Context: an optimization exercise on an open-source flow, tuned for small area. The choices shown serve that exercise and are no tape-out recipe. In this exercise RTL edits were held to simulation tests only and were not proved equivalent to the original. The series may have gaps, and a smaller design here may also do less where the tests do not look.

Fig. 1: run 1, cell placement
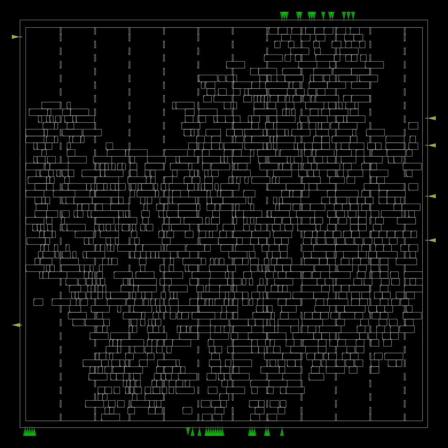
Fig. 2: run 1, metal 2
(3 px per um)
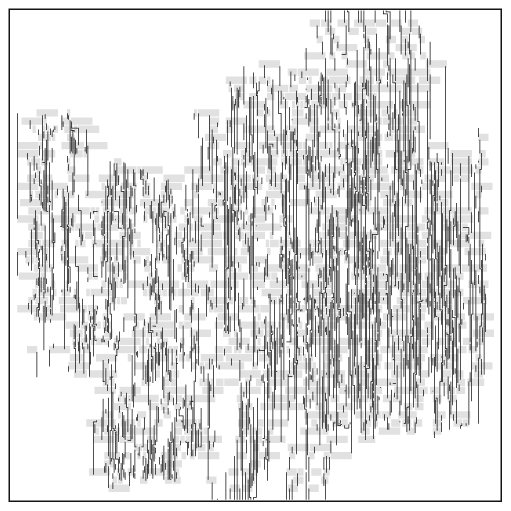
Fig. 3: run 1, selected gate families
(3 px per um)
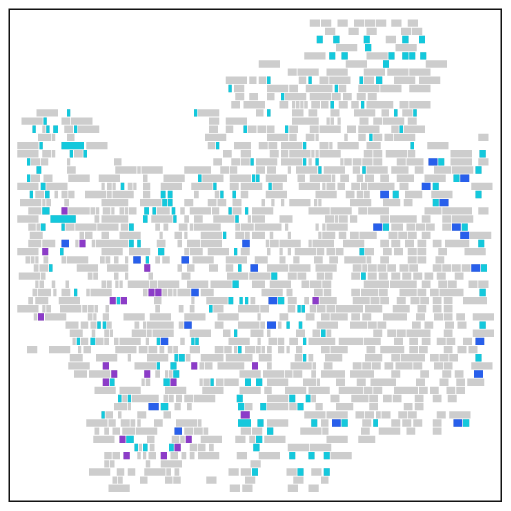
Fig. 4: run 1, the metal 1 layer
(3 px per um)
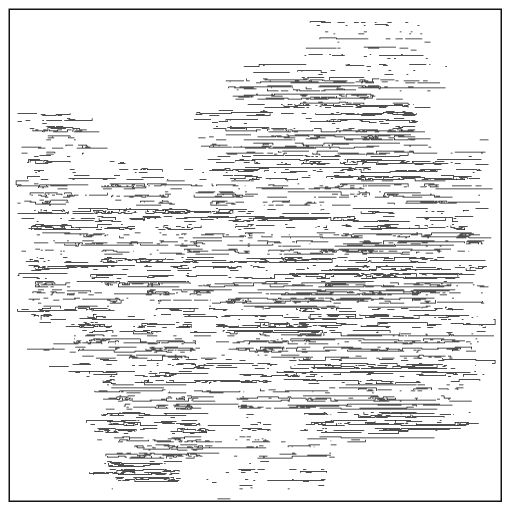
===== design/flow/run.sh =====
#!/bin/bash
# synth_recipe.tcl (not shown) runs the flow's synth.tcl, then flattens the netlist and writes it again
# the make line also repeats each setting of config.mk as NAME=value (left out here)
make -C /OpenROAD-flow-scripts/flow DESIGN_CONFIG=/design/flow/config.mk WORK_HOME=/design/flow/orfs CLKGATE_MAP_FILE= SYNTH_SCRIPT=/design/flow/synth_recipe.tcl finish

===== design/flow/design.v =====
module rx_fullsuma_error_top(
	input [31:0] rx_data,   
	input rx_clk,
	input reset,
	input trans_en,
	output reg tx_serial,
	output reg led_3c,
	input aligned,
	input [3:0] rx_k
);
wire rx_clk_1;
wire rx_rst;
reg [7:0] total_error;
reg [10:0] tx_counter;
reg tx_serial1;
reg [7:0] tx_data;
wire tx_strobe;
reg [2:0] tx_bitn;
reg tx_ready;
reg [7:0] tx_latch;
reg tx_done;
wire [31:0] rx_data1;
reg [4:0] error;
reg enable0;
wire reset1 = 1'd0;
wire k0;
reg [31:0] o;
wire enable1;
reg [6:0] state;
wire [31:0] i_data_payload;
reg i_data_strobe;
wire [19:0] o_crc;
wire reset2 = 1'd0;
wire [31:0] crc_dat;
reg [19:0] crc_cur;
reg [19:0] crc_next;
reg [31:0] data_r;
reg [31:0] error_xor;
reg k0_r;
reg [31:0] rx_data_r;
reg sop;
reg eop;
reg [15:0] wait_1;
reg error_send_done;
reg aux;
reg [1:0] clockdomainsrenamer0_state;
reg [1:0] clockdomainsrenamer0_next_state;
reg [7:0] tx_latch_clockdomainsrenamer0_t_next_value0;
reg tx_latch_clockdomainsrenamer0_t_next_value_ce0;
reg [10:0] tx_counter_clockdomainsrenamer0_t_next_value1;
reg tx_counter_clockdomainsrenamer0_t_next_value_ce1;
reg tx_serial1_clockdomainsrenamer0_f_next_value;
reg tx_serial1_clockdomainsrenamer0_f_next_value_ce;
reg [2:0] tx_bitn_clockdomainsrenamer0_t_next_value2;
reg tx_bitn_clockdomainsrenamer0_t_next_value_ce2;
reg tx_done_clockdomainsrenamer0_t_next_value3;
reg tx_done_clockdomainsrenamer0_t_next_value_ce3;
reg [1:0] clockdomainsrenamer1_state;
reg [1:0] clockdomainsrenamer1_next_state;
reg i_data_strobe_clockdomainsrenamer1_next_value;
reg i_data_strobe_clockdomainsrenamer1_next_value_ce;
reg [2:0] clockdomainsrenamer2_state;
reg [2:0] clockdomainsrenamer2_next_state;
reg enable0_clockdomainsrenamer2_t_next_value0;
reg enable0_clockdomainsrenamer2_t_next_value_ce0;
reg sop_clockdomainsrenamer2_t_next_value1;
reg sop_clockdomainsrenamer2_t_next_value_ce1;
reg [7:0] total_error_clockdomainsrenamer2_next_value0;
reg total_error_clockdomainsrenamer2_next_value_ce0;
reg aux_clockdomainsrenamer2_next_value1;
reg aux_clockdomainsrenamer2_next_value_ce1;
reg [15:0] wait_clockdomainsrenamer2_next_value2;
reg wait_clockdomainsrenamer2_next_value_ce2;
reg eop_clockdomainsrenamer2_f_next_value;
reg eop_clockdomainsrenamer2_f_next_value_ce;
reg [1:0] clockdomainsrenamer3_state;
reg [1:0] clockdomainsrenamer3_next_state;
reg error_send_done_clockdomainsrenamer3_next_value0;
reg error_send_done_clockdomainsrenamer3_next_value_ce0;
reg [7:0] tx_data_clockdomainsrenamer3_next_value1;
reg tx_data_clockdomainsrenamer3_next_value_ce1;
reg tx_ready_clockdomainsrenamer3_next_value2;
reg tx_ready_clockdomainsrenamer3_next_value_ce2;
assign rx_rst = reset;
assign rx_clk_1 = rx_clk;
assign rx_data1 = rx_data;
assign k0 = rx_k[0];
always @(*) begin
	tx_serial <= 1'd0;
	tx_serial <= tx_serial1;
	tx_serial <= tx_serial1;
end
assign tx_strobe = (tx_counter == 1'd0);
always @(*) begin
	clockdomainsrenamer0_next_state <= 2'd0;
	tx_latch_clockdomainsrenamer0_t_next_value0 <= 8'd0;
	tx_latch_clockdomainsrenamer0_t_next_value_ce0 <= 1'd0;
	tx_counter_clockdomainsrenamer0_t_next_value1 <= 11'd0;
	tx_counter_clockdomainsrenamer0_t_next_value_ce1 <= 1'd0;
	tx_serial1_clockdomainsrenamer0_f_next_value <= 1'd0;
	tx_serial1_clockdomainsrenamer0_f_next_value_ce <= 1'd0;
	tx_bitn_clockdomainsrenamer0_t_next_value2 <= 3'd0;
	tx_bitn_clockdomainsrenamer0_t_next_value_ce2 <= 1'd0;
	tx_done_clockdomainsrenamer0_t_next_value3 <= 1'd0;
	tx_done_clockdomainsrenamer0_t_next_value_ce3 <= 1'd0;
	clockdomainsrenamer0_next_state <= clockdomainsrenamer0_state;
	case (clockdomainsrenamer0_state)
		1'd1: begin
			if (tx_strobe) begin
				tx_serial1_clockdomainsrenamer0_f_next_value <= 1'd0;
				tx_serial1_clockdomainsrenamer0_f_next_value_ce <= 1'd1;
				clockdomainsrenamer0_next_state <= 2'd2;
			end
		end
		2'd2: begin
			if (tx_strobe) begin
				tx_serial1_clockdomainsrenamer0_f_next_value <= tx_latch[0];
				tx_serial1_clockdomainsrenamer0_f_next_value_ce <= 1'd1;
				tx_latch_clockdomainsrenamer0_t_next_value0 <= {1'd0, tx_latch[7:1]};
				tx_latch_clockdomainsrenamer0_t_next_value_ce0 <= 1'd1;
				tx_bitn_clockdomainsrenamer0_t_next_value2 <= (tx_bitn + 1'd1);
				tx_bitn_clockdomainsrenamer0_t_next_value_ce2 <= 1'd1;
				if ((tx_bitn == 3'd7)) begin
					clockdomainsrenamer0_next_state <= 2'd3;
					tx_bitn_clockdomainsrenamer0_t_next_value2 <= 1'd0;
					tx_bitn_clockdomainsrenamer0_t_next_value_ce2 <= 1'd1;
					tx_done_clockdomainsrenamer0_t_next_value3 <= 1'd1;
					tx_done_clockdomainsrenamer0_t_next_value_ce3 <= 1'd1;
				end
			end
		end
		2'd3: begin
			if (tx_strobe) begin
				tx_serial1_clockdomainsrenamer0_f_next_value <= 1'd1;
				tx_serial1_clockdomainsrenamer0_f_next_value_ce <= 1'd1;
				tx_done_clockdomainsrenamer0_t_next_value3 <= 1'd0;
				tx_done_clockdomainsrenamer0_t_next_value_ce3 <= 1'd1;
				clockdomainsrenamer0_next_state <= 1'd0;
			end
		end
		default: begin
			if (tx_ready) begin
				tx_latch_clockdomainsrenamer0_t_next_value0 <= tx_data;
				tx_latch_clockdomainsrenamer0_t_next_value_ce0 <= 1'd1;
				tx_counter_clockdomainsrenamer0_t_next_value1 <= 11'd1040;
				tx_counter_clockdomainsrenamer0_t_next_value_ce1 <= 1'd1;
				clockdomainsrenamer0_next_state <= 1'd1;
			end else begin
				tx_serial1_clockdomainsrenamer0_f_next_value <= 1'd1;
				tx_serial1_clockdomainsrenamer0_f_next_value_ce <= 1'd1;
			end
		end
	endcase
end
assign enable1 = enable0;
assign i_data_payload = data_r;
assign crc_dat = i_data_payload;
assign o_crc = crc_cur;
always @(*) begin
	crc_next <= 20'd151419;
	crc_next[0] <= ((((((((((((((((((((((((((((crc_dat[0] ^ crc_dat[1]) ^ crc_dat[3]) ^ crc_dat[4]) ^ crc_dat[6]) ^ crc_dat[7]) ^ crc_dat[8]) ^ crc_dat[12]) ^ crc_dat[13]) ^ crc_dat[15]) ^ crc_dat[21]) ^ crc_dat[22]) ^ crc_dat[23]) ^ crc_dat[24]) ^ crc_dat[26]) ^ crc_dat[28]) ^ crc_dat[30]) ^ crc_dat[31]) ^ crc_cur[0]) ^ crc_cur[1]) ^ crc_cur[3]) ^ crc_cur[9]) ^ crc_cur[10]) ^ crc_cur[11]) ^ crc_cur[12]) ^ crc_cur[14]) ^ crc_cur[16]) ^ crc_cur[18]) ^ crc_cur[19]);
	crc_next[1] <= (((((((((((((((((((((((((((crc_dat[0] ^ crc_dat[2]) ^ crc_dat[3]) ^ crc_dat[5]) ^ crc_dat[6]) ^ crc_dat[9]) ^ crc_dat[12]) ^ crc_dat[14]) ^ crc_dat[15]) ^ crc_dat[16]) ^ crc_dat[21]) ^ crc_dat[25]) ^ crc_dat[26]) ^ crc_dat[27]) ^ crc_dat[28]) ^ crc_dat[29]) ^ crc_dat[30]) ^ crc_cur[0]) ^ crc_cur[2]) ^ crc_cur[3]) ^ crc_cur[4]) ^ crc_cur[9]) ^ crc_cur[13]) ^ crc_cur[14]) ^ crc_cur[15]) ^ crc_cur[16]) ^ crc_cur[17]) ^ crc_cur[18]);
	crc_next[2] <= ((((((((((((((((((crc_dat[0] ^ crc_dat[8]) ^ crc_dat[10]) ^ crc_dat[12]) ^ crc_dat[16]) ^ crc_dat[17]) ^ crc_dat[21]) ^ crc_dat[23]) ^ crc_dat[24]) ^ crc_dat[27]) ^ crc_dat[29]) ^ crc_cur[0]) ^ crc_cur[4]) ^ crc_cur[5]) ^ crc_cur[9]) ^ crc_cur[11]) ^ crc_cur[12]) ^ crc_cur[15]) ^ crc_cur[17]);
	crc_next[3] <= (((((((((((((((((((((((((crc_dat[0] ^ crc_dat[3]) ^ crc_dat[4]) ^ crc_dat[6]) ^ crc_dat[7]) ^ crc_dat[8]) ^ crc_dat[9]) ^ crc_dat[11]) ^ crc_dat[12]) ^ crc_dat[15]) ^ crc_dat[17]) ^ crc_dat[18]) ^ crc_dat[21]) ^ crc_dat[23]) ^ crc_dat[25]) ^ crc_dat[26]) ^ crc_dat[31]) ^ crc_cur[0]) ^ crc_cur[3]) ^ crc_cur[5]) ^ crc_cur[6]) ^ crc_cur[9]) ^ crc_cur[11]) ^ crc_cur[13]) ^ crc_cur[14]) ^ crc_cur[19]);
	crc_next[4] <= ((((((((((((((((((((((((crc_dat[1] ^ crc_dat[4]) ^ crc_dat[5]) ^ crc_dat[7]) ^ crc_dat[8]) ^ crc_dat[9]) ^ crc_dat[10]) ^ crc_dat[12]) ^ crc_dat[13]) ^ crc_dat[16]) ^ crc_dat[18]) ^ crc_dat[19]) ^ crc_dat[22]) ^ crc_dat[24]) ^ crc_dat[26]) ^ crc_dat[27]) ^ crc_cur[0]) ^ crc_cur[1]) ^ crc_cur[4]) ^ crc_cur[6]) ^ crc_cur[7]) ^ crc_cur[10]) ^ crc_cur[12]) ^ crc_cur[14]) ^ crc_cur[15]);
	crc_next[5] <= ((((((((((((((((((((((((crc_dat[2] ^ crc_dat[5]) ^ crc_dat[6]) ^ crc_dat[8]) ^ crc_dat[9]) ^ crc_dat[10]) ^ crc_dat[11]) ^ crc_dat[13]) ^ crc_dat[14]) ^ crc_dat[17]) ^ crc_dat[19]) ^ crc_dat[20]) ^ crc_dat[23]) ^ crc_dat[25]) ^ crc_dat[27]) ^ crc_dat[28]) ^ crc_cur[1]) ^ crc_cur[2]) ^ crc_cur[5]) ^ crc_cur[7]) ^ crc_cur[8]) ^ crc_cur[11]) ^ crc_cur[13]) ^ crc_cur[15]) ^ crc_cur[16]);
	crc_next[6] <= ((((((((((((((((((((((((crc_dat[0] ^ crc_dat[1]) ^ crc_dat[4]) ^ crc_dat[8]) ^ crc_dat[9]) ^ crc_dat[10]) ^ crc_dat[11]) ^ crc_dat[13]) ^ crc_dat[14]) ^ crc_dat[18]) ^ crc_dat[20]) ^ crc_dat[22]) ^ crc_dat[23]) ^ crc_dat[29]) ^ crc_dat[30]) ^ crc_dat[31]) ^ crc_cur[1]) ^ crc_cur[2]) ^ crc_cur[6]) ^ crc_cur[8]) ^ crc_cur[10]) ^ crc_cur[11]) ^ crc_cur[17]) ^ crc_cur[18]) ^ crc_cur[19]);
	crc_next[7] <= ((((((((((((((((((((((crc_dat[0] ^ crc_dat[2]) ^ crc_dat[3]) ^ crc_dat[4]) ^ crc_dat[5]) ^ crc_dat[6]) ^ crc_dat[7]) ^ crc_dat[8]) ^ crc_dat[9]) ^ crc_dat[10]) ^ crc_dat[11]) ^ crc_dat[13]) ^ crc_dat[14]) ^ crc_dat[19]) ^ crc_dat[22]) ^ crc_dat[26]) ^ crc_dat[28]) ^ crc_cur[1]) ^ crc_cur[2]) ^ crc_cur[7]) ^ crc_cur[10]) ^ crc_cur[14]) ^ crc_cur[16]);
	crc_next[8] <= (((((((((((((((((((((((crc_dat[1] ^ crc_dat[3]) ^ crc_dat[4]) ^ crc_dat[5]) ^ crc_dat[6]) ^ crc_dat[7]) ^ crc_dat[8]) ^ crc_dat[9]) ^ crc_dat[10]) ^ crc_dat[11]) ^ crc_dat[12]) ^ crc_dat[14]) ^ crc_dat[15]) ^ crc_dat[20]) ^ crc_dat[23]) ^ crc_dat[27]) ^ crc_dat[29]) ^ crc_cur[0]) ^ crc_cur[2]) ^ crc_cur[3]) ^ crc_cur[8]) ^ crc_cur[11]) ^ crc_cur[15]) ^ crc_cur[17]);
	crc_next[9] <= (((((((((((((((((crc_dat[0] ^ crc_dat[1]) ^ crc_dat[2]) ^ crc_dat[3]) ^ crc_dat[5]) ^ crc_dat[9]) ^ crc_dat[10]) ^ crc_dat[11]) ^ crc_dat[16]) ^ crc_dat[22]) ^ crc_dat[23]) ^ crc_dat[26]) ^ crc_dat[31]) ^ crc_cur[4]) ^ crc_cur[10]) ^ crc_cur[11]) ^ crc_cur[14]) ^ crc_cur[19]);
	crc_next[10] <= ((((((((((((((((crc_dat[1] ^ crc_dat[2]) ^ crc_dat[3]) ^ crc_dat[4]) ^ crc_dat[6]) ^ crc_dat[10]) ^ crc_dat[11]) ^ crc_dat[12]) ^ crc_dat[17]) ^ crc_dat[23]) ^ crc_dat[24]) ^ crc_dat[27]) ^ crc_cur[0]) ^ crc_cur[5]) ^ crc_cur[11]) ^ crc_cur[12]) ^ crc_cur[15]);
	crc_next[11] <= ((((((((((((((((((((((((crc_dat[0] ^ crc_dat[1]) ^ crc_dat[2]) ^ crc_dat[5]) ^ crc_dat[6]) ^ crc_dat[8]) ^ crc_dat[11]) ^ crc_dat[15]) ^ crc_dat[18]) ^ crc_dat[21]) ^ crc_dat[22]) ^ crc_dat[23]) ^ crc_dat[25]) ^ crc_dat[26]) ^ crc_dat[30]) ^ crc_dat[31]) ^ crc_cur[3]) ^ crc_cur[6]) ^ crc_cur[9]) ^ crc_cur[10]) ^ crc_cur[11]) ^ crc_cur[13]) ^ crc_cur[14]) ^ crc_cur[18]) ^ crc_cur[19]);
	crc_next[12] <= ((((((((((((((((((((crc_dat[0] ^ crc_dat[2]) ^ crc_dat[4]) ^ crc_dat[8]) ^ crc_dat[9]) ^ crc_dat[13]) ^ crc_dat[15]) ^ crc_dat[16]) ^ crc_dat[19]) ^ crc_dat[21]) ^ crc_dat[27]) ^ crc_dat[28]) ^ crc_dat[30]) ^ crc_cur[1]) ^ crc_cur[3]) ^ crc_cur[4]) ^ crc_cur[7]) ^ crc_cur[9]) ^ crc_cur[15]) ^ crc_cur[16]) ^ crc_cur[18]);
	crc_next[13] <= ((((((((((((((((((((crc_dat[1] ^ crc_dat[3]) ^ crc_dat[5]) ^ crc_dat[9]) ^ crc_dat[10]) ^ crc_dat[14]) ^ crc_dat[16]) ^ crc_dat[17]) ^ crc_dat[20]) ^ crc_dat[22]) ^ crc_dat[28]) ^ crc_dat[29]) ^ crc_dat[31]) ^ crc_cur[2]) ^ crc_cur[4]) ^ crc_cur[5]) ^ crc_cur[8]) ^ crc_cur[10]) ^ crc_cur[16]) ^ crc_cur[17]) ^ crc_cur[19]);
	crc_next[14] <= ((((((((((((((((((crc_dat[2] ^ crc_dat[4]) ^ crc_dat[6]) ^ crc_dat[10]) ^ crc_dat[11]) ^ crc_dat[15]) ^ crc_dat[17]) ^ crc_dat[18]) ^ crc_dat[21]) ^ crc_dat[23]) ^ crc_dat[29]) ^ crc_dat[30]) ^ crc_cur[3]) ^ crc_cur[5]) ^ crc_cur[6]) ^ crc_cur[9]) ^ crc_cur[11]) ^ crc_cur[17]) ^ crc_cur[18]);
	crc_next[15] <= (((((((((((((((((((crc_dat[3] ^ crc_dat[5]) ^ crc_dat[7]) ^ crc_dat[11]) ^ crc_dat[12]) ^ crc_dat[16]) ^ crc_dat[18]) ^ crc_dat[19]) ^ crc_dat[22]) ^ crc_dat[24]) ^ crc_dat[30]) ^ crc_dat[31]) ^ crc_cur[0]) ^ crc_cur[4]) ^ crc_cur[6]) ^ crc_cur[7]) ^ crc_cur[10]) ^ crc_cur[12]) ^ crc_cur[18]) ^ crc_cur[19]);
	crc_next[16] <= ((((((((((((((((((crc_dat[4] ^ crc_dat[6]) ^ crc_dat[8]) ^ crc_dat[12]) ^ crc_dat[13]) ^ crc_dat[17]) ^ crc_dat[19]) ^ crc_dat[20]) ^ crc_dat[23]) ^ crc_dat[25]) ^ crc_dat[31]) ^ crc_cur[0]) ^ crc_cur[1]) ^ crc_cur[5]) ^ crc_cur[7]) ^ crc_cur[8]) ^ crc_cur[11]) ^ crc_cur[13]) ^ crc_cur[19]);
	crc_next[17] <= ((((((((((((((((crc_dat[5] ^ crc_dat[7]) ^ crc_dat[9]) ^ crc_dat[13]) ^ crc_dat[14]) ^ crc_dat[18]) ^ crc_dat[20]) ^ crc_dat[21]) ^ crc_dat[24]) ^ crc_dat[26]) ^ crc_cur[1]) ^ crc_cur[2]) ^ crc_cur[6]) ^ crc_cur[8]) ^ crc_cur[9]) ^ crc_cur[12]) ^ crc_cur[14]);
	crc_next[18] <= (((((((((((((((((((((((((((((crc_dat[0] ^ crc_dat[1]) ^ crc_dat[3]) ^ crc_dat[4]) ^ crc_dat[7]) ^ crc_dat[10]) ^ crc_dat[12]) ^ crc_dat[13]) ^ crc_dat[14]) ^ crc_dat[19]) ^ crc_dat[23]) ^ crc_dat[24]) ^ crc_dat[25]) ^ crc_dat[26]) ^ crc_dat[27]) ^ crc_dat[28]) ^ crc_dat[30]) ^ crc_dat[31]) ^ crc_cur[0]) ^ crc_cur[1]) ^ crc_cur[2]) ^ crc_cur[7]) ^ crc_cur[11]) ^ crc_cur[12]) ^ crc_cur[13]) ^ crc_cur[14]) ^ crc_cur[15]) ^ crc_cur[16]) ^ crc_cur[18]) ^ crc_cur[19]);
	crc_next[19] <= ((((((((((((((((((((((((((crc_dat[0] ^ crc_dat[2]) ^ crc_dat[3]) ^ crc_dat[5]) ^ crc_dat[6]) ^ crc_dat[7]) ^ crc_dat[11]) ^ crc_dat[12]) ^ crc_dat[14]) ^ crc_dat[20]) ^ crc_dat[21]) ^ crc_dat[22]) ^ crc_dat[23]) ^ crc_dat[25]) ^ crc_dat[27]) ^ crc_dat[29]) ^ crc_dat[30]) ^ crc_cur[0]) ^ crc_cur[2]) ^ crc_cur[8]) ^ crc_cur[9]) ^ crc_cur[10]) ^ crc_cur[11]) ^ crc_cur[13]) ^ crc_cur[15]) ^ crc_cur[17]) ^ crc_cur[18]);
end
always @(*) begin
	error_xor <= 32'd0;
	clockdomainsrenamer1_next_state <= 2'd0;
	i_data_strobe_clockdomainsrenamer1_next_value <= 1'd0;
	i_data_strobe_clockdomainsrenamer1_next_value_ce <= 1'd0;
	clockdomainsrenamer1_next_state <= clockdomainsrenamer1_state;
	case (clockdomainsrenamer1_state)
		1'd1: begin
			if (enable0) begin
				clockdomainsrenamer1_next_state <= 2'd2;
				i_data_strobe_clockdomainsrenamer1_next_value <= 1'd1;
				i_data_strobe_clockdomainsrenamer1_next_value_ce <= 1'd1;
			end
		end
		2'd2: begin
			if ((data_r[7:0] != 8'd220)) begin
				error_xor <= (data_r ^ o);
				clockdomainsrenamer1_next_state <= 2'd2;
			end else begin
				if (((data_r[7:0] == 8'd220) & k0_r)) begin
					error_xor <= (o_crc ^ data_r[27:8]);
					i_data_strobe_clockdomainsrenamer1_next_value <= 1'd0;
					i_data_strobe_clockdomainsrenamer1_next_value_ce <= 1'd1;
					clockdomainsrenamer1_next_state <= 1'd1;
				end
			end
		end
		default: begin
			if ((~reset1)) begin
				clockdomainsrenamer1_next_state <= 1'd1;
			end
		end
	endcase
end
always @(*) begin
	clockdomainsrenamer2_next_state <= 3'd0;
	enable0_clockdomainsrenamer2_t_next_value0 <= 1'd0;
	enable0_clockdomainsrenamer2_t_next_value_ce0 <= 1'd0;
	sop_clockdomainsrenamer2_t_next_value1 <= 1'd0;
	sop_clockdomainsrenamer2_t_next_value_ce1 <= 1'd0;
	total_error_clockdomainsrenamer2_next_value0 <= 8'd0;
	total_error_clockdomainsrenamer2_next_value_ce0 <= 1'd0;
	aux_clockdomainsrenamer2_next_value1 <= 1'd0;
	aux_clockdomainsrenamer2_next_value_ce1 <= 1'd0;
	wait_clockdomainsrenamer2_next_value2 <= 16'd0;
	wait_clockdomainsrenamer2_next_value_ce2 <= 1'd0;
	eop_clockdomainsrenamer2_f_next_value <= 1'd0;
	eop_clockdomainsrenamer2_f_next_value_ce <= 1'd0;
	clockdomainsrenamer2_next_state <= clockdomainsrenamer2_state;
	case (clockdomainsrenamer2_state)
		1'd1: begin
			if (((rx_data[7:0] == 6'd60) & rx_k[0])) begin
				enable0_clockdomainsrenamer2_t_next_value0 <= 1'd1;
				enable0_clockdomainsrenamer2_t_next_value_ce0 <= 1'd1;
				sop_clockdomainsrenamer2_t_next_value1 <= 1'd1;
				sop_clockdomainsrenamer2_t_next_value_ce1 <= 1'd1;
				clockdomainsrenamer2_next_state <= 2'd3;
			end
		end
		2'd2: begin
			clockdomainsrenamer2_next_state <= 2'd3;
		end
		2'd3: begin
			sop_clockdomainsrenamer2_t_next_value1 <= 1'd0;
			sop_clockdomainsrenamer2_t_next_value_ce1 <= 1'd1;
			total_error_clockdomainsrenamer2_next_value0 <= (total_error + error);
			total_error_clockdomainsrenamer2_next_value_ce0 <= 1'd1;
			if (((rx_data[7:0] == 8'd220) & rx_k[0])) begin
				enable0_clockdomainsrenamer2_t_next_value0 <= 1'd0;
				enable0_clockdomainsrenamer2_t_next_value_ce0 <= 1'd1;
				clockdomainsrenamer2_next_state <= 3'd4;
			end else begin
				clockdomainsrenamer2_next_state <= 2'd3;
				enable0_clockdomainsrenamer2_t_next_value0 <= 1'd1;
				enable0_clockdomainsrenamer2_t_next_value_ce0 <= 1'd1;
			end
		end
		3'd4: begin
			total_error_clockdomainsrenamer2_next_value0 <= (total_error + error);
			total_error_clockdomainsrenamer2_next_value_ce0 <= 1'd1;
			aux_clockdomainsrenamer2_next_value1 <= 1'd1;
			aux_clockdomainsrenamer2_next_value_ce1 <= 1'd1;
			if (aux) begin
				clockdomainsrenamer2_next_state <= 3'd5;
			end
		end
		3'd5: begin
			wait_clockdomainsrenamer2_next_value2 <= (wait_1 + 1'd1);
			wait_clockdomainsrenamer2_next_value_ce2 <= 1'd1;
			if ((wait_1 <= 16'd5200)) begin
				if (((rx_data[7:0] == 6'd60) & rx_k[0])) begin
					sop_clockdomainsrenamer2_t_next_value1 <= 1'd1;
					sop_clockdomainsrenamer2_t_next_value_ce1 <= 1'd1;
					clockdomainsrenamer2_next_state <= 2'd3;
					wait_clockdomainsrenamer2_next_value2 <= 'd0;
			        wait_clockdomainsrenamer2_next_value_ce2 <= 1'd1;
				end
			end else begin
				clockdomainsrenamer2_next_state <= 3'd6;
				eop_clockdomainsrenamer2_f_next_value <= 1'd1;
				eop_clockdomainsrenamer2_f_next_value_ce <= 1'd1;
				wait_clockdomainsrenamer2_next_value2 <= 'd0;
				wait_clockdomainsrenamer2_next_value_ce2 <= 1'd1;
			end
		end
		3'd6: begin
			if (error_send_done) begin
				eop_clockdomainsrenamer2_f_next_value <= 1'd0;
				eop_clockdomainsrenamer2_f_next_value_ce <= 1'd1;
				clockdomainsrenamer2_next_state <= 1'd1;
				total_error_clockdomainsrenamer2_next_value0 <= 1'd0;
				total_error_clockdomainsrenamer2_next_value_ce0 <= 1'd1;
			end
		end
		default: begin
			if ((~reset)) begin
				clockdomainsrenamer2_next_state <= 1'd1;
			end
		end
	endcase
end
always @(*) begin
	clockdomainsrenamer3_next_state <= 2'd0;
	error_send_done_clockdomainsrenamer3_next_value0 <= 1'd0;
	error_send_done_clockdomainsrenamer3_next_value_ce0 <= 1'd0;
	tx_data_clockdomainsrenamer3_next_value1 <= 8'd0;
	tx_data_clockdomainsrenamer3_next_value_ce1 <= 1'd0;
	tx_ready_clockdomainsrenamer3_next_value2 <= 1'd0;
	tx_ready_clockdomainsrenamer3_next_value_ce2 <= 1'd0;
	clockdomainsrenamer3_next_state <= clockdomainsrenamer3_state;
	case (clockdomainsrenamer3_state)
		1'd1: begin
			tx_ready_clockdomainsrenamer3_next_value2 <= 1'd0;
			tx_ready_clockdomainsrenamer3_next_value_ce2 <= 1'd1;
			if (tx_done) begin
				clockdomainsrenamer3_next_state <= 2'd2;
				tx_data_clockdomainsrenamer3_next_value1 <= total_error;
				tx_data_clockdomainsrenamer3_next_value_ce1 <= 1'd1;
			end
		end
		2'd2: begin
			tx_data_clockdomainsrenamer3_next_value1 <= total_error;
			tx_data_clockdomainsrenamer3_next_value_ce1 <= 1'd1;
			if (eop) begin
				if ((~tx_done)) begin
					tx_ready_clockdomainsrenamer3_next_value2 <= 1'd1;
					tx_ready_clockdomainsrenamer3_next_value_ce2 <= 1'd1;
					clockdomainsrenamer3_next_state <= 2'd3;
				end
			end else begin
				tx_ready_clockdomainsrenamer3_next_value2 <= 1'd0;
				tx_ready_clockdomainsrenamer3_next_value_ce2 <= 1'd1;
			end
		end
		2'd3: begin
			if (tx_done) begin
				clockdomainsrenamer3_next_state <= 1'd0;
				error_send_done_clockdomainsrenamer3_next_value0 <= 1'd1;
				error_send_done_clockdomainsrenamer3_next_value_ce0 <= 1'd1;
				tx_ready_clockdomainsrenamer3_next_value2 <= 1'd0;
				tx_ready_clockdomainsrenamer3_next_value_ce2 <= 1'd1;
			end
		end
		default: begin
			error_send_done_clockdomainsrenamer3_next_value0 <= 1'd0;
			error_send_done_clockdomainsrenamer3_next_value_ce0 <= 1'd1;
			if (sop) begin
				tx_data_clockdomainsrenamer3_next_value1 <= 6'd60;
				tx_data_clockdomainsrenamer3_next_value_ce1 <= 1'd1;
				tx_ready_clockdomainsrenamer3_next_value2 <= 1'd1;
				tx_ready_clockdomainsrenamer3_next_value_ce2 <= 1'd1;
				clockdomainsrenamer3_next_state <= 1'd1;
			end
		end
	endcase
end
always @(posedge rx_clk_1) begin
	rx_data_r <= rx_data;
	if ((tx_counter == 1'd0)) begin
		tx_counter <= 11'd1040;
	end else begin
		tx_counter <= (tx_counter - 1'd1);
	end
	clockdomainsrenamer0_state <= clockdomainsrenamer0_next_state;
	if (tx_latch_clockdomainsrenamer0_t_next_value_ce0) begin
		tx_latch <= tx_latch_clockdomainsrenamer0_t_next_value0;
	end
	if (tx_counter_clockdomainsrenamer0_t_next_value_ce1) begin
		tx_counter <= tx_counter_clockdomainsrenamer0_t_next_value1;
	end
	if (tx_serial1_clockdomainsrenamer0_f_next_value_ce) begin
		tx_serial1 <= tx_serial1_clockdomainsrenamer0_f_next_value;
	end
	if (tx_bitn_clockdomainsrenamer0_t_next_value_ce2) begin
		tx_bitn <= tx_bitn_clockdomainsrenamer0_t_next_value2;
	end
	if (tx_done_clockdomainsrenamer0_t_next_value_ce3) begin
		tx_done <= tx_done_clockdomainsrenamer0_t_next_value3;
	end
	k0_r <= k0;
	error <= (((((((((((((((((((((((((((((((error_xor[0] + error_xor[1]) + error_xor[2]) + error_xor[3]) + error_xor[4]) + error_xor[5]) + error_xor[6]) + error_xor[7]) + error_xor[8]) + error_xor[9]) + error_xor[10]) + error_xor[11]) + error_xor[12]) + error_xor[13]) + error_xor[14]) + error_xor[15]) + error_xor[16]) + error_xor[17]) + error_xor[18]) + error_xor[19]) + error_xor[20]) + error_xor[21]) + error_xor[22]) + error_xor[23]) + error_xor[24]) + error_xor[25]) + error_xor[26]) + error_xor[27]) + error_xor[28]) + error_xor[29]) + error_xor[30]) + error_xor[31]);
	data_r <= rx_data1;
	if (enable1) begin
		state <= {(((((state[4] ^ state[5]) ^ (state[5] ^ state[6])) ^ ((state[5] ^ state[6]) ^ state[0])) ^ (((state[5] ^ state[6]) ^ state[0]) ^ (state[0] ^ state[1]))) ^ ((((state[5] ^ state[6]) ^ state[0]) ^ (state[0] ^ state[1])) ^ ((state[0] ^ state[1]) ^ (state[1] ^ state[2])))), (((((state[3] ^ state[4]) ^ (state[4] ^ state[5])) ^ ((state[4] ^ state[5]) ^ (state[5] ^ state[6]))) ^ (((state[4] ^ state[5]) ^ (state[5] ^ state[6])) ^ ((state[5] ^ state[6]) ^ state[0]))) ^ ((((state[4] ^ state[5]) ^ (state[5] ^ state[6])) ^ ((state[5] ^ state[6]) ^ state[0])) ^ (((state[5] ^ state[6]) ^ state[0]) ^ (state[0] ^ state[1])))), (((((state[2] ^ state[3]) ^ (state[3] ^ state[4])) ^ ((state[3] ^ state[4]) ^ (state[4] ^ state[5]))) ^ (((state[3] ^ state[4]) ^ (state[4] ^ state[5])) ^ ((state[4] ^ state[5]) ^ (state[5] ^ state[6])))) ^ ((((state[3] ^ state[4]) ^ (state[4] ^ state[5])) ^ ((state[4] ^ state[5]) ^ (state[5] ^ state[6]))) ^ (((state[4] ^ state[5]) ^ (state[5] ^ state[6])) ^ ((state[5] ^ state[6]) ^ state[0])))), (((((state[1] ^ state[2]) ^ (state[2] ^ state[3])) ^ ((state[2] ^ state[3]) ^ (state[3] ^ state[4]))) ^ (((state[2] ^ state[3]) ^ (state[3] ^ state[4])) ^ ((state[3] ^ state[4]) ^ (state[4] ^ state[5])))) ^ ((((state[2] ^ state[3]) ^ (state[3] ^ state[4])) ^ ((state[3] ^ state[4]) ^ (state[4] ^ state[5]))) ^ (((state[3] ^ state[4]) ^ (state[4] ^ state[5])) ^ ((state[4] ^ state[5]) ^ (state[5] ^ state[6]))))), (((((state[0] ^ state[1]) ^ (state[1] ^ state[2])) ^ ((state[1] ^ state[2]) ^ (state[2] ^ state[3]))) ^ (((state[1] ^ state[2]) ^ (state[2] ^ state[3])) ^ ((state[2] ^ state[3]) ^ (state[3] ^ state[4])))) ^ ((((state[1] ^ state[2]) ^ (state[2] ^ state[3])) ^ ((state[2] ^ state[3]) ^ (state[3] ^ state[4]))) ^ (((state[2] ^ state[3]) ^ (state[3] ^ state[4])) ^ ((state[3] ^ state[4]) ^ (state[4] ^ state[5]))))), ((((((state[5] ^ state[6]) ^ state[0]) ^ (state[0] ^ state[1])) ^ ((state[0] ^ state[1]) ^ (state[1] ^ state[2]))) ^ (((state[0] ^ state[1]) ^ (state[1] ^ state[2])) ^ ((state[1] ^ state[2]) ^ (state[2] ^ state[3])))) ^ ((((state[0] ^ state[1]) ^ (state[1] ^ state[2])) ^ ((state[1] ^ state[2]) ^ (state[2] ^ state[3]))) ^ (((state[1] ^ state[2]) ^ (state[2] ^ state[3])) ^ ((state[2] ^ state[3]) ^ (state[3] ^ state[4]))))), ((((((state[4] ^ state[5]) ^ (state[5] ^ state[6])) ^ ((state[5] ^ state[6]) ^ state[0])) ^ (((state[5] ^ state[6]) ^ state[0]) ^ (state[0] ^ state[1]))) ^ ((((state[5] ^ state[6]) ^ state[0]) ^ (state[0] ^ state[1])) ^ ((state[0] ^ state[1]) ^ (state[1] ^ state[2])))) ^ (((((state[5] ^ state[6]) ^ state[0]) ^ (state[0] ^ state[1])) ^ ((state[0] ^ state[1]) ^ (state[1] ^ state[2]))) ^ (((state[0] ^ state[1]) ^ (state[1] ^ state[2])) ^ ((state[1] ^ state[2]) ^ (state[2] ^ state[3])))))};
		o <= {(state[5] ^ state[6]), (state[4] ^ state[5]), (state[3] ^ state[4]), (state[2] ^ state[3]), (state[1] ^ state[2]), (state[0] ^ state[1]), ((state[5] ^ state[6]) ^ state[0]), ((state[4] ^ state[5]) ^ (state[5] ^ state[6])), ((state[3] ^ state[4]) ^ (state[4] ^ state[5])), ((state[2] ^ state[3]) ^ (state[3] ^ state[4])), ((state[1] ^ state[2]) ^ (state[2] ^ state[3])), ((state[0] ^ state[1]) ^ (state[1] ^ state[2])), (((state[5] ^ state[6]) ^ state[0]) ^ (state[0] ^ state[1])), (((state[4] ^ state[5]) ^ (state[5] ^ state[6])) ^ ((state[5] ^ state[6]) ^ state[0])), (((state[3] ^ state[4]) ^ (state[4] ^ state[5])) ^ ((state[4] ^ state[5]) ^ (state[5] ^ state[6]))), (((state[2] ^ state[3]) ^ (state[3] ^ state[4])) ^ ((state[3] ^ state[4]) ^ (state[4] ^ state[5]))), (((state[1] ^ state[2]) ^ (state[2] ^ state[3])) ^ ((state[2] ^ state[3]) ^ (state[3] ^ state[4]))), (((state[0] ^ state[1]) ^ (state[1] ^ state[2])) ^ ((state[1] ^ state[2]) ^ (state[2] ^ state[3]))), ((((state[5] ^ state[6]) ^ state[0]) ^ (state[0] ^ state[1])) ^ ((state[0] ^ state[1]) ^ (state[1] ^ state[2]))), ((((state[4] ^ state[5]) ^ (state[5] ^ state[6])) ^ ((state[5] ^ state[6]) ^ state[0])) ^ (((state[5] ^ state[6]) ^ state[0]) ^ (state[0] ^ state[1]))), ((((state[3] ^ state[4]) ^ (state[4] ^ state[5])) ^ ((state[4] ^ state[5]) ^ (state[5] ^ state[6]))) ^ (((state[4] ^ state[5]) ^ (state[5] ^ state[6])) ^ ((state[5] ^ state[6]) ^ state[0]))), ((((state[2] ^ state[3]) ^ (state[3] ^ state[4])) ^ ((state[3] ^ state[4]) ^ (state[4] ^ state[5]))) ^ (((state[3] ^ state[4]) ^ (state[4] ^ state[5])) ^ ((state[4] ^ state[5]) ^ (state[5] ^ state[6])))), ((((state[1] ^ state[2]) ^ (state[2] ^ state[3])) ^ ((state[2] ^ state[3]) ^ (state[3] ^ state[4]))) ^ (((state[2] ^ state[3]) ^ (state[3] ^ state[4])) ^ ((state[3] ^ state[4]) ^ (state[4] ^ state[5])))), ((((state[0] ^ state[1]) ^ (state[1] ^ state[2])) ^ ((state[1] ^ state[2]) ^ (state[2] ^ state[3]))) ^ (((state[1] ^ state[2]) ^ (state[2] ^ state[3])) ^ ((state[2] ^ state[3]) ^ (state[3] ^ state[4])))), (((((state[5] ^ state[6]) ^ state[0]) ^ (state[0] ^ state[1])) ^ ((state[0] ^ state[1]) ^ (state[1] ^ state[2]))) ^ (((state[0] ^ state[1]) ^ (state[1] ^ state[2])) ^ ((state[1] ^ state[2]) ^ (state[2] ^ state[3])))), (((((state[4] ^ state[5]) ^ (state[5] ^ state[6])) ^ ((state[5] ^ state[6]) ^ state[0])) ^ (((state[5] ^ state[6]) ^ state[0]) ^ (state[0] ^ state[1]))) ^ ((((state[5] ^ state[6]) ^ state[0]) ^ (state[0] ^ state[1])) ^ ((state[0] ^ state[1]) ^ (state[1] ^ state[2])))), (((((state[3] ^ state[4]) ^ (state[4] ^ state[5])) ^ ((state[4] ^ state[5]) ^ (state[5] ^ state[6]))) ^ (((state[4] ^ state[5]) ^ (state[5] ^ state[6])) ^ ((state[5] ^ state[6]) ^ state[0]))) ^ ((((state[4] ^ state[5]) ^ (state[5] ^ state[6])) ^ ((state[5] ^ state[6]) ^ state[0])) ^ (((state[5] ^ state[6]) ^ state[0]) ^ (state[0] ^ state[1])))), (((((state[2] ^ state[3]) ^ (state[3] ^ state[4])) ^ ((state[3] ^ state[4]) ^ (state[4] ^ state[5]))) ^ (((state[3] ^ state[4]) ^ (state[4] ^ state[5])) ^ ((state[4] ^ state[5]) ^ (state[5] ^ state[6])))) ^ ((((state[3] ^ state[4]) ^ (state[4] ^ state[5])) ^ ((state[4] ^ state[5]) ^ (state[5] ^ state[6]))) ^ (((state[4] ^ state[5]) ^ (state[5] ^ state[6])) ^ ((state[5] ^ state[6]) ^ state[0])))), (((((state[1] ^ state[2]) ^ (state[2] ^ state[3])) ^ ((state[2] ^ state[3]) ^ (state[3] ^ state[4]))) ^ (((state[2] ^ state[3]) ^ (state[3] ^ state[4])) ^ ((state[3] ^ state[4]) ^ (state[4] ^ state[5])))) ^ ((((state[2] ^ state[3]) ^ (state[3] ^ state[4])) ^ ((state[3] ^ state[4]) ^ (state[4] ^ state[5]))) ^ (((state[3] ^ state[4]) ^ (state[4] ^ state[5])) ^ ((state[4] ^ state[5]) ^ (state[5] ^ state[6]))))), (((((state[0] ^ state[1]) ^ (state[1] ^ state[2])) ^ ((state[1] ^ state[2]) ^ (state[2] ^ state[3]))) ^ (((state[1] ^ state[2]) ^ (state[2] ^ state[3])) ^ ((state[2] ^ state[3]) ^ (state[3] ^ state[4])))) ^ ((((state[1] ^ state[2]) ^ (state[2] ^ state[3])) ^ ((state[2] ^ state[3]) ^ (state[3] ^ state[4]))) ^ (((state[2] ^ state[3]) ^ (state[3] ^ state[4])) ^ ((state[3] ^ state[4]) ^ (state[4] ^ state[5]))))), ((((((state[5] ^ state[6]) ^ state[0]) ^ (state[0] ^ state[1])) ^ ((state[0] ^ state[1]) ^ (state[1] ^ state[2]))) ^ (((state[0] ^ state[1]) ^ (state[1] ^ state[2])) ^ ((state[1] ^ state[2]) ^ (state[2] ^ state[3])))) ^ ((((state[0] ^ state[1]) ^ (state[1] ^ state[2])) ^ ((state[1] ^ state[2]) ^ (state[2] ^ state[3]))) ^ (((state[1] ^ state[2]) ^ (state[2] ^ state[3])) ^ ((state[2] ^ state[3]) ^ (state[3] ^ state[4]))))), ((((((state[4] ^ state[5]) ^ (state[5] ^ state[6])) ^ ((state[5] ^ state[6]) ^ state[0])) ^ (((state[5] ^ state[6]) ^ state[0]) ^ (state[0] ^ state[1]))) ^ ((((state[5] ^ state[6]) ^ state[0]) ^ (state[0] ^ state[1])) ^ ((state[0] ^ state[1]) ^ (state[1] ^ state[2])))) ^ (((((state[5] ^ state[6]) ^ state[0]) ^ (state[0] ^ state[1])) ^ ((state[0] ^ state[1]) ^ (state[1] ^ state[2]))) ^ (((state[0] ^ state[1]) ^ (state[1] ^ state[2])) ^ ((state[1] ^ state[2]) ^ (state[2] ^ state[3])))))};
	end
	if (i_data_strobe) begin
		crc_cur <= crc_next;
	end
	if (reset2) begin
		crc_cur <= 20'd1048575;
	end
	clockdomainsrenamer1_state <= clockdomainsrenamer1_next_state;
	if (i_data_strobe_clockdomainsrenamer1_next_value_ce) begin
		i_data_strobe <= i_data_strobe_clockdomainsrenamer1_next_value;
	end
	clockdomainsrenamer2_state <= clockdomainsrenamer2_next_state;
	if (enable0_clockdomainsrenamer2_t_next_value_ce0) begin
		enable0 <= enable0_clockdomainsrenamer2_t_next_value0;
	end
	if (sop_clockdomainsrenamer2_t_next_value_ce1) begin
		sop <= sop_clockdomainsrenamer2_t_next_value1;
	end
	if (total_error_clockdomainsrenamer2_next_value_ce0) begin
		total_error <= total_error_clockdomainsrenamer2_next_value0;
	end
	if (aux_clockdomainsrenamer2_next_value_ce1) begin
		aux <= aux_clockdomainsrenamer2_next_value1;
	end
	if (wait_clockdomainsrenamer2_next_value_ce2) begin
		wait_1 <= wait_clockdomainsrenamer2_next_value2;
	end
	if (eop_clockdomainsrenamer2_f_next_value_ce) begin
		eop <= eop_clockdomainsrenamer2_f_next_value;
	end
	clockdomainsrenamer3_state <= clockdomainsrenamer3_next_state;
	if (error_send_done_clockdomainsrenamer3_next_value_ce0) begin
		error_send_done <= error_send_done_clockdomainsrenamer3_next_value0;
	end
	if (tx_data_clockdomainsrenamer3_next_value_ce1) begin
		tx_data <= tx_data_clockdomainsrenamer3_next_value1;
	end
	if (tx_ready_clockdomainsrenamer3_next_value_ce2) begin
		tx_ready <= tx_ready_clockdomainsrenamer3_next_value2;
	end
	if ((((clockdomainsrenamer2_state == 3'd1) & (rx_data[7:0] == 6'd60)) & rx_k[0])) begin
		led_3c <= 1'd1;
	end
	if (rx_rst) begin
		led_3c <= 1'd0;
		total_error <= 8'd0;
		tx_counter <= 11'd0;
		tx_serial1 <= 1'd1;
		tx_data <= 8'd0;
		tx_bitn <= 3'd0;
		tx_ready <= 1'd0;
		tx_latch <= 8'd0;
		tx_done <= 1'd0;
		error <= 5'd0;
		enable0 <= 1'd0;
		o <= 32'd0;
		state <= 7'd1;
		i_data_strobe <= 1'd0;
		crc_cur <= 20'd1048575;
		data_r <= 32'd0;
		k0_r <= 1'd0;
		rx_data_r <= 32'd0;
		sop <= 1'd0;
		eop <= 1'd0;
		wait_1 <= 16'd0;
		error_send_done <= 1'd0;
		aux <= 1'd0;
		clockdomainsrenamer0_state <= 2'd0;
		clockdomainsrenamer1_state <= 2'd0;
		clockdomainsrenamer2_state <= 3'd0;
		clockdomainsrenamer3_state <= 2'd0;
	end
end
endmodule

===== design/flow/constraint.sdc =====
create_clock -name core_clock -period 7.0 [get_ports {rx_clk}]
set_input_delay 1.4000 -clock core_clock [delete_from_list [all_inputs] [get_ports {rx_clk}]]
set_output_delay 1.4000 -clock core_clock [all_outputs]
set_load 0.01 [all_outputs]

===== design/flow/config.mk =====
export PLATFORM = sky130hd
export DESIGN_NAME = rx_fullsuma_error_top
export DESIGN_NICKNAME = rx_fullsuma_error_top
export VERILOG_FILES = /design/flow/design.v
export SDC_FILE = /design/flow/constraint.sdc
export NUM_CORES = 4
export LEC_CHECK = 0
export CAP_MARGIN = 20
export CORE_MARGIN = 2
export CORE_UTILIZATION = 40
export PLACE_DENSITY = 0.6
export SLEW_MARGIN = 20

==> impl_metrics.yaml, run 1 <==
global_route:
  grt_pass1_vias: 7113
  grt_pass1_wl_um: 38600
  grt_start_max_net_pins: 98
  grt-ovfl-total: 0
  grt_busiest_layer: "met2"
  antenna_found_initial: 0
  grtUsageMet3: 0.0330
  grt.total_usage: 0.188
  gr-usage-met2: 0.322
sta:
  fmax_mhz: 153
  grt_setup_unrepaired: "no"
  finalClockSkew_ns: 0.0188
  worst_pin_slew_ns: 1.06
  fin_crit_ns: 6.53
  setup_viol: 0
  max-slew-margin-rel: 0.294
  tns_ns: 0
  hold_viol_final: 0
  slew_viol_final: 0
  fin_crit_sh: 0.933
  fin_ws_ns: 0.471
  whs_ns: 0.459
detailed_routing:
  dr_wl_met3_um: 610
  drtAntennaViolNets: 0
  vias_per_cell: 5.04
  dr.pass1.iters: 5
  first_iter_violations: 408
  remaining_drc_errors: 0
  top_layer: "met4"
  wl_per_cell_um: 16.9
  met2_length_um: 12000
  wl_met1_um: 10900
placed_design:
  dpl.cell_count: 1396
  place_area_mm2: 0.0108
  globalplace.congestion: 0.860
  pre_cts_ws_ns: 0.564
  port_buffers: 36
  dpl.hpwl_um: 17500
final_layout:
  largest_class: "multi-input gates"
  postLayoutCoreUtil: 0.452
  final_area_mm2: 0.0114
  top_register: "data_r"
  multiInputGateArea_mm2: 0.00643
  inv_count: 47
  final_nets: 1178
  drive_gt1_frac: 0.0738
  seqCellArea_mm2: 0.00328
  layout.cells.most_common: "xnor2_1"
  final_cell_mix: "xnor2_1, dfxtp_1, nor2_1, xor2_1, a21oi_1"
  antenna_cells: 0
  multi_input_area_share: 0.567
  n_all_buffers: 48
  multi_input_comb_cells: 807
  area_share_nonclk_buffers: 0.0394
  largestRegisters: "data_r x32, o x27, crc_cur x20"
  fillers: 2465
  syn_to_final_growth_pct: 11.6
  clock_buffers: 20
  clkCellAreaFrac: 0.0529
  instances_no_fill: 1428
  largest_reg_flops: 32
worst_hold_path:
  worstHoldPathType: "reg2reg"
  hp-start: "tx_latch[5]"
  hold_path_depth: 2
  worstHoldEndpoint: "tx_latch[5]"
critical_path:
  r2r.worst_path.cells: 21
  cp-end-kind: "flip-flop"
  path_depth: 21
  slowest_stage: "fa_1"
  cp_common_cell: "fa_1"
  path_max_fanout: 10
  r2r_start: "data_r[1]"
  cp_top_family: "adder cells"
  crit_end: "error[4]"
  cp-start-kind: "flip-flop"
  crit_type: "reg2reg"
  arrival_ns: 6.80
  crit_path_start: "data_r[1]"
  rr_endpoint: "error[4]"
  cp.buffers_inverters: 4
  required_ns: 7.27
  max_stage_delay_ns: 0.57
  crit_chain: "inv_1, ha_1, nand3_1, nor2_1, and3_1, a22oi_1, fa_1, fa_1, inv_1, fa_1, inv_1, fa_1, fa_1, inv_1, fa_1, ha_1, fa_1, a21o_1, a21oi_1, xor2_1, nor2_1"
  r2r_slack_ns: 0.47
logic_synthesis:
  muxShareOfSynthArea: 0.00984
  ys.flop_type: "dfxtp_1"
  async_flop_share: 0
  synth_most_common_cell: "xnor2_1"
  synth_top_area_cell: "dfxtp_1"
  yosysWarnings: 1
  synth.area.top_cells: "dfxtp_1, xnor2_1, xor2_1"
  synth.avg_cell_area_um2: 9.39
  ys_ff_latch: 164
  synth_top_area_share: 0.323
  synthCells: 1084
  synth_compound_area_frac: 0.121
  synth_top_family_by_area: "XOR/XNOR gates"
  ys_types: 57
  synth_edf_count: 0
  syn_nets: 1177
  synthAdderAreaFrac: 0.0836
  netlist_top_cells_count: "xnor2_1, dfxtp_1, nor2_1"
  syn_area_mm2: 0.0102
  yosysSeqAreaShare: 0.323
  synth_simple_gate_area_frac: 0.141
  synthXorXnorAreaFrac: 0.277
clock_tree:
  clk_path_buf_depth: 2
  post_cts_buffers: 0
  cts.sinks: 164
  clock_latency_ns: 0.45
  path_clk_slew_ns: 0.07
  cts_resized: 0
  root_buffer: "clkbuf_16"
  cts_hold_buf: 0
  htree_levels: 4
  cts_tree: "yes"
  numCtsBuffers: 17
floorplanning:
  nWellTaps: 330
  start_util: 0.405
  placement_rows: 58
  die_y_um: 164
  die_w_um: 164
  boundaryPins: 42
  die_area_mm2: 0.0267
  coreArea_mm2: 0.0251
run:
  drv_cap: 0
outcome:
  status: "finished clean"
Back to the opening pictures, Fig. 1:
register share of the cell area: 0.289
Seq Cell Count: 164

Back to the opening pictures, Fig. 2:
share of all routed wire	50%
wire length on this layer	12000 um
nets with wire on the layer	941
longest straight run	66.3 um
main direction	vertical

Back to the opening pictures, Fig. 3:
colour	family	cells	most used
blue	non-inverting ao/oa cells	25	a211o_1
purple	and/or cells	23	and3_1
cyan	nor cells	169	nor2_1

Back to the opening pictures, Fig. 4:
nets with wire on the layer	1107
longest straight run	38.6 um
main direction	horizontal
Vias: 7196
met1 Usage GRT: 0.236
drt total wl: 24100 um

## Run 2: files that changed since run 1, shown whole
==> design/flow/design.v <==
module rx_fullsuma_error_top(
	input [31:0] rx_data,
	input rx_clk,
	input reset,
	input trans_en,
	output reg tx_serial,
	output reg led_3c,
	input aligned,
	input [3:0] rx_k
);
localparam [2:0] S_RST = 3'd0, S_IDLE = 3'd1, S_PKT = 3'd2, S_PKTA = 3'd3,
                 S_EOP = 3'd4, S_WAIT = 3'd5, S_SEND = 3'd6;
localparam [1:0] F_IDLE = 2'd0, F_SOP = 2'd1, F_WAIT = 2'd2, F_ERR = 2'd3;
localparam [3:0] U_IDLE = 4'd0, U_WAIT = 4'd1, U_STOP = 4'd2, U_B0 = 4'd8, U_B7 = 4'd15;
reg [2:0] st;
reg aux;
reg [1:0] f3;
reg [3:0] up;
reg [10:0] bc;
reg [6:0] ps;
reg [19:0] cw;
reg [7:0] tot;
wire k0 = rx_k[0];
wire low_dc = rx_data[7:0] == 8'hDC;
wire is_sop = (rx_data[7:0] == 8'h3C) & k0;
wire is_eop = low_dc & k0;
wire en = st == S_PKT;
wire [31:0] o;
assign o[31] = ps[5] ^ ps[6];
assign o[30] = ps[4] ^ ps[5];
assign o[29] = ps[3] ^ ps[4];
assign o[28] = ps[2] ^ ps[3];
assign o[27] = ps[1] ^ ps[2];
assign o[26] = ps[0] ^ ps[1];
assign o[25] = o[31] ^ ps[0];
genvar gi;
generate for (gi = 0; gi < 25; gi = gi + 1) begin : g_prbs
	assign o[gi] = o[gi + 6] ^ o[gi + 7];
end endgenerate
wire [31:0] w = rx_data ^ {cw, 12'd0};
wire [19:0] crc_upd;
wire cx0 = w[6] ^ w[23];
wire cx1 = w[5] ^ w[9];
wire cx2 = w[4] ^ w[8];
wire cx3 = w[3] ^ w[12];
wire cx4 = w[2] ^ w[11];
wire cx5 = w[0] ^ w[30];
wire cx6 = w[1] ^ w[10];
wire cx7 = w[14] ^ w[20];
wire cx8 = w[13] ^ w[19];
wire cx9 = w[7] ^ cx3;
wire cx10 = w[15] ^ w[21];
wire cx11 = w[22] ^ w[31];
wire cx12 = cx0 ^ cx4;
wire cx13 = w[26] ^ cx1;
wire cx14 = w[27] ^ cx5;
wire cx15 = w[29] ^ cx7;
wire cx16 = cx2 ^ cx8;
wire cx17 = w[16] ^ w[28];
wire cx18 = w[27] ^ cx6;
wire cx19 = w[16] ^ w[24];
wire cx20 = w[10] ^ w[17];
wire cx21 = w[7] ^ cx13;
wire cx22 = cx0 ^ cx2;
wire cx23 = w[25] ^ cx12;
wire cx24 = w[26] ^ cx10;
wire cx25 = cx6 ^ cx11;
wire cx26 = cx9 ^ cx22;
wire cx27 = w[25] ^ w[31];
wire cx28 = w[11] ^ w[18];
wire cx29 = w[27] ^ cx20;
wire cx30 = w[4] ^ w[24];
wire cx31 = w[1] ^ cx24;
wire cx32 = w[5] ^ cx11;
wire cx33 = w[22] ^ cx21;
wire cx34 = w[0] ^ w[23];
wire cx35 = w[12] ^ cx19;
wire cx36 = w[2] ^ cx14;
wire cx37 = cx16 ^ cx33;
wire cx38 = w[28] ^ cx8;
wire cx39 = cx5 ^ cx31;
wire cx40 = w[9] ^ cx28;
wire cx41 = w[6] ^ w[14];
wire cx42 = w[3] ^ cx4;
wire cx43 = w[13] ^ w[24];
wire cx44 = w[29] ^ cx10;
wire cx45 = w[8] ^ cx29;
wire cx46 = cx1 ^ cx15;
wire cx47 = w[17] ^ cx27;
wire cx48 = cx9 ^ cx14;
wire cx49 = cx17 ^ cx36;
wire cx50 = w[28] ^ cx11;
wire cx51 = cx50 ^ cx26;
wire cx52 = cx51 ^ cx39;
wire cx53 = cx52 ^ cx43;
wire cx54 = w[25] ^ cx3;
wire cx55 = cx54 ^ cx13;
wire cx56 = cx55 ^ cx41;
wire cx57 = cx56 ^ cx44;
wire cx58 = cx57 ^ cx49;
wire cx59 = w[21] ^ w[29];
wire cx60 = cx59 ^ cx34;
wire cx61 = cx60 ^ cx35;
wire cx62 = cx61 ^ cx45;
wire cx63 = w[0] ^ cx24;
wire cx64 = cx63 ^ cx26;
wire cx65 = cx64 ^ cx40;
wire cx66 = cx65 ^ cx47;
wire cx67 = w[18] ^ cx18;
wire cx68 = cx67 ^ cx35;
wire cx69 = cx68 ^ cx37;
wire cx70 = cx1 ^ cx7;
wire cx71 = cx70 ^ cx23;
wire cx72 = cx71 ^ cx38;
wire cx73 = cx72 ^ cx45;
wire cx74 = w[13] ^ w[23];
wire cx75 = cx74 ^ cx2;
wire cx76 = cx75 ^ cx5;
wire cx77 = cx76 ^ cx15;
wire cx78 = cx77 ^ cx25;
wire cx79 = cx78 ^ cx40;
wire cx80 = w[0] ^ w[10];
wire cx81 = cx80 ^ w[28];
wire cx82 = cx81 ^ cx37;
wire cx83 = cx82 ^ cx41;
wire cx84 = cx83 ^ cx42;
wire cx85 = w[11] ^ w[15];
wire cx86 = cx85 ^ cx18;
wire cx87 = cx86 ^ cx26;
wire cx88 = cx87 ^ cx46;
wire cx89 = w[16] ^ cx13;
wire cx90 = cx89 ^ cx25;
wire cx91 = cx90 ^ cx34;
wire cx92 = cx91 ^ cx42;
wire cx93 = w[17] ^ cx3;
wire cx94 = cx93 ^ cx12;
wire cx95 = cx94 ^ cx18;
wire cx96 = cx95 ^ cx30;
wire cx97 = w[8] ^ w[18];
wire cx98 = cx97 ^ cx23;
wire cx99 = cx98 ^ cx32;
wire cx100 = cx99 ^ cx39;
wire cx101 = w[9] ^ cx10;
wire cx102 = cx101 ^ cx16;
wire cx103 = cx102 ^ cx49;
wire cx104 = w[3] ^ w[17];
wire cx105 = cx104 ^ cx17;
wire cx106 = cx105 ^ cx25;
wire cx107 = cx106 ^ cx46;
wire cx108 = w[4] ^ w[18];
wire cx109 = cx108 ^ w[30];
wire cx110 = cx109 ^ cx12;
wire cx111 = cx110 ^ cx20;
wire cx112 = cx111 ^ cx44;
wire cx113 = w[19] ^ w[30];
wire cx114 = cx113 ^ cx9;
wire cx115 = cx114 ^ cx19;
wire cx116 = cx115 ^ cx28;
wire cx117 = cx116 ^ cx32;
wire cx118 = w[12] ^ w[20];
wire cx119 = cx118 ^ cx0;
wire cx120 = cx119 ^ cx16;
wire cx121 = cx120 ^ cx47;
wire cx122 = w[18] ^ w[21];
wire cx123 = cx122 ^ cx7;
wire cx124 = cx123 ^ cx21;
wire cx125 = cx124 ^ cx43;
wire cx126 = w[14] ^ w[23];
wire cx127 = cx126 ^ w[26];
wire cx128 = cx127 ^ cx6;
wire cx129 = cx128 ^ cx27;
wire cx130 = cx129 ^ cx30;
wire cx131 = cx130 ^ cx38;
wire cx132 = cx131 ^ cx48;
wire cx133 = w[5] ^ w[21];
wire cx134 = cx133 ^ w[22];
wire cx135 = cx134 ^ cx15;
wire cx136 = cx135 ^ cx23;
wire cx137 = cx136 ^ cx48;
assign crc_upd[0] = cx53;
assign crc_upd[1] = cx58;
assign crc_upd[2] = cx62;
assign crc_upd[3] = cx66;
assign crc_upd[4] = cx69;
assign crc_upd[5] = cx73;
assign crc_upd[6] = cx79;
assign crc_upd[7] = cx84;
assign crc_upd[8] = cx88;
assign crc_upd[9] = cx92;
assign crc_upd[10] = cx96;
assign crc_upd[11] = cx100;
assign crc_upd[12] = cx103;
assign crc_upd[13] = cx107;
assign crc_upd[14] = cx112;
assign crc_upd[15] = cx117;
assign crc_upd[16] = cx121;
assign crc_upd[17] = cx125;
assign crc_upd[18] = cx132;
assign crc_upd[19] = cx137;
wire wait_done = ~cw[1] & ~cw[4] & ~cw[5] & cw[7] & cw[9] & cw[10] & cw[11] & ~cw[12] & cw[14];
wire [31:0] m = {o[31:28], low_dc ? cw : o[27:8], low_dc ? 8'hDC : o[7:0]};
wire [31:0] x = (rx_data ^ m) & {{4{~low_dc}}, 28'hfffffff};
wire cnt_en = en & (~low_dc | (k0 & ~aux));
wire [4:0] pc = x[0] + x[1] + x[2] + x[3] + x[4] + x[5] + x[6] + x[7] + x[8] + x[9] + x[10] + x[11] + x[12] + x[13] + x[14] + x[15] + x[16] + x[17] + x[18] + x[19] + x[20] + x[21] + x[22] + x[23] + x[24] + x[25] + x[26] + x[27] + x[28] + x[29] + x[30] + x[31];
wire [4:0] add = cnt_en ? pc : 5'd0;
wire tx_ready = f3[0];
wire strobe = bc[0] & bc[2] & bc[3] & ~bc[5] & bc[7] & bc[9] & ~bc[10];
wire tx_done = up == U_STOP;
wire [7:0] tx_byte = (f3 == F_ERR) ? tot : 8'h3C;
wire start = (up == U_IDLE) & tx_ready;
always @(*) begin
	led_3c = aux | (st != S_RST && st != S_IDLE);
end
always @(posedge rx_clk) begin
	tot <= (st == S_IDLE ? 8'd0 : tot) + {3'd0, add};
	if (start | strobe)
		bc <= 11'd475;
	else
		bc <= {bc[9:0], bc[10] ^ bc[8]};
	if (reset) begin
		st <= S_RST;
		aux <= 1'b0;
		f3 <= F_IDLE;
		up <= U_IDLE;
		tx_serial <= 1'b1;
		ps <= 7'd1;
		cw <= 20'hfffff;
	end else begin
		case (st)
			S_RST: st <= S_IDLE;
			S_IDLE: if (is_sop) st <= S_PKT;
			S_PKT, S_PKTA: st <= is_eop ? S_EOP : S_PKT;
			S_EOP: begin
				aux <= 1'b1;
				if (aux) st <= S_WAIT;
			end
			S_WAIT: if (wait_done) st <= S_SEND; else if (is_sop) st <= S_PKTA;
			S_SEND: if (f3 == F_IDLE) st <= S_IDLE;
			default: st <= S_RST;
		endcase
		case (f3)
			F_IDLE: if (st == S_PKT) f3 <= F_SOP;
			F_SOP: if (tx_done) f3 <= F_WAIT;
			F_WAIT: if (st == S_SEND && !tx_done) f3 <= F_ERR;
			F_ERR: if (tx_done) f3 <= F_IDLE;
		endcase
		if (up == U_IDLE) begin
			if (tx_ready) up <= U_WAIT;
		end else if (strobe) begin
			if (up == U_WAIT) begin
				up <= U_B0;
				tx_serial <= 1'b0;
			end else if (up == U_STOP) begin
				up <= U_IDLE;
				tx_serial <= 1'b1;
			end else begin
				up <= (up == U_B7) ? U_STOP : up + 4'd1;
				tx_serial <= tx_byte[up[2:0]];
			end
		end
		if (en) ps <= o[6:0];
		if (st == S_RST || st == S_IDLE || st == S_EOP)
			cw <= 20'hfffff;
		else if (st == S_WAIT)
			cw <= {crc_upd[19:16], cw[14:0], cw[4] ^ cw[15]};
		else
			cw <= crc_upd;
	end
end
endmodule
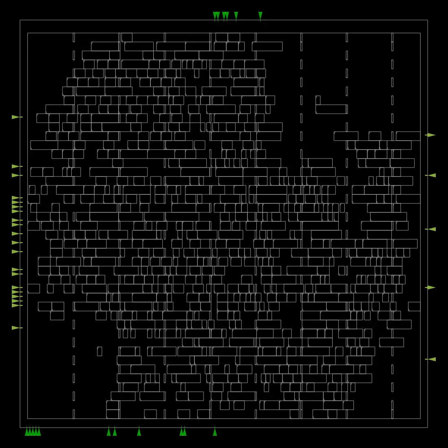
Fig. 5. Cell placement (run 2).
Core ar.: 0.0139 mm2
Taps Inserted: 180
post-route insts no fill: 879
Cell Rows: 43
register share of the cell area: 0.160

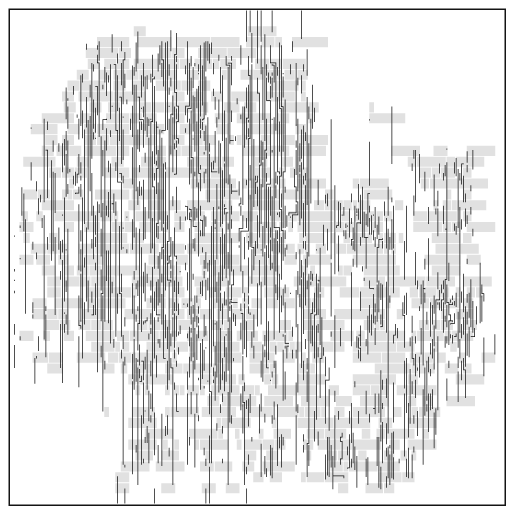
Fig. 6. Metal 2 (run 2).
(4 px per um)
main direction	vertical
wire length on this layer	7530 um
share of all routed wire	47%
nets with wire on the layer	647

==> impl_metrics.yaml, run 2 <==
final_layout:
  top_register: "cw"
  final_nets: 780
  n_all_buffers: 89
  fillers: 1259
  area_share_nonclk_buffers: 0.112
  layout.cells.most_common: "xnor2_1"
  largest_class: "multi-input gates"
  seq_cells: 57
  final_area_mm2: 0.00712
  final_cell_mix: "xnor2_1, dfxtp_1, xor2_1, buf_4"
  multi_input_area_share: 0.630
  largestRegisters: "cw x20, bc x11, tot x8"
  inv_count: 37
  seqCellArea_mm2: 0.00114
  antenna_cells: 0
  syn_to_final_growth_pct: 24.3
  largest_reg_flops: 20
logic_synthesis:
  synth_simple_gate_area_frac: 0.121
  synth.area.top_cells: "xnor2_1, dfxtp_1, fa_1"
  synthXorXnorAreaFrac: 0.386
  synth_most_common_cell: "xnor2_1"
  ys_ff_latch: 57
  synthAdderAreaFrac: 0.131
  async_flop_share: 0
  synth_top_family_by_area: "XOR/XNOR gates"
  synth_top_area_share: 0.200
  synth_top_area_cell: "xnor2_1"
  syn_nets: 712
  yosysSeqAreaShare: 0.199
  ys.flop_type: "dfxtp_1"
  synth_compound_area_frac: 0.103
  syn_area_mm2: 0.00572
  synth.avg_cell_area_um2: 9.13
critical_path:
  path_depth: 27
  crit_path_start: "rx_data[1]"
  path_max_fanout: 4
  max_stage_delay_ns: 0.57
  cp-end-kind: "flip-flop"
  cp.buffers_inverters: 6
  cp_top_family: "adder cells"
  r2r_slack_ns: 0.21
  required_ns: 7.18
  slowest_stage: "fa_1"
  r2r_start: "ps[3]"
  cp-start-kind: "input port"
  rr_endpoint: "tot[6]"
  arrival_ns: 7.65
sta:
  slew_viol_final: 0
  setup_viol: 6
  fin_crit_sh: 1.07
  whs_ns: 0.418
  fin_ws_ns: -0.465
  fmax_mhz: 134
  grt_setup_unrepaired: "yes"
  worst_pin_slew_ns: 0.850
  max-slew-margin-rel: 0.434
clock_tree:
  path_clk_slew_ns: 0.05
  post_cts_buffers: 9
  clk_path_buf_depth: 2
  cts_hold_buf: 0
  cts_tree: "yes"
  cts.sinks: 57
  root_buffer: "clkbuf_16"
  cts_resized: 47
detailed_routing:
  wl_per_cell_um: 18.2
  first_iter_violations: 349
  drtAntennaViolNets: 0
  dr.pass1.iters: 4
  remaining_drc_errors: 0
  wl_met1_um: 6970
  drt-total-wl_um: 16000
  vias_per_cell: 5.20
  met2_length_um: 7530
global_route:
  grtUsageMet3: 0.0421
  grt_pass1_wl_um: 25200
  antenna_found_initial: 0
  use_met1: 0.288
  grt_start_max_net_pins: 27
  grt_busiest_layer: "met2"
placed_design:
  dpl.hpwl_um: 12700
  dpl.cell_count: 852
  place_area_mm2: 0.00654
  globalplace.congestion: 0.960
  pre_cts_ws_ns: -1.24
outcome:
  status: "complete, but fails checks"
  failed_checks: "negative setup slack"
run:
  drv_cap: 0
worst_hold_path:
  worstHoldPathType: "reg2reg"
  hp-start: "bc[6]"
floorplanning:
  start_util: 0.411
  die_w_um: 124
--- run 3 (changed files replaced; the others as in run 2) ---
==> design/flow/design.v <==
module rx_fullsuma_error_top(
	input [31:0] rx_data,
	input rx_clk,
	input reset,
	input trans_en,
	output reg tx_serial,
	output reg led_3c,
	input aligned,
	input [3:0] rx_k
);
localparam [2:0] S_RST = 3'd0, S_IDLE = 3'd1, S_PKT = 3'd2, S_PKTA = 3'd3,
                 S_EOP = 3'd4, S_WAIT = 3'd5, S_SEND = 3'd6;
localparam [1:0] F_IDLE = 2'd0, F_SOP = 2'd1, F_WAIT = 2'd2, F_ERR = 2'd3;
localparam [3:0] U_IDLE = 4'd0, U_WAIT = 4'd1, U_STOP = 4'd2, U_B0 = 4'd8, U_B7 = 4'd15;
reg [2:0] st;
reg aux;
reg [1:0] f3;
reg [3:0] up;
reg [10:0] bc;
reg [6:0] ps;
reg [19:0] cw;
reg [7:0] tot;
reg [4:0] err;
wire k0 = rx_k[0];
wire low_dc = rx_data[7:0] == 8'hDC;
wire is_sop = (rx_data[7:0] == 8'h3C) & k0;
wire is_eop = low_dc & k0;
wire en = st == S_PKT;
wire [31:0] o;
bx2 u_o31 (.a(ps[5]), .b(ps[6]), .y(o[31]));
bx2 u_o30 (.a(ps[4]), .b(ps[5]), .y(o[30]));
bx2 u_o29 (.a(ps[3]), .b(ps[4]), .y(o[29]));
bx2 u_o28 (.a(ps[2]), .b(ps[3]), .y(o[28]));
bx2 u_o27 (.a(ps[1]), .b(ps[2]), .y(o[27]));
bx2 u_o26 (.a(ps[0]), .b(ps[1]), .y(o[26]));
bx2 u_o25 (.a(o[31]), .b(ps[0]), .y(o[25]));
genvar gi;
generate for (gi = 0; gi < 25; gi = gi + 1) begin : g_prbs
	bx2 u_o (.a(o[gi + 6]), .b(o[gi + 7]), .y(o[gi]));
end endgenerate
wire [31:0] x;
generate for (gi = 0; gi < 8; gi = gi + 1) begin : g_xl
	if ((8'hDC >> gi) & 1)
		bc1 u_x (.d(rx_data[gi]), .o(o[gi]), .s(low_dc), .x(x[gi]));
	else
		bc0 u_x (.d(rx_data[gi]), .o(o[gi]), .s(low_dc), .x(x[gi]));
end endgenerate
generate for (gi = 8; gi < 28; gi = gi + 1) begin : g_xm
	bcm u_x (.d(rx_data[gi]), .o(o[gi]), .c(cw[gi - 8]), .s(low_dc), .x(x[gi]));
end endgenerate
generate for (gi = 28; gi < 32; gi = gi + 1) begin : g_xh
	bcg u_x (.d(rx_data[gi]), .o(o[gi]), .s(low_dc), .x(x[gi]));
end endgenerate
wire [19:0] crc_upd;
wire [4:0] pc;
wire [154:0] cx;
bx2 u_cx0 (.a(rx_data[23]), .b(cw[11]), .y(cx[0]));
bx2 u_cx1 (.a(rx_data[12]), .b(cw[0]), .y(cx[1]));
bx2 u_cx2 (.a(rx_data[22]), .b(cw[10]), .y(cx[2]));
bx2 u_cx3 (.a(rx_data[6]), .b(cx[0]), .y(cx[3]));
bx2 u_cx4 (.a(rx_data[26]), .b(cw[14]), .y(cx[4]));
bx2 u_cx5 (.a(rx_data[14]), .b(cw[2]), .y(cx[5]));
bx2 u_cx6 (.a(rx_data[13]), .b(cw[1]), .y(cx[6]));
bx2 u_cx7 (.a(rx_data[30]), .b(cw[18]), .y(cx[7]));
bx2 u_cx8 (.a(rx_data[21]), .b(cw[9]), .y(cx[8]));
bx2 u_cx9 (.a(rx_data[27]), .b(cw[15]), .y(cx[9]));
bx2 u_cx10 (.a(rx_data[31]), .b(cw[19]), .y(cx[10]));
bx2 u_cx11 (.a(rx_data[3]), .b(cx[1]), .y(cx[11]));
bx2 u_cx12 (.a(rx_data[5]), .b(rx_data[9]), .y(cx[12]));
bx2 u_cx13 (.a(rx_data[4]), .b(rx_data[8]), .y(cx[13]));
bx2 u_cx14 (.a(rx_data[2]), .b(rx_data[11]), .y(cx[14]));
bx2 u_cx15 (.a(rx_data[17]), .b(cw[5]), .y(cx[15]));
bx2 u_cx16 (.a(rx_data[0]), .b(cx[8]), .y(cx[16]));
bx2 u_cx17 (.a(rx_data[1]), .b(rx_data[10]), .y(cx[17]));
bx2 u_cx18 (.a(rx_data[15]), .b(cw[3]), .y(cx[18]));
bx2 u_cx19 (.a(rx_data[18]), .b(cw[6]), .y(cx[19]));
bx2 u_cx20 (.a(rx_data[24]), .b(cw[12]), .y(cx[20]));
bx2 u_cx21 (.a(rx_data[25]), .b(cw[13]), .y(cx[21]));
bx2 u_cx22 (.a(rx_data[16]), .b(cw[4]), .y(cx[22]));
bx2 u_cx23 (.a(rx_data[29]), .b(cw[17]), .y(cx[23]));
bx2 u_cx24 (.a(rx_data[20]), .b(cw[8]), .y(cx[24]));
bx2 u_cx25 (.a(rx_data[28]), .b(cw[16]), .y(cx[25]));
bx2 u_cx26 (.a(rx_data[19]), .b(cw[7]), .y(cx[26]));
bx2 u_cx27 (.a(cx[6]), .b(cx[26]), .y(cx[27]));
bx2 u_cx28 (.a(cx[5]), .b(cx[24]), .y(cx[28]));
bx2 u_cx29 (.a(cx[2]), .b(cx[10]), .y(cx[29]));
bx2 u_cx30 (.a(rx_data[7]), .b(cx[11]), .y(cx[30]));
bx2 u_cx31 (.a(cx[7]), .b(cx[18]), .y(cx[31]));
bx2 u_cx32 (.a(cx[3]), .b(cx[14]), .y(cx[32]));
bx2 u_cx33 (.a(cx[4]), .b(cx[12]), .y(cx[33]));
bx2 u_cx34 (.a(cx[9]), .b(cx[22]), .y(cx[34]));
bx2 u_cx35 (.a(cx[23]), .b(cx[28]), .y(cx[35]));
bx2 u_cx36 (.a(cx[3]), .b(cx[13]), .y(cx[36]));
bx2 u_cx37 (.a(cx[16]), .b(cx[31]), .y(cx[37]));
bx2 u_cx38 (.a(cx[25]), .b(cx[27]), .y(cx[38]));
bx2 u_cx39 (.a(cx[10]), .b(cx[21]), .y(cx[39]));
bx2 u_cx40 (.a(cx[17]), .b(cx[20]), .y(cx[40]));
bx2 u_cx41 (.a(rx_data[11]), .b(cx[19]), .y(cx[41]));
bx2 u_cx42 (.a(cx[15]), .b(cx[32]), .y(cx[42]));
bx2 u_cx43 (.a(cx[7]), .b(cx[30]), .y(cx[43]));
bx2 u_cx44 (.a(rx_data[7]), .b(cx[33]), .y(cx[44]));
bx2 u_cx45 (.a(cx[17]), .b(cx[35]), .y(cx[45]));
bx2 u_cx46 (.a(rx_data[0]), .b(cx[0]), .y(cx[46]));
bx2 u_cx47 (.a(cx[22]), .b(cx[29]), .y(cx[47]));
bx2 u_cx48 (.a(cx[30]), .b(cx[36]), .y(cx[48]));
bx2 u_cx49 (.a(rx_data[8]), .b(cx[21]), .y(cx[49]));
bx2 u_cx50 (.a(cx[2]), .b(cx[13]), .y(cx[50]));
bx2 u_cx51 (.a(cx[9]), .b(cx[43]), .y(cx[51]));
bx2 u_cx52 (.a(rx_data[1]), .b(cx[4]), .y(cx[52]));
bx2 u_cx53 (.a(rx_data[10]), .b(cx[23]), .y(cx[53]));
bx2 u_cx54 (.a(cx[6]), .b(cx[20]), .y(cx[54]));
bx2 u_cx55 (.a(cx[34]), .b(cx[37]), .y(cx[55]));
bx2 u_cx56 (.a(cx[37]), .b(cx[52]), .y(cx[56]));
bx2 u_cx57 (.a(cx[15]), .b(cx[16]), .y(cx[57]));
bx2 u_cx58 (.a(cx[12]), .b(cx[45]), .y(cx[58]));
bx2 u_cx59 (.a(cx[8]), .b(cx[19]), .y(cx[59]));
bx2 u_cx60 (.a(rx_data[9]), .b(cx[13]), .y(cx[60]));
bx2 u_cx61 (.a(cx[4]), .b(cx[39]), .y(cx[61]));
bx2 u_cx62 (.a(rx_data[4]), .b(cx[40]), .y(cx[62]));
bx2 u_cx63 (.a(cx[5]), .b(cx[38]), .y(cx[63]));
bx2 u_cx64 (.a(rx_data[3]), .b(cx[47]), .y(cx[64]));
bx2 u_cx65 (.a(cx[44]), .b(cx[50]), .y(cx[65]));
bx2 u_cx66 (.a(cx[9]), .b(cx[42]), .y(cx[66]));
bx2 u_cx67 (.a(cx[1]), .b(cx[27]), .y(cx[67]));
bx2 u_cx68 (.a(rx_data[5]), .b(cx[32]), .y(cx[68]));
bx2 u_cx69 (.a(rx_data[2]), .b(cx[55]), .y(cx[69]));
bx2 u_cx70 (.a(cx[18]), .b(cx[48]), .y(cx[70]));
bx2 u_cx71 (.a(cx[29]), .b(cx[56]), .y(cx[71]));
bx2 u_cx72 (.a(cx[25]), .b(cx[48]), .y(cx[72]));
bx2 u_cx73 (.a(cx[72]), .b(cx[54]), .y(cx[73]));
bx2 u_cx74 (.a(cx[73]), .b(cx[71]), .y(cx[74]));
bx2 u_cx75 (.a(rx_data[6]), .b(cx[5]), .y(cx[75]));
bx2 u_cx76 (.a(cx[75]), .b(cx[11]), .y(cx[76]));
bx2 u_cx77 (.a(cx[76]), .b(cx[21]), .y(cx[77]));
bx2 u_cx78 (.a(cx[77]), .b(cx[23]), .y(cx[78]));
bx2 u_cx79 (.a(cx[78]), .b(cx[25]), .y(cx[79]));
bx2 u_cx80 (.a(cx[79]), .b(cx[33]), .y(cx[80]));
bx2 u_cx81 (.a(cx[80]), .b(cx[69]), .y(cx[81]));
bx2 u_cx82 (.a(rx_data[8]), .b(cx[0]), .y(cx[82]));
bx2 u_cx83 (.a(cx[82]), .b(cx[1]), .y(cx[83]));
bx2 u_cx84 (.a(cx[83]), .b(cx[20]), .y(cx[84]));
bx2 u_cx85 (.a(cx[84]), .b(cx[34]), .y(cx[85]));
bx2 u_cx86 (.a(cx[85]), .b(cx[53]), .y(cx[86]));
bx2 u_cx87 (.a(cx[86]), .b(cx[57]), .y(cx[87]));
bx2 u_cx88 (.a(rx_data[9]), .b(cx[41]), .y(cx[88]));
bx2 u_cx89 (.a(cx[88]), .b(cx[57]), .y(cx[89]));
bx2 u_cx90 (.a(cx[89]), .b(cx[61]), .y(cx[90]));
bx2 u_cx91 (.a(cx[90]), .b(cx[70]), .y(cx[91]));
bx2 u_cx92 (.a(cx[19]), .b(cx[34]), .y(cx[92]));
bx2 u_cx93 (.a(cx[92]), .b(cx[40]), .y(cx[93]));
bx2 u_cx94 (.a(cx[93]), .b(cx[65]), .y(cx[94]));
bx2 u_cx95 (.a(cx[94]), .b(cx[67]), .y(cx[95]));
bx2 u_cx96 (.a(rx_data[10]), .b(cx[12]), .y(cx[96]));
bx2 u_cx97 (.a(cx[96]), .b(cx[28]), .y(cx[97]));
bx2 u_cx98 (.a(cx[97]), .b(cx[38]), .y(cx[98]));
bx2 u_cx99 (.a(cx[98]), .b(cx[49]), .y(cx[99]));
bx2 u_cx100 (.a(cx[99]), .b(cx[66]), .y(cx[100]));
bx2 u_cx101 (.a(cx[6]), .b(cx[7]), .y(cx[101]));
bx2 u_cx102 (.a(cx[101]), .b(cx[29]), .y(cx[102]));
bx2 u_cx103 (.a(cx[102]), .b(cx[41]), .y(cx[103]));
bx2 u_cx104 (.a(cx[103]), .b(cx[45]), .y(cx[104]));
bx2 u_cx105 (.a(cx[104]), .b(cx[46]), .y(cx[105]));
bx2 u_cx106 (.a(cx[105]), .b(cx[60]), .y(cx[106]));
bx2 u_cx107 (.a(rx_data[0]), .b(rx_data[3]), .y(cx[107]));
bx2 u_cx108 (.a(cx[107]), .b(rx_data[6]), .y(cx[108]));
bx2 u_cx109 (.a(cx[108]), .b(rx_data[10]), .y(cx[109]));
bx2 u_cx110 (.a(cx[109]), .b(cx[14]), .y(cx[110]));
bx2 u_cx111 (.a(cx[110]), .b(cx[63]), .y(cx[111]));
bx2 u_cx112 (.a(cx[111]), .b(cx[65]), .y(cx[112]));
bx2 u_cx113 (.a(rx_data[11]), .b(cx[9]), .y(cx[113]));
bx2 u_cx114 (.a(cx[113]), .b(cx[58]), .y(cx[114]));
bx2 u_cx115 (.a(cx[114]), .b(cx[70]), .y(cx[115]));
bx2 u_cx116 (.a(cx[14]), .b(cx[17]), .y(cx[116]));
bx2 u_cx117 (.a(cx[116]), .b(cx[33]), .y(cx[117]));
bx2 u_cx118 (.a(cx[117]), .b(cx[46]), .y(cx[118]));
bx2 u_cx119 (.a(cx[118]), .b(cx[64]), .y(cx[119]));
bx2 u_cx120 (.a(cx[11]), .b(cx[62]), .y(cx[120]));
bx2 u_cx121 (.a(cx[120]), .b(cx[66]), .y(cx[121]));
bx2 u_cx122 (.a(cx[19]), .b(cx[49]), .y(cx[122]));
bx2 u_cx123 (.a(cx[122]), .b(cx[68]), .y(cx[123]));
bx2 u_cx124 (.a(cx[123]), .b(cx[71]), .y(cx[124]));
bx2 u_cx125 (.a(cx[38]), .b(cx[60]), .y(cx[125]));
bx2 u_cx126 (.a(cx[125]), .b(cx[69]), .y(cx[126]));
bx2 u_cx127 (.a(cx[15]), .b(cx[25]), .y(cx[127]));
bx2 u_cx128 (.a(cx[127]), .b(cx[58]), .y(cx[128]));
bx2 u_cx129 (.a(cx[128]), .b(cx[64]), .y(cx[129]));
bx2 u_cx130 (.a(rx_data[4]), .b(cx[31]), .y(cx[130]));
bx2 u_cx131 (.a(cx[130]), .b(cx[42]), .y(cx[131]));
bx2 u_cx132 (.a(cx[131]), .b(cx[53]), .y(cx[132]));
bx2 u_cx133 (.a(cx[132]), .b(cx[59]), .y(cx[133]));
bx2 u_cx134 (.a(rx_data[5]), .b(cx[20]), .y(cx[134]));
bx2 u_cx135 (.a(cx[134]), .b(cx[26]), .y(cx[135]));
bx2 u_cx136 (.a(cx[135]), .b(cx[41]), .y(cx[136]));
bx2 u_cx137 (.a(cx[136]), .b(cx[43]), .y(cx[137]));
bx2 u_cx138 (.a(cx[137]), .b(cx[47]), .y(cx[138]));
bx2 u_cx139 (.a(cx[15]), .b(cx[24]), .y(cx[139]));
bx2 u_cx140 (.a(cx[139]), .b(cx[36]), .y(cx[140]));
bx2 u_cx141 (.a(cx[140]), .b(cx[39]), .y(cx[141]));
bx2 u_cx142 (.a(cx[141]), .b(cx[67]), .y(cx[142]));
bx2 u_cx143 (.a(cx[28]), .b(cx[44]), .y(cx[143]));
bx2 u_cx144 (.a(cx[143]), .b(cx[54]), .y(cx[144]));
bx2 u_cx145 (.a(cx[144]), .b(cx[59]), .y(cx[145]));
bx2 u_cx146 (.a(cx[46]), .b(cx[51]), .y(cx[146]));
bx2 u_cx147 (.a(cx[146]), .b(cx[61]), .y(cx[147]));
bx2 u_cx148 (.a(cx[147]), .b(cx[62]), .y(cx[148]));
bx2 u_cx149 (.a(cx[148]), .b(cx[63]), .y(cx[149]));
bx2 u_cx150 (.a(cx[2]), .b(cx[16]), .y(cx[150]));
bx2 u_cx151 (.a(cx[150]), .b(cx[21]), .y(cx[151]));
bx2 u_cx152 (.a(cx[151]), .b(cx[35]), .y(cx[152]));
bx2 u_cx153 (.a(cx[152]), .b(cx[51]), .y(cx[153]));
bx2 u_cx154 (.a(cx[153]), .b(cx[68]), .y(cx[154]));
assign crc_upd[0] = cx[74];
assign crc_upd[1] = cx[81];
assign crc_upd[2] = cx[87];
assign crc_upd[3] = cx[91];
assign crc_upd[4] = cx[95];
assign crc_upd[5] = cx[100];
assign crc_upd[6] = cx[106];
assign crc_upd[7] = cx[112];
assign crc_upd[8] = cx[115];
assign crc_upd[9] = cx[119];
assign crc_upd[10] = cx[121];
assign crc_upd[11] = cx[124];
assign crc_upd[12] = cx[126];
assign crc_upd[13] = cx[129];
assign crc_upd[14] = cx[133];
assign crc_upd[15] = cx[138];
assign crc_upd[16] = cx[142];
assign crc_upd[17] = cx[145];
assign crc_upd[18] = cx[149];
assign crc_upd[19] = cx[154];
wire pf0_s, pf0_c; bfa u_pf0 (.a(x[0]), .b(x[1]), .c(x[2]), .s(pf0_s), .co(pf0_c));
wire pf1_s, pf1_c; bfa u_pf1 (.a(x[3]), .b(x[4]), .c(x[5]), .s(pf1_s), .co(pf1_c));
wire pf2_s, pf2_c; bfa u_pf2 (.a(x[6]), .b(x[7]), .c(x[8]), .s(pf2_s), .co(pf2_c));
wire pf3_s, pf3_c; bfa u_pf3 (.a(x[9]), .b(x[10]), .c(x[11]), .s(pf3_s), .co(pf3_c));
wire pf4_s, pf4_c; bfa u_pf4 (.a(x[12]), .b(x[13]), .c(x[14]), .s(pf4_s), .co(pf4_c));
wire pf5_s, pf5_c; bfa u_pf5 (.a(x[15]), .b(x[16]), .c(x[17]), .s(pf5_s), .co(pf5_c));
wire pf6_s, pf6_c; bfa u_pf6 (.a(x[18]), .b(x[19]), .c(x[20]), .s(pf6_s), .co(pf6_c));
wire pf7_s, pf7_c; bfa u_pf7 (.a(x[21]), .b(x[22]), .c(x[23]), .s(pf7_s), .co(pf7_c));
wire pf8_s, pf8_c; bfa u_pf8 (.a(x[24]), .b(x[25]), .c(x[26]), .s(pf8_s), .co(pf8_c));
wire pf9_s, pf9_c; bfa u_pf9 (.a(x[27]), .b(x[28]), .c(x[29]), .s(pf9_s), .co(pf9_c));
wire pf10_s, pf10_c; bfa u_pf10 (.a(x[30]), .b(x[31]), .c(pf0_s), .s(pf10_s), .co(pf10_c));
wire pf11_s, pf11_c; bfa u_pf11 (.a(pf1_s), .b(pf2_s), .c(pf3_s), .s(pf11_s), .co(pf11_c));
wire pf12_s, pf12_c; bfa u_pf12 (.a(pf4_s), .b(pf5_s), .c(pf6_s), .s(pf12_s), .co(pf12_c));
wire pf13_s, pf13_c; bfa u_pf13 (.a(pf7_s), .b(pf8_s), .c(pf9_s), .s(pf13_s), .co(pf13_c));
wire pf14_s, pf14_c; bfa u_pf14 (.a(pf10_s), .b(pf11_s), .c(pf12_s), .s(pf14_s), .co(pf14_c));
wire ph0_s, ph0_c; bha u_ph0 (.a(pf13_s), .b(pf14_s), .s(ph0_s), .co(ph0_c));
wire pf15_s, pf15_c; bfa u_pf15 (.a(pf0_c), .b(pf1_c), .c(pf2_c), .s(pf15_s), .co(pf15_c));
wire pf16_s, pf16_c; bfa u_pf16 (.a(pf3_c), .b(pf4_c), .c(pf5_c), .s(pf16_s), .co(pf16_c));
wire pf17_s, pf17_c; bfa u_pf17 (.a(pf6_c), .b(pf7_c), .c(pf8_c), .s(pf17_s), .co(pf17_c));
wire pf18_s, pf18_c; bfa u_pf18 (.a(pf9_c), .b(pf10_c), .c(pf11_c), .s(pf18_s), .co(pf18_c));
wire pf19_s, pf19_c; bfa u_pf19 (.a(pf12_c), .b(pf13_c), .c(pf15_s), .s(pf19_s), .co(pf19_c));
wire pf20_s, pf20_c; bfa u_pf20 (.a(pf16_s), .b(pf17_s), .c(pf14_c), .s(pf20_s), .co(pf20_c));
wire pf21_s, pf21_c; bfa u_pf21 (.a(pf18_s), .b(pf19_s), .c(ph0_c), .s(pf21_s), .co(pf21_c));
wire ph1_s, ph1_c; bha u_ph1 (.a(pf20_s), .b(pf21_s), .s(ph1_s), .co(ph1_c));
wire pf22_s, pf22_c; bfa u_pf22 (.a(pf15_c), .b(pf16_c), .c(pf17_c), .s(pf22_s), .co(pf22_c));
wire pf23_s, pf23_c; bfa u_pf23 (.a(pf18_c), .b(pf19_c), .c(pf22_s), .s(pf23_s), .co(pf23_c));
wire pf24_s, pf24_c; bfa u_pf24 (.a(pf20_c), .b(pf23_s), .c(pf21_c), .s(pf24_s), .co(pf24_c));
wire ph2_s, ph2_c; bha u_ph2 (.a(ph1_c), .b(pf24_s), .s(ph2_s), .co(ph2_c));
wire pf25_s, pf25_c; bfa u_pf25 (.a(pf22_c), .b(pf23_c), .c(pf24_c), .s(pf25_s), .co(pf25_c));
wire ph3_s, ph3_c; bha u_ph3 (.a(ph2_c), .b(pf25_s), .s(ph3_s), .co(ph3_c));
wire pcx0; bx2 u_pcx0 (.a(pf25_c), .b(ph3_c), .y(pcx0));
assign pc[0] = ph0_s;
assign pc[1] = ph1_s;
assign pc[2] = ph2_s;
assign pc[3] = ph3_s;
assign pc[4] = pcx0;
wire wait_done = ~cw[1] & ~cw[4] & ~cw[5] & cw[7] & cw[9] & cw[10] & cw[11] & ~cw[12] & cw[14];
wire cnt_en = en & (~low_dc | (k0 & ~aux));
wire tx_ready = f3[0];
wire strobe = bc[0] & bc[2] & bc[3] & ~bc[5] & bc[7] & bc[9] & ~bc[10];
wire tx_done = up == U_STOP;
wire [7:0] tx_byte = (f3 == F_ERR) ? tot : 8'h3C;
wire start = (up == U_IDLE) & tx_ready;
wire [4:0] err_d;
generate for (gi = 0; gi < 5; gi = gi + 1) begin : g_err
	band u_e (.a(pc[gi]), .b(cnt_en), .y(err_d[gi]));
end endgenerate
wire clr = st == S_IDLE;
wire [7:0] tot_s;
wire [7:0] tc;
bha u_t0 (.a(tot[0]), .b(err[0]), .s(tot_s[0]), .co(tc[0]));
generate for (gi = 1; gi < 5; gi = gi + 1) begin : g_tf
	bfa u_t (.a(tot[gi]), .b(err[gi]), .c(tc[gi - 1]), .s(tot_s[gi]), .co(tc[gi]));
end endgenerate
bha u_t5 (.a(tot[5]), .b(tc[4]), .s(tot_s[5]), .co(tc[5]));
bha u_t6 (.a(tot[6]), .b(tc[5]), .s(tot_s[6]), .co(tc[6]));
bx2 u_t7 (.a(tot[7]), .b(tc[6]), .y(tot_s[7]));
wire [7:0] tot_d;
generate for (gi = 0; gi < 8; gi = gi + 1) begin : g_tc
	bandn u_c (.a(tot_s[gi]), .bn(clr), .y(tot_d[gi]));
end endgenerate
localparam [10:0] BC_LOAD = 11'd475;
wire bc_ld = start | strobe;
wire bc_fb;
bx2 u_bcf (.a(bc[10]), .b(bc[8]), .y(bc_fb));
wire [10:0] bc_d;
wire [10:0] bc_sh = {bc[9:0], bc_fb};
generate for (gi = 0; gi < 11; gi = gi + 1) begin : g_bc
	if ((BC_LOAD >> gi) & 1)
		bor u_b (.a(bc_sh[gi]), .b(bc_ld), .y(bc_d[gi]));
	else
		bandn u_b (.a(bc_sh[gi]), .bn(bc_ld), .y(bc_d[gi]));
end endgenerate
wire [6:0] ps_d;
bps1 u_ps0 (.o(o[0]), .q(ps[0]), .en(en), .rst(reset), .d(ps_d[0]));
generate for (gi = 1; gi < 7; gi = gi + 1) begin : g_ps
	bps0 u_p (.o(o[gi]), .q(ps[gi]), .en(en), .rst(reset), .d(ps_d[gi]));
end endgenerate
wire cw_set = reset | st == S_RST | st == S_IDLE | st == S_EOP;
wire cw_wt = st == S_WAIT;
wire cw_fb;
bx2 u_cwf (.a(cw[4]), .b(cw[15]), .y(cw_fb));
wire [15:0] cw_sh = {cw[14:0], cw_fb};
wire [19:0] cw_d;
generate for (gi = 0; gi < 16; gi = gi + 1) begin : g_cw
	bcw u_c (.set(cw_set), .wt(cw_wt), .sh(cw_sh[gi]), .c(crc_upd[gi]), .d(cw_d[gi]));
end endgenerate
generate for (gi = 16; gi < 20; gi = gi + 1) begin : g_cwh
	bor u_c (.a(crc_upd[gi]), .b(cw_set), .y(cw_d[gi]));
end endgenerate
always @(*) begin
	led_3c = aux | (st != S_RST && st != S_IDLE);
end
always @(posedge rx_clk) begin
	ps <= ps_d;
	cw <= cw_d;
	err <= err_d;
	tot <= tot_d;
	bc <= bc_d;
	if (reset) begin
		st <= S_RST;
		aux <= 1'b0;
		f3 <= F_IDLE;
		up <= U_IDLE;
		tx_serial <= 1'b1;
	end else begin
		case (st)
			S_RST: st <= S_IDLE;
			S_IDLE: if (is_sop) st <= S_PKT;
			S_PKT, S_PKTA: st <= is_eop ? S_EOP : S_PKT;
			S_EOP: begin
				aux <= 1'b1;
				if (aux) st <= S_WAIT;
			end
			S_WAIT: if (wait_done) st <= S_SEND; else if (is_sop) st <= S_PKTA;
			S_SEND: if (f3 == F_IDLE) st <= S_IDLE;
			default: st <= S_RST;
		endcase
		case (f3)
			F_IDLE: if (st == S_PKT) f3 <= F_SOP;
			F_SOP: if (tx_done) f3 <= F_WAIT;
			F_WAIT: if (st == S_SEND && !tx_done) f3 <= F_ERR;
			F_ERR: if (tx_done) f3 <= F_IDLE;
		endcase
		if (up == U_IDLE) begin
			if (tx_ready) up <= U_WAIT;
		end else if (strobe) begin
			if (up == U_WAIT) begin
				up <= U_B0;
				tx_serial <= 1'b0;
			end else if (up == U_STOP) begin
				up <= U_IDLE;
				tx_serial <= 1'b1;
			end else begin
				up <= (up == U_B7) ? U_STOP : up + 4'd1;
				tx_serial <= tx_byte[up[2:0]];
			end
		end
	end
end
endmodule
module bx2(input a, input b, output y);
	assign y = a ^ b;
endmodule
module bfa(input a, input b, input c, output s, output co);
	assign s = a ^ b ^ c;
	assign co = (a & b) | (a & c) | (b & c);
endmodule
module bha(input a, input b, output s, output co);
	assign s = a ^ b;
	assign co = a & b;
endmodule
module bcm(input d, input o, input c, input s, output x);
	assign x = d ^ (s ? c : o);
endmodule
module bc1(input d, input o, input s, output x);
	assign x = d ^ (s | o);
endmodule
module bc0(input d, input o, input s, output x);
	assign x = d ^ (~s & o);
endmodule
module bcg(input d, input o, input s, output x);
	assign x = ~s & (d ^ o);
endmodule
module band(input a, input b, output y);
	assign y = a & b;
endmodule
module bandn(input a, input bn, output y);
	assign y = a & ~bn;
endmodule
module bor(input a, input b, output y);
	assign y = a | b;
endmodule
module bps1(input o, input q, input en, input rst, output d);
	assign d = rst | (en ? o : q);
endmodule
module bps0(input o, input q, input en, input rst, output d);
	assign d = ~rst & (en ? o : q);
endmodule
module bcw(input set, input wt, input sh, input c, output d);
	assign d = set | (wt ? sh : c);
endmodule
==> design/flow/config.mk <==
export PLATFORM = sky130hd
export DESIGN_NAME = rx_fullsuma_error_top
export DESIGN_NICKNAME = rx_fullsuma_error_top
export VERILOG_FILES = /design/flow/design.v
export SDC_FILE = /design/flow/constraint.sdc
export NUM_CORES = 4
export LEC_CHECK = 0
export CAP_MARGIN = 20
export CORE_MARGIN = 2
export CORE_UTILIZATION = 40
export PLACE_DENSITY = 0.6
export SLEW_MARGIN = 20
export SYNTH_HIERARCHICAL = 1
==> impl_metrics.yaml, run 3 <==
detailed_routing:
  dr.pass1.iters: 5
  met2_length_um: 7090
  wl_met1_um: 6470
  top_layer: "met4"
  vias_per_cell: 5.09
  drtAntennaViolNets: 0
  dr_wl_met3_um: 660
  wl_per_cell_um: 18.5
  remaining_drc_errors: 0
  first_iter_violations: 259
placed_design:
  pre_cts_ws_ns: 0.376
  place_area_mm2: 0.00626
  dpl.hpwl_um: 11800
  port_buffers: 36
  globalplace.congestion: 0.916
  dpl.cell_count: 766
logic_synthesis:
  async_flop_share: 0
  synth_edf_count: 0
  synthAdderAreaFrac: 0.141
  yosysSeqAreaShare: 0.222
  syn_nets: 629
  synth_compound_area_frac: 0.0705
  ys_ff_latch: 62
  synth.avg_cell_area_um2: 10.3
  ys.flop_type: "dfxtp_1"
  ys_types: 56
  yosysWarnings: 7
  synth_most_common_cell: "xor2_1"
  synth.area.top_cells: "xor2_1, dfxtp_1, fa_1"
  synthXorXnorAreaFrac: 0.354
  netlist_top_cells_count: "xor2_1, dfxtp_1, fa_1, mux2i_1, xnor2_1"
  synth_top_family_by_area: "XOR/XNOR gates"
  synth_simple_gate_area_frac: 0.141
  synth_top_area_cell: "xor2_1"
  synthCells: 544
  syn_area_mm2: 0.00559
  synth_top_area_share: 0.299
  muxShareOfSynthArea: 0.0578
final_layout:
  multi_input_comb_cells: 465
  clock_buffers: 11
  layout.cells.most_common: "xor2_1"
  antenna_cells: 0
  inv_count: 11
  drive_gt1_frac: 0.105
  final_cell_mix: "xor2_1, dfxtp_1, clkdlybuf4s50_1, mux2i_1, xnor2_1"
  largestRegisters: "cw x20, bc x11, tot x8"
  final_area_mm2: 0.00656
  top_register: "cw"
  seq_cells: 62
  final_nets: 682
  seq_share: 0.189
  n_all_buffers: 48
  instances_no_fill: 782
  fillers: 1338
  seqCellArea_mm2: 0.00124
  largest_reg_flops: 20
  clkCellAreaFrac: 0.0460
  syn_to_final_growth_pct: 17.4
  postLayoutCoreUtil: 0.476
  multiInputGateArea_mm2: 0.00429
  area_share_nonclk_buffers: 0.0706
  multi_input_area_share: 0.654
  largest_class: "multi-input gates"
outcome:
  status: "finished clean"
global_route:
  grt.total_usage: 0.208
  use_met1: 0.275
  grtUsageMet3: 0.0276
  antenna_found_initial: 0
  grt_pass1_vias: 4186
  grt-ovfl-total: 0
  grt_pass1_wl_um: 23000
  grt_busiest_layer: "met2"
  grt_start_max_net_pins: 36
critical_path:
  cp_common_cell: "xor2_1"
  max_stage_delay_ns: 0.59
  r2r.worst_path.cells: 18
  cp_top_family: "adder cells"
  crit_chain: "xor2_1, xor2_1, xor2_1, xor2_1, xor2_1, xor2_1, nand2b_4, xnor2_2, fa_1, fa_1, fa_1, ha_2, fa_2, fa_2, fa_1, ha_1, xor2_1, and2_1"
  slowest_stage: "fa_1"
  crit_type: "reg2reg"
  rr_endpoint: "err[4]"
  crit_path_start: "ps[4]"
  crit_end: "err[4]"
  path_depth: 18
  r2r_slack_ns: 0.64
  required_ns: 7.24
  path_max_fanout: 3
  r2r_start: "ps[4]"
  arrival_ns: 6.60
  cp.buffers_inverters: 0
  cp-start-kind: "flip-flop"
  cp-end-kind: "flip-flop"
sta:
  slew_viol_final: 0
  grt_setup_unrepaired: "no"
  hold_viol_final: 0
  fin_crit_sh: 0.909
  tns_ns: 0
  max-slew-margin-rel: 0.502
  fin_ws_ns: 0.637
  worst_pin_slew_ns: 0.746
  whs_ns: 0.402
  finalClockSkew_ns: 0.00590
  setup_viol: 0
  fmax_mhz: 157
  fin_crit_ns: 6.36
worst_hold_path:
  hold_path_depth: 1
  hp-start: "bc[6]"
  worstHoldEndpoint: "bc[7]"
  worstHoldPathType: "reg2reg"
clock_tree:
  cts_hold_buf: 0
  clk_path_buf_depth: 2
  path_clk_slew_ns: 0.05
  cts_resized: 0
  post_cts_buffers: 0
  cts_tree: "yes"
  clock_latency_ns: 0.35
floorplanning:
  boundaryPins: 42
  coreArea_mm2: 0.0138
  nWellTaps: 180
  die_y_um: 122
  placement_rows: 43
  die_w_um: 122
  start_util: 0.406
  die_area_mm2: 0.0149
run:
  drv_cap: 0
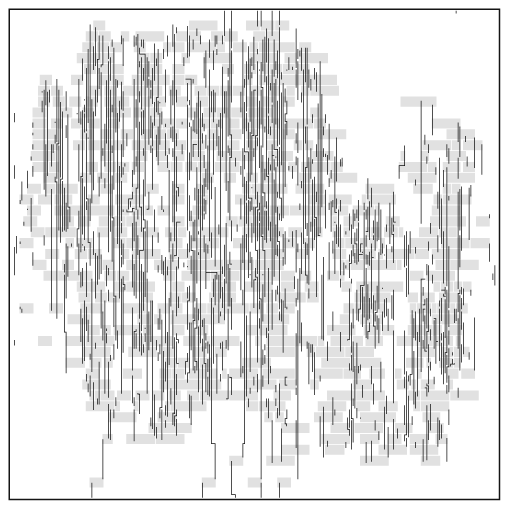
Fig. 7. Metal 2 (run 3).
(4 px per um)
longest straight run	66.6 um
wire length on this layer	7090 um
nets with wire on the layer	600
share of all routed wire	49%
Vias: 3984
met2 GRT Util: 0.340
drt total wl: 14500 um

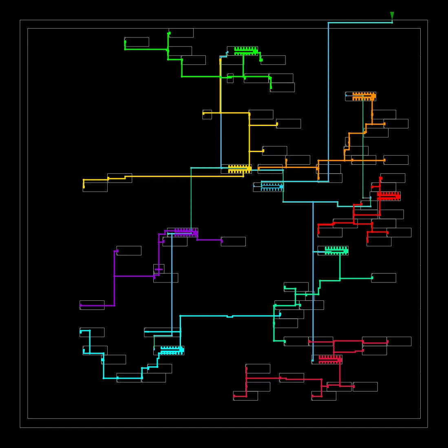
Fig. 8. Clock tree branches (run 3).
TritonCTS Sinks: 62
H-tree Lvls: 3
root buffer cell: clkbuf_16
CTS Buf Count: 9

==> run 3 -> run 4 <==
--- a/design/flow/design.v
+++ b/design/flow/design.v
@@ -18,5 +18,5 @@
 reg [3:0] up;
 reg [10:0] bc;
-reg [6:0] ps;
+reg [6:0] pq;       
 reg [19:0] cw;
 reg [7:0] tot;
@@ -24,31 +24,41 @@
 wire k0 = rx_k[0];
 wire low_dc = rx_data[7:0] == 8'hDC;
+wire nlow_dc = ~low_dc;
 wire is_sop = (rx_data[7:0] == 8'h3C) & k0;
 wire is_eop = low_dc & k0;
 wire en = st == S_PKT;
+wire nen = ~en;
 wire [31:0] o;
-bx2 u_o31 (.a(ps[5]), .b(ps[6]), .y(o[31]));
-bx2 u_o30 (.a(ps[4]), .b(ps[5]), .y(o[30]));
-bx2 u_o29 (.a(ps[3]), .b(ps[4]), .y(o[29]));
-bx2 u_o28 (.a(ps[2]), .b(ps[3]), .y(o[28]));
-bx2 u_o27 (.a(ps[1]), .b(ps[2]), .y(o[27]));
-bx2 u_o26 (.a(ps[0]), .b(ps[1]), .y(o[26]));
-bx2 u_o25 (.a(o[31]), .b(ps[0]), .y(o[25]));
+wire [6:1] on;    
+bx2 u_o31 (.a(pq[5]), .b(pq[6]), .y(o[31]));
+bx2 u_o30 (.a(pq[4]), .b(pq[5]), .y(o[30]));
+bx2 u_o29 (.a(pq[3]), .b(pq[4]), .y(o[29]));
+bx2 u_o28 (.a(pq[2]), .b(pq[3]), .y(o[28]));
+bx2 u_o27 (.a(pq[1]), .b(pq[2]), .y(o[27]));
+bxn2 u_o26 (.a(pq[0]), .b(pq[1]), .y(o[26]));
+bx2 u_o25 (.a(o[31]), .b(pq[0]), .y(o[25]));
 genvar gi;
-generate for (gi = 0; gi < 25; gi = gi + 1) begin : g_prbs
+generate for (gi = 7; gi < 25; gi = gi + 1) begin : g_prbs
 	bx2 u_o (.a(o[gi + 6]), .b(o[gi + 7]), .y(o[gi]));
 end endgenerate
-wire [31:0] x;
-generate for (gi = 0; gi < 8; gi = gi + 1) begin : g_xl
-	if ((8'hDC >> gi) & 1)
-		bc1 u_x (.d(rx_data[gi]), .o(o[gi]), .s(low_dc), .x(x[gi]));
-	else
-		bc0 u_x (.d(rx_data[gi]), .o(o[gi]), .s(low_dc), .x(x[gi]));
+bxn2 u_on6 (.a(o[12]), .b(o[13]), .y(on[6]));
+generate for (gi = 1; gi < 6; gi = gi + 1) begin : g_prbsn
+	bxn2 u_o (.a(o[gi + 6]), .b(o[gi + 7]), .y(on[gi]));
 end endgenerate
+bxn2 u_o0 (.a(on[6]), .b(o[7]), .y(o[0]));
+wire [31:0] x;
+bc0 u_xl0 (.d(rx_data[0]), .o(o[0]), .ns(nlow_dc), .x(x[0]));
+bc0n u_xl1 (.d(rx_data[1]), .on(on[1]), .s(low_dc), .x(x[1]));
+bc1n u_xl2 (.d(rx_data[2]), .on(on[2]), .ns(nlow_dc), .x(x[2]));
+bc1n u_xl3 (.d(rx_data[3]), .on(on[3]), .ns(nlow_dc), .x(x[3]));
+bc1n u_xl4 (.d(rx_data[4]), .on(on[4]), .ns(nlow_dc), .x(x[4]));
+bc0n u_xl5 (.d(rx_data[5]), .on(on[5]), .s(low_dc), .x(x[5]));
+bc1n u_xl6 (.d(rx_data[6]), .on(on[6]), .ns(nlow_dc), .x(x[6]));
+bc1 u_xl7 (.d(rx_data[7]), .o(o[7]), .s(low_dc), .x(x[7]));
 generate for (gi = 8; gi < 28; gi = gi + 1) begin : g_xm
 	bcm u_x (.d(rx_data[gi]), .o(o[gi]), .c(cw[gi - 8]), .s(low_dc), .x(x[gi]));
 end endgenerate
 generate for (gi = 28; gi < 32; gi = gi + 1) begin : g_xh
-	bcg u_x (.d(rx_data[gi]), .o(o[gi]), .s(low_dc), .x(x[gi]));
+	bcg u_x (.d(rx_data[gi]), .o(o[gi]), .ns(nlow_dc), .x(x[gi]));
 end endgenerate
 wire [19:0] crc_upd;
@@ -267,9 +277,9 @@
 assign pc[4] = pcx0;
 wire wait_done = ~cw[1] & ~cw[4] & ~cw[5] & cw[7] & cw[9] & cw[10] & cw[11] & ~cw[12] & cw[14];
-wire cnt_en = en & (~low_dc | (k0 & ~aux));
-wire tx_ready = f3[0];
+wire cnt_en = en & (nlow_dc | (k0 & ~aux));
+wire tx_ready = f3 == F_SOP || f3 == F_ERR;
 wire strobe = bc[0] & bc[2] & bc[3] & ~bc[5] & bc[7] & bc[9] & ~bc[10];
 wire tx_done = up == U_STOP;
-wire [7:0] tx_byte = (f3 == F_ERR) ? tot : 8'h3C;
+wire f_err = f3 == F_ERR;
 wire start = (up == U_IDLE) & tx_ready;
 wire [4:0] err_d;
@@ -277,5 +287,5 @@
 	band u_e (.a(pc[gi]), .b(cnt_en), .y(err_d[gi]));
 end endgenerate
-wire clr = st == S_IDLE;
+wire nclr = st != S_IDLE;
 wire [7:0] tot_s;
 wire [7:0] tc;
@@ -289,8 +299,9 @@
 wire [7:0] tot_d;
 generate for (gi = 0; gi < 8; gi = gi + 1) begin : g_tc
-	bandn u_c (.a(tot_s[gi]), .bn(clr), .y(tot_d[gi]));
+	band u_c (.a(tot_s[gi]), .b(nclr), .y(tot_d[gi]));
 end endgenerate
 localparam [10:0] BC_LOAD = 11'd475;
 wire bc_ld = start | strobe;
+wire nbc_ld = ~bc_ld;
 wire bc_fb;
 bx2 u_bcf (.a(bc[10]), .b(bc[8]), .y(bc_fb));
@@ -301,13 +312,14 @@
 		bor u_b (.a(bc_sh[gi]), .b(bc_ld), .y(bc_d[gi]));
 	else
-		bandn u_b (.a(bc_sh[gi]), .bn(bc_ld), .y(bc_d[gi]));
+		band u_b (.a(bc_sh[gi]), .b(nbc_ld), .y(bc_d[gi]));
 end endgenerate
-wire [6:0] ps_d;
-bps1 u_ps0 (.o(o[0]), .q(ps[0]), .en(en), .rst(reset), .d(ps_d[0]));
-generate for (gi = 1; gi < 7; gi = gi + 1) begin : g_ps
-	bps0 u_p (.o(o[gi]), .q(ps[gi]), .en(en), .rst(reset), .d(ps_d[gi]));
+wire [6:0] pq_n = {on[6:1], o[0]};
+wire [6:0] pq_d;
+generate for (gi = 0; gi < 7; gi = gi + 1) begin : g_ps
+	bsel1 u_p (.set(reset), .a(en), .an(nen), .x(pq_n[gi]), .y(pq[gi]), .d(pq_d[gi]));
 end endgenerate
-wire cw_set = reset | st == S_RST | st == S_IDLE | st == S_EOP;
+wire cw_set = reset | st == S_RST | st == S_IDLE | st == S_EOP | st == S_PKTA | st == S_SEND;
 wire cw_wt = st == S_WAIT;
+wire cw_nwt = ~cw_wt;
 wire cw_fb;
 bx2 u_cwf (.a(cw[4]), .b(cw[15]), .y(cw_fb));
@@ -315,14 +327,15 @@
 wire [19:0] cw_d;
 generate for (gi = 0; gi < 16; gi = gi + 1) begin : g_cw
-	bcw u_c (.set(cw_set), .wt(cw_wt), .sh(cw_sh[gi]), .c(crc_upd[gi]), .d(cw_d[gi]));
+	bsel1 u_c (.set(cw_set), .a(cw_wt), .an(cw_nwt), .x(cw_sh[gi]), .y(crc_upd[gi]), .d(cw_d[gi]));
 end endgenerate
 generate for (gi = 16; gi < 20; gi = gi + 1) begin : g_cwh
 	bor u_c (.a(crc_upd[gi]), .b(cw_set), .y(cw_d[gi]));
 end endgenerate
+wire [7:0] tx_byte = f_err ? tot : 8'h3C;
 always @(*) begin
 	led_3c = aux | (st != S_RST && st != S_IDLE);
 end
 always @(posedge rx_clk) begin
-	ps <= ps_d;
+	pq <= pq_d;
 	cw <= cw_d;
 	err <= err_d;
@@ -374,4 +387,7 @@
 	assign y = a ^ b;
 endmodule
+module bxn2(input a, input b, output y);
+	assign y = ~(a ^ b);
+endmodule
 module bfa(input a, input b, input c, output s, output co);
 	assign s = a ^ b ^ c;
@@ -385,29 +401,26 @@
 	assign x = d ^ (s ? c : o);
 endmodule
+module bc1n(input d, input on, input ns, output x);
+	assign x = d ^ ~(ns & on);
+endmodule
+module bc0n(input d, input on, input s, output x);
+	assign x = d ^ ~(s | on);
+endmodule
 module bc1(input d, input o, input s, output x);
 	assign x = d ^ (s | o);
 endmodule
-module bc0(input d, input o, input s, output x);
-	assign x = d ^ (~s & o);
+module bc0(input d, input o, input ns, output x);
+	assign x = d ^ (ns & o);
 endmodule
-module bcg(input d, input o, input s, output x);
-	assign x = ~s & (d ^ o);
+module bcg(input d, input o, input ns, output x);
+	assign x = ns & (d ^ o);
 endmodule
 module band(input a, input b, output y);
 	assign y = a & b;
 endmodule
-module bandn(input a, input bn, output y);
-	assign y = a & ~bn;
-endmodule
 module bor(input a, input b, output y);
 	assign y = a | b;
 endmodule
-module bps1(input o, input q, input en, input rst, output d);
-	assign d = rst | (en ? o : q);
-endmodule
-module bps0(input o, input q, input en, input rst, output d);
-	assign d = ~rst & (en ? o : q);
-endmodule
-module bcw(input set, input wt, input sh, input c, output d);
-	assign d = set | (wt ? sh : c);
+module bsel1(input set, input a, input an, input x, input y, output d);
+	assign d = set | (a & x) | (an & y);
 endmodule
--- a/design/flow/config.mk
+++ b/design/flow/config.mk
@@ -6,8 +6,9 @@
 export NUM_CORES = 4
 export LEC_CHECK = 0
-export CAP_MARGIN = 20
+export CAP_MARGIN = 0
 export CORE_MARGIN = 2
 export CORE_UTILIZATION = 40
+export CTS_BUF_LIST = sky130_fd_sc_hd__clkbuf_4
 export PLACE_DENSITY = 0.6
-export SLEW_MARGIN = 20
+export SLEW_MARGIN = 0
 export SYNTH_HIERARCHICAL = 1
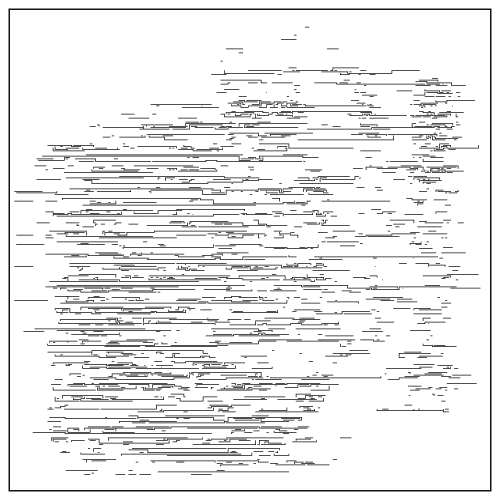
Fig. 9. The metal 1 layer (run 4).
(4 px per um)
drt total wl: 14300 um
Vias: 3868
met1 Usage GRT: 0.258

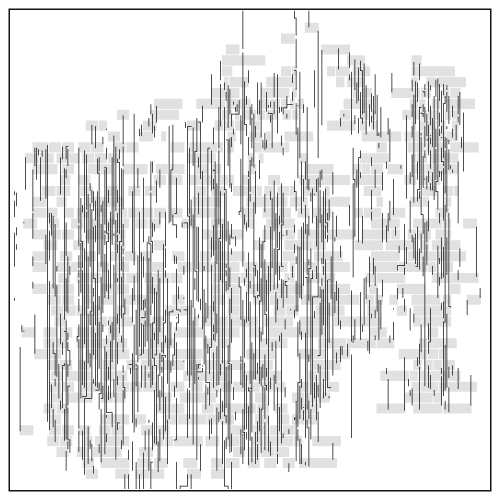
Fig. 10. Metal 2 (run 4).
(4 px per um)
share of all routed wire	50%
wire length on this layer	7130 um
main direction	vertical
longest straight run	69.0 um

==> impl_metrics.yaml, run 4 <==
outcome:
  status: "finished clean"
sta:
  grt_setup_unrepaired: "no"
  worst_pin_slew_ns: 0.647
  finalClockSkew_ns: 0.0249
  max-slew-margin-rel: 0.567
critical_path:
  cp-start-kind: "flip-flop"
  required_ns: 7.35
  cp.buffers_inverters: 0
  r2r_slack_ns: 0.65
  max_stage_delay_ns: 0.59
  arrival_ns: 6.70
  crit_path_start: "pq[5]"
  cp-end-kind: "flip-flop"
  crit_type: "reg2reg"
logic_synthesis:
  yosysSeqAreaShare: 0.230
  muxShareOfSynthArea: 0.0469
  synth_simple_gate_area_frac: 0.112
  syn_nets: 611
  synth_most_common_cell: "xor2_1"
  synth_top_family_by_area: "XOR/XNOR gates"
  ys_types: 52
  synth_edf_count: 0
  synth.avg_cell_area_um2: 10.2
  netlist_top_cells_count: "xor2_1, dfxtp_1, fa_1, xnor2_1"
  synthXorXnorAreaFrac: 0.363
clock_tree:
  post_cts_buffers: 0
  cts_tree: "yes"
  numCtsBuffers: 9
  htree_levels: 3
  clock_latency_ns: 0.45
final_layout:
  inv_count: 12
  antenna_cells: 0
  final_cell_mix: "xor2_1, dfxtp_1, clkdlybuf4s50_1, xnor2_1, fa_1"
  top_register: "cw"
  clock_buffers: 10
  largestRegisters: "cw x20, bc x11, tot x8"
  seq_share: 0.201
  multi_input_comb_cells: 446
  clkCellAreaFrac: 0.0261
  seqCellArea_mm2: 0.00124
  syn_to_final_growth_pct: 14.9
  largest_reg_flops: 20
global_route:
  antenna_found_initial: 0
  grt_pass1_vias: 4242
floorplanning:
  die_y_um: 120
  boundaryPins: 42
  placement_rows: 42
  coreArea_mm2: 0.0132
detailed_routing:
  vias_per_cell: 5.10
  wl_met1_um: 6300
  first_iter_violations: 250
  wl_per_cell_um: 18.9
  drtAntennaViolNets: 0
  met2_length_um: 7130
  top_layer: "met4"
worst_hold_path:
  hp-start: "bc[6]"
  worstHoldEndpoint: "bc[7]"
  hold_path_depth: 1
placed_design:
  place_area_mm2: 0.00603
  dpl.cell_count: 742
==> run 4 -> run 5 <==
--- a/design/flow/config.mk
+++ b/design/flow/config.mk
@@ -8,7 +8,7 @@
 export CAP_MARGIN = 0
 export CORE_MARGIN = 2
-export CORE_UTILIZATION = 40
-export CTS_BUF_LIST = sky130_fd_sc_hd__clkbuf_4
-export PLACE_DENSITY = 0.6
+export CORE_UTILIZATION = 60
+export CTS_BUF_LIST = sky130_fd_sc_hd__clkbuf_8
+export PLACE_DENSITY = 0.7
 export SLEW_MARGIN = 0
 export SYNTH_HIERARCHICAL = 1
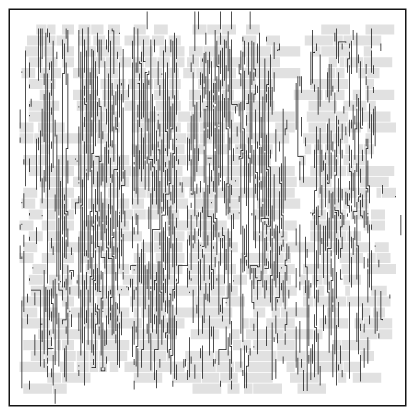
Fig. 11. Metal 2 (run 5).
(4 px per um)
met2 GRT Util: 0.503
Vias: 4023
drt total wl: 13700 um

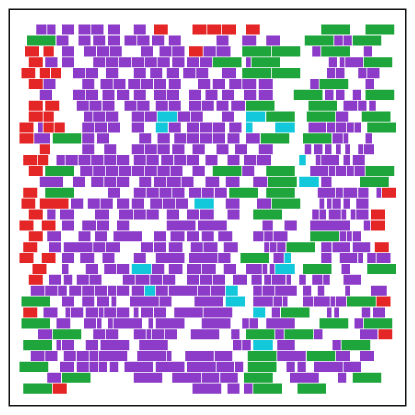
Fig. 12. Placement by cell class (run 5).
(4 px per um)
colour	class	cells
cyan	clock drivers and dummy loads	16
purple	remaining logic cells	458
green	registers	62
red	remaining buffers and delay cells	45
Cell Rows: 34
Final Cell Area: 0.00611 mm2

==> impl_metrics.yaml, run 5 <==
sta:
  finalClockSkew_ns: 0.0175
  fin_crit_sh: 0.896
  max-slew-margin-rel: 0.391
  setup_viol: 0
  hold_viol_final: 0
  fin_ws_ns: 0.726
  worst_pin_slew_ns: 0.911
  fmax_mhz: 159
  grt_setup_unrepaired: "no"
  fin_crit_ns: 6.27
detailed_routing:
  wl_met1_um: 5740
  dr_wl_met3_um: 745
  wl_per_cell_um: 19.9
  vias_per_cell: 5.84
  remaining_drc_errors: 0
placed_design:
  pre_cts_ws_ns: 0.375
  dpl.hpwl_um: 11200
  globalplace.congestion: 0.986
logic_synthesis:
  synth_top_area_cell: "xor2_1"
  synth_top_family_by_area: "XOR/XNOR gates"
  synth_top_area_share: 0.314
  synth_most_common_cell: "xor2_1"
  synthXorXnorAreaFrac: 0.363
  netlist_top_cells_count: "xor2_1, dfxtp_1, fa_1, xnor2_1"
  async_flop_share: 0
  synth_simple_gate_area_frac: 0.112
  yosysWarnings: 7
  ys_types: 52
  ys_ff_latch: 62
  ys.flop_type: "dfxtp_1"
  yosysSeqAreaShare: 0.230
  muxShareOfSynthArea: 0.0469
  syn_area_mm2: 0.00539
  synth_edf_count: 0
critical_path:
  crit_path_start: "rx_data[0]"
  r2r_start: "pq[5]"
  max_stage_delay_ns: 0.58
  cp-start-kind: "input port"
  cp.buffers_inverters: 3
  r2r.worst_path.cells: 18
  arrival_ns: 6.51
  rr_endpoint: "err[4]"
  slowest_stage: "fa_1"
  crit_end: "err[4]"
  r2r_slack_ns: 0.74
  crit_chain: "clkdlybuf4s50_1, nand4bb_1, nor3_4, buf_12, inv_1, nand2_1, xor2_1, fa_1, fa_1, fa_1, ha_1, fa_1, fa_1, fa_1, ha_1, xor2_1, and2_1"
  cp_top_family: "adder cells"
  path_max_fanout: 25
final_layout:
  antenna_cells: 0
  clock_buffers: 9
  multi_input_area_share: 0.667
  seqCellArea_mm2: 0.00124
  largest_reg_flops: 20
  inv_count: 12
  seq_share: 0.203
  final_nets: 661
  multi_input_comb_cells: 446
  multiInputGateArea_mm2: 0.00407
  syn_to_final_growth_pct: 13.4
  area_share_nonclk_buffers: 0.0721
  clkCellAreaFrac: 0.0283
clock_tree:
  cts_hold_buf: 0
  cts_tree: "yes"
  path_clk_slew_ns: 0.08
  cts.sinks: 62
  clock_latency_ns: 0.35
  cts_resized: 0
  root_buffer: "clkbuf_8"
  clk_path_buf_depth: 2
  post_cts_buffers: 0
global_route:
  grt-ovfl-total: 0
  grt.total_usage: 0.292
  grt_busiest_layer: "met2"
  antenna_found_initial: 0
  use_met1: 0.369
  grtUsageMet3: 0.0518
  grt_pass1_wl_um: 21700
outcome:
  status: "finished clean"
floorplanning:
  die_w_um: 98.7
  die_area_mm2: 0.00975
  nWellTaps: 108
  boundaryPins: 42
worst_hold_path:
  hold_path_depth: 1
  worstHoldPathType: "reg2reg"
Fig. 13: run 5, selected gate families
(4 px per um)
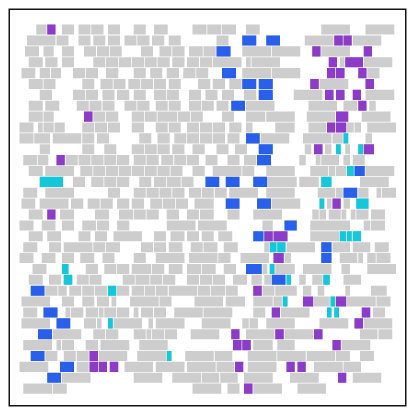

==> run 5 -> run 6 <==
==> design/flow/flow/run.sh (new file) <==
#!/bin/bash
# The standard layout (standard.sh), with two changes:
# - the port buffers are the smallest buffer cell, buf_1, instead of the resizer's pick;
# - clock tree synthesis clusters sinks more coarsely and adds no dummy loads.
# make's output goes to make_finish.log here; ORFS keeps each step's log under orfs/logs.
set -euo pipefail
bash standard.sh \
  "BUFFER_PORTS_ARGS=-buffer_cell sky130_fd_sc_hd__buf_1" \
  "CTS_ARGS=-sink_clustering_enable -repair_clock_nets -root_buf sky130_fd_sc_hd__clkbuf_8 -buf_list sky130_fd_sc_hd__clkbuf_4 -dont_use_dummy_load" \
  finish > make_finish.log 2>&1
==> design/flow/standard.sh (new file) <==
#!/bin/bash
# synth_recipe.tcl (not shown) runs the flow's synth.tcl, then flattens the netlist and writes it again
# the make line also repeats each setting of config.mk as NAME=value (left out here)
make -C /OpenROAD-flow-scripts/flow DESIGN_CONFIG=/design/flow/config.mk WORK_HOME=/design/flow/orfs CLKGATE_MAP_FILE= SYNTH_SCRIPT=/design/flow/synth_recipe.tcl "${@:-finish}"
--- a/design/flow/config.mk
+++ b/design/flow/config.mk
@@ -9,5 +9,4 @@
 export CORE_MARGIN = 2
 export CORE_UTILIZATION = 60
-export CTS_BUF_LIST = sky130_fd_sc_hd__clkbuf_8
 export PLACE_DENSITY = 0.7
 export SLEW_MARGIN = 0
removed: design/flow/run.sh
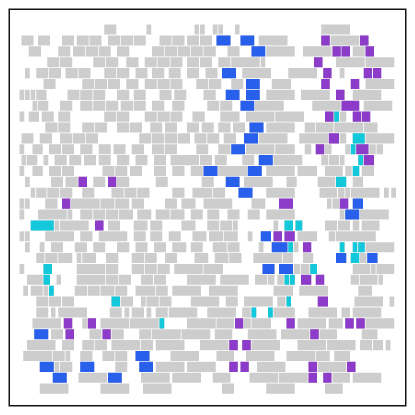
Fig. 14. Selected gate families (run 6).
(4 px per um)
colour	family	cells	most used
blue	non-inverting ao/oa cells	31	a221o_1
cyan	nor cells	25	nor2_1
purple	and/or cells	49	and2_1

==> impl_metrics.yaml, run 6 <==
placed_design:
  port_buffers: 36
  dpl.hpwl_um: 11100
  pre_cts_ws_ns: 0.633
  dpl.cell_count: 672
  globalplace.congestion: 0.973
  place_area_mm2: 0.00570
global_route:
  grt.total_usage: 0.293
  grt-ovfl-total: 0
  grt_busiest_layer: "met2"
  antenna_found_initial: 0
  gr-usage-met2: 0.493
  grtUsageMet3: 0.0376
  grt_pass1_wl_um: 21800
  grt_pass1_vias: 4031
  use_met1: 0.399
  grt_start_max_net_pins: 26
critical_path:
  r2r.worst_path.cells: 18
  arrival_ns: 6.53
  r2r_slack_ns: 0.68
  slowest_stage: "fa_1"
  required_ns: 7.21
  r2r_start: "pq[5]"
  crit_chain: "xor2_1, xor2_1, xor2_1, xor2_1, xor2_1, xnor2_1, nor2_1, xor2_1, fa_1, fa_1, fa_1, ha_1, fa_1, fa_1, fa_1, ha_1, xor2_1, and2_1"
  cp.buffers_inverters: 0
  rr_endpoint: "err[4]"
  cp_top_family: "adder cells"
  max_stage_delay_ns: 0.51
  path_max_fanout: 3
  crit_type: "reg2reg"
  crit_end: "err[4]"
  cp_common_cell: "xor2_1"
  cp-start-kind: "flip-flop"
  cp-end-kind: "flip-flop"
  path_depth: 18
  crit_path_start: "pq[5]"
clock_tree:
  root_buffer: "clkbuf_8"
  cts_resized: 0
  post_cts_buffers: 0
  cts.sinks: 62
  clock_latency_ns: 0.34
  path_clk_slew_ns: 0.05
  clk_path_buf_depth: 2
  cts_hold_buf: 0
  numCtsBuffers: 9
  htree_levels: 3
  cts_tree: "yes"
sta:
  max-slew-margin-rel: 0.395
  setup_viol: 0
  fmax_mhz: 158
  slew_viol_final: 0
  finalClockSkew_ns: 0.0251
  worst_pin_slew_ns: 0.900
  tns_ns: 0
  fin_crit_ns: 6.32
  hold_viol_final: 0
  fin_crit_sh: 0.902
  whs_ns: 0.404
  fin_ws_ns: 0.683
  grt_setup_unrepaired: "no"
logic_synthesis:
  yosysWarnings: 7
  synth.avg_cell_area_um2: 10.2
  synthAdderAreaFrac: 0.146
  syn_area_mm2: 0.00539
  syn_nets: 611
  netlist_top_cells_count: "xor2_1, dfxtp_1, fa_1, xnor2_1"
  ys_ff_latch: 62
  synth_simple_gate_area_frac: 0.112
  synth_compound_area_frac: 0.0862
  synth.area.top_cells: "xor2_1, dfxtp_1, fa_1"
  yosysSeqAreaShare: 0.230
  synth_top_area_share: 0.314
  synth_most_common_cell: "xor2_1"
  synth_edf_count: 0
  ys_types: 52
  synth_top_area_cell: "xor2_1"
  synth_top_family_by_area: "XOR/XNOR gates"
  ys.flop_type: "dfxtp_1"
  muxShareOfSynthArea: 0.0469
  async_flop_share: 0
  synthCells: 526
  synthXorXnorAreaFrac: 0.363
worst_hold_path:
  worstHoldEndpoint: "bc[7]"
  hold_path_depth: 1
  hp-start: "bc[6]"
  worstHoldPathType: "reg2reg"
final_layout:
  multi_input_area_share: 0.699
  postLayoutCoreUtil: 0.668
  final_area_mm2: 0.00583
  largestRegisters: "cw x20, bc x11, tot x8"
  seqCellArea_mm2: 0.00124
  top_register: "cw"
  clock_buffers: 9
  final_cell_mix: "xor2_1, dfxtp_1, buf_1, xnor2_1, fa_1"
  largest_class: "multi-input gates"
  clkCellAreaFrac: 0.0213
  inv_count: 12
  multiInputGateArea_mm2: 0.00407
  seq_cells: 62
  instances_no_fill: 681
  syn_to_final_growth_pct: 8.18
  antenna_cells: 0
  fillers: 753
  multi_input_comb_cells: 446
  largest_reg_flops: 20
  layout.cells.most_common: "xor2_1"
  seq_share: 0.213
  final_nets: 660
  area_share_nonclk_buffers: 0.0357
  n_all_buffers: 44
  drive_gt1_frac: 0.0506
floorplanning:
  boundaryPins: 42
  placement_rows: 34
  coreArea_mm2: 0.00872
  die_area_mm2: 0.00975
  start_util: 0.618
  die_w_um: 98.7
  die_y_um: 98.7
  nWellTaps: 108
outcome:
  status: "finished clean"
detailed_routing:
  drt-total-wl_um: 13600
  remaining_drc_errors: 0
  dr.pass1.iters: 5
  drtAntennaViolNets: 0
  vias_per_cell: 5.81
  num_vias: 3956
  wl_met1_um: 6030
  wl_per_cell_um: 20.0
  dr_wl_met3_um: 705
  top_layer: "met4"
  met2_length_um: 6590
  first_iter_violations: 160
run:
  drv_cap: 0
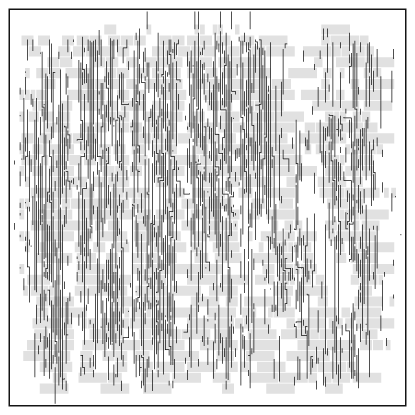
Fig. 15. Metal 2 (run 6).
(4 px per um)
main direction	vertical
share of all routed wire	48%

==> run 6 -> run 7 <==
--- a/design/flow/flow/run.sh
+++ b/design/flow/flow/run.sh
@@ -7,4 +7,4 @@
 bash standard.sh \
   "BUFFER_PORTS_ARGS=-buffer_cell sky130_fd_sc_hd__buf_1" \
-  "CTS_ARGS=-sink_clustering_enable -repair_clock_nets -root_buf sky130_fd_sc_hd__clkbuf_8 -buf_list sky130_fd_sc_hd__clkbuf_4 -dont_use_dummy_load" \
+  "CTS_ARGS=-sink_clustering_enable -repair_clock_nets -sink_clustering_size 30 -sink_clustering_max_diameter 200 -buf_list sky130_fd_sc_hd__clkbuf_8 -dont_use_dummy_load" \
   finish > make_finish.log 2>&1
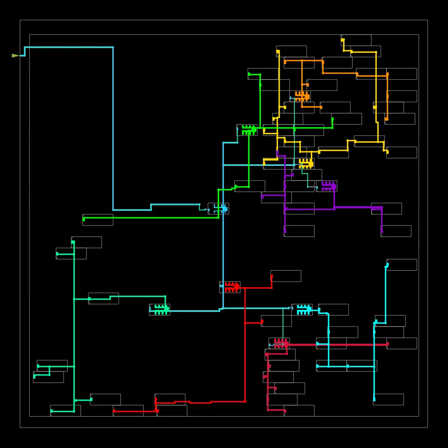
Fig. 16. Clock tree branches (run 7).
root buffer cell: clkbuf_8
Seq Cell Count: 62

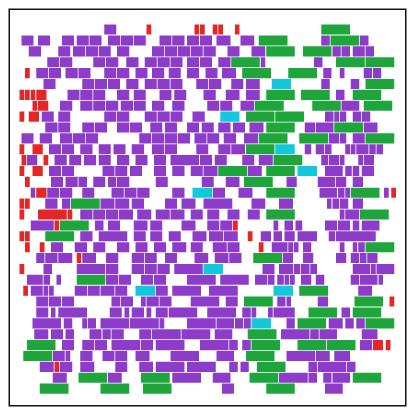
Fig. 17. Placement by cell class (run 7).
(4 px per um)
colour	class	cells
green	registers	62
red	remaining buffers and delay cells	44
purple	remaining logic cells	458
cyan	clock-net drivers	9
register share of the cell area: 0.213
fin util: 0.668

==> impl_metrics.yaml, run 7 <==
logic_synthesis:
  synth_simple_gate_area_frac: 0.112
  ys.flop_type: "dfxtp_1"
  synth_edf_count: 0
  muxShareOfSynthArea: 0.0469
  ys_ff_latch: 62
  synth_top_area_cell: "xor2_1"
  synth.area.top_cells: "xor2_1, dfxtp_1, fa_1"
  netlist_top_cells_count: "xor2_1, dfxtp_1, fa_1, xnor2_1"
  async_flop_share: 0
  synth_top_family_by_area: "XOR/XNOR gates"
  syn_nets: 611
  synthAdderAreaFrac: 0.146
  synthCells: 526
  ys_types: 52
final_layout:
  fillers: 753
  inv_count: 12
  instances_no_fill: 681
  area_share_nonclk_buffers: 0.0357
  multi_input_comb_cells: 446
  final_cell_mix: "xor2_1, dfxtp_1, buf_1, xnor2_1, fa_1"
  drive_gt1_frac: 0.0506
  final_area_mm2: 0.00583
  n_all_buffers: 44
  final_nets: 660
  layout.cells.most_common: "xor2_1"
  largestRegisters: "cw x20, bc x11, tot x8"
  largest_reg_flops: 20
  syn_to_final_growth_pct: 8.18
  top_register: "cw"
  multi_input_area_share: 0.699
  antenna_cells: 0
  multiInputGateArea_mm2: 0.00407
global_route:
  gr-usage-met2: 0.493
  grt.total_usage: 0.293
  grt_start_max_net_pins: 26
  grtUsageMet3: 0.0376
  antenna_found_initial: 0
  grt_pass1_vias: 4031
sta:
  slew_viol_final: 0
  fin_crit_ns: 6.32
  setup_viol: 0
  hold_viol_final: 0
  fin_ws_ns: 0.683
  fmax_mhz: 158
  tns_ns: 0
  finalClockSkew_ns: 0.0251
  grt_setup_unrepaired: "no"
  fin_crit_sh: 0.902
critical_path:
  cp-end-kind: "flip-flop"
  crit_type: "reg2reg"
  cp-start-kind: "flip-flop"
  required_ns: 7.21
  path_max_fanout: 3
  cp_common_cell: "xor2_1"
  max_stage_delay_ns: 0.51
  crit_chain: "xor2_1, xor2_1, xor2_1, xor2_1, xor2_1, xnor2_1, nor2_1, xor2_1, fa_1, fa_1, fa_1, ha_1, fa_1, fa_1, fa_1, ha_1, xor2_1, and2_1"
  crit_path_start: "pq[5]"
  r2r.worst_path.cells: 18
  rr_endpoint: "err[4]"
  r2r_slack_ns: 0.68
  slowest_stage: "fa_1"
clock_tree:
  numCtsBuffers: 9
  htree_levels: 3
  cts_hold_buf: 0
  cts.sinks: 62
  post_cts_buffers: 0
detailed_routing:
  wl_per_cell_um: 20.0
  dr_wl_met3_um: 705
  remaining_drc_errors: 0
  dr.pass1.iters: 5
  wl_met1_um: 6030
  vias_per_cell: 5.81
  met2_length_um: 6590
floorplanning:
  coreArea_mm2: 0.00872
  start_util: 0.618
  die_area_mm2: 0.00975
  nWellTaps: 108
  placement_rows: 34
  die_w_um: 98.7
  die_y_um: 98.7
placed_design:
  globalplace.congestion: 0.973
  place_area_mm2: 0.00570
  port_buffers: 36
worst_hold_path:
  hold_path_depth: 1
  worstHoldEndpoint: "bc[7]"
outcome:
  status: "finished clean"
run:
  drv_cap: 0
## Run 8: files that changed since run 7, shown whole
==> design/flow/design.v <==
module rx_fullsuma_error_top(
	input [31:0] rx_data,
	input rx_clk,
	input reset,
	input trans_en,
	output reg tx_serial,
	output reg led_3c,
	input aligned,
	input [3:0] rx_k
);
localparam [2:0] S_RST = 3'd1, S_IDLE = 3'd0, S_PKT = 3'd4, S_PKTA = 3'd5,
                 S_EOP = 3'd2, S_WAIT = 3'd6, S_SEND = 3'd7;
localparam [1:0] F_IDLE = 2'd0, F_SOP = 2'd1, F_WAIT = 2'd2, F_ERR = 2'd3;
localparam [3:0] U_IDLE = 4'd1, U_WAIT = 4'd7, U_STOP = 4'd0;
reg [2:0] st;
reg aux;
reg [1:0] f3;
reg [3:0] up;
reg [10:0] bc;
reg [6:0] pq;       
reg [19:0] cw;
reg [7:0] tot;
reg [4:0] err;
wire k0 = rx_k[0];
wire low_dc = rx_data[7:0] == 8'hDC;
wire nlow_dc = ~low_dc;
wire is_sop = (rx_data[7:0] == 8'h3C) & k0;
wire is_eop = low_dc & k0;
wire en = st == S_PKT;
wire nen = ~en;
wire [31:0] o;
wire [6:1] on;    
bx2 u_o31 (.a(pq[5]), .b(pq[6]), .y(o[31]));
bx2 u_o30 (.a(pq[4]), .b(pq[5]), .y(o[30]));
bx2 u_o29 (.a(pq[3]), .b(pq[4]), .y(o[29]));
bx2 u_o28 (.a(pq[2]), .b(pq[3]), .y(o[28]));
bx2 u_o27 (.a(pq[1]), .b(pq[2]), .y(o[27]));
bxn2 u_o26 (.a(pq[0]), .b(pq[1]), .y(o[26]));
bx2 u_o25 (.a(o[31]), .b(pq[0]), .y(o[25]));
genvar gi;
generate for (gi = 7; gi < 25; gi = gi + 1) begin : g_prbs
	bx2 u_o (.a(o[gi + 6]), .b(o[gi + 7]), .y(o[gi]));
end endgenerate
bxn2 u_on6 (.a(o[12]), .b(o[13]), .y(on[6]));
generate for (gi = 1; gi < 6; gi = gi + 1) begin : g_prbsn
	bxn2 u_o (.a(o[gi + 6]), .b(o[gi + 7]), .y(on[gi]));
end endgenerate
bxn2 u_o0 (.a(on[6]), .b(o[7]), .y(o[0]));
wire [31:0] x;
bc0 u_xl0 (.d(rx_data[0]), .o(o[0]), .ns(nlow_dc), .x(x[0]));
bc0n u_xl1 (.d(rx_data[1]), .on(on[1]), .s(low_dc), .x(x[1]));
bc1n u_xl2 (.d(rx_data[2]), .on(on[2]), .ns(nlow_dc), .x(x[2]));
bc1n u_xl3 (.d(rx_data[3]), .on(on[3]), .ns(nlow_dc), .x(x[3]));
bc1n u_xl4 (.d(rx_data[4]), .on(on[4]), .ns(nlow_dc), .x(x[4]));
bc0n u_xl5 (.d(rx_data[5]), .on(on[5]), .s(low_dc), .x(x[5]));
bc1n u_xl6 (.d(rx_data[6]), .on(on[6]), .ns(nlow_dc), .x(x[6]));
bc1 u_xl7 (.d(rx_data[7]), .o(o[7]), .s(low_dc), .x(x[7]));
generate for (gi = 8; gi < 28; gi = gi + 1) begin : g_xm
	bcm u_x (.d(rx_data[gi]), .o(o[gi]), .c(cw[gi - 8]), .s(low_dc), .x(x[gi]));
end endgenerate
generate for (gi = 28; gi < 32; gi = gi + 1) begin : g_xh
	bcg u_x (.d(rx_data[gi]), .o(o[gi]), .ns(nlow_dc), .x(x[gi]));
end endgenerate
wire [19:0] crc_upd;
wire [4:0] pc;
wire [153:0] cx;
bx2 u_cx0 (.a(rx_data[23]), .b(cw[11]), .y(cx[0]));
bx2 u_cx1 (.a(rx_data[12]), .b(cw[0]), .y(cx[1]));
bx2 u_cx2 (.a(rx_data[11]), .b(cx[0]), .y(cx[2]));
bx2 u_cx3 (.a(rx_data[31]), .b(cw[19]), .y(cx[3]));
bx2 u_cx4 (.a(rx_data[21]), .b(cw[9]), .y(cx[4]));
bx2 u_cx5 (.a(rx_data[14]), .b(cw[2]), .y(cx[5]));
bx2 u_cx6 (.a(rx_data[30]), .b(cw[18]), .y(cx[6]));
bx2 u_cx7 (.a(rx_data[13]), .b(cw[1]), .y(cx[7]));
bx2 u_cx8 (.a(rx_data[26]), .b(cw[14]), .y(cx[8]));
bx2 u_cx9 (.a(rx_data[27]), .b(cw[15]), .y(cx[9]));
bx2 u_cx10 (.a(rx_data[22]), .b(cw[10]), .y(cx[10]));
bx2 u_cx11 (.a(rx_data[4]), .b(rx_data[8]), .y(cx[11]));
bx2 u_cx12 (.a(rx_data[5]), .b(rx_data[9]), .y(cx[12]));
bx2 u_cx13 (.a(rx_data[3]), .b(cx[1]), .y(cx[13]));
bx2 u_cx14 (.a(rx_data[18]), .b(cw[6]), .y(cx[14]));
bx2 u_cx15 (.a(rx_data[2]), .b(rx_data[6]), .y(cx[15]));
bx2 u_cx16 (.a(rx_data[0]), .b(cx[8]), .y(cx[16]));
bx2 u_cx17 (.a(rx_data[17]), .b(cw[5]), .y(cx[17]));
bx2 u_cx18 (.a(rx_data[20]), .b(cw[8]), .y(cx[18]));
bx2 u_cx19 (.a(rx_data[19]), .b(cw[7]), .y(cx[19]));
bx2 u_cx20 (.a(rx_data[15]), .b(cw[3]), .y(cx[20]));
bx2 u_cx21 (.a(rx_data[16]), .b(cw[4]), .y(cx[21]));
bx2 u_cx22 (.a(rx_data[24]), .b(cw[12]), .y(cx[22]));
bx2 u_cx23 (.a(rx_data[29]), .b(cw[17]), .y(cx[23]));
bx2 u_cx24 (.a(rx_data[1]), .b(rx_data[10]), .y(cx[24]));
bx2 u_cx25 (.a(rx_data[25]), .b(cw[13]), .y(cx[25]));
bx2 u_cx26 (.a(rx_data[28]), .b(cw[16]), .y(cx[26]));
bx2 u_cx27 (.a(cx[3]), .b(cx[10]), .y(cx[27]));
bx2 u_cx28 (.a(cx[4]), .b(cx[20]), .y(cx[28]));
bx2 u_cx29 (.a(cx[5]), .b(cx[18]), .y(cx[29]));
bx2 u_cx30 (.a(rx_data[7]), .b(cx[13]), .y(cx[30]));
bx2 u_cx31 (.a(cx[7]), .b(cx[19]), .y(cx[31]));
bx2 u_cx32 (.a(cx[6]), .b(cx[28]), .y(cx[32]));
bx2 u_cx33 (.a(cx[2]), .b(cx[15]), .y(cx[33]));
bx2 u_cx34 (.a(cx[12]), .b(cx[24]), .y(cx[34]));
bx2 u_cx35 (.a(cx[9]), .b(cx[31]), .y(cx[35]));
bx2 u_cx36 (.a(cx[23]), .b(cx[29]), .y(cx[36]));
bx2 u_cx37 (.a(cx[16]), .b(cx[26]), .y(cx[37]));
bx2 u_cx38 (.a(rx_data[6]), .b(cx[11]), .y(cx[38]));
bx2 u_cx39 (.a(cx[0]), .b(cx[22]), .y(cx[39]));
bx2 u_cx40 (.a(cx[6]), .b(cx[30]), .y(cx[40]));
bx2 u_cx41 (.a(cx[25]), .b(cx[33]), .y(cx[41]));
bx2 u_cx42 (.a(cx[21]), .b(cx[27]), .y(cx[42]));
bx2 u_cx43 (.a(cx[30]), .b(cx[38]), .y(cx[43]));
bx2 u_cx44 (.a(cx[14]), .b(cx[22]), .y(cx[44]));
bx2 u_cx45 (.a(cx[3]), .b(cx[25]), .y(cx[45]));
bx2 u_cx46 (.a(rx_data[10]), .b(cx[17]), .y(cx[46]));
bx2 u_cx47 (.a(cx[5]), .b(cx[37]), .y(cx[47]));
bx2 u_cx48 (.a(rx_data[8]), .b(cx[41]), .y(cx[48]));
bx2 u_cx49 (.a(rx_data[7]), .b(cx[11]), .y(cx[49]));
bx2 u_cx50 (.a(cx[21]), .b(cx[32]), .y(cx[50]));
bx2 u_cx51 (.a(cx[17]), .b(cx[45]), .y(cx[51]));
bx2 u_cx52 (.a(rx_data[4]), .b(cx[24]), .y(cx[52]));
bx2 u_cx53 (.a(rx_data[3]), .b(cx[34]), .y(cx[53]));
bx2 u_cx54 (.a(cx[42]), .b(cx[53]), .y(cx[54]));
bx2 u_cx55 (.a(cx[2]), .b(cx[43]), .y(cx[55]));
bx2 u_cx56 (.a(cx[4]), .b(cx[9]), .y(cx[56]));
bx2 u_cx57 (.a(cx[12]), .b(cx[29]), .y(cx[57]));
bx2 u_cx58 (.a(rx_data[1]), .b(cx[27]), .y(cx[58]));
bx2 u_cx59 (.a(cx[15]), .b(cx[47]), .y(cx[59]));
bx2 u_cx60 (.a(cx[32]), .b(cx[58]), .y(cx[60]));
bx2 u_cx61 (.a(rx_data[9]), .b(cx[11]), .y(cx[61]));
bx2 u_cx62 (.a(cx[10]), .b(cx[49]), .y(cx[62]));
bx2 u_cx63 (.a(rx_data[5]), .b(cx[40]), .y(cx[63]));
bx2 u_cx64 (.a(cx[1]), .b(cx[21]), .y(cx[64]));
bx2 u_cx65 (.a(cx[26]), .b(cx[35]), .y(cx[65]));
bx2 u_cx66 (.a(cx[12]), .b(cx[59]), .y(cx[66]));
bx2 u_cx67 (.a(cx[9]), .b(cx[13]), .y(cx[67]));
bx2 u_cx68 (.a(cx[14]), .b(cx[16]), .y(cx[68]));
bx2 u_cx69 (.a(rx_data[0]), .b(cx[56]), .y(cx[69]));
bx2 u_cx70 (.a(cx[23]), .b(cx[46]), .y(cx[70]));
bx2 u_cx71 (.a(rx_data[0]), .b(cx[61]), .y(cx[71]));
bx2 u_cx72 (.a(cx[8]), .b(cx[44]), .y(cx[72]));
bx2 u_cx73 (.a(cx[7]), .b(cx[37]), .y(cx[73]));
bx2 u_cx74 (.a(cx[73]), .b(cx[39]), .y(cx[74]));
bx2 u_cx75 (.a(cx[74]), .b(cx[43]), .y(cx[75]));
bx2 u_cx76 (.a(cx[75]), .b(cx[60]), .y(cx[76]));
bx2 u_cx77 (.a(cx[23]), .b(cx[25]), .y(cx[77]));
bx2 u_cx78 (.a(cx[77]), .b(cx[50]), .y(cx[78]));
bx2 u_cx79 (.a(cx[78]), .b(cx[66]), .y(cx[79]));
bx2 u_cx80 (.a(cx[79]), .b(cx[67]), .y(cx[80]));
bx2 u_cx81 (.a(rx_data[8]), .b(cx[39]), .y(cx[81]));
bx2 u_cx82 (.a(cx[81]), .b(cx[64]), .y(cx[82]));
bx2 u_cx83 (.a(cx[82]), .b(cx[69]), .y(cx[83]));
bx2 u_cx84 (.a(cx[83]), .b(cx[70]), .y(cx[84]));
bx2 u_cx85 (.a(rx_data[9]), .b(cx[28]), .y(cx[85]));
bx2 u_cx86 (.a(cx[85]), .b(cx[51]), .y(cx[86]));
bx2 u_cx87 (.a(cx[86]), .b(cx[55]), .y(cx[87]));
bx2 u_cx88 (.a(cx[87]), .b(cx[68]), .y(cx[88]));
bx2 u_cx89 (.a(cx[34]), .b(cx[35]), .y(cx[89]));
bx2 u_cx90 (.a(cx[89]), .b(cx[62]), .y(cx[90]));
bx2 u_cx91 (.a(cx[90]), .b(cx[64]), .y(cx[91]));
bx2 u_cx92 (.a(cx[91]), .b(cx[72]), .y(cx[92]));
bx2 u_cx93 (.a(cx[46]), .b(cx[48]), .y(cx[93]));
bx2 u_cx94 (.a(cx[93]), .b(cx[57]), .y(cx[94]));
bx2 u_cx95 (.a(cx[94]), .b(cx[65]), .y(cx[95]));
bx2 u_cx96 (.a(cx[2]), .b(cx[6]), .y(cx[96]));
bx2 u_cx97 (.a(cx[96]), .b(cx[7]), .y(cx[97]));
bx2 u_cx98 (.a(cx[97]), .b(cx[14]), .y(cx[98]));
bx2 u_cx99 (.a(cx[98]), .b(cx[24]), .y(cx[99]));
bx2 u_cx100 (.a(cx[99]), .b(cx[27]), .y(cx[100]));
bx2 u_cx101 (.a(cx[100]), .b(cx[36]), .y(cx[101]));
bx2 u_cx102 (.a(cx[101]), .b(cx[71]), .y(cx[102]));
bx2 u_cx103 (.a(rx_data[3]), .b(rx_data[10]), .y(cx[103]));
bx2 u_cx104 (.a(cx[103]), .b(rx_data[11]), .y(cx[104]));
bx2 u_cx105 (.a(cx[104]), .b(cx[31]), .y(cx[105]));
bx2 u_cx106 (.a(cx[105]), .b(cx[62]), .y(cx[106]));
bx2 u_cx107 (.a(cx[106]), .b(cx[66]), .y(cx[107]));
bx2 u_cx108 (.a(cx[9]), .b(cx[20]), .y(cx[108]));
bx2 u_cx109 (.a(cx[108]), .b(cx[34]), .y(cx[109]));
bx2 u_cx110 (.a(cx[109]), .b(cx[36]), .y(cx[110]));
bx2 u_cx111 (.a(cx[110]), .b(cx[55]), .y(cx[111]));
bx2 u_cx112 (.a(rx_data[2]), .b(cx[2]), .y(cx[112]));
bx2 u_cx113 (.a(cx[112]), .b(cx[16]), .y(cx[113]));
bx2 u_cx114 (.a(cx[113]), .b(cx[54]), .y(cx[114]));
bx2 u_cx115 (.a(cx[17]), .b(cx[22]), .y(cx[115]));
bx2 u_cx116 (.a(cx[115]), .b(cx[33]), .y(cx[116]));
bx2 u_cx117 (.a(cx[116]), .b(cx[52]), .y(cx[117]));
bx2 u_cx118 (.a(cx[117]), .b(cx[67]), .y(cx[118]));
bx2 u_cx119 (.a(rx_data[5]), .b(cx[48]), .y(cx[119]));
bx2 u_cx120 (.a(cx[119]), .b(cx[60]), .y(cx[120]));
bx2 u_cx121 (.a(cx[120]), .b(cx[68]), .y(cx[121]));
bx2 u_cx122 (.a(rx_data[2]), .b(cx[50]), .y(cx[122]));
bx2 u_cx123 (.a(cx[122]), .b(cx[65]), .y(cx[123]));
bx2 u_cx124 (.a(cx[123]), .b(cx[71]), .y(cx[124]));
bx2 u_cx125 (.a(cx[17]), .b(cx[26]), .y(cx[125]));
bx2 u_cx126 (.a(cx[125]), .b(cx[36]), .y(cx[126]));
bx2 u_cx127 (.a(cx[126]), .b(cx[54]), .y(cx[127]));
bx2 u_cx128 (.a(rx_data[4]), .b(cx[14]), .y(cx[128]));
bx2 u_cx129 (.a(cx[128]), .b(cx[32]), .y(cx[129]));
bx2 u_cx130 (.a(cx[129]), .b(cx[33]), .y(cx[130]));
bx2 u_cx131 (.a(cx[130]), .b(cx[70]), .y(cx[131]));
bx2 u_cx132 (.a(rx_data[11]), .b(cx[19]), .y(cx[132]));
bx2 u_cx133 (.a(cx[132]), .b(cx[42]), .y(cx[133]));
bx2 u_cx134 (.a(cx[133]), .b(cx[44]), .y(cx[134]));
bx2 u_cx135 (.a(cx[134]), .b(cx[63]), .y(cx[135]));
bx2 u_cx136 (.a(cx[0]), .b(cx[1]), .y(cx[136]));
bx2 u_cx137 (.a(cx[136]), .b(cx[18]), .y(cx[137]));
bx2 u_cx138 (.a(cx[137]), .b(cx[31]), .y(cx[138]));
bx2 u_cx139 (.a(cx[138]), .b(cx[38]), .y(cx[139]));
bx2 u_cx140 (.a(cx[139]), .b(cx[51]), .y(cx[140]));
bx2 u_cx141 (.a(rx_data[7]), .b(cx[4]), .y(cx[141]));
bx2 u_cx142 (.a(cx[141]), .b(cx[7]), .y(cx[142]));
bx2 u_cx143 (.a(cx[142]), .b(cx[57]), .y(cx[143]));
bx2 u_cx144 (.a(cx[143]), .b(cx[72]), .y(cx[144]));
bx2 u_cx145 (.a(cx[35]), .b(cx[39]), .y(cx[145]));
bx2 u_cx146 (.a(cx[145]), .b(cx[40]), .y(cx[146]));
bx2 u_cx147 (.a(cx[146]), .b(cx[45]), .y(cx[147]));
bx2 u_cx148 (.a(cx[147]), .b(cx[47]), .y(cx[148]));
bx2 u_cx149 (.a(cx[148]), .b(cx[52]), .y(cx[149]));
bx2 u_cx150 (.a(cx[10]), .b(cx[36]), .y(cx[150]));
bx2 u_cx151 (.a(cx[150]), .b(cx[41]), .y(cx[151]));
bx2 u_cx152 (.a(cx[151]), .b(cx[63]), .y(cx[152]));
bx2 u_cx153 (.a(cx[152]), .b(cx[69]), .y(cx[153]));
assign crc_upd[0] = cx[76];
assign crc_upd[1] = cx[80];
assign crc_upd[2] = cx[84];
assign crc_upd[3] = cx[88];
assign crc_upd[4] = cx[92];
assign crc_upd[5] = cx[95];
assign crc_upd[6] = cx[102];
assign crc_upd[7] = cx[107];
assign crc_upd[8] = cx[111];
assign crc_upd[9] = cx[114];
assign crc_upd[10] = cx[118];
assign crc_upd[11] = cx[121];
assign crc_upd[12] = cx[124];
assign crc_upd[13] = cx[127];
assign crc_upd[14] = cx[131];
assign crc_upd[15] = cx[135];
assign crc_upd[16] = cx[140];
assign crc_upd[17] = cx[144];
assign crc_upd[18] = cx[149];
assign crc_upd[19] = cx[153];
wire pf0_s, pf0_c; bfa u_pf0 (.a(x[0]), .b(x[1]), .c(x[2]), .s(pf0_s), .co(pf0_c));
wire pf1_s, pf1_c; bfa u_pf1 (.a(x[3]), .b(x[4]), .c(x[5]), .s(pf1_s), .co(pf1_c));
wire pf2_s, pf2_c; bfa u_pf2 (.a(x[6]), .b(x[7]), .c(x[8]), .s(pf2_s), .co(pf2_c));
wire pf3_s, pf3_c; bfa u_pf3 (.a(x[9]), .b(x[10]), .c(x[11]), .s(pf3_s), .co(pf3_c));
wire pf4_s, pf4_c; bfa u_pf4 (.a(x[12]), .b(x[13]), .c(x[14]), .s(pf4_s), .co(pf4_c));
wire pf5_s, pf5_c; bfa u_pf5 (.a(x[15]), .b(x[16]), .c(x[17]), .s(pf5_s), .co(pf5_c));
wire pf6_s, pf6_c; bfa u_pf6 (.a(x[18]), .b(x[19]), .c(x[20]), .s(pf6_s), .co(pf6_c));
wire pf7_s, pf7_c; bfa u_pf7 (.a(x[21]), .b(x[22]), .c(x[23]), .s(pf7_s), .co(pf7_c));
wire pf8_s, pf8_c; bfa u_pf8 (.a(x[24]), .b(x[25]), .c(x[26]), .s(pf8_s), .co(pf8_c));
wire pf9_s, pf9_c; bfa u_pf9 (.a(x[27]), .b(x[28]), .c(x[29]), .s(pf9_s), .co(pf9_c));
wire pf10_s, pf10_c; bfa u_pf10 (.a(x[30]), .b(x[31]), .c(pf0_s), .s(pf10_s), .co(pf10_c));
wire pf11_s, pf11_c; bfa u_pf11 (.a(pf1_s), .b(pf2_s), .c(pf3_s), .s(pf11_s), .co(pf11_c));
wire pf12_s, pf12_c; bfa u_pf12 (.a(pf4_s), .b(pf5_s), .c(pf6_s), .s(pf12_s), .co(pf12_c));
wire pf13_s, pf13_c; bfa u_pf13 (.a(pf7_s), .b(pf8_s), .c(pf9_s), .s(pf13_s), .co(pf13_c));
wire pf14_s, pf14_c; bfa u_pf14 (.a(pf10_s), .b(pf11_s), .c(pf12_s), .s(pf14_s), .co(pf14_c));
wire ph0_s, ph0_c; bha u_ph0 (.a(pf13_s), .b(pf14_s), .s(ph0_s), .co(ph0_c));
wire pf15_s, pf15_c; bfa u_pf15 (.a(pf0_c), .b(pf1_c), .c(pf2_c), .s(pf15_s), .co(pf15_c));
wire pf16_s, pf16_c; bfa u_pf16 (.a(pf3_c), .b(pf4_c), .c(pf5_c), .s(pf16_s), .co(pf16_c));
wire pf17_s, pf17_c; bfa u_pf17 (.a(pf6_c), .b(pf7_c), .c(pf8_c), .s(pf17_s), .co(pf17_c));
wire pf18_s, pf18_c; bfa u_pf18 (.a(pf9_c), .b(pf10_c), .c(pf11_c), .s(pf18_s), .co(pf18_c));
wire pf19_s, pf19_c; bfa u_pf19 (.a(pf12_c), .b(pf13_c), .c(pf15_s), .s(pf19_s), .co(pf19_c));
wire pf20_s, pf20_c; bfa u_pf20 (.a(pf16_s), .b(pf17_s), .c(pf14_c), .s(pf20_s), .co(pf20_c));
wire pf21_s, pf21_c; bfa u_pf21 (.a(pf18_s), .b(pf19_s), .c(ph0_c), .s(pf21_s), .co(pf21_c));
wire ph1_s, ph1_c; bha u_ph1 (.a(pf20_s), .b(pf21_s), .s(ph1_s), .co(ph1_c));
wire pf22_s, pf22_c; bfa u_pf22 (.a(pf15_c), .b(pf16_c), .c(pf17_c), .s(pf22_s), .co(pf22_c));
wire pf23_s, pf23_c; bfa u_pf23 (.a(pf18_c), .b(pf19_c), .c(pf22_s), .s(pf23_s), .co(pf23_c));
wire pf24_s, pf24_c; bfa u_pf24 (.a(pf20_c), .b(pf23_s), .c(pf21_c), .s(pf24_s), .co(pf24_c));
wire ph2_s, ph2_c; bha u_ph2 (.a(ph1_c), .b(pf24_s), .s(ph2_s), .co(ph2_c));
wire pf25_s, pf25_c; bfa u_pf25 (.a(pf22_c), .b(pf23_c), .c(pf24_c), .s(pf25_s), .co(pf25_c));
wire ph3_s, ph3_c; bha u_ph3 (.a(ph2_c), .b(pf25_s), .s(ph3_s), .co(ph3_c));
wire pcx0; bx2 u_pcx0 (.a(pf25_c), .b(ph3_c), .y(pcx0));
assign pc[0] = ph0_s;
assign pc[1] = ph1_s;
assign pc[2] = ph2_s;
assign pc[3] = ph3_s;
assign pc[4] = pcx0;
wire wait_done = ~cw[1] & ~cw[4] & ~cw[5] & cw[7] & cw[9] & cw[10] & cw[11] & ~cw[12] & cw[14];
wire cnt_en = en & (nlow_dc | (k0 & ~aux));
wire tx_ready = f3 == F_SOP || f3 == F_ERR;
wire strobe = bc[0] & bc[2] & bc[3] & ~bc[5] & bc[7] & bc[9] & ~bc[10];
wire tx_done = up == U_STOP;
wire f_err = f3 == F_ERR;
wire start = (up == U_IDLE) & tx_ready;
wire [4:0] err_d;
generate for (gi = 0; gi < 5; gi = gi + 1) begin : g_err
	band u_e (.a(pc[gi]), .b(cnt_en), .y(err_d[gi]));
end endgenerate
wire nclr = st != S_IDLE;
wire [7:0] tot_s;
wire [7:0] tc;
bha u_t0 (.a(tot[0]), .b(err[0]), .s(tot_s[0]), .co(tc[0]));
generate for (gi = 1; gi < 5; gi = gi + 1) begin : g_tf
	bfa u_t (.a(tot[gi]), .b(err[gi]), .c(tc[gi - 1]), .s(tot_s[gi]), .co(tc[gi]));
end endgenerate
bha u_t5 (.a(tot[5]), .b(tc[4]), .s(tot_s[5]), .co(tc[5]));
bha u_t6 (.a(tot[6]), .b(tc[5]), .s(tot_s[6]), .co(tc[6]));
bx2 u_t7 (.a(tot[7]), .b(tc[6]), .y(tot_s[7]));
wire [7:0] tot_d;
generate for (gi = 0; gi < 8; gi = gi + 1) begin : g_tc
	band u_c (.a(tot_s[gi]), .b(nclr), .y(tot_d[gi]));
end endgenerate
localparam [10:0] BC_LOAD = 11'd475;
wire bc_ld = start | strobe;
wire nbc_ld = ~bc_ld;
wire bc_fb;
bx2 u_bcf (.a(bc[10]), .b(bc[8]), .y(bc_fb));
wire [10:0] bc_d;
wire [10:0] bc_sh = {bc[9:0], bc_fb};
generate for (gi = 0; gi < 11; gi = gi + 1) begin : g_bc
	if ((BC_LOAD >> gi) & 1)
		bor u_b (.a(bc_sh[gi]), .b(bc_ld), .y(bc_d[gi]));
	else
		band u_b (.a(bc_sh[gi]), .b(nbc_ld), .y(bc_d[gi]));
end endgenerate
wire [6:0] pq_n = {on[6:1], o[0]};
wire [6:0] pq_d;
generate for (gi = 0; gi < 7; gi = gi + 1) begin : g_ps
	bsel1 u_p (.set(reset), .a(en), .an(nen), .x(pq_n[gi]), .y(pq[gi]), .d(pq_d[gi]));
end endgenerate
wire cw_set = reset | st == S_RST | st == S_IDLE | st == S_EOP | st == S_PKTA | st == S_SEND;
wire cw_wt = st == S_WAIT;
wire cw_nwt = ~cw_wt;
wire cw_fb;
bx2 u_cwf (.a(cw[4]), .b(cw[15]), .y(cw_fb));
wire [15:0] cw_sh = {cw[14:0], cw_fb};
wire [19:0] cw_d;
generate for (gi = 0; gi < 16; gi = gi + 1) begin : g_cw
	bsel1 u_c (.set(cw_set), .a(cw_wt), .an(cw_nwt), .x(cw_sh[gi]), .y(crc_upd[gi]), .d(cw_d[gi]));
end endgenerate
generate for (gi = 16; gi < 20; gi = gi + 1) begin : g_cwh
	bor u_c (.a(crc_upd[gi]), .b(cw_set), .y(cw_d[gi]));
end endgenerate
wire tx_val = up[3] ? (f_err ? tot[up[2:0]] : up[2] ^ up[1]) : ~up[1];
always @(*) begin
	led_3c = aux | (st != S_RST && st != S_IDLE);
end
always @(posedge rx_clk) begin
	pq <= pq_d;
	cw <= cw_d;
	err <= err_d;
	tot <= tot_d;
	bc <= bc_d;
	if (reset) begin
		up <= U_IDLE;
		tx_serial <= 1'b1;
	end else begin
		if (up == U_IDLE)
			up <= tx_ready ? U_WAIT : U_IDLE;
		else if (strobe)
			up <= up + 4'd1;
		if (strobe)
			tx_serial <= tx_val;
	end
	if (reset) begin
		st <= S_RST;
		aux <= 1'b0;
		f3 <= F_IDLE;
	end else begin
		case (st)
			S_RST: st <= S_IDLE;
			S_IDLE: if (is_sop) st <= S_PKT;
			S_PKT, S_PKTA: st <= is_eop ? S_EOP : S_PKT;
			S_EOP: begin
				aux <= 1'b1;
				if (aux) st <= S_WAIT;
			end
			S_WAIT: if (wait_done) st <= S_SEND; else if (is_sop) st <= S_PKTA;
			S_SEND: if (f3 == F_IDLE) st <= S_IDLE;
			default: st <= S_RST;
		endcase
		case (f3)
			F_IDLE: if (st == S_PKT) f3 <= F_SOP;
			F_SOP: if (tx_done) f3 <= F_WAIT;
			F_WAIT: if (st == S_SEND && !tx_done) f3 <= F_ERR;
			F_ERR: if (tx_done) f3 <= F_IDLE;
		endcase
	end
end
endmodule
module bx2(input a, input b, output y);
	assign y = a ^ b;
endmodule
module bxn2(input a, input b, output y);
	assign y = ~(a ^ b);
endmodule
module bfa(input a, input b, input c, output s, output co);
	assign s = a ^ b ^ c;
	assign co = (a & b) | (a & c) | (b & c);
endmodule
module bha(input a, input b, output s, output co);
	assign s = a ^ b;
	assign co = a & b;
endmodule
module bcm(input d, input o, input c, input s, output x);
	assign x = d ^ (s ? c : o);
endmodule
module bc1n(input d, input on, input ns, output x);
	assign x = d ^ ~(ns & on);
endmodule
module bc0n(input d, input on, input s, output x);
	assign x = d ^ ~(s | on);
endmodule
module bc1(input d, input o, input s, output x);
	assign x = d ^ (s | o);
endmodule
module bc0(input d, input o, input ns, output x);
	assign x = d ^ (ns & o);
endmodule
module bcg(input d, input o, input ns, output x);
	assign x = ns & (d ^ o);
endmodule
module band(input a, input b, output y);
	assign y = a & b;
endmodule
module bor(input a, input b, output y);
	assign y = a | b;
endmodule
module bsel1(input set, input a, input an, input x, input y, output d);
	assign d = set | (a & x) | (an & y);
endmodule
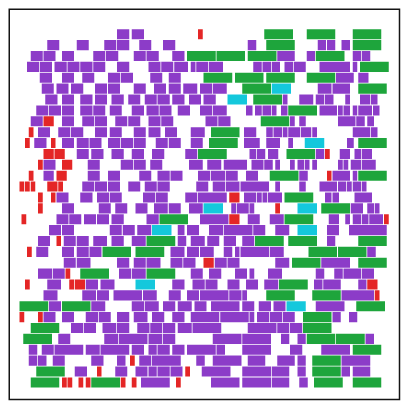
Fig. 18. Placement by cell class (run 8).
(4 px per um)
Final Cell Area: 0.00569 mm2
register share of the cell area: 0.218

==> impl_metrics.yaml, run 8 <==
final_layout:
  drive_gt1_frac: 0.0469
  inv_count: 9
  largest_class: "multi-input gates"
  layout.cells.most_common: "xor2_1"
  largestRegisters: "cw x20, bc x11, tot x8"
  syn_to_final_growth_pct: 9.13
  multi_input_area_share: 0.693
  final_nets: 641
  final_cell_mix: "xor2_1, dfxtp_1, buf_1, xnor2_1, fa_1"
  clkCellAreaFrac: 0.0218
  area_share_nonclk_buffers: 0.0383
  antenna_cells: 0
  largest_reg_flops: 20
  seqCellArea_mm2: 0.00124
  top_register: "cw"
  seq_cells: 62
  clock_buffers: 9
  n_all_buffers: 47
  multiInputGateArea_mm2: 0.00394
  multi_input_comb_cells: 427
critical_path:
  crit_chain: "xor2_1, xor2_1, xor2_1, xor2_1, xor2_1, xnor2_1, nand2_1, xnor2_1, fa_1, fa_1, fa_1, ha_1, fa_1, fa_1, fa_1, ha_1, xor2_1, and2_1"
  max_stage_delay_ns: 0.56
  required_ns: 7.23
  crit_path_start: "pq[5]"
  arrival_ns: 6.47
  crit_type: "reg2reg"
  r2r_slack_ns: 0.75
  path_max_fanout: 3
  crit_end: "err[4]"
  cp_top_family: "adder cells"
  r2r.worst_path.cells: 18
  cp-start-kind: "flip-flop"
  slowest_stage: "fa_1"
  cp.buffers_inverters: 0
  path_depth: 18
  rr_endpoint: "err[4]"
  cp-end-kind: "flip-flop"
  r2r_start: "pq[5]"
detailed_routing:
  met2_length_um: 6450
  first_iter_violations: 263
  wl_per_cell_um: 20.2
  drtAntennaViolNets: 0
  dr.pass1.iters: 7
  remaining_drc_errors: 0
  dr_wl_met3_um: 587
  drt-total-wl_um: 13300
  vias_per_cell: 5.79
  wl_met1_um: 5700
  top_layer: "met4"
  num_vias: 3814
worst_hold_path:
  worstHoldEndpoint: "bc[7]"
  worstHoldPathType: "reg2reg"
  hp-start: "bc[6]"
  hold_path_depth: 1
run:
  drv_cap: 0
placed_design:
  dpl.cell_count: 650
  globalplace.congestion: 0.945
  dpl.hpwl_um: 11100
  port_buffers: 36
  pre_cts_ws_ns: 0.508
  place_area_mm2: 0.00556
logic_synthesis:
  synth_compound_area_frac: 0.0740
  synth_edf_count: 0
  synthXorXnorAreaFrac: 0.375
  ys.flop_type: "dfxtp_1"
  syn_area_mm2: 0.00521
  ys_types: 46
  synth_top_area_cell: "xor2_1"
  syn_nets: 585
  async_flop_share: 0
  muxShareOfSynthArea: 0.0536
  synthAdderAreaFrac: 0.151
  yosysSeqAreaShare: 0.238
  synthCells: 500
  synth_simple_gate_area_frac: 0.0999
  synth.avg_cell_area_um2: 10.4
  ys_ff_latch: 62
  synth_top_family_by_area: "XOR/XNOR gates"
  synth.area.top_cells: "xor2_1, dfxtp_1, fa_1"
  netlist_top_cells_count: "xor2_1, dfxtp_1, xnor2_1"
  yosysWarnings: 7
  synth_most_common_cell: "xor2_1"
  synth_top_area_share: 0.323
floorplanning:
  die_y_um: 97.2
  die_area_mm2: 0.00944
  start_util: 0.628
  boundaryPins: 42
  nWellTaps: 105
  die_w_um: 97.2
sta:
  fin_crit_ns: 6.25
  setup_viol: 0
  max-slew-margin-rel: 0.475
  fmax_mhz: 160
  tns_ns: 0
  slew_viol_final: 0
  worst_pin_slew_ns: 0.787
  fin_crit_sh: 0.892
  whs_ns: 0.409
  fin_ws_ns: 0.755
  hold_viol_final: 0
  grt_setup_unrepaired: "no"
  finalClockSkew_ns: 0.0280
clock_tree:
  cts.sinks: 62
  numCtsBuffers: 9
  clock_latency_ns: 0.34
  root_buffer: "clkbuf_8"
  path_clk_slew_ns: 0.06
  clk_path_buf_depth: 2
  cts_resized: 0
  htree_levels: 3
  cts_hold_buf: 0
  post_cts_buffers: 0
  cts_tree: "yes"
global_route:
  grt_busiest_layer: "met2"
  grt-ovfl-total: 0
  grt_pass1_vias: 4000
  grt_start_max_net_pins: 21
  antenna_found_initial: 0
  grtUsageMet3: 0.0410
  grt.total_usage: 0.298
  gr-usage-met2: 0.496
  use_met1: 0.383
  grt_pass1_wl_um: 21800
outcome:
  status: "finished clean"
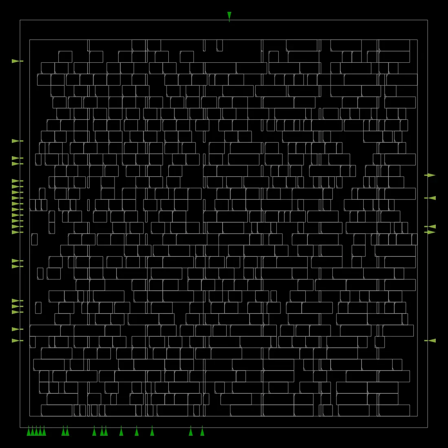
Fig. 19. Cell placement (run 8).
Fillers: 687
Cell Rows: 33
fin util: 0.685
post-route insts no fill: 659
Core ar.: 0.00830 mm2

==> run 8 -> run 9 <==
--- a/design/flow/design.v
+++ b/design/flow/design.v
@@ -55,10 +55,12 @@
 bc0n u_xl5 (.d(rx_data[5]), .on(on[5]), .s(low_dc), .x(x[5]));
 bc1n u_xl6 (.d(rx_data[6]), .on(on[6]), .ns(nlow_dc), .x(x[6]));
-bc1 u_xl7 (.d(rx_data[7]), .o(o[7]), .s(low_dc), .x(x[7]));
+wire xl7n; bnor u_xln7 (.a(o[7]), .b(low_dc), .y(xl7n)); bxn2 u_xl7 (.a(rx_data[7]), .b(xl7n), .y(x[7]));
 generate for (gi = 8; gi < 28; gi = gi + 1) begin : g_xm
 	bcm u_x (.d(rx_data[gi]), .o(o[gi]), .c(cw[gi - 8]), .s(low_dc), .x(x[gi]));
 end endgenerate
+wire [31:28] xhn;
 generate for (gi = 28; gi < 32; gi = gi + 1) begin : g_xh
-	bcg u_x (.d(rx_data[gi]), .o(o[gi]), .ns(nlow_dc), .x(x[gi]));
+	bxn2 u_n (.a(rx_data[gi]), .b(o[gi]), .y(xhn[gi]));
+	bnor u_x (.a(xhn[gi]), .b(low_dc), .y(x[gi]));
 end endgenerate
 wire [19:0] crc_upd;
@@ -410,4 +412,7 @@
 	assign x = ns & (d ^ o);
 endmodule
+module bnor(input a, input b, output y);
+	assign y = ~(a | b);
+endmodule
 module band(input a, input b, output y);
 	assign y = a & b;
==> impl_metrics.yaml, run 9 <==
final_layout:
  seq_cells: 62
  clkCellAreaFrac: 0.0216
  antenna_cells: 0
  seqCellArea_mm2: 0.00124
  area_share_nonclk_buffers: 0.0375
  n_all_buffers: 45
  multi_input_comb_cells: 436
  top_register: "cw"
  final_area_mm2: 0.00574
  multiInputGateArea_mm2: 0.00399
  layout.cells.most_common: "xor2_1"
  final_nets: 648
  fillers: 749
  largest_class: "multi-input gates"
  clock_buffers: 9
  syn_to_final_growth_pct: 8.86
  largestRegisters: "cw x20, bc x11, tot x8"
  drive_gt1_frac: 0.0410
  multi_input_area_share: 0.695
  largest_reg_flops: 20
global_route:
  use_met1: 0.376
  grt_busiest_layer: "met2"
  grt_start_max_net_pins: 32
  grt-ovfl-total: 0
  gr-usage-met2: 0.523
  grtUsageMet3: 0.0453
  grt.total_usage: 0.300
  antenna_found_initial: 0
  grt_pass1_wl_um: 21800
critical_path:
  rr_endpoint: "err[4]"
  cp-start-kind: "flip-flop"
  required_ns: 7.23
  arrival_ns: 6.58
  crit_type: "reg2reg"
  cp_top_family: "adder cells"
  crit_path_start: "pq[5]"
  path_max_fanout: 3
  crit_end: "err[4]"
  r2r_start: "pq[5]"
  crit_chain: "xor2_1, xor2_1, xor2_1, xor2_1, xor2_1, xnor2_1, nand2_1, xnor2_1, fa_1, fa_1, fa_1, ha_1, fa_1, fa_1, fa_1, ha_1, xor2_1, and2_1"
  cp-end-kind: "flip-flop"
  r2r.worst_path.cells: 18
  slowest_stage: "fa_1"
  max_stage_delay_ns: 0.61
  path_depth: 18
  cp.buffers_inverters: 0
placed_design:
  port_buffers: 36
  place_area_mm2: 0.00561
  globalplace.congestion: 0.940
  dpl.cell_count: 660
  pre_cts_ws_ns: 0.577
  dpl.hpwl_um: 11200
logic_synthesis:
  ys.flop_type: "dfxtp_1"
  synth_top_area_share: 0.312
  yosysSeqAreaShare: 0.236
  synthCells: 511
  synth.area.top_cells: "xor2_1, dfxtp_1, fa_1"
  ys_ff_latch: 62
  synth_top_area_cell: "xor2_1"
  netlist_top_cells_count: "xor2_1, dfxtp_1, xnor2_1"
  synth_most_common_cell: "xor2_1"
  syn_nets: 596
  muxShareOfSynthArea: 0.0532
  synthAdderAreaFrac: 0.150
  synth.avg_cell_area_um2: 10.3
  synth_top_family_by_area: "XOR/XNOR gates"
  syn_area_mm2: 0.00527
  ys_types: 48
  synth_edf_count: 0
  synthXorXnorAreaFrac: 0.371
  synth_compound_area_frac: 0.0786
  yosysWarnings: 7
clock_tree:
  clock_latency_ns: 0.34
  root_buffer: "clkbuf_8"
  cts_resized: 0
  post_cts_buffers: 0
  clk_path_buf_depth: 2
  path_clk_slew_ns: 0.07
  htree_levels: 3
  cts.sinks: 62
  cts_tree: "yes"
  cts_hold_buf: 0
  numCtsBuffers: 9
sta:
  fin_ws_ns: 0.654
  fin_crit_sh: 0.907
  slew_viol_final: 0
  fin_crit_ns: 6.35
  hold_viol_final: 0
  grt_setup_unrepaired: "no"
  whs_ns: 0.400
  finalClockSkew_ns: 0.0193
  worst_pin_slew_ns: 0.773
  max-slew-margin-rel: 0.484
  setup_viol: 0
  tns_ns: 0
worst_hold_path:
  worstHoldPathType: "reg2reg"
  hp-start: "bc[6]"
  worstHoldEndpoint: "bc[7]"
  hold_path_depth: 1
detailed_routing:
  top_layer: "met4"
  drtAntennaViolNets: 0
  wl_met1_um: 5690
  num_vias: 3825
  wl_per_cell_um: 20.5
  dr_wl_met3_um: 664
  drt-total-wl_um: 13700
  met2_length_um: 6950
  remaining_drc_errors: 0
  dr.pass1.iters: 4
  vias_per_cell: 5.72
  first_iter_violations: 203
floorplanning:
  die_area_mm2: 0.00955
  die_y_um: 97.7
  die_w_um: 97.7
  coreArea_mm2: 0.00864
  start_util: 0.610
  placement_rows: 34
  boundaryPins: 42
run:
  drv_cap: 0
outcome:
  status: "finished clean"
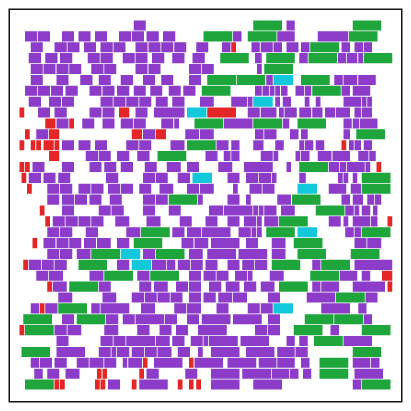
Fig. 20. Placement by cell class (run 9).
(4 px per um)
colour	class	cells
green	registers	62
cyan	clock-net drivers	9
purple	remaining logic cells	445
red	remaining buffers and delay cells	45

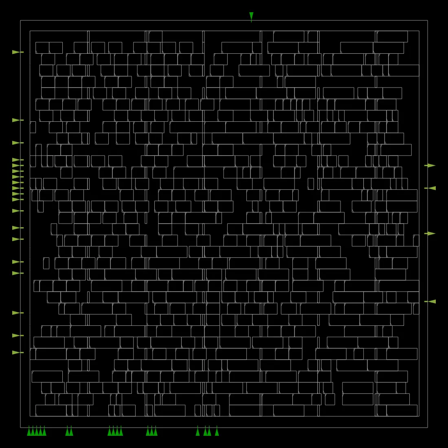
Fig. 21. Cell placement (run 9).
post-route insts no fill: 669
register share of the cell area: 0.216
fin util: 0.664
Taps Inserted: 108

Fig. 22: run 9, the metal 1 layer
(4 px per um)
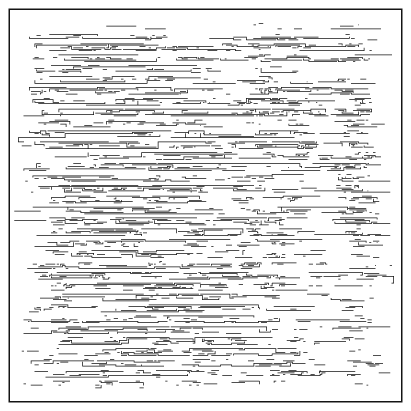

==> run 9 -> run 10 <==
--- a/design/flow/design.v
+++ b/design/flow/design.v
@@ -333,5 +333,19 @@
 	bor u_c (.a(crc_upd[gi]), .b(cw_set), .y(cw_d[gi]));
 end endgenerate
-wire tx_val = up[3] ? (f_err ? tot[up[2:0]] : up[2] ^ up[1]) : ~up[1];
+wire c3c;
+bx2 u_c3c (.a(up[2]), .b(up[1]), .y(c3c));
+wire tx_val = up[3] ? (f_err ? tot[up[2:0]] : c3c) : ~up[1];
+wire [3:0] up_s;
+wire [2:0] up_c;
+bha u_up0 (.a(up[0]), .b(strobe), .s(up_s[0]), .co(up_c[0]));
+bha u_up1 (.a(up[1]), .b(up_c[0]), .s(up_s[1]), .co(up_c[1]));
+bha u_up2 (.a(up[2]), .b(up_c[1]), .s(up_s[2]), .co(up_c[2]));
+bx2 u_up3 (.a(up[3]), .b(up_c[2]), .y(up_s[3]));
+wire up_idle = up == U_IDLE;
+wire [3:0] up_d = reset ? U_IDLE : up_idle ? (tx_ready ? U_WAIT : U_IDLE) : up_s;
+wire f3_t1;
+bx2 u_f31 (.a(f3[1]), .b(f3[0] & tx_done), .y(f3_t1));
+wire f3_n0 = f3[0] ? ~tx_done : f3[1] ? (st == S_SEND) & ~tx_done : en;
+wire [1:0] f3_d = reset ? 2'b00 : {f3_t1, f3_n0};
 always @(*) begin
 	led_3c = aux | (st != S_RST && st != S_IDLE);
@@ -343,19 +357,13 @@
 	tot <= tot_d;
 	bc <= bc_d;
-	if (reset) begin
-		up <= U_IDLE;
+	if (reset)
 		tx_serial <= 1'b1;
-	end else begin
-		if (up == U_IDLE)
-			up <= tx_ready ? U_WAIT : U_IDLE;
-		else if (strobe)
-			up <= up + 4'd1;
-		if (strobe)
-			tx_serial <= tx_val;
-	end
+	else if (strobe)
+		tx_serial <= tx_val;
+	up <= up_d;
+	f3 <= f3_d;
 	if (reset) begin
 		st <= S_RST;
 		aux <= 1'b0;
-		f3 <= F_IDLE;
 	end else begin
 		case (st)
@@ -371,10 +379,4 @@
 			default: st <= S_RST;
 		endcase
-		case (f3)
-			F_IDLE: if (st == S_PKT) f3 <= F_SOP;
-			F_SOP: if (tx_done) f3 <= F_WAIT;
-			F_WAIT: if (st == S_SEND && !tx_done) f3 <= F_ERR;
-			F_ERR: if (tx_done) f3 <= F_IDLE;
-		endcase
 	end
 end
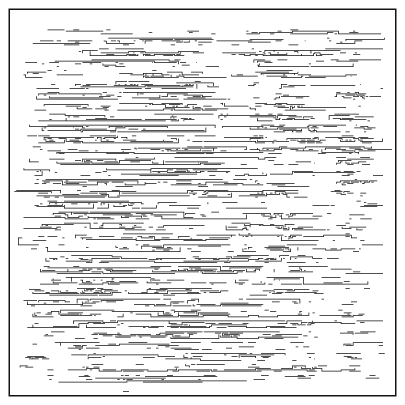
Fig. 23. The metal 1 layer (run 10).
(4 px per um)
share of all routed wire	42%
nets with wire on the layer	566
wire length on this layer	5460 um
drt total wl: 13000 um
met1 Usage GRT: 0.358
Vias: 3722

==> impl_metrics.yaml, run 10 <==
final_layout:
  largestRegisters: "cw x20, bc x11, tot x8"
  instances_no_fill: 647
  syn_to_final_growth_pct: 9.24
  largest_reg_flops: 20
  antenna_cells: 0
  multiInputGateArea_mm2: 0.00382
  seqCellArea_mm2: 0.00124
  final_nets: 624
  final_cell_mix: "xor2_1, dfxtp_1, buf_1, xnor2_1, fa_1"
  layout.cells.most_common: "xor2_1"
  seq_cells: 62
  multi_input_area_share: 0.685
  final_area_mm2: 0.00558
  postLayoutCoreUtil: 0.679
  area_share_nonclk_buffers: 0.0413
  clkCellAreaFrac: 0.0222
  top_register: "cw"
  seq_share: 0.222
  largest_class: "multi-input gates"
  drive_gt1_frac: 0.0461
  multi_input_comb_cells: 416
  clock_buffers: 9
logic_synthesis:
  syn_nets: 570
  synthCells: 490
  synth.area.top_cells: "xor2_1, dfxtp_1, fa_1"
  synthAdderAreaFrac: 0.142
  synth_edf_count: 0
  synthXorXnorAreaFrac: 0.388
  yosysSeqAreaShare: 0.243
  ys.flop_type: "dfxtp_1"
  synth_top_area_share: 0.329
  yosysWarnings: 7
  async_flop_share: 0
  synth.avg_cell_area_um2: 10.4
  ys_ff_latch: 62
  muxShareOfSynthArea: 0.0500
  synth_top_area_cell: "xor2_1"
  synth_most_common_cell: "xor2_1"
  netlist_top_cells_count: "xor2_1, dfxtp_1, xnor2_1"
  ys_types: 42
run:
  drv_cap: 0
worst_hold_path:
  worstHoldEndpoint: "bc[7]"
  worstHoldPathType: "reg2reg"
  hold_path_depth: 1
critical_path:
  max_stage_delay_ns: 0.51
  path_max_fanout: 3
  cp-end-kind: "flip-flop"
  cp-start-kind: "flip-flop"
  crit_chain: "xor2_1, xor2_1, xor2_1, xor2_1, xor2_1, xnor2_1, nor2_1, xor2_1, fa_1, fa_1, fa_1, ha_1, fa_1, fa_1, fa_1, ha_1, xor2_1, and2_1"
  required_ns: 7.22
  path_depth: 18
  crit_end: "err[4]"
  slowest_stage: "fa_1"
  crit_type: "reg2reg"
  cp_top_family: "adder cells"
  r2r.worst_path.cells: 18
  r2r_slack_ns: 0.72
  arrival_ns: 6.50
clock_tree:
  root_buffer: "clkbuf_8"
  cts_hold_buf: 0
  htree_levels: 3
  path_clk_slew_ns: 0.07
  clk_path_buf_depth: 2
  clock_latency_ns: 0.33
  cts_tree: "yes"
  numCtsBuffers: 9
sta:
  slew_viol_final: 0
  setup_viol: 0
  finalClockSkew_ns: 0.0266
  hold_viol_final: 0
  tns_ns: 0
  grt_setup_unrepaired: "no"
  whs_ns: 0.396
  fin_crit_ns: 6.28
  worst_pin_slew_ns: 0.776
global_route:
  grtUsageMet3: 0.0572
  grt_busiest_layer: "met2"
  grt_start_max_net_pins: 30
  grt_pass1_wl_um: 20200
  grt-ovfl-total: 0
placed_design:
  place_area_mm2: 0.00546
  dpl.cell_count: 638
  globalplace.congestion: 0.996
  port_buffers: 36
  pre_cts_ws_ns: 0.595
  dpl.hpwl_um: 10800
detailed_routing:
  top_layer: "met4"
  vias_per_cell: 5.75
  met2_length_um: 6400
  first_iter_violations: 172
  remaining_drc_errors: 0
  wl_met1_um: 5460
floorplanning:
  die_y_um: 96.3
  start_util: 0.622
  placement_rows: 33
outcome:
  status: "finished clean"
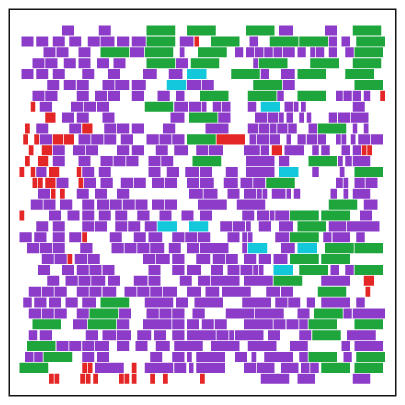
Fig. 24. Placement by cell class (run 10).
(4 px per um)
colour	class	cells
red	remaining buffers and delay cells	47
green	registers	62
purple	remaining logic cells	424
cyan	clock-net drivers	9

==> run 10 -> run 11 <==
--- a/design/flow/design.v
+++ b/design/flow/design.v
@@ -17,5 +17,5 @@
 reg [1:0] f3;
 reg [3:0] up;
-reg [10:0] bc;
+reg [10:0] bcq;
 reg [6:0] pq;       
 reg [19:0] cw;
@@ -280,4 +280,5 @@
 wire cnt_en = en & (nlow_dc | (k0 & ~aux));
 wire tx_ready = f3 == F_SOP || f3 == F_ERR;
+wire [10:0] bc = bcq ^ 11'b01010101010;
 wire strobe = bc[0] & bc[2] & bc[3] & ~bc[5] & bc[7] & bc[9] & ~bc[10];
 wire tx_done = up == U_STOP;
@@ -303,15 +304,16 @@
 end endgenerate
 localparam [10:0] BC_LOAD = 11'd475;
+localparam [10:0] BCQ_LOAD = BC_LOAD ^ 11'b01010101010;
 wire bc_ld = start | strobe;
 wire nbc_ld = ~bc_ld;
-wire bc_fb;
-bx2 u_bcf (.a(bc[10]), .b(bc[8]), .y(bc_fb));
-wire [10:0] bc_d;
-wire [10:0] bc_sh = {bc[9:0], bc_fb};
+wire bc_fbn;
+bxn2 u_bcf (.a(bcq[10]), .b(bcq[8]), .y(bc_fbn));
+wire [10:0] bcq_d;
+wire [10:0] bcq_shn = {bcq[9:0], bc_fbn};
 generate for (gi = 0; gi < 11; gi = gi + 1) begin : g_bc
-	if ((BC_LOAD >> gi) & 1)
-		bor u_b (.a(bc_sh[gi]), .b(bc_ld), .y(bc_d[gi]));
+	if ((BCQ_LOAD >> gi) & 1)
+		bnand u_b (.a(bcq_shn[gi]), .b(nbc_ld), .y(bcq_d[gi]));
 	else
-		band u_b (.a(bc_sh[gi]), .b(nbc_ld), .y(bc_d[gi]));
+		bnor u_b (.a(bcq_shn[gi]), .b(bc_ld), .y(bcq_d[gi]));
 end endgenerate
 wire [6:0] pq_n = {on[6:1], o[0]};
@@ -356,5 +358,5 @@
 	err <= err_d;
 	tot <= tot_d;
-	bc <= bc_d;
+	bcq <= bcq_d;
 	if (reset)
 		tx_serial <= 1'b1;
@@ -414,4 +416,7 @@
 	assign x = ns & (d ^ o);
 endmodule
+module bnand(input a, input b, output y);
+	assign y = ~(a & b);
+endmodule
 module bnor(input a, input b, output y);
 	assign y = ~(a | b);
--- a/design/flow/config.mk
+++ b/design/flow/config.mk
@@ -9,4 +9,5 @@
 export CORE_MARGIN = 2
 export CORE_UTILIZATION = 60
+export GPL_TIMING_DRIVEN = 0
 export PLACE_DENSITY = 0.7
 export SLEW_MARGIN = 0
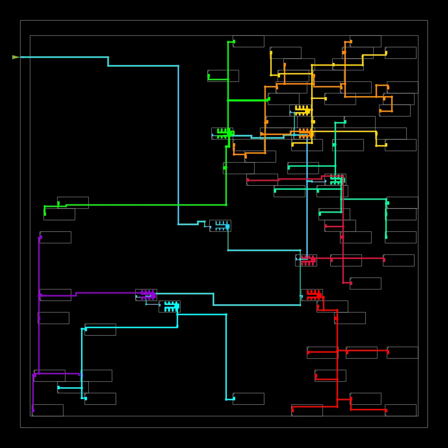
Fig. 25. Clock tree branches (run 11).

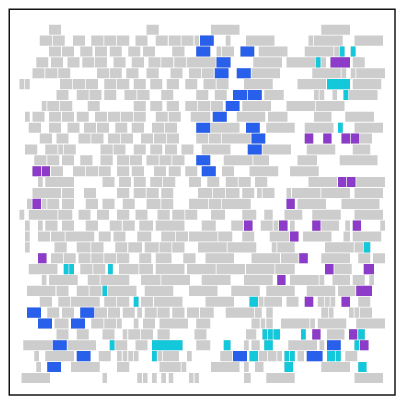
Fig. 26. Selected gate families (run 11).
(4 px per um)
multi-input combinational area share: 0.690
post-route insts no fill: 641
commonest non-fill, non-tap cell in the layout: xor2_1

==> impl_metrics.yaml, run 11 <==
outcome:
  status: "finished clean"
critical_path:
  cp_top_family: "adder cells"
  r2r_slack_ns: 0.64
  max_stage_delay_ns: 0.57
  cp_common_cell: "fa_1"
  cp-start-kind: "input port"
  r2r.worst_path.cells: 18
  required_ns: 7.23
  rr_endpoint: "err[4]"
  path_depth: 17
  crit_path_start: "rx_data[4]"
  crit_chain: "buf_1, nand4b_1, nor4_4, buf_8, buf_6, mux2i_1, xnor2_1, fa_1, fa_1, fa_1, ha_1, fa_1, fa_1, fa_1, ha_1, xor2_1, and2_1"
final_layout:
  final_cell_mix: "xor2_1, dfxtp_1, buf_1, xnor2_1, fa_1"
  drive_gt1_frac: 0.0336
  postLayoutCoreUtil: 0.671
  largest_class: "multi-input gates"
  antenna_cells: 0
  top_register: "cw"
  fillers: 701
  seq_cells: 62
  largest_reg_flops: 20
  syn_to_final_growth_pct: 8.42
  clkCellAreaFrac: 0.0225
sta:
  finalClockSkew_ns: 0.0226
  setup_viol: 0
  fin_crit_sh: 0.949
  worst_pin_slew_ns: 0.695
  fin_crit_ns: 6.64
  tns_ns: 0
logic_synthesis:
  synthXorXnorAreaFrac: 0.388
  synth_simple_gate_area_frac: 0.0942
  synthAdderAreaFrac: 0.143
  synth_top_family_by_area: "XOR/XNOR gates"
  synth_most_common_cell: "xor2_1"
  synth_edf_count: 0
  synth_compound_area_frac: 0.0741
  ys_ff_latch: 62
run:
  drv_cap: 0
clock_tree:
  root_buffer: "clkbuf_8"
  path_clk_slew_ns: 0.06
  cts_hold_buf: 0
  numCtsBuffers: 9
detailed_routing:
  first_iter_violations: 208
  drtAntennaViolNets: 0
  dr_wl_met3_um: 735
  wl_met1_um: 5680
  num_vias: 3742
floorplanning:
  die_area_mm2: 0.00923
  placement_rows: 33
  die_w_um: 96.1
global_route:
  grt_busiest_layer: "met2"
  gr-usage-met2: 0.508
  grtUsageMet3: 0.0454
  use_met1: 0.397
worst_hold_path:
  hold_path_depth: 1
  worstHoldPathType: "reg2reg"
placed_design:
  globalplace.congestion: 1.01
==> run 11 -> run 12 <==
--- a/design/flow/config.mk
+++ b/design/flow/config.mk
@@ -9,5 +9,4 @@
 export CORE_MARGIN = 2
 export CORE_UTILIZATION = 60
-export GPL_TIMING_DRIVEN = 0
 export PLACE_DENSITY = 0.7
 export SLEW_MARGIN = 0
==> impl_metrics.yaml, run 12 <==
final_layout:
  final_cell_mix: "xor2_1, dfxtp_1, buf_1, xnor2_1, fa_1"
  seq_share: 0.223
  largestRegisters: "cw x20, bcq x11, tot x8"
  fillers: 679
  layout.cells.most_common: "xor2_1"
  n_all_buffers: 47
  syn_to_final_growth_pct: 9.23
  area_share_nonclk_buffers: 0.0415
  multi_input_area_share: 0.685
  drive_gt1_frac: 0.0463
  top_register: "cw"
  clkCellAreaFrac: 0.0223
  seq_cells: 62
  postLayoutCoreUtil: 0.676
  largest_class: "multi-input gates"
  largest_reg_flops: 20
outcome:
  status: "finished clean"
placed_design:
  globalplace.congestion: 0.969
  place_area_mm2: 0.00543
  dpl.hpwl_um: 10800
  dpl.cell_count: 636
worst_hold_path:
  worstHoldEndpoint: "bcq[8]"
  hp-start: "bcq[7]"
logic_synthesis:
  synth_edf_count: 0
  synth_compound_area_frac: 0.0741
  synthXorXnorAreaFrac: 0.388
  synth.avg_cell_area_um2: 10.4
  synthAdderAreaFrac: 0.143
  synth_most_common_cell: "xor2_1"
  muxShareOfSynthArea: 0.0497
  syn_nets: 568
  syn_area_mm2: 0.00508
  async_flop_share: 0
  synth_simple_gate_area_frac: 0.0942
  ys_ff_latch: 62
  synth.area.top_cells: "xor2_1, dfxtp_1, fa_1"
  yosysWarnings: 7
  ys_types: 41
sta:
  hold_viol_final: 0
  fmax_mhz: 158
  fin_ws_ns: 0.674
  whs_ns: 0.377
  fin_crit_ns: 6.33
  fin_crit_sh: 0.904
critical_path:
  required_ns: 7.24
  max_stage_delay_ns: 0.57
  arrival_ns: 6.57
  crit_path_start: "pq[5]"
  r2r_slack_ns: 0.67
  crit_type: "reg2reg"
  path_max_fanout: 3
  path_depth: 18
  slowest_stage: "fa_1"
  cp-end-kind: "flip-flop"
  cp_top_family: "adder cells"
  cp.buffers_inverters: 0
  r2r_start: "pq[5]"
  r2r.worst_path.cells: 18
  rr_endpoint: "err[4]"
clock_tree:
  clock_latency_ns: 0.35
  cts_hold_buf: 0
  clk_path_buf_depth: 2
  cts.sinks: 62
  path_clk_slew_ns: 0.08
  cts_resized: 0
global_route:
  grt_start_max_net_pins: 29
  grt.total_usage: 0.306
  grt_pass1_vias: 3803
  grtUsageMet3: 0.0619
  antenna_found_initial: 0
  grt_pass1_wl_um: 20500
floorplanning:
  coreArea_mm2: 0.00822
  die_y_um: 96.1
  die_w_um: 96.1
  start_util: 0.619
  placement_rows: 33
detailed_routing:
  met2_length_um: 6300
  top_layer: "met4"
  wl_per_cell_um: 20.3
  remaining_drc_errors: 0
  vias_per_cell: 5.76
  dr.pass1.iters: 6
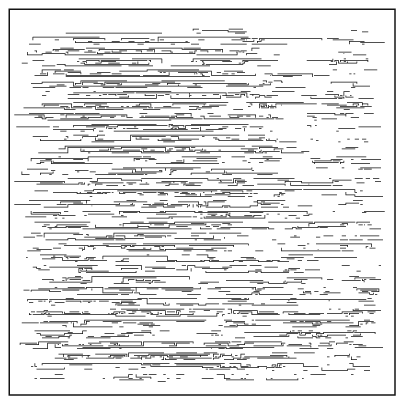
Fig. 27. The metal 1 layer (run 12).
(4 px per um)
nets with wire on the layer	572
wire length on this layer	5690 um
Vias: 3717
met1 Usage GRT: 0.391
drt total wl: 13100 um

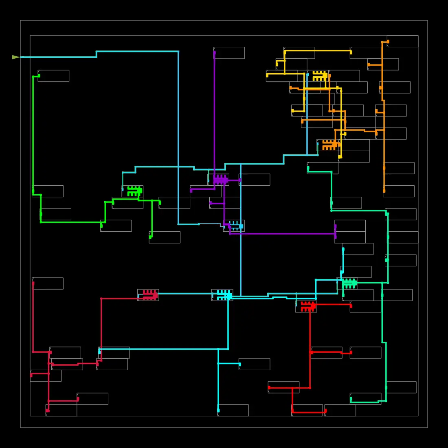
Fig. 28. Clock tree branches (run 12).

==> run 12 -> run 13 <==
--- a/design/flow/config.mk
+++ b/design/flow/config.mk
@@ -9,4 +9,6 @@
 export CORE_MARGIN = 2
 export CORE_UTILIZATION = 60
+export GPL_ROUTABILITY_DRIVEN = 0
+export GPL_TIMING_DRIVEN = 0
 export PLACE_DENSITY = 0.7
 export SLEW_MARGIN = 0
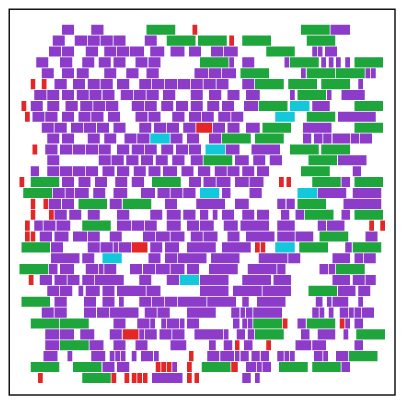
Fig. 29. Placement by cell class (run 13).
(4 px per um)
colour	class	cells
purple	remaining logic cells	422
green	registers	62
red	remaining buffers and delay cells	43
cyan	clock-net drivers	9

==> impl_metrics.yaml, run 13 <==
outcome:
  status: "finished clean"
final_layout:
  final_cell_mix: "xor2_1, dfxtp_1, buf_1, xnor2_1, fa_1"
  inv_count: 6
  seq_cells: 62
  final_nets: 618
  area_share_nonclk_buffers: 0.0336
  n_all_buffers: 43
  seq_share: 0.225
  largest_class: "multi-input gates"
  multi_input_comb_cells: 416
sta:
  worst_pin_slew_ns: 0.915
  setup_viol: 0
  whs_ns: 0.386
  fin_ws_ns: 0.417
  tns_ns: 0
  fin_crit_sh: 0.940
  finalClockSkew_ns: 0.0268
  grt_setup_unrepaired: "no"
  slew_viol_final: 0
detailed_routing:
  met2_length_um: 6040
  vias_per_cell: 5.75
  dr.pass1.iters: 6
  top_layer: "met4"
  dr_wl_met3_um: 790
critical_path:
  cp.buffers_inverters: 3
  max_stage_delay_ns: 0.54
  r2r_slack_ns: 0.81
  path_max_fanout: 15
  cp-end-kind: "flip-flop"
  crit_type: "in2reg"
  cp_top_family: "adder cells"
  cp-start-kind: "input port"
  required_ns: 7.25
  r2r_start: "pq[5]"
  cp_common_cell: "fa_1"
logic_synthesis:
  syn_area_mm2: 0.00508
  synthCells: 488
  async_flop_share: 0
  ys_types: 41
  synth_edf_count: 0
  synth_top_area_share: 0.327
  synth_simple_gate_area_frac: 0.0942
clock_tree:
  numCtsBuffers: 9
  clock_latency_ns: 0.35
  cts_tree: "yes"
  clk_path_buf_depth: 2
placed_design:
  port_buffers: 36
  place_area_mm2: 0.00539
worst_hold_path:
  worstHoldPathType: "reg2reg"
  hp-start: "bcq[1]"
  worstHoldEndpoint: "bcq[2]"
floorplanning:
  start_util: 0.619
  placement_rows: 33
  coreArea_mm2: 0.00822
  die_y_um: 96.1
global_route:
  grtUsageMet3: 0.0532
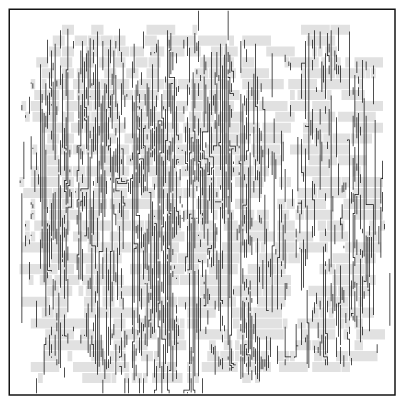
Fig. 30. Metal 2 (run 13).
(4 px per um)
longest straight run	45.0 um
main direction	vertical
share of all routed wire	48%
Vias: 3688
drt total wl: 12600 um
met2 GRT Util: 0.492

==> run 13 -> run 14 <==
--- a/design/flow/flow/run.sh
+++ b/design/flow/flow/run.sh
@@ -7,4 +7,4 @@
 bash standard.sh \
   "BUFFER_PORTS_ARGS=-buffer_cell sky130_fd_sc_hd__buf_1" \
-  "CTS_ARGS=-sink_clustering_enable -repair_clock_nets -sink_clustering_size 30 -sink_clustering_max_diameter 200 -buf_list sky130_fd_sc_hd__clkbuf_8 -dont_use_dummy_load" \
+  "CTS_ARGS=-sink_clustering_enable -repair_clock_nets -sink_clustering_size 30 -sink_clustering_max_diameter 200 -buf_list sky130_fd_sc_hd__clkbuf_4 -dont_use_dummy_load" \
   finish > make_finish.log 2>&1
--- a/design/flow/config.mk
+++ b/design/flow/config.mk
@@ -9,6 +9,4 @@
 export CORE_MARGIN = 2
 export CORE_UTILIZATION = 60
-export GPL_ROUTABILITY_DRIVEN = 0
-export GPL_TIMING_DRIVEN = 0
 export PLACE_DENSITY = 0.7
 export SLEW_MARGIN = 0
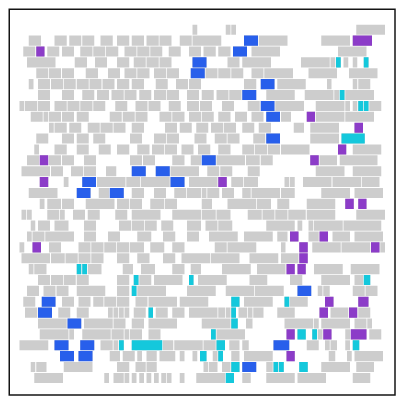
Fig. 31. Selected gate families (run 14).
(4 px per um)
colour	family	cells	most used
blue	non-inverting ao/oa cells	26	a221o_1
purple	and/or cells	27	and2_1
cyan	nor cells	31	nor2_1

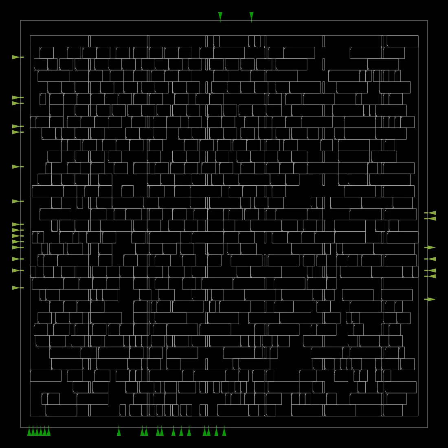
Fig. 32. Cell placement (run 14).
Core ar.: 0.00822 mm2
fin util: 0.669

==> impl_metrics.yaml, run 14 <==
outcome:
  status: "finished clean"
global_route:
  antenna_found_initial: 0
  gr-usage-met2: 0.514
  grt_pass1_vias: 3765
  use_met1: 0.395
  grt.total_usage: 0.304
  grt_pass1_wl_um: 20400
  grt_start_max_net_pins: 29
  grt_busiest_layer: "met2"
  grtUsageMet3: 0.0603
  grt-ovfl-total: 0
worst_hold_path:
  hold_path_depth: 1
  worstHoldPathType: "reg2reg"
  hp-start: "bcq[7]"
  worstHoldEndpoint: "bcq[8]"
placed_design:
  dpl.hpwl_um: 10800
  place_area_mm2: 0.00543
  port_buffers: 36
  globalplace.congestion: 0.969
  pre_cts_ws_ns: 0.439
  dpl.cell_count: 636
detailed_routing:
  wl_per_cell_um: 20.2
  remaining_drc_errors: 0
  vias_per_cell: 5.75
  dr_wl_met3_um: 782
  top_layer: "met4"
  drt-total-wl_um: 13000
  met2_length_um: 6290
  wl_met1_um: 5650
  first_iter_violations: 257
  dr.pass1.iters: 8
  num_vias: 3710
  drtAntennaViolNets: 0
critical_path:
  r2r.worst_path.cells: 18
  cp-start-kind: "flip-flop"
  cp_top_family: "adder cells"
  slowest_stage: "fa_1"
  r2r_start: "pq[5]"
  max_stage_delay_ns: 0.57
  crit_chain: "xor2_1, xor2_1, xor2_1, xor2_1, xor2_1, xnor2_1, nand2_1, xnor2_1, fa_1, fa_1, fa_1, ha_1, fa_1, fa_1, fa_1, ha_1, xor2_1, and2_1"
  crit_end: "err[4]"
  required_ns: 7.31
  cp.buffers_inverters: 0
  rr_endpoint: "err[4]"
  path_max_fanout: 3
  arrival_ns: 6.62
  crit_path_start: "pq[5]"
  r2r_slack_ns: 0.69
  crit_type: "reg2reg"
  path_depth: 18
  cp-end-kind: "flip-flop"
clock_tree:
  cts_hold_buf: 0
  root_buffer: "clkbuf_4"
  path_clk_slew_ns: 0.12
  numCtsBuffers: 9
  cts_resized: 0
  cts.sinks: 62
  post_cts_buffers: 0
  htree_levels: 3
  cts_tree: "yes"
  clk_path_buf_depth: 2
  clock_latency_ns: 0.41
floorplanning:
  die_w_um: 96.1
  die_y_um: 96.1
  start_util: 0.619
  boundaryPins: 42
  die_area_mm2: 0.00923
  placement_rows: 33
  nWellTaps: 105
final_layout:
  syn_to_final_growth_pct: 8.12
  area_share_nonclk_buffers: 0.0419
  clock_buffers: 9
  instances_no_fill: 645
  multi_input_comb_cells: 416
  final_nets: 622
  largestRegisters: "cw x20, bcq x11, tot x8"
  largest_class: "multi-input gates"
  final_cell_mix: "xor2_1, dfxtp_1, buf_1, xnor2_1, fa_1"
  drive_gt1_frac: 0.0463
  seq_cells: 62
  clkCellAreaFrac: 0.0123
  n_all_buffers: 47
  layout.cells.most_common: "xor2_1"
  final_area_mm2: 0.00550
  inv_count: 6
  top_register: "cw"
  seqCellArea_mm2: 0.00124
  fillers: 686
  seq_share: 0.226
  multiInputGateArea_mm2: 0.00380
  multi_input_area_share: 0.692
  largest_reg_flops: 20
  antenna_cells: 0
sta:
  fin_crit_sh: 0.902
  slew_viol_final: 0
  finalClockSkew_ns: 0.0327
  hold_viol_final: 0
  tns_ns: 0
  fin_crit_ns: 6.31
  worst_pin_slew_ns: 0.715
  setup_viol: 0
  fmax_mhz: 158
  grt_setup_unrepaired: "no"
  fin_ws_ns: 0.689
  whs_ns: 0.373
  max-slew-margin-rel: 0.522
logic_synthesis:
  netlist_top_cells_count: "xor2_1, dfxtp_1, xnor2_1"
  ys_types: 41
  synth_edf_count: 0
  synth_top_area_share: 0.327
  async_flop_share: 0
  syn_area_mm2: 0.00508
  synth_top_family_by_area: "XOR/XNOR gates"
  synth_compound_area_frac: 0.0741
  synth_simple_gate_area_frac: 0.0942
  synth.area.top_cells: "xor2_1, dfxtp_1, fa_1"
  synth_most_common_cell: "xor2_1"
  ys.flop_type: "dfxtp_1"
  yosysWarnings: 7
  synthXorXnorAreaFrac: 0.388
  muxShareOfSynthArea: 0.0497
  synth.avg_cell_area_um2: 10.4
  syn_nets: 568
  synthAdderAreaFrac: 0.143
  synthCells: 488
  synth_top_area_cell: "xor2_1"
  ys_ff_latch: 62
  yosysSeqAreaShare: 0.244
run:
  drv_cap: 0
Fig. 33: run 14, metal 2
(4 px per um)
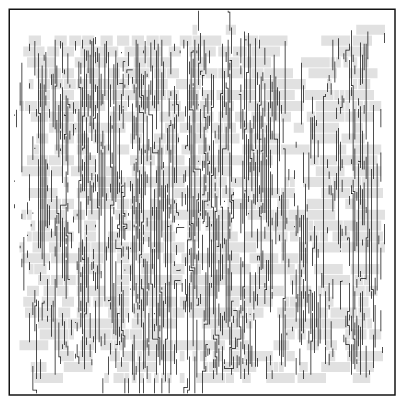

==> run 14 -> run 15 <==
--- a/design/flow/design.v
+++ b/design/flow/design.v
@@ -299,7 +299,10 @@
 bha u_t6 (.a(tot[6]), .b(tc[5]), .s(tot_s[6]), .co(tc[6]));
 bx2 u_t7 (.a(tot[7]), .b(tc[6]), .y(tot_s[7]));
+wire tot_sh = strobe & f_err & up[3];
+wire tot_keep = nclr & ~tot_sh;
 wire [7:0] tot_d;
+wire [8:0] tot_up = {1'b0, tot};
 generate for (gi = 0; gi < 8; gi = gi + 1) begin : g_tc
-	band u_c (.a(tot_s[gi]), .b(nclr), .y(tot_d[gi]));
+	bsel2 u_c (.a(tot_keep), .x(tot_s[gi]), .b(tot_sh), .y(tot_up[gi + 1]), .d(tot_d[gi]));
 end endgenerate
 localparam [10:0] BC_LOAD = 11'd475;
@@ -337,5 +340,5 @@
 wire c3c;
 bx2 u_c3c (.a(up[2]), .b(up[1]), .y(c3c));
-wire tx_val = up[3] ? (f_err ? tot[up[2:0]] : c3c) : ~up[1];
+wire tx_val = up[3] ? (f_err ? tot[0] : c3c) : ~up[1];
 wire [3:0] up_s;
 wire [2:0] up_c;
@@ -416,4 +419,7 @@
 	assign x = ns & (d ^ o);
 endmodule
+module bsel2(input a, input x, input b, input y, output d);
+	assign d = (a & x) | (b & y);
+endmodule
 module bnand(input a, input b, output y);
 	assign y = ~(a & b);
--- a/design/flow/flow/run.sh
+++ b/design/flow/flow/run.sh
@@ -7,4 +7,4 @@
 bash standard.sh \
   "BUFFER_PORTS_ARGS=-buffer_cell sky130_fd_sc_hd__buf_1" \
-  "CTS_ARGS=-sink_clustering_enable -repair_clock_nets -sink_clustering_size 30 -sink_clustering_max_diameter 200 -buf_list sky130_fd_sc_hd__clkbuf_4 -dont_use_dummy_load" \
+  "CTS_ARGS=-sink_clustering_enable -repair_clock_nets -sink_clustering_size 30 -sink_clustering_max_diameter 200 -buf_list sky130_fd_sc_hd__clkbuf_8 -dont_use_dummy_load" \
   finish > make_finish.log 2>&1
--- a/design/flow/config.mk
+++ b/design/flow/config.mk
@@ -9,4 +9,6 @@
 export CORE_MARGIN = 2
 export CORE_UTILIZATION = 60
+export GPL_ROUTABILITY_DRIVEN = 0
+export GPL_TIMING_DRIVEN = 0
 export PLACE_DENSITY = 0.7
 export SLEW_MARGIN = 0
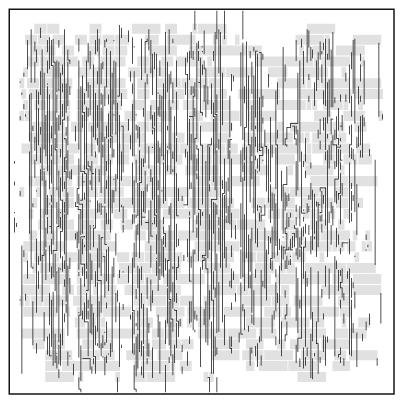
Fig. 34. Metal 2 (run 15).
(4 px per um)
main direction	vertical
nets with wire on the layer	531

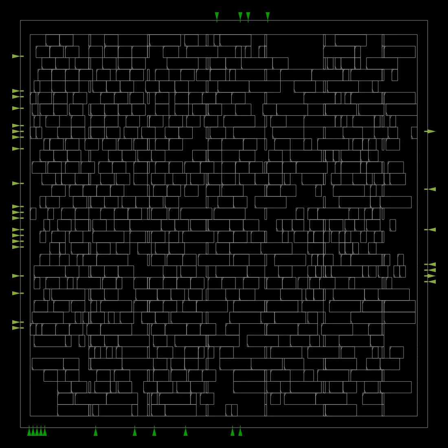
Fig. 35. Cell placement (run 15).
Taps Inserted: 105
post-route insts no fill: 643
Core ar.: 0.00818 mm2

==> impl_metrics.yaml, run 15 <==
final_layout:
  antenna_cells: 0
  layout.cells.most_common: "xor2_1"
  multiInputGateArea_mm2: 0.00379
  seq_share: 0.226
  final_cell_mix: "xor2_1, dfxtp_1, buf_1, xnor2_1, fa_1"
  clkCellAreaFrac: 0.0226
  final_area_mm2: 0.00548
logic_synthesis:
  syn_nets: 571
  ys.flop_type: "dfxtp_1"
  synth_compound_area_frac: 0.0821
  synth_top_area_cell: "xor2_1"
  muxShareOfSynthArea: 0.0455
  synth_top_area_share: 0.329
  syn_area_mm2: 0.00506
  synth_edf_count: 0
  synth_top_family_by_area: "XOR/XNOR gates"
  ys_ff_latch: 62
  synth.avg_cell_area_um2: 10.3
critical_path:
  r2r_slack_ns: 0.64
  path_depth: 17
  cp_top_family: "adder cells"
  max_stage_delay_ns: 0.73
  cp_common_cell: "fa_1"
  crit_type: "in2reg"
  cp-start-kind: "input port"
  crit_path_start: "rx_data[2]"
  required_ns: 7.21
sta:
  finalClockSkew_ns: 0.0250
  tns_ns: 0
  max-slew-margin-rel: 0.469
  setup_viol: 0
clock_tree:
  path_clk_slew_ns: 0.08
  htree_levels: 3
  cts_tree: "yes"
  clk_path_buf_depth: 2
  root_buffer: "clkbuf_8"
  cts.sinks: 62
detailed_routing:
  wl_met1_um: 5440
  wl_per_cell_um: 19.5
  first_iter_violations: 208
  drt-total-wl_um: 12500
  dr.pass1.iters: 4
floorplanning:
  die_w_um: 95.8
  placement_rows: 33
  start_util: 0.619
global_route:
  use_met1: 0.387
  grtUsageMet3: 0.0462
  grt_busiest_layer: "met2"
  gr-usage-met2: 0.488
  grt_pass1_wl_um: 19600
worst_hold_path:
  worstHoldEndpoint: "bcq[7]"
  hp-start: "bcq[6]"
  worstHoldPathType: "reg2reg"
outcome:
  status: "finished clean"
run:
  drv_cap: 0
placed_design:
  pre_cts_ws_ns: -0.0452
==> run 15 -> run 16 <==
--- a/design/flow/design.v
+++ b/design/flow/design.v
@@ -302,8 +302,8 @@
 wire tot_keep = nclr & ~tot_sh;
 wire [7:0] tot_d;
-wire [8:0] tot_up = {1'b0, tot};
-generate for (gi = 0; gi < 8; gi = gi + 1) begin : g_tc
-	bsel2 u_c (.a(tot_keep), .x(tot_s[gi]), .b(tot_sh), .y(tot_up[gi + 1]), .d(tot_d[gi]));
+generate for (gi = 0; gi < 7; gi = gi + 1) begin : g_tc
+	bsel2 u_c (.a(tot_keep), .x(tot_s[gi]), .b(tot_sh), .y(tot[gi + 1]), .d(tot_d[gi]));
 end endgenerate
+band u_tc7 (.a(tot_keep), .b(tot_s[7]), .y(tot_d[7]));
 localparam [10:0] BC_LOAD = 11'd475;
 localparam [10:0] BCQ_LOAD = BC_LOAD ^ 11'b01010101010;
==> impl_metrics.yaml, run 16 <==
clock_tree:
  cts_tree: "yes"
  clock_latency_ns: 0.34
  cts.sinks: 62
  numCtsBuffers: 9
  clk_path_buf_depth: 2
  root_buffer: "clkbuf_8"
  cts_hold_buf: 0
  htree_levels: 3
  path_clk_slew_ns: 0.07
  post_cts_buffers: 0
placed_design:
  port_buffers: 36
  place_area_mm2: 0.00536
  dpl.hpwl_um: 10400
  pre_cts_ws_ns: -0.104
sta:
  max-slew-margin-rel: 0.434
  fin_ws_ns: 0.283
  grt_setup_unrepaired: "no"
  fin_crit_ns: 6.72
  tns_ns: 0
  worst_pin_slew_ns: 0.843
  hold_viol_final: 0
  slew_viol_final: 0
  fin_crit_sh: 0.960
  whs_ns: 0.387
  finalClockSkew_ns: 0.0214
  setup_viol: 0
critical_path:
  crit_path_start: "rx_data[2]"
  r2r_slack_ns: 0.66
  r2r.worst_path.cells: 18
  arrival_ns: 6.95
  cp_common_cell: "fa_1"
  crit_end: "err[4]"
  rr_endpoint: "err[4]"
  cp.buffers_inverters: 3
  slowest_stage: "nor4_4"
  crit_chain: "buf_1, nand4b_1, nor4_4, buf_8, buf_8, mux2i_1, xnor2_1, fa_1, fa_1, fa_1, ha_1, fa_1, fa_1, fa_1, ha_1, xor2_1, and2_1"
  path_depth: 17
  required_ns: 7.23
  r2r_start: "pq[5]"
  cp-end-kind: "flip-flop"
  max_stage_delay_ns: 0.70
  cp_top_family: "adder cells"
logic_synthesis:
  synth_most_common_cell: "xor2_1"
  synth_top_area_cell: "xor2_1"
  syn_area_mm2: 0.00505
  async_flop_share: 0
  yosysWarnings: 7
  synth.area.top_cells: "xor2_1, dfxtp_1, fa_1"
  muxShareOfSynthArea: 0.0456
  ys.flop_type: "dfxtp_1"
  synth_top_family_by_area: "XOR/XNOR gates"
  ys_types: 39
  synth.avg_cell_area_um2: 10.3
  synth_simple_gate_area_frac: 0.0879
  synthXorXnorAreaFrac: 0.390
  synthAdderAreaFrac: 0.144
  synth_edf_count: 0
  syn_nets: 570
  synth_compound_area_frac: 0.0805
  synthCells: 490
  synth_top_area_share: 0.329
  netlist_top_cells_count: "xor2_1, dfxtp_1, xnor2_1"
detailed_routing:
  remaining_drc_errors: 0
  wl_met1_um: 5530
  vias_per_cell: 5.80
  top_layer: "met4"
  wl_per_cell_um: 20.0
  drtAntennaViolNets: 0
  first_iter_violations: 198
outcome:
  status: "finished clean"
final_layout:
  multi_input_comb_cells: 419
  top_register: "cw"
  drive_gt1_frac: 0.0298
  multi_input_area_share: 0.691
  postLayoutCoreUtil: 0.670
  largest_reg_flops: 20
  clock_buffers: 9
  n_all_buffers: 42
  seqCellArea_mm2: 0.00124
  clkCellAreaFrac: 0.0226
  final_area_mm2: 0.00548
  area_share_nonclk_buffers: 0.0329
  layout.cells.most_common: "xor2_1"
  largestRegisters: "cw x20, bcq x11, tot x8"
  final_nets: 619
  antenna_cells: 0
  largest_class: "multi-input gates"
  instances_no_fill: 642
  seq_cells: 62
floorplanning:
  die_y_um: 95.8
  start_util: 0.618
  boundaryPins: 42
  die_w_um: 95.8
  nWellTaps: 105
  coreArea_mm2: 0.00818
global_route:
  grt_busiest_layer: "met2"
  grt_pass1_wl_um: 19700
  grt_start_max_net_pins: 21
  antenna_found_initial: 0
  grt.total_usage: 0.294
  grt-ovfl-total: 0
worst_hold_path:
  hold_path_depth: 1
  hp-start: "bcq[4]"
  worstHoldEndpoint: "bcq[5]"
  worstHoldPathType: "reg2reg"
run:
  drv_cap: 0
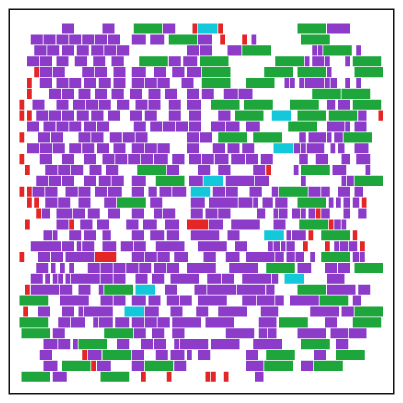
Fig. 36. Placement by cell class (run 16).
(4 px per um)
colour	class	cells
green	registers	62
cyan	clock-net drivers	9
purple	remaining logic cells	424
red	remaining buffers and delay cells	42

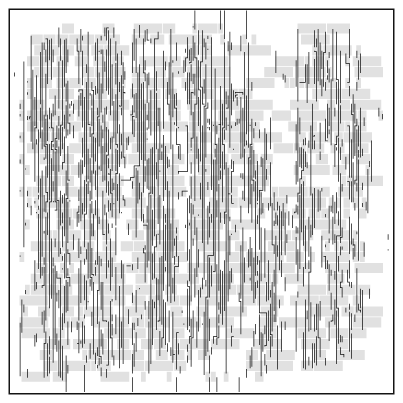
Fig. 37. Metal 2 (run 16).
(4 px per um)
wire length on this layer	6000 um
main direction	vertical
share of all routed wire	47%
longest straight run	49.3 um
drt total wl: 12800 um
met2 GRT Util: 0.474
Vias: 3726

Fig. 38: run 16, selected gate families
(4 px per um)
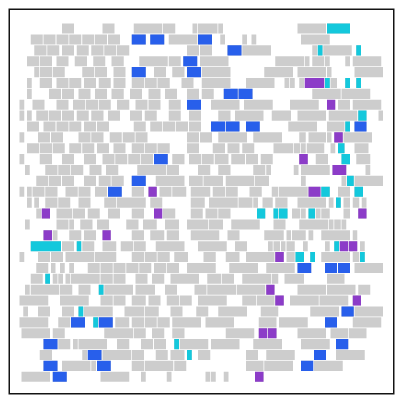

## Run 17: large edit since run 16, in outline
design/flow/design.v: 438 -> 426 lines; modules unchanged: 16
  rx_fullsuma_error_top: edited, 388 -> 376 lines
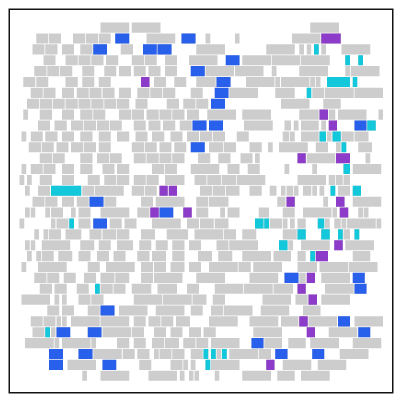
Fig. 39. Selected gate families (run 17).
(4 px per um)
colour	family	cells	most used
purple	and/or cells	21	and2_1
cyan	nor cells	30	nor2_1
blue	non-inverting ao/oa cells	32	a221o_1
post-route insts no fill: 639
multi-input combinational area share: 0.690

==> impl_metrics.yaml, run 17 <==
final_layout:
  drive_gt1_frac: 0.0300
  final_cell_mix: "xor2_1, dfxtp_1, buf_1, xnor2_1, fa_1"
  n_all_buffers: 42
  top_register: "cw"
  seqCellArea_mm2: 0.00124
  syn_to_final_growth_pct: 8.46
  multi_input_comb_cells: 416
  postLayoutCoreUtil: 0.667
  final_nets: 616
  multiInputGateArea_mm2: 0.00376
  clock_buffers: 9
  antenna_cells: 0
  final_area_mm2: 0.00545
  seq_share: 0.228
  largest_reg_flops: 20
  layout.cells.most_common: "xor2_1"
  largestRegisters: "cw x20, bcq x11, tot x8"
  area_share_nonclk_buffers: 0.0324
  clkCellAreaFrac: 0.0227
  seq_cells: 62
  inv_count: 5
  fillers: 703
logic_synthesis:
  synth.area.top_cells: "xor2_1, dfxtp_1, fa_1"
  synthAdderAreaFrac: 0.144
  synthCells: 487
  ys.flop_type: "dfxtp_1"
  netlist_top_cells_count: "xor2_1, dfxtp_1, xnor2_1"
  synth_edf_count: 0
  synth_most_common_cell: "xor2_1"
  syn_area_mm2: 0.00503
  synth_top_area_cell: "xor2_1"
  ys_types: 39
  synth_top_area_share: 0.326
  synth_simple_gate_area_frac: 0.0884
  yosysSeqAreaShare: 0.247
  synthXorXnorAreaFrac: 0.387
  async_flop_share: 0
  ys_ff_latch: 62
  yosysWarnings: 7
  synth_top_family_by_area: "XOR/XNOR gates"
  synth.avg_cell_area_um2: 10.3
  muxShareOfSynthArea: 0.0458
detailed_routing:
  wl_met1_um: 5510
  drt-total-wl_um: 12600
  dr_wl_met3_um: 820
  remaining_drc_errors: 0
  drtAntennaViolNets: 0
  wl_per_cell_um: 19.7
  top_layer: "met4"
  first_iter_violations: 194
  dr.pass1.iters: 5
  vias_per_cell: 5.77
  met2_length_um: 5920
  num_vias: 3684
critical_path:
  cp_common_cell: "fa_1"
  r2r_start: "pq[5]"
  r2r.worst_path.cells: 18
  r2r_slack_ns: 0.58
  cp-start-kind: "input port"
  crit_type: "in2reg"
  cp.buffers_inverters: 3
  crit_end: "err[4]"
  required_ns: 7.23
  arrival_ns: 6.85
  cp-end-kind: "flip-flop"
  crit_path_start: "rx_data[2]"
  cp_top_family: "adder cells"
  slowest_stage: "nor4_4"
  path_depth: 17
  rr_endpoint: "err[4]"
  max_stage_delay_ns: 0.65
placed_design:
  pre_cts_ws_ns: 0.0804
  port_buffers: 36
  place_area_mm2: 0.00533
  dpl.hpwl_um: 10300
  dpl.cell_count: 630
worst_hold_path:
  hold_path_depth: 1
  worstHoldEndpoint: "bcq[5]"
  worstHoldPathType: "reg2reg"
  hp-start: "bcq[4]"
clock_tree:
  cts.sinks: 62
  numCtsBuffers: 9
  clk_path_buf_depth: 2
  cts_tree: "yes"
  path_clk_slew_ns: 0.07
  post_cts_buffers: 0
  clock_latency_ns: 0.34
  cts_hold_buf: 0
  htree_levels: 3
  root_buffer: "clkbuf_8"
  cts_resized: 0
sta:
  worst_pin_slew_ns: 0.761
  max-slew-margin-rel: 0.493
  grt_setup_unrepaired: "no"
  tns_ns: 0
  setup_viol: 0
  fmax_mhz: 151
  slew_viol_final: 0
  hold_viol_final: 0
  fin_crit_ns: 6.62
  fin_ws_ns: 0.382
  finalClockSkew_ns: 0.0169
outcome:
  status: "finished clean"
floorplanning:
  start_util: 0.615
  die_y_um: 95.5
  coreArea_mm2: 0.00818
  boundaryPins: 42
  nWellTaps: 105
  die_area_mm2: 0.00913
  placement_rows: 33
global_route:
  grt_pass1_vias: 3756
  antenna_found_initial: 0
  grt-ovfl-total: 0
  grtUsageMet3: 0.0625
  grt_start_max_net_pins: 21
  grt.total_usage: 0.294
  grt_busiest_layer: "met2"
  gr-usage-met2: 0.481
  use_met1: 0.380
  grt_pass1_wl_um: 19700
run:
  drv_cap: 0
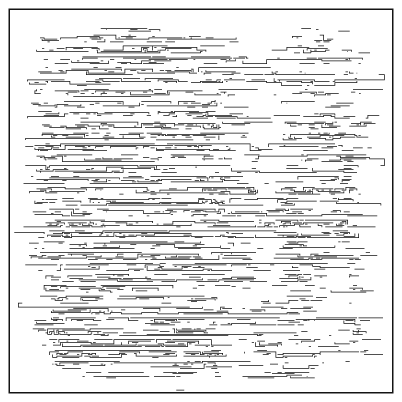
Fig. 40. The metal 1 layer (run 17).
(4 px per um)
wire length on this layer	5510 um
longest straight run	42.8 um
nets with wire on the layer	566
main direction	horizontal
share of all routed wire	44%

re-timing with driven ports:
The flow's constraints put no driver on any port. The routed layouts listed below were extracted and timed again, unchanged, in two steps. Step 1 sets driving cells, clkbuf_16 on the clock port and buf_2 on the other inputs (assumed; they add their load-dependent delay and slew). Step 2 times the ports against the registers' clock, not the clock port: input delays grow and output delays shrink by t, the midpoint of the rising clock arrivals with the driver on. Slacks: ideal ports / drivers / drivers and shift; pairs: ideal ports / drivers.
run	t, ns	slack for setup (ns)	worst hold slack (ns)	worst setup path after step 2	slew at the worst register clock pin (ns)
run 1	0.482	0.471 / 0.471 / 0.471	0.459 / 0.459 / 0.459	register to register	0.07 / 0.07
run 2	0.352	-0.465 / -0.461 / -0.814	0.418 / 0.418 / 0.418	input to register	0.06 / 0.06
run 3	0.377	0.637 / 0.637 / 0.362	0.402 / 0.402 / 0.402	input to register	0.06 / 0.06
run 4	0.467	0.648 / 0.648 / 0.369	0.423 / 0.423 / 0.423	input to register	0.12 / 0.12
run 5	0.380	0.726 / 0.739 / 0.359	0.417 / 0.417 / 0.417	input to register	0.09 / 0.09
run 6	0.362	0.683 / 0.683 / 0.633	0.404 / 0.404 / 0.404	input to register	0.08 / 0.08
run 7	0.362	0.683 / 0.683 / 0.633	0.404 / 0.404 / 0.404	input to register	0.08 / 0.08
run 8	0.359	0.755 / 0.755 / 0.491	0.409 / 0.409 / 0.409	input to register	0.07 / 0.07
run 9	0.363	0.654 / 0.654 / 0.526	0.400 / 0.400 / 0.400	input to register	0.07 / 0.07
run 10	0.355	0.716 / 0.716 / 0.572	0.396 / 0.396 / 0.396	input to register	0.07 / 0.07
run 11	0.368	0.355 / 0.363 / -0.005	0.373 / 0.373 / 0.373	input to register	0.08 / 0.08
run 12	0.373	0.674 / 0.674 / 0.442	0.377 / 0.377 / 0.377	input to register	0.08 / 0.08
run 13	0.373	0.417 / 0.428 / 0.055	0.386 / 0.386 / 0.386	input to register	0.08 / 0.08
run 14	0.430	0.689 / 0.689 / 0.434	0.373 / 0.373 / 0.373	input to register	0.12 / 0.12
run 15	0.358	0.266 / 0.279 / -0.079	0.377 / 0.377 / 0.377	input to register	0.08 / 0.08
run 16	0.361	0.283 / 0.295 / -0.066	0.387 / 0.387 / 0.387	input to register	0.07 / 0.07
run 17	0.358	0.382 / 0.390 / 0.031	0.375 / 0.375 / 0.375	input to register	0.07 / 0.07
With both steps, setup timing fails in run 11, run 15 and run 16, where it was met with ideal ports. The setup slack of run 5, which loses most, moves by +0.013 ns with the drivers and by -0.367 ns with both steps.
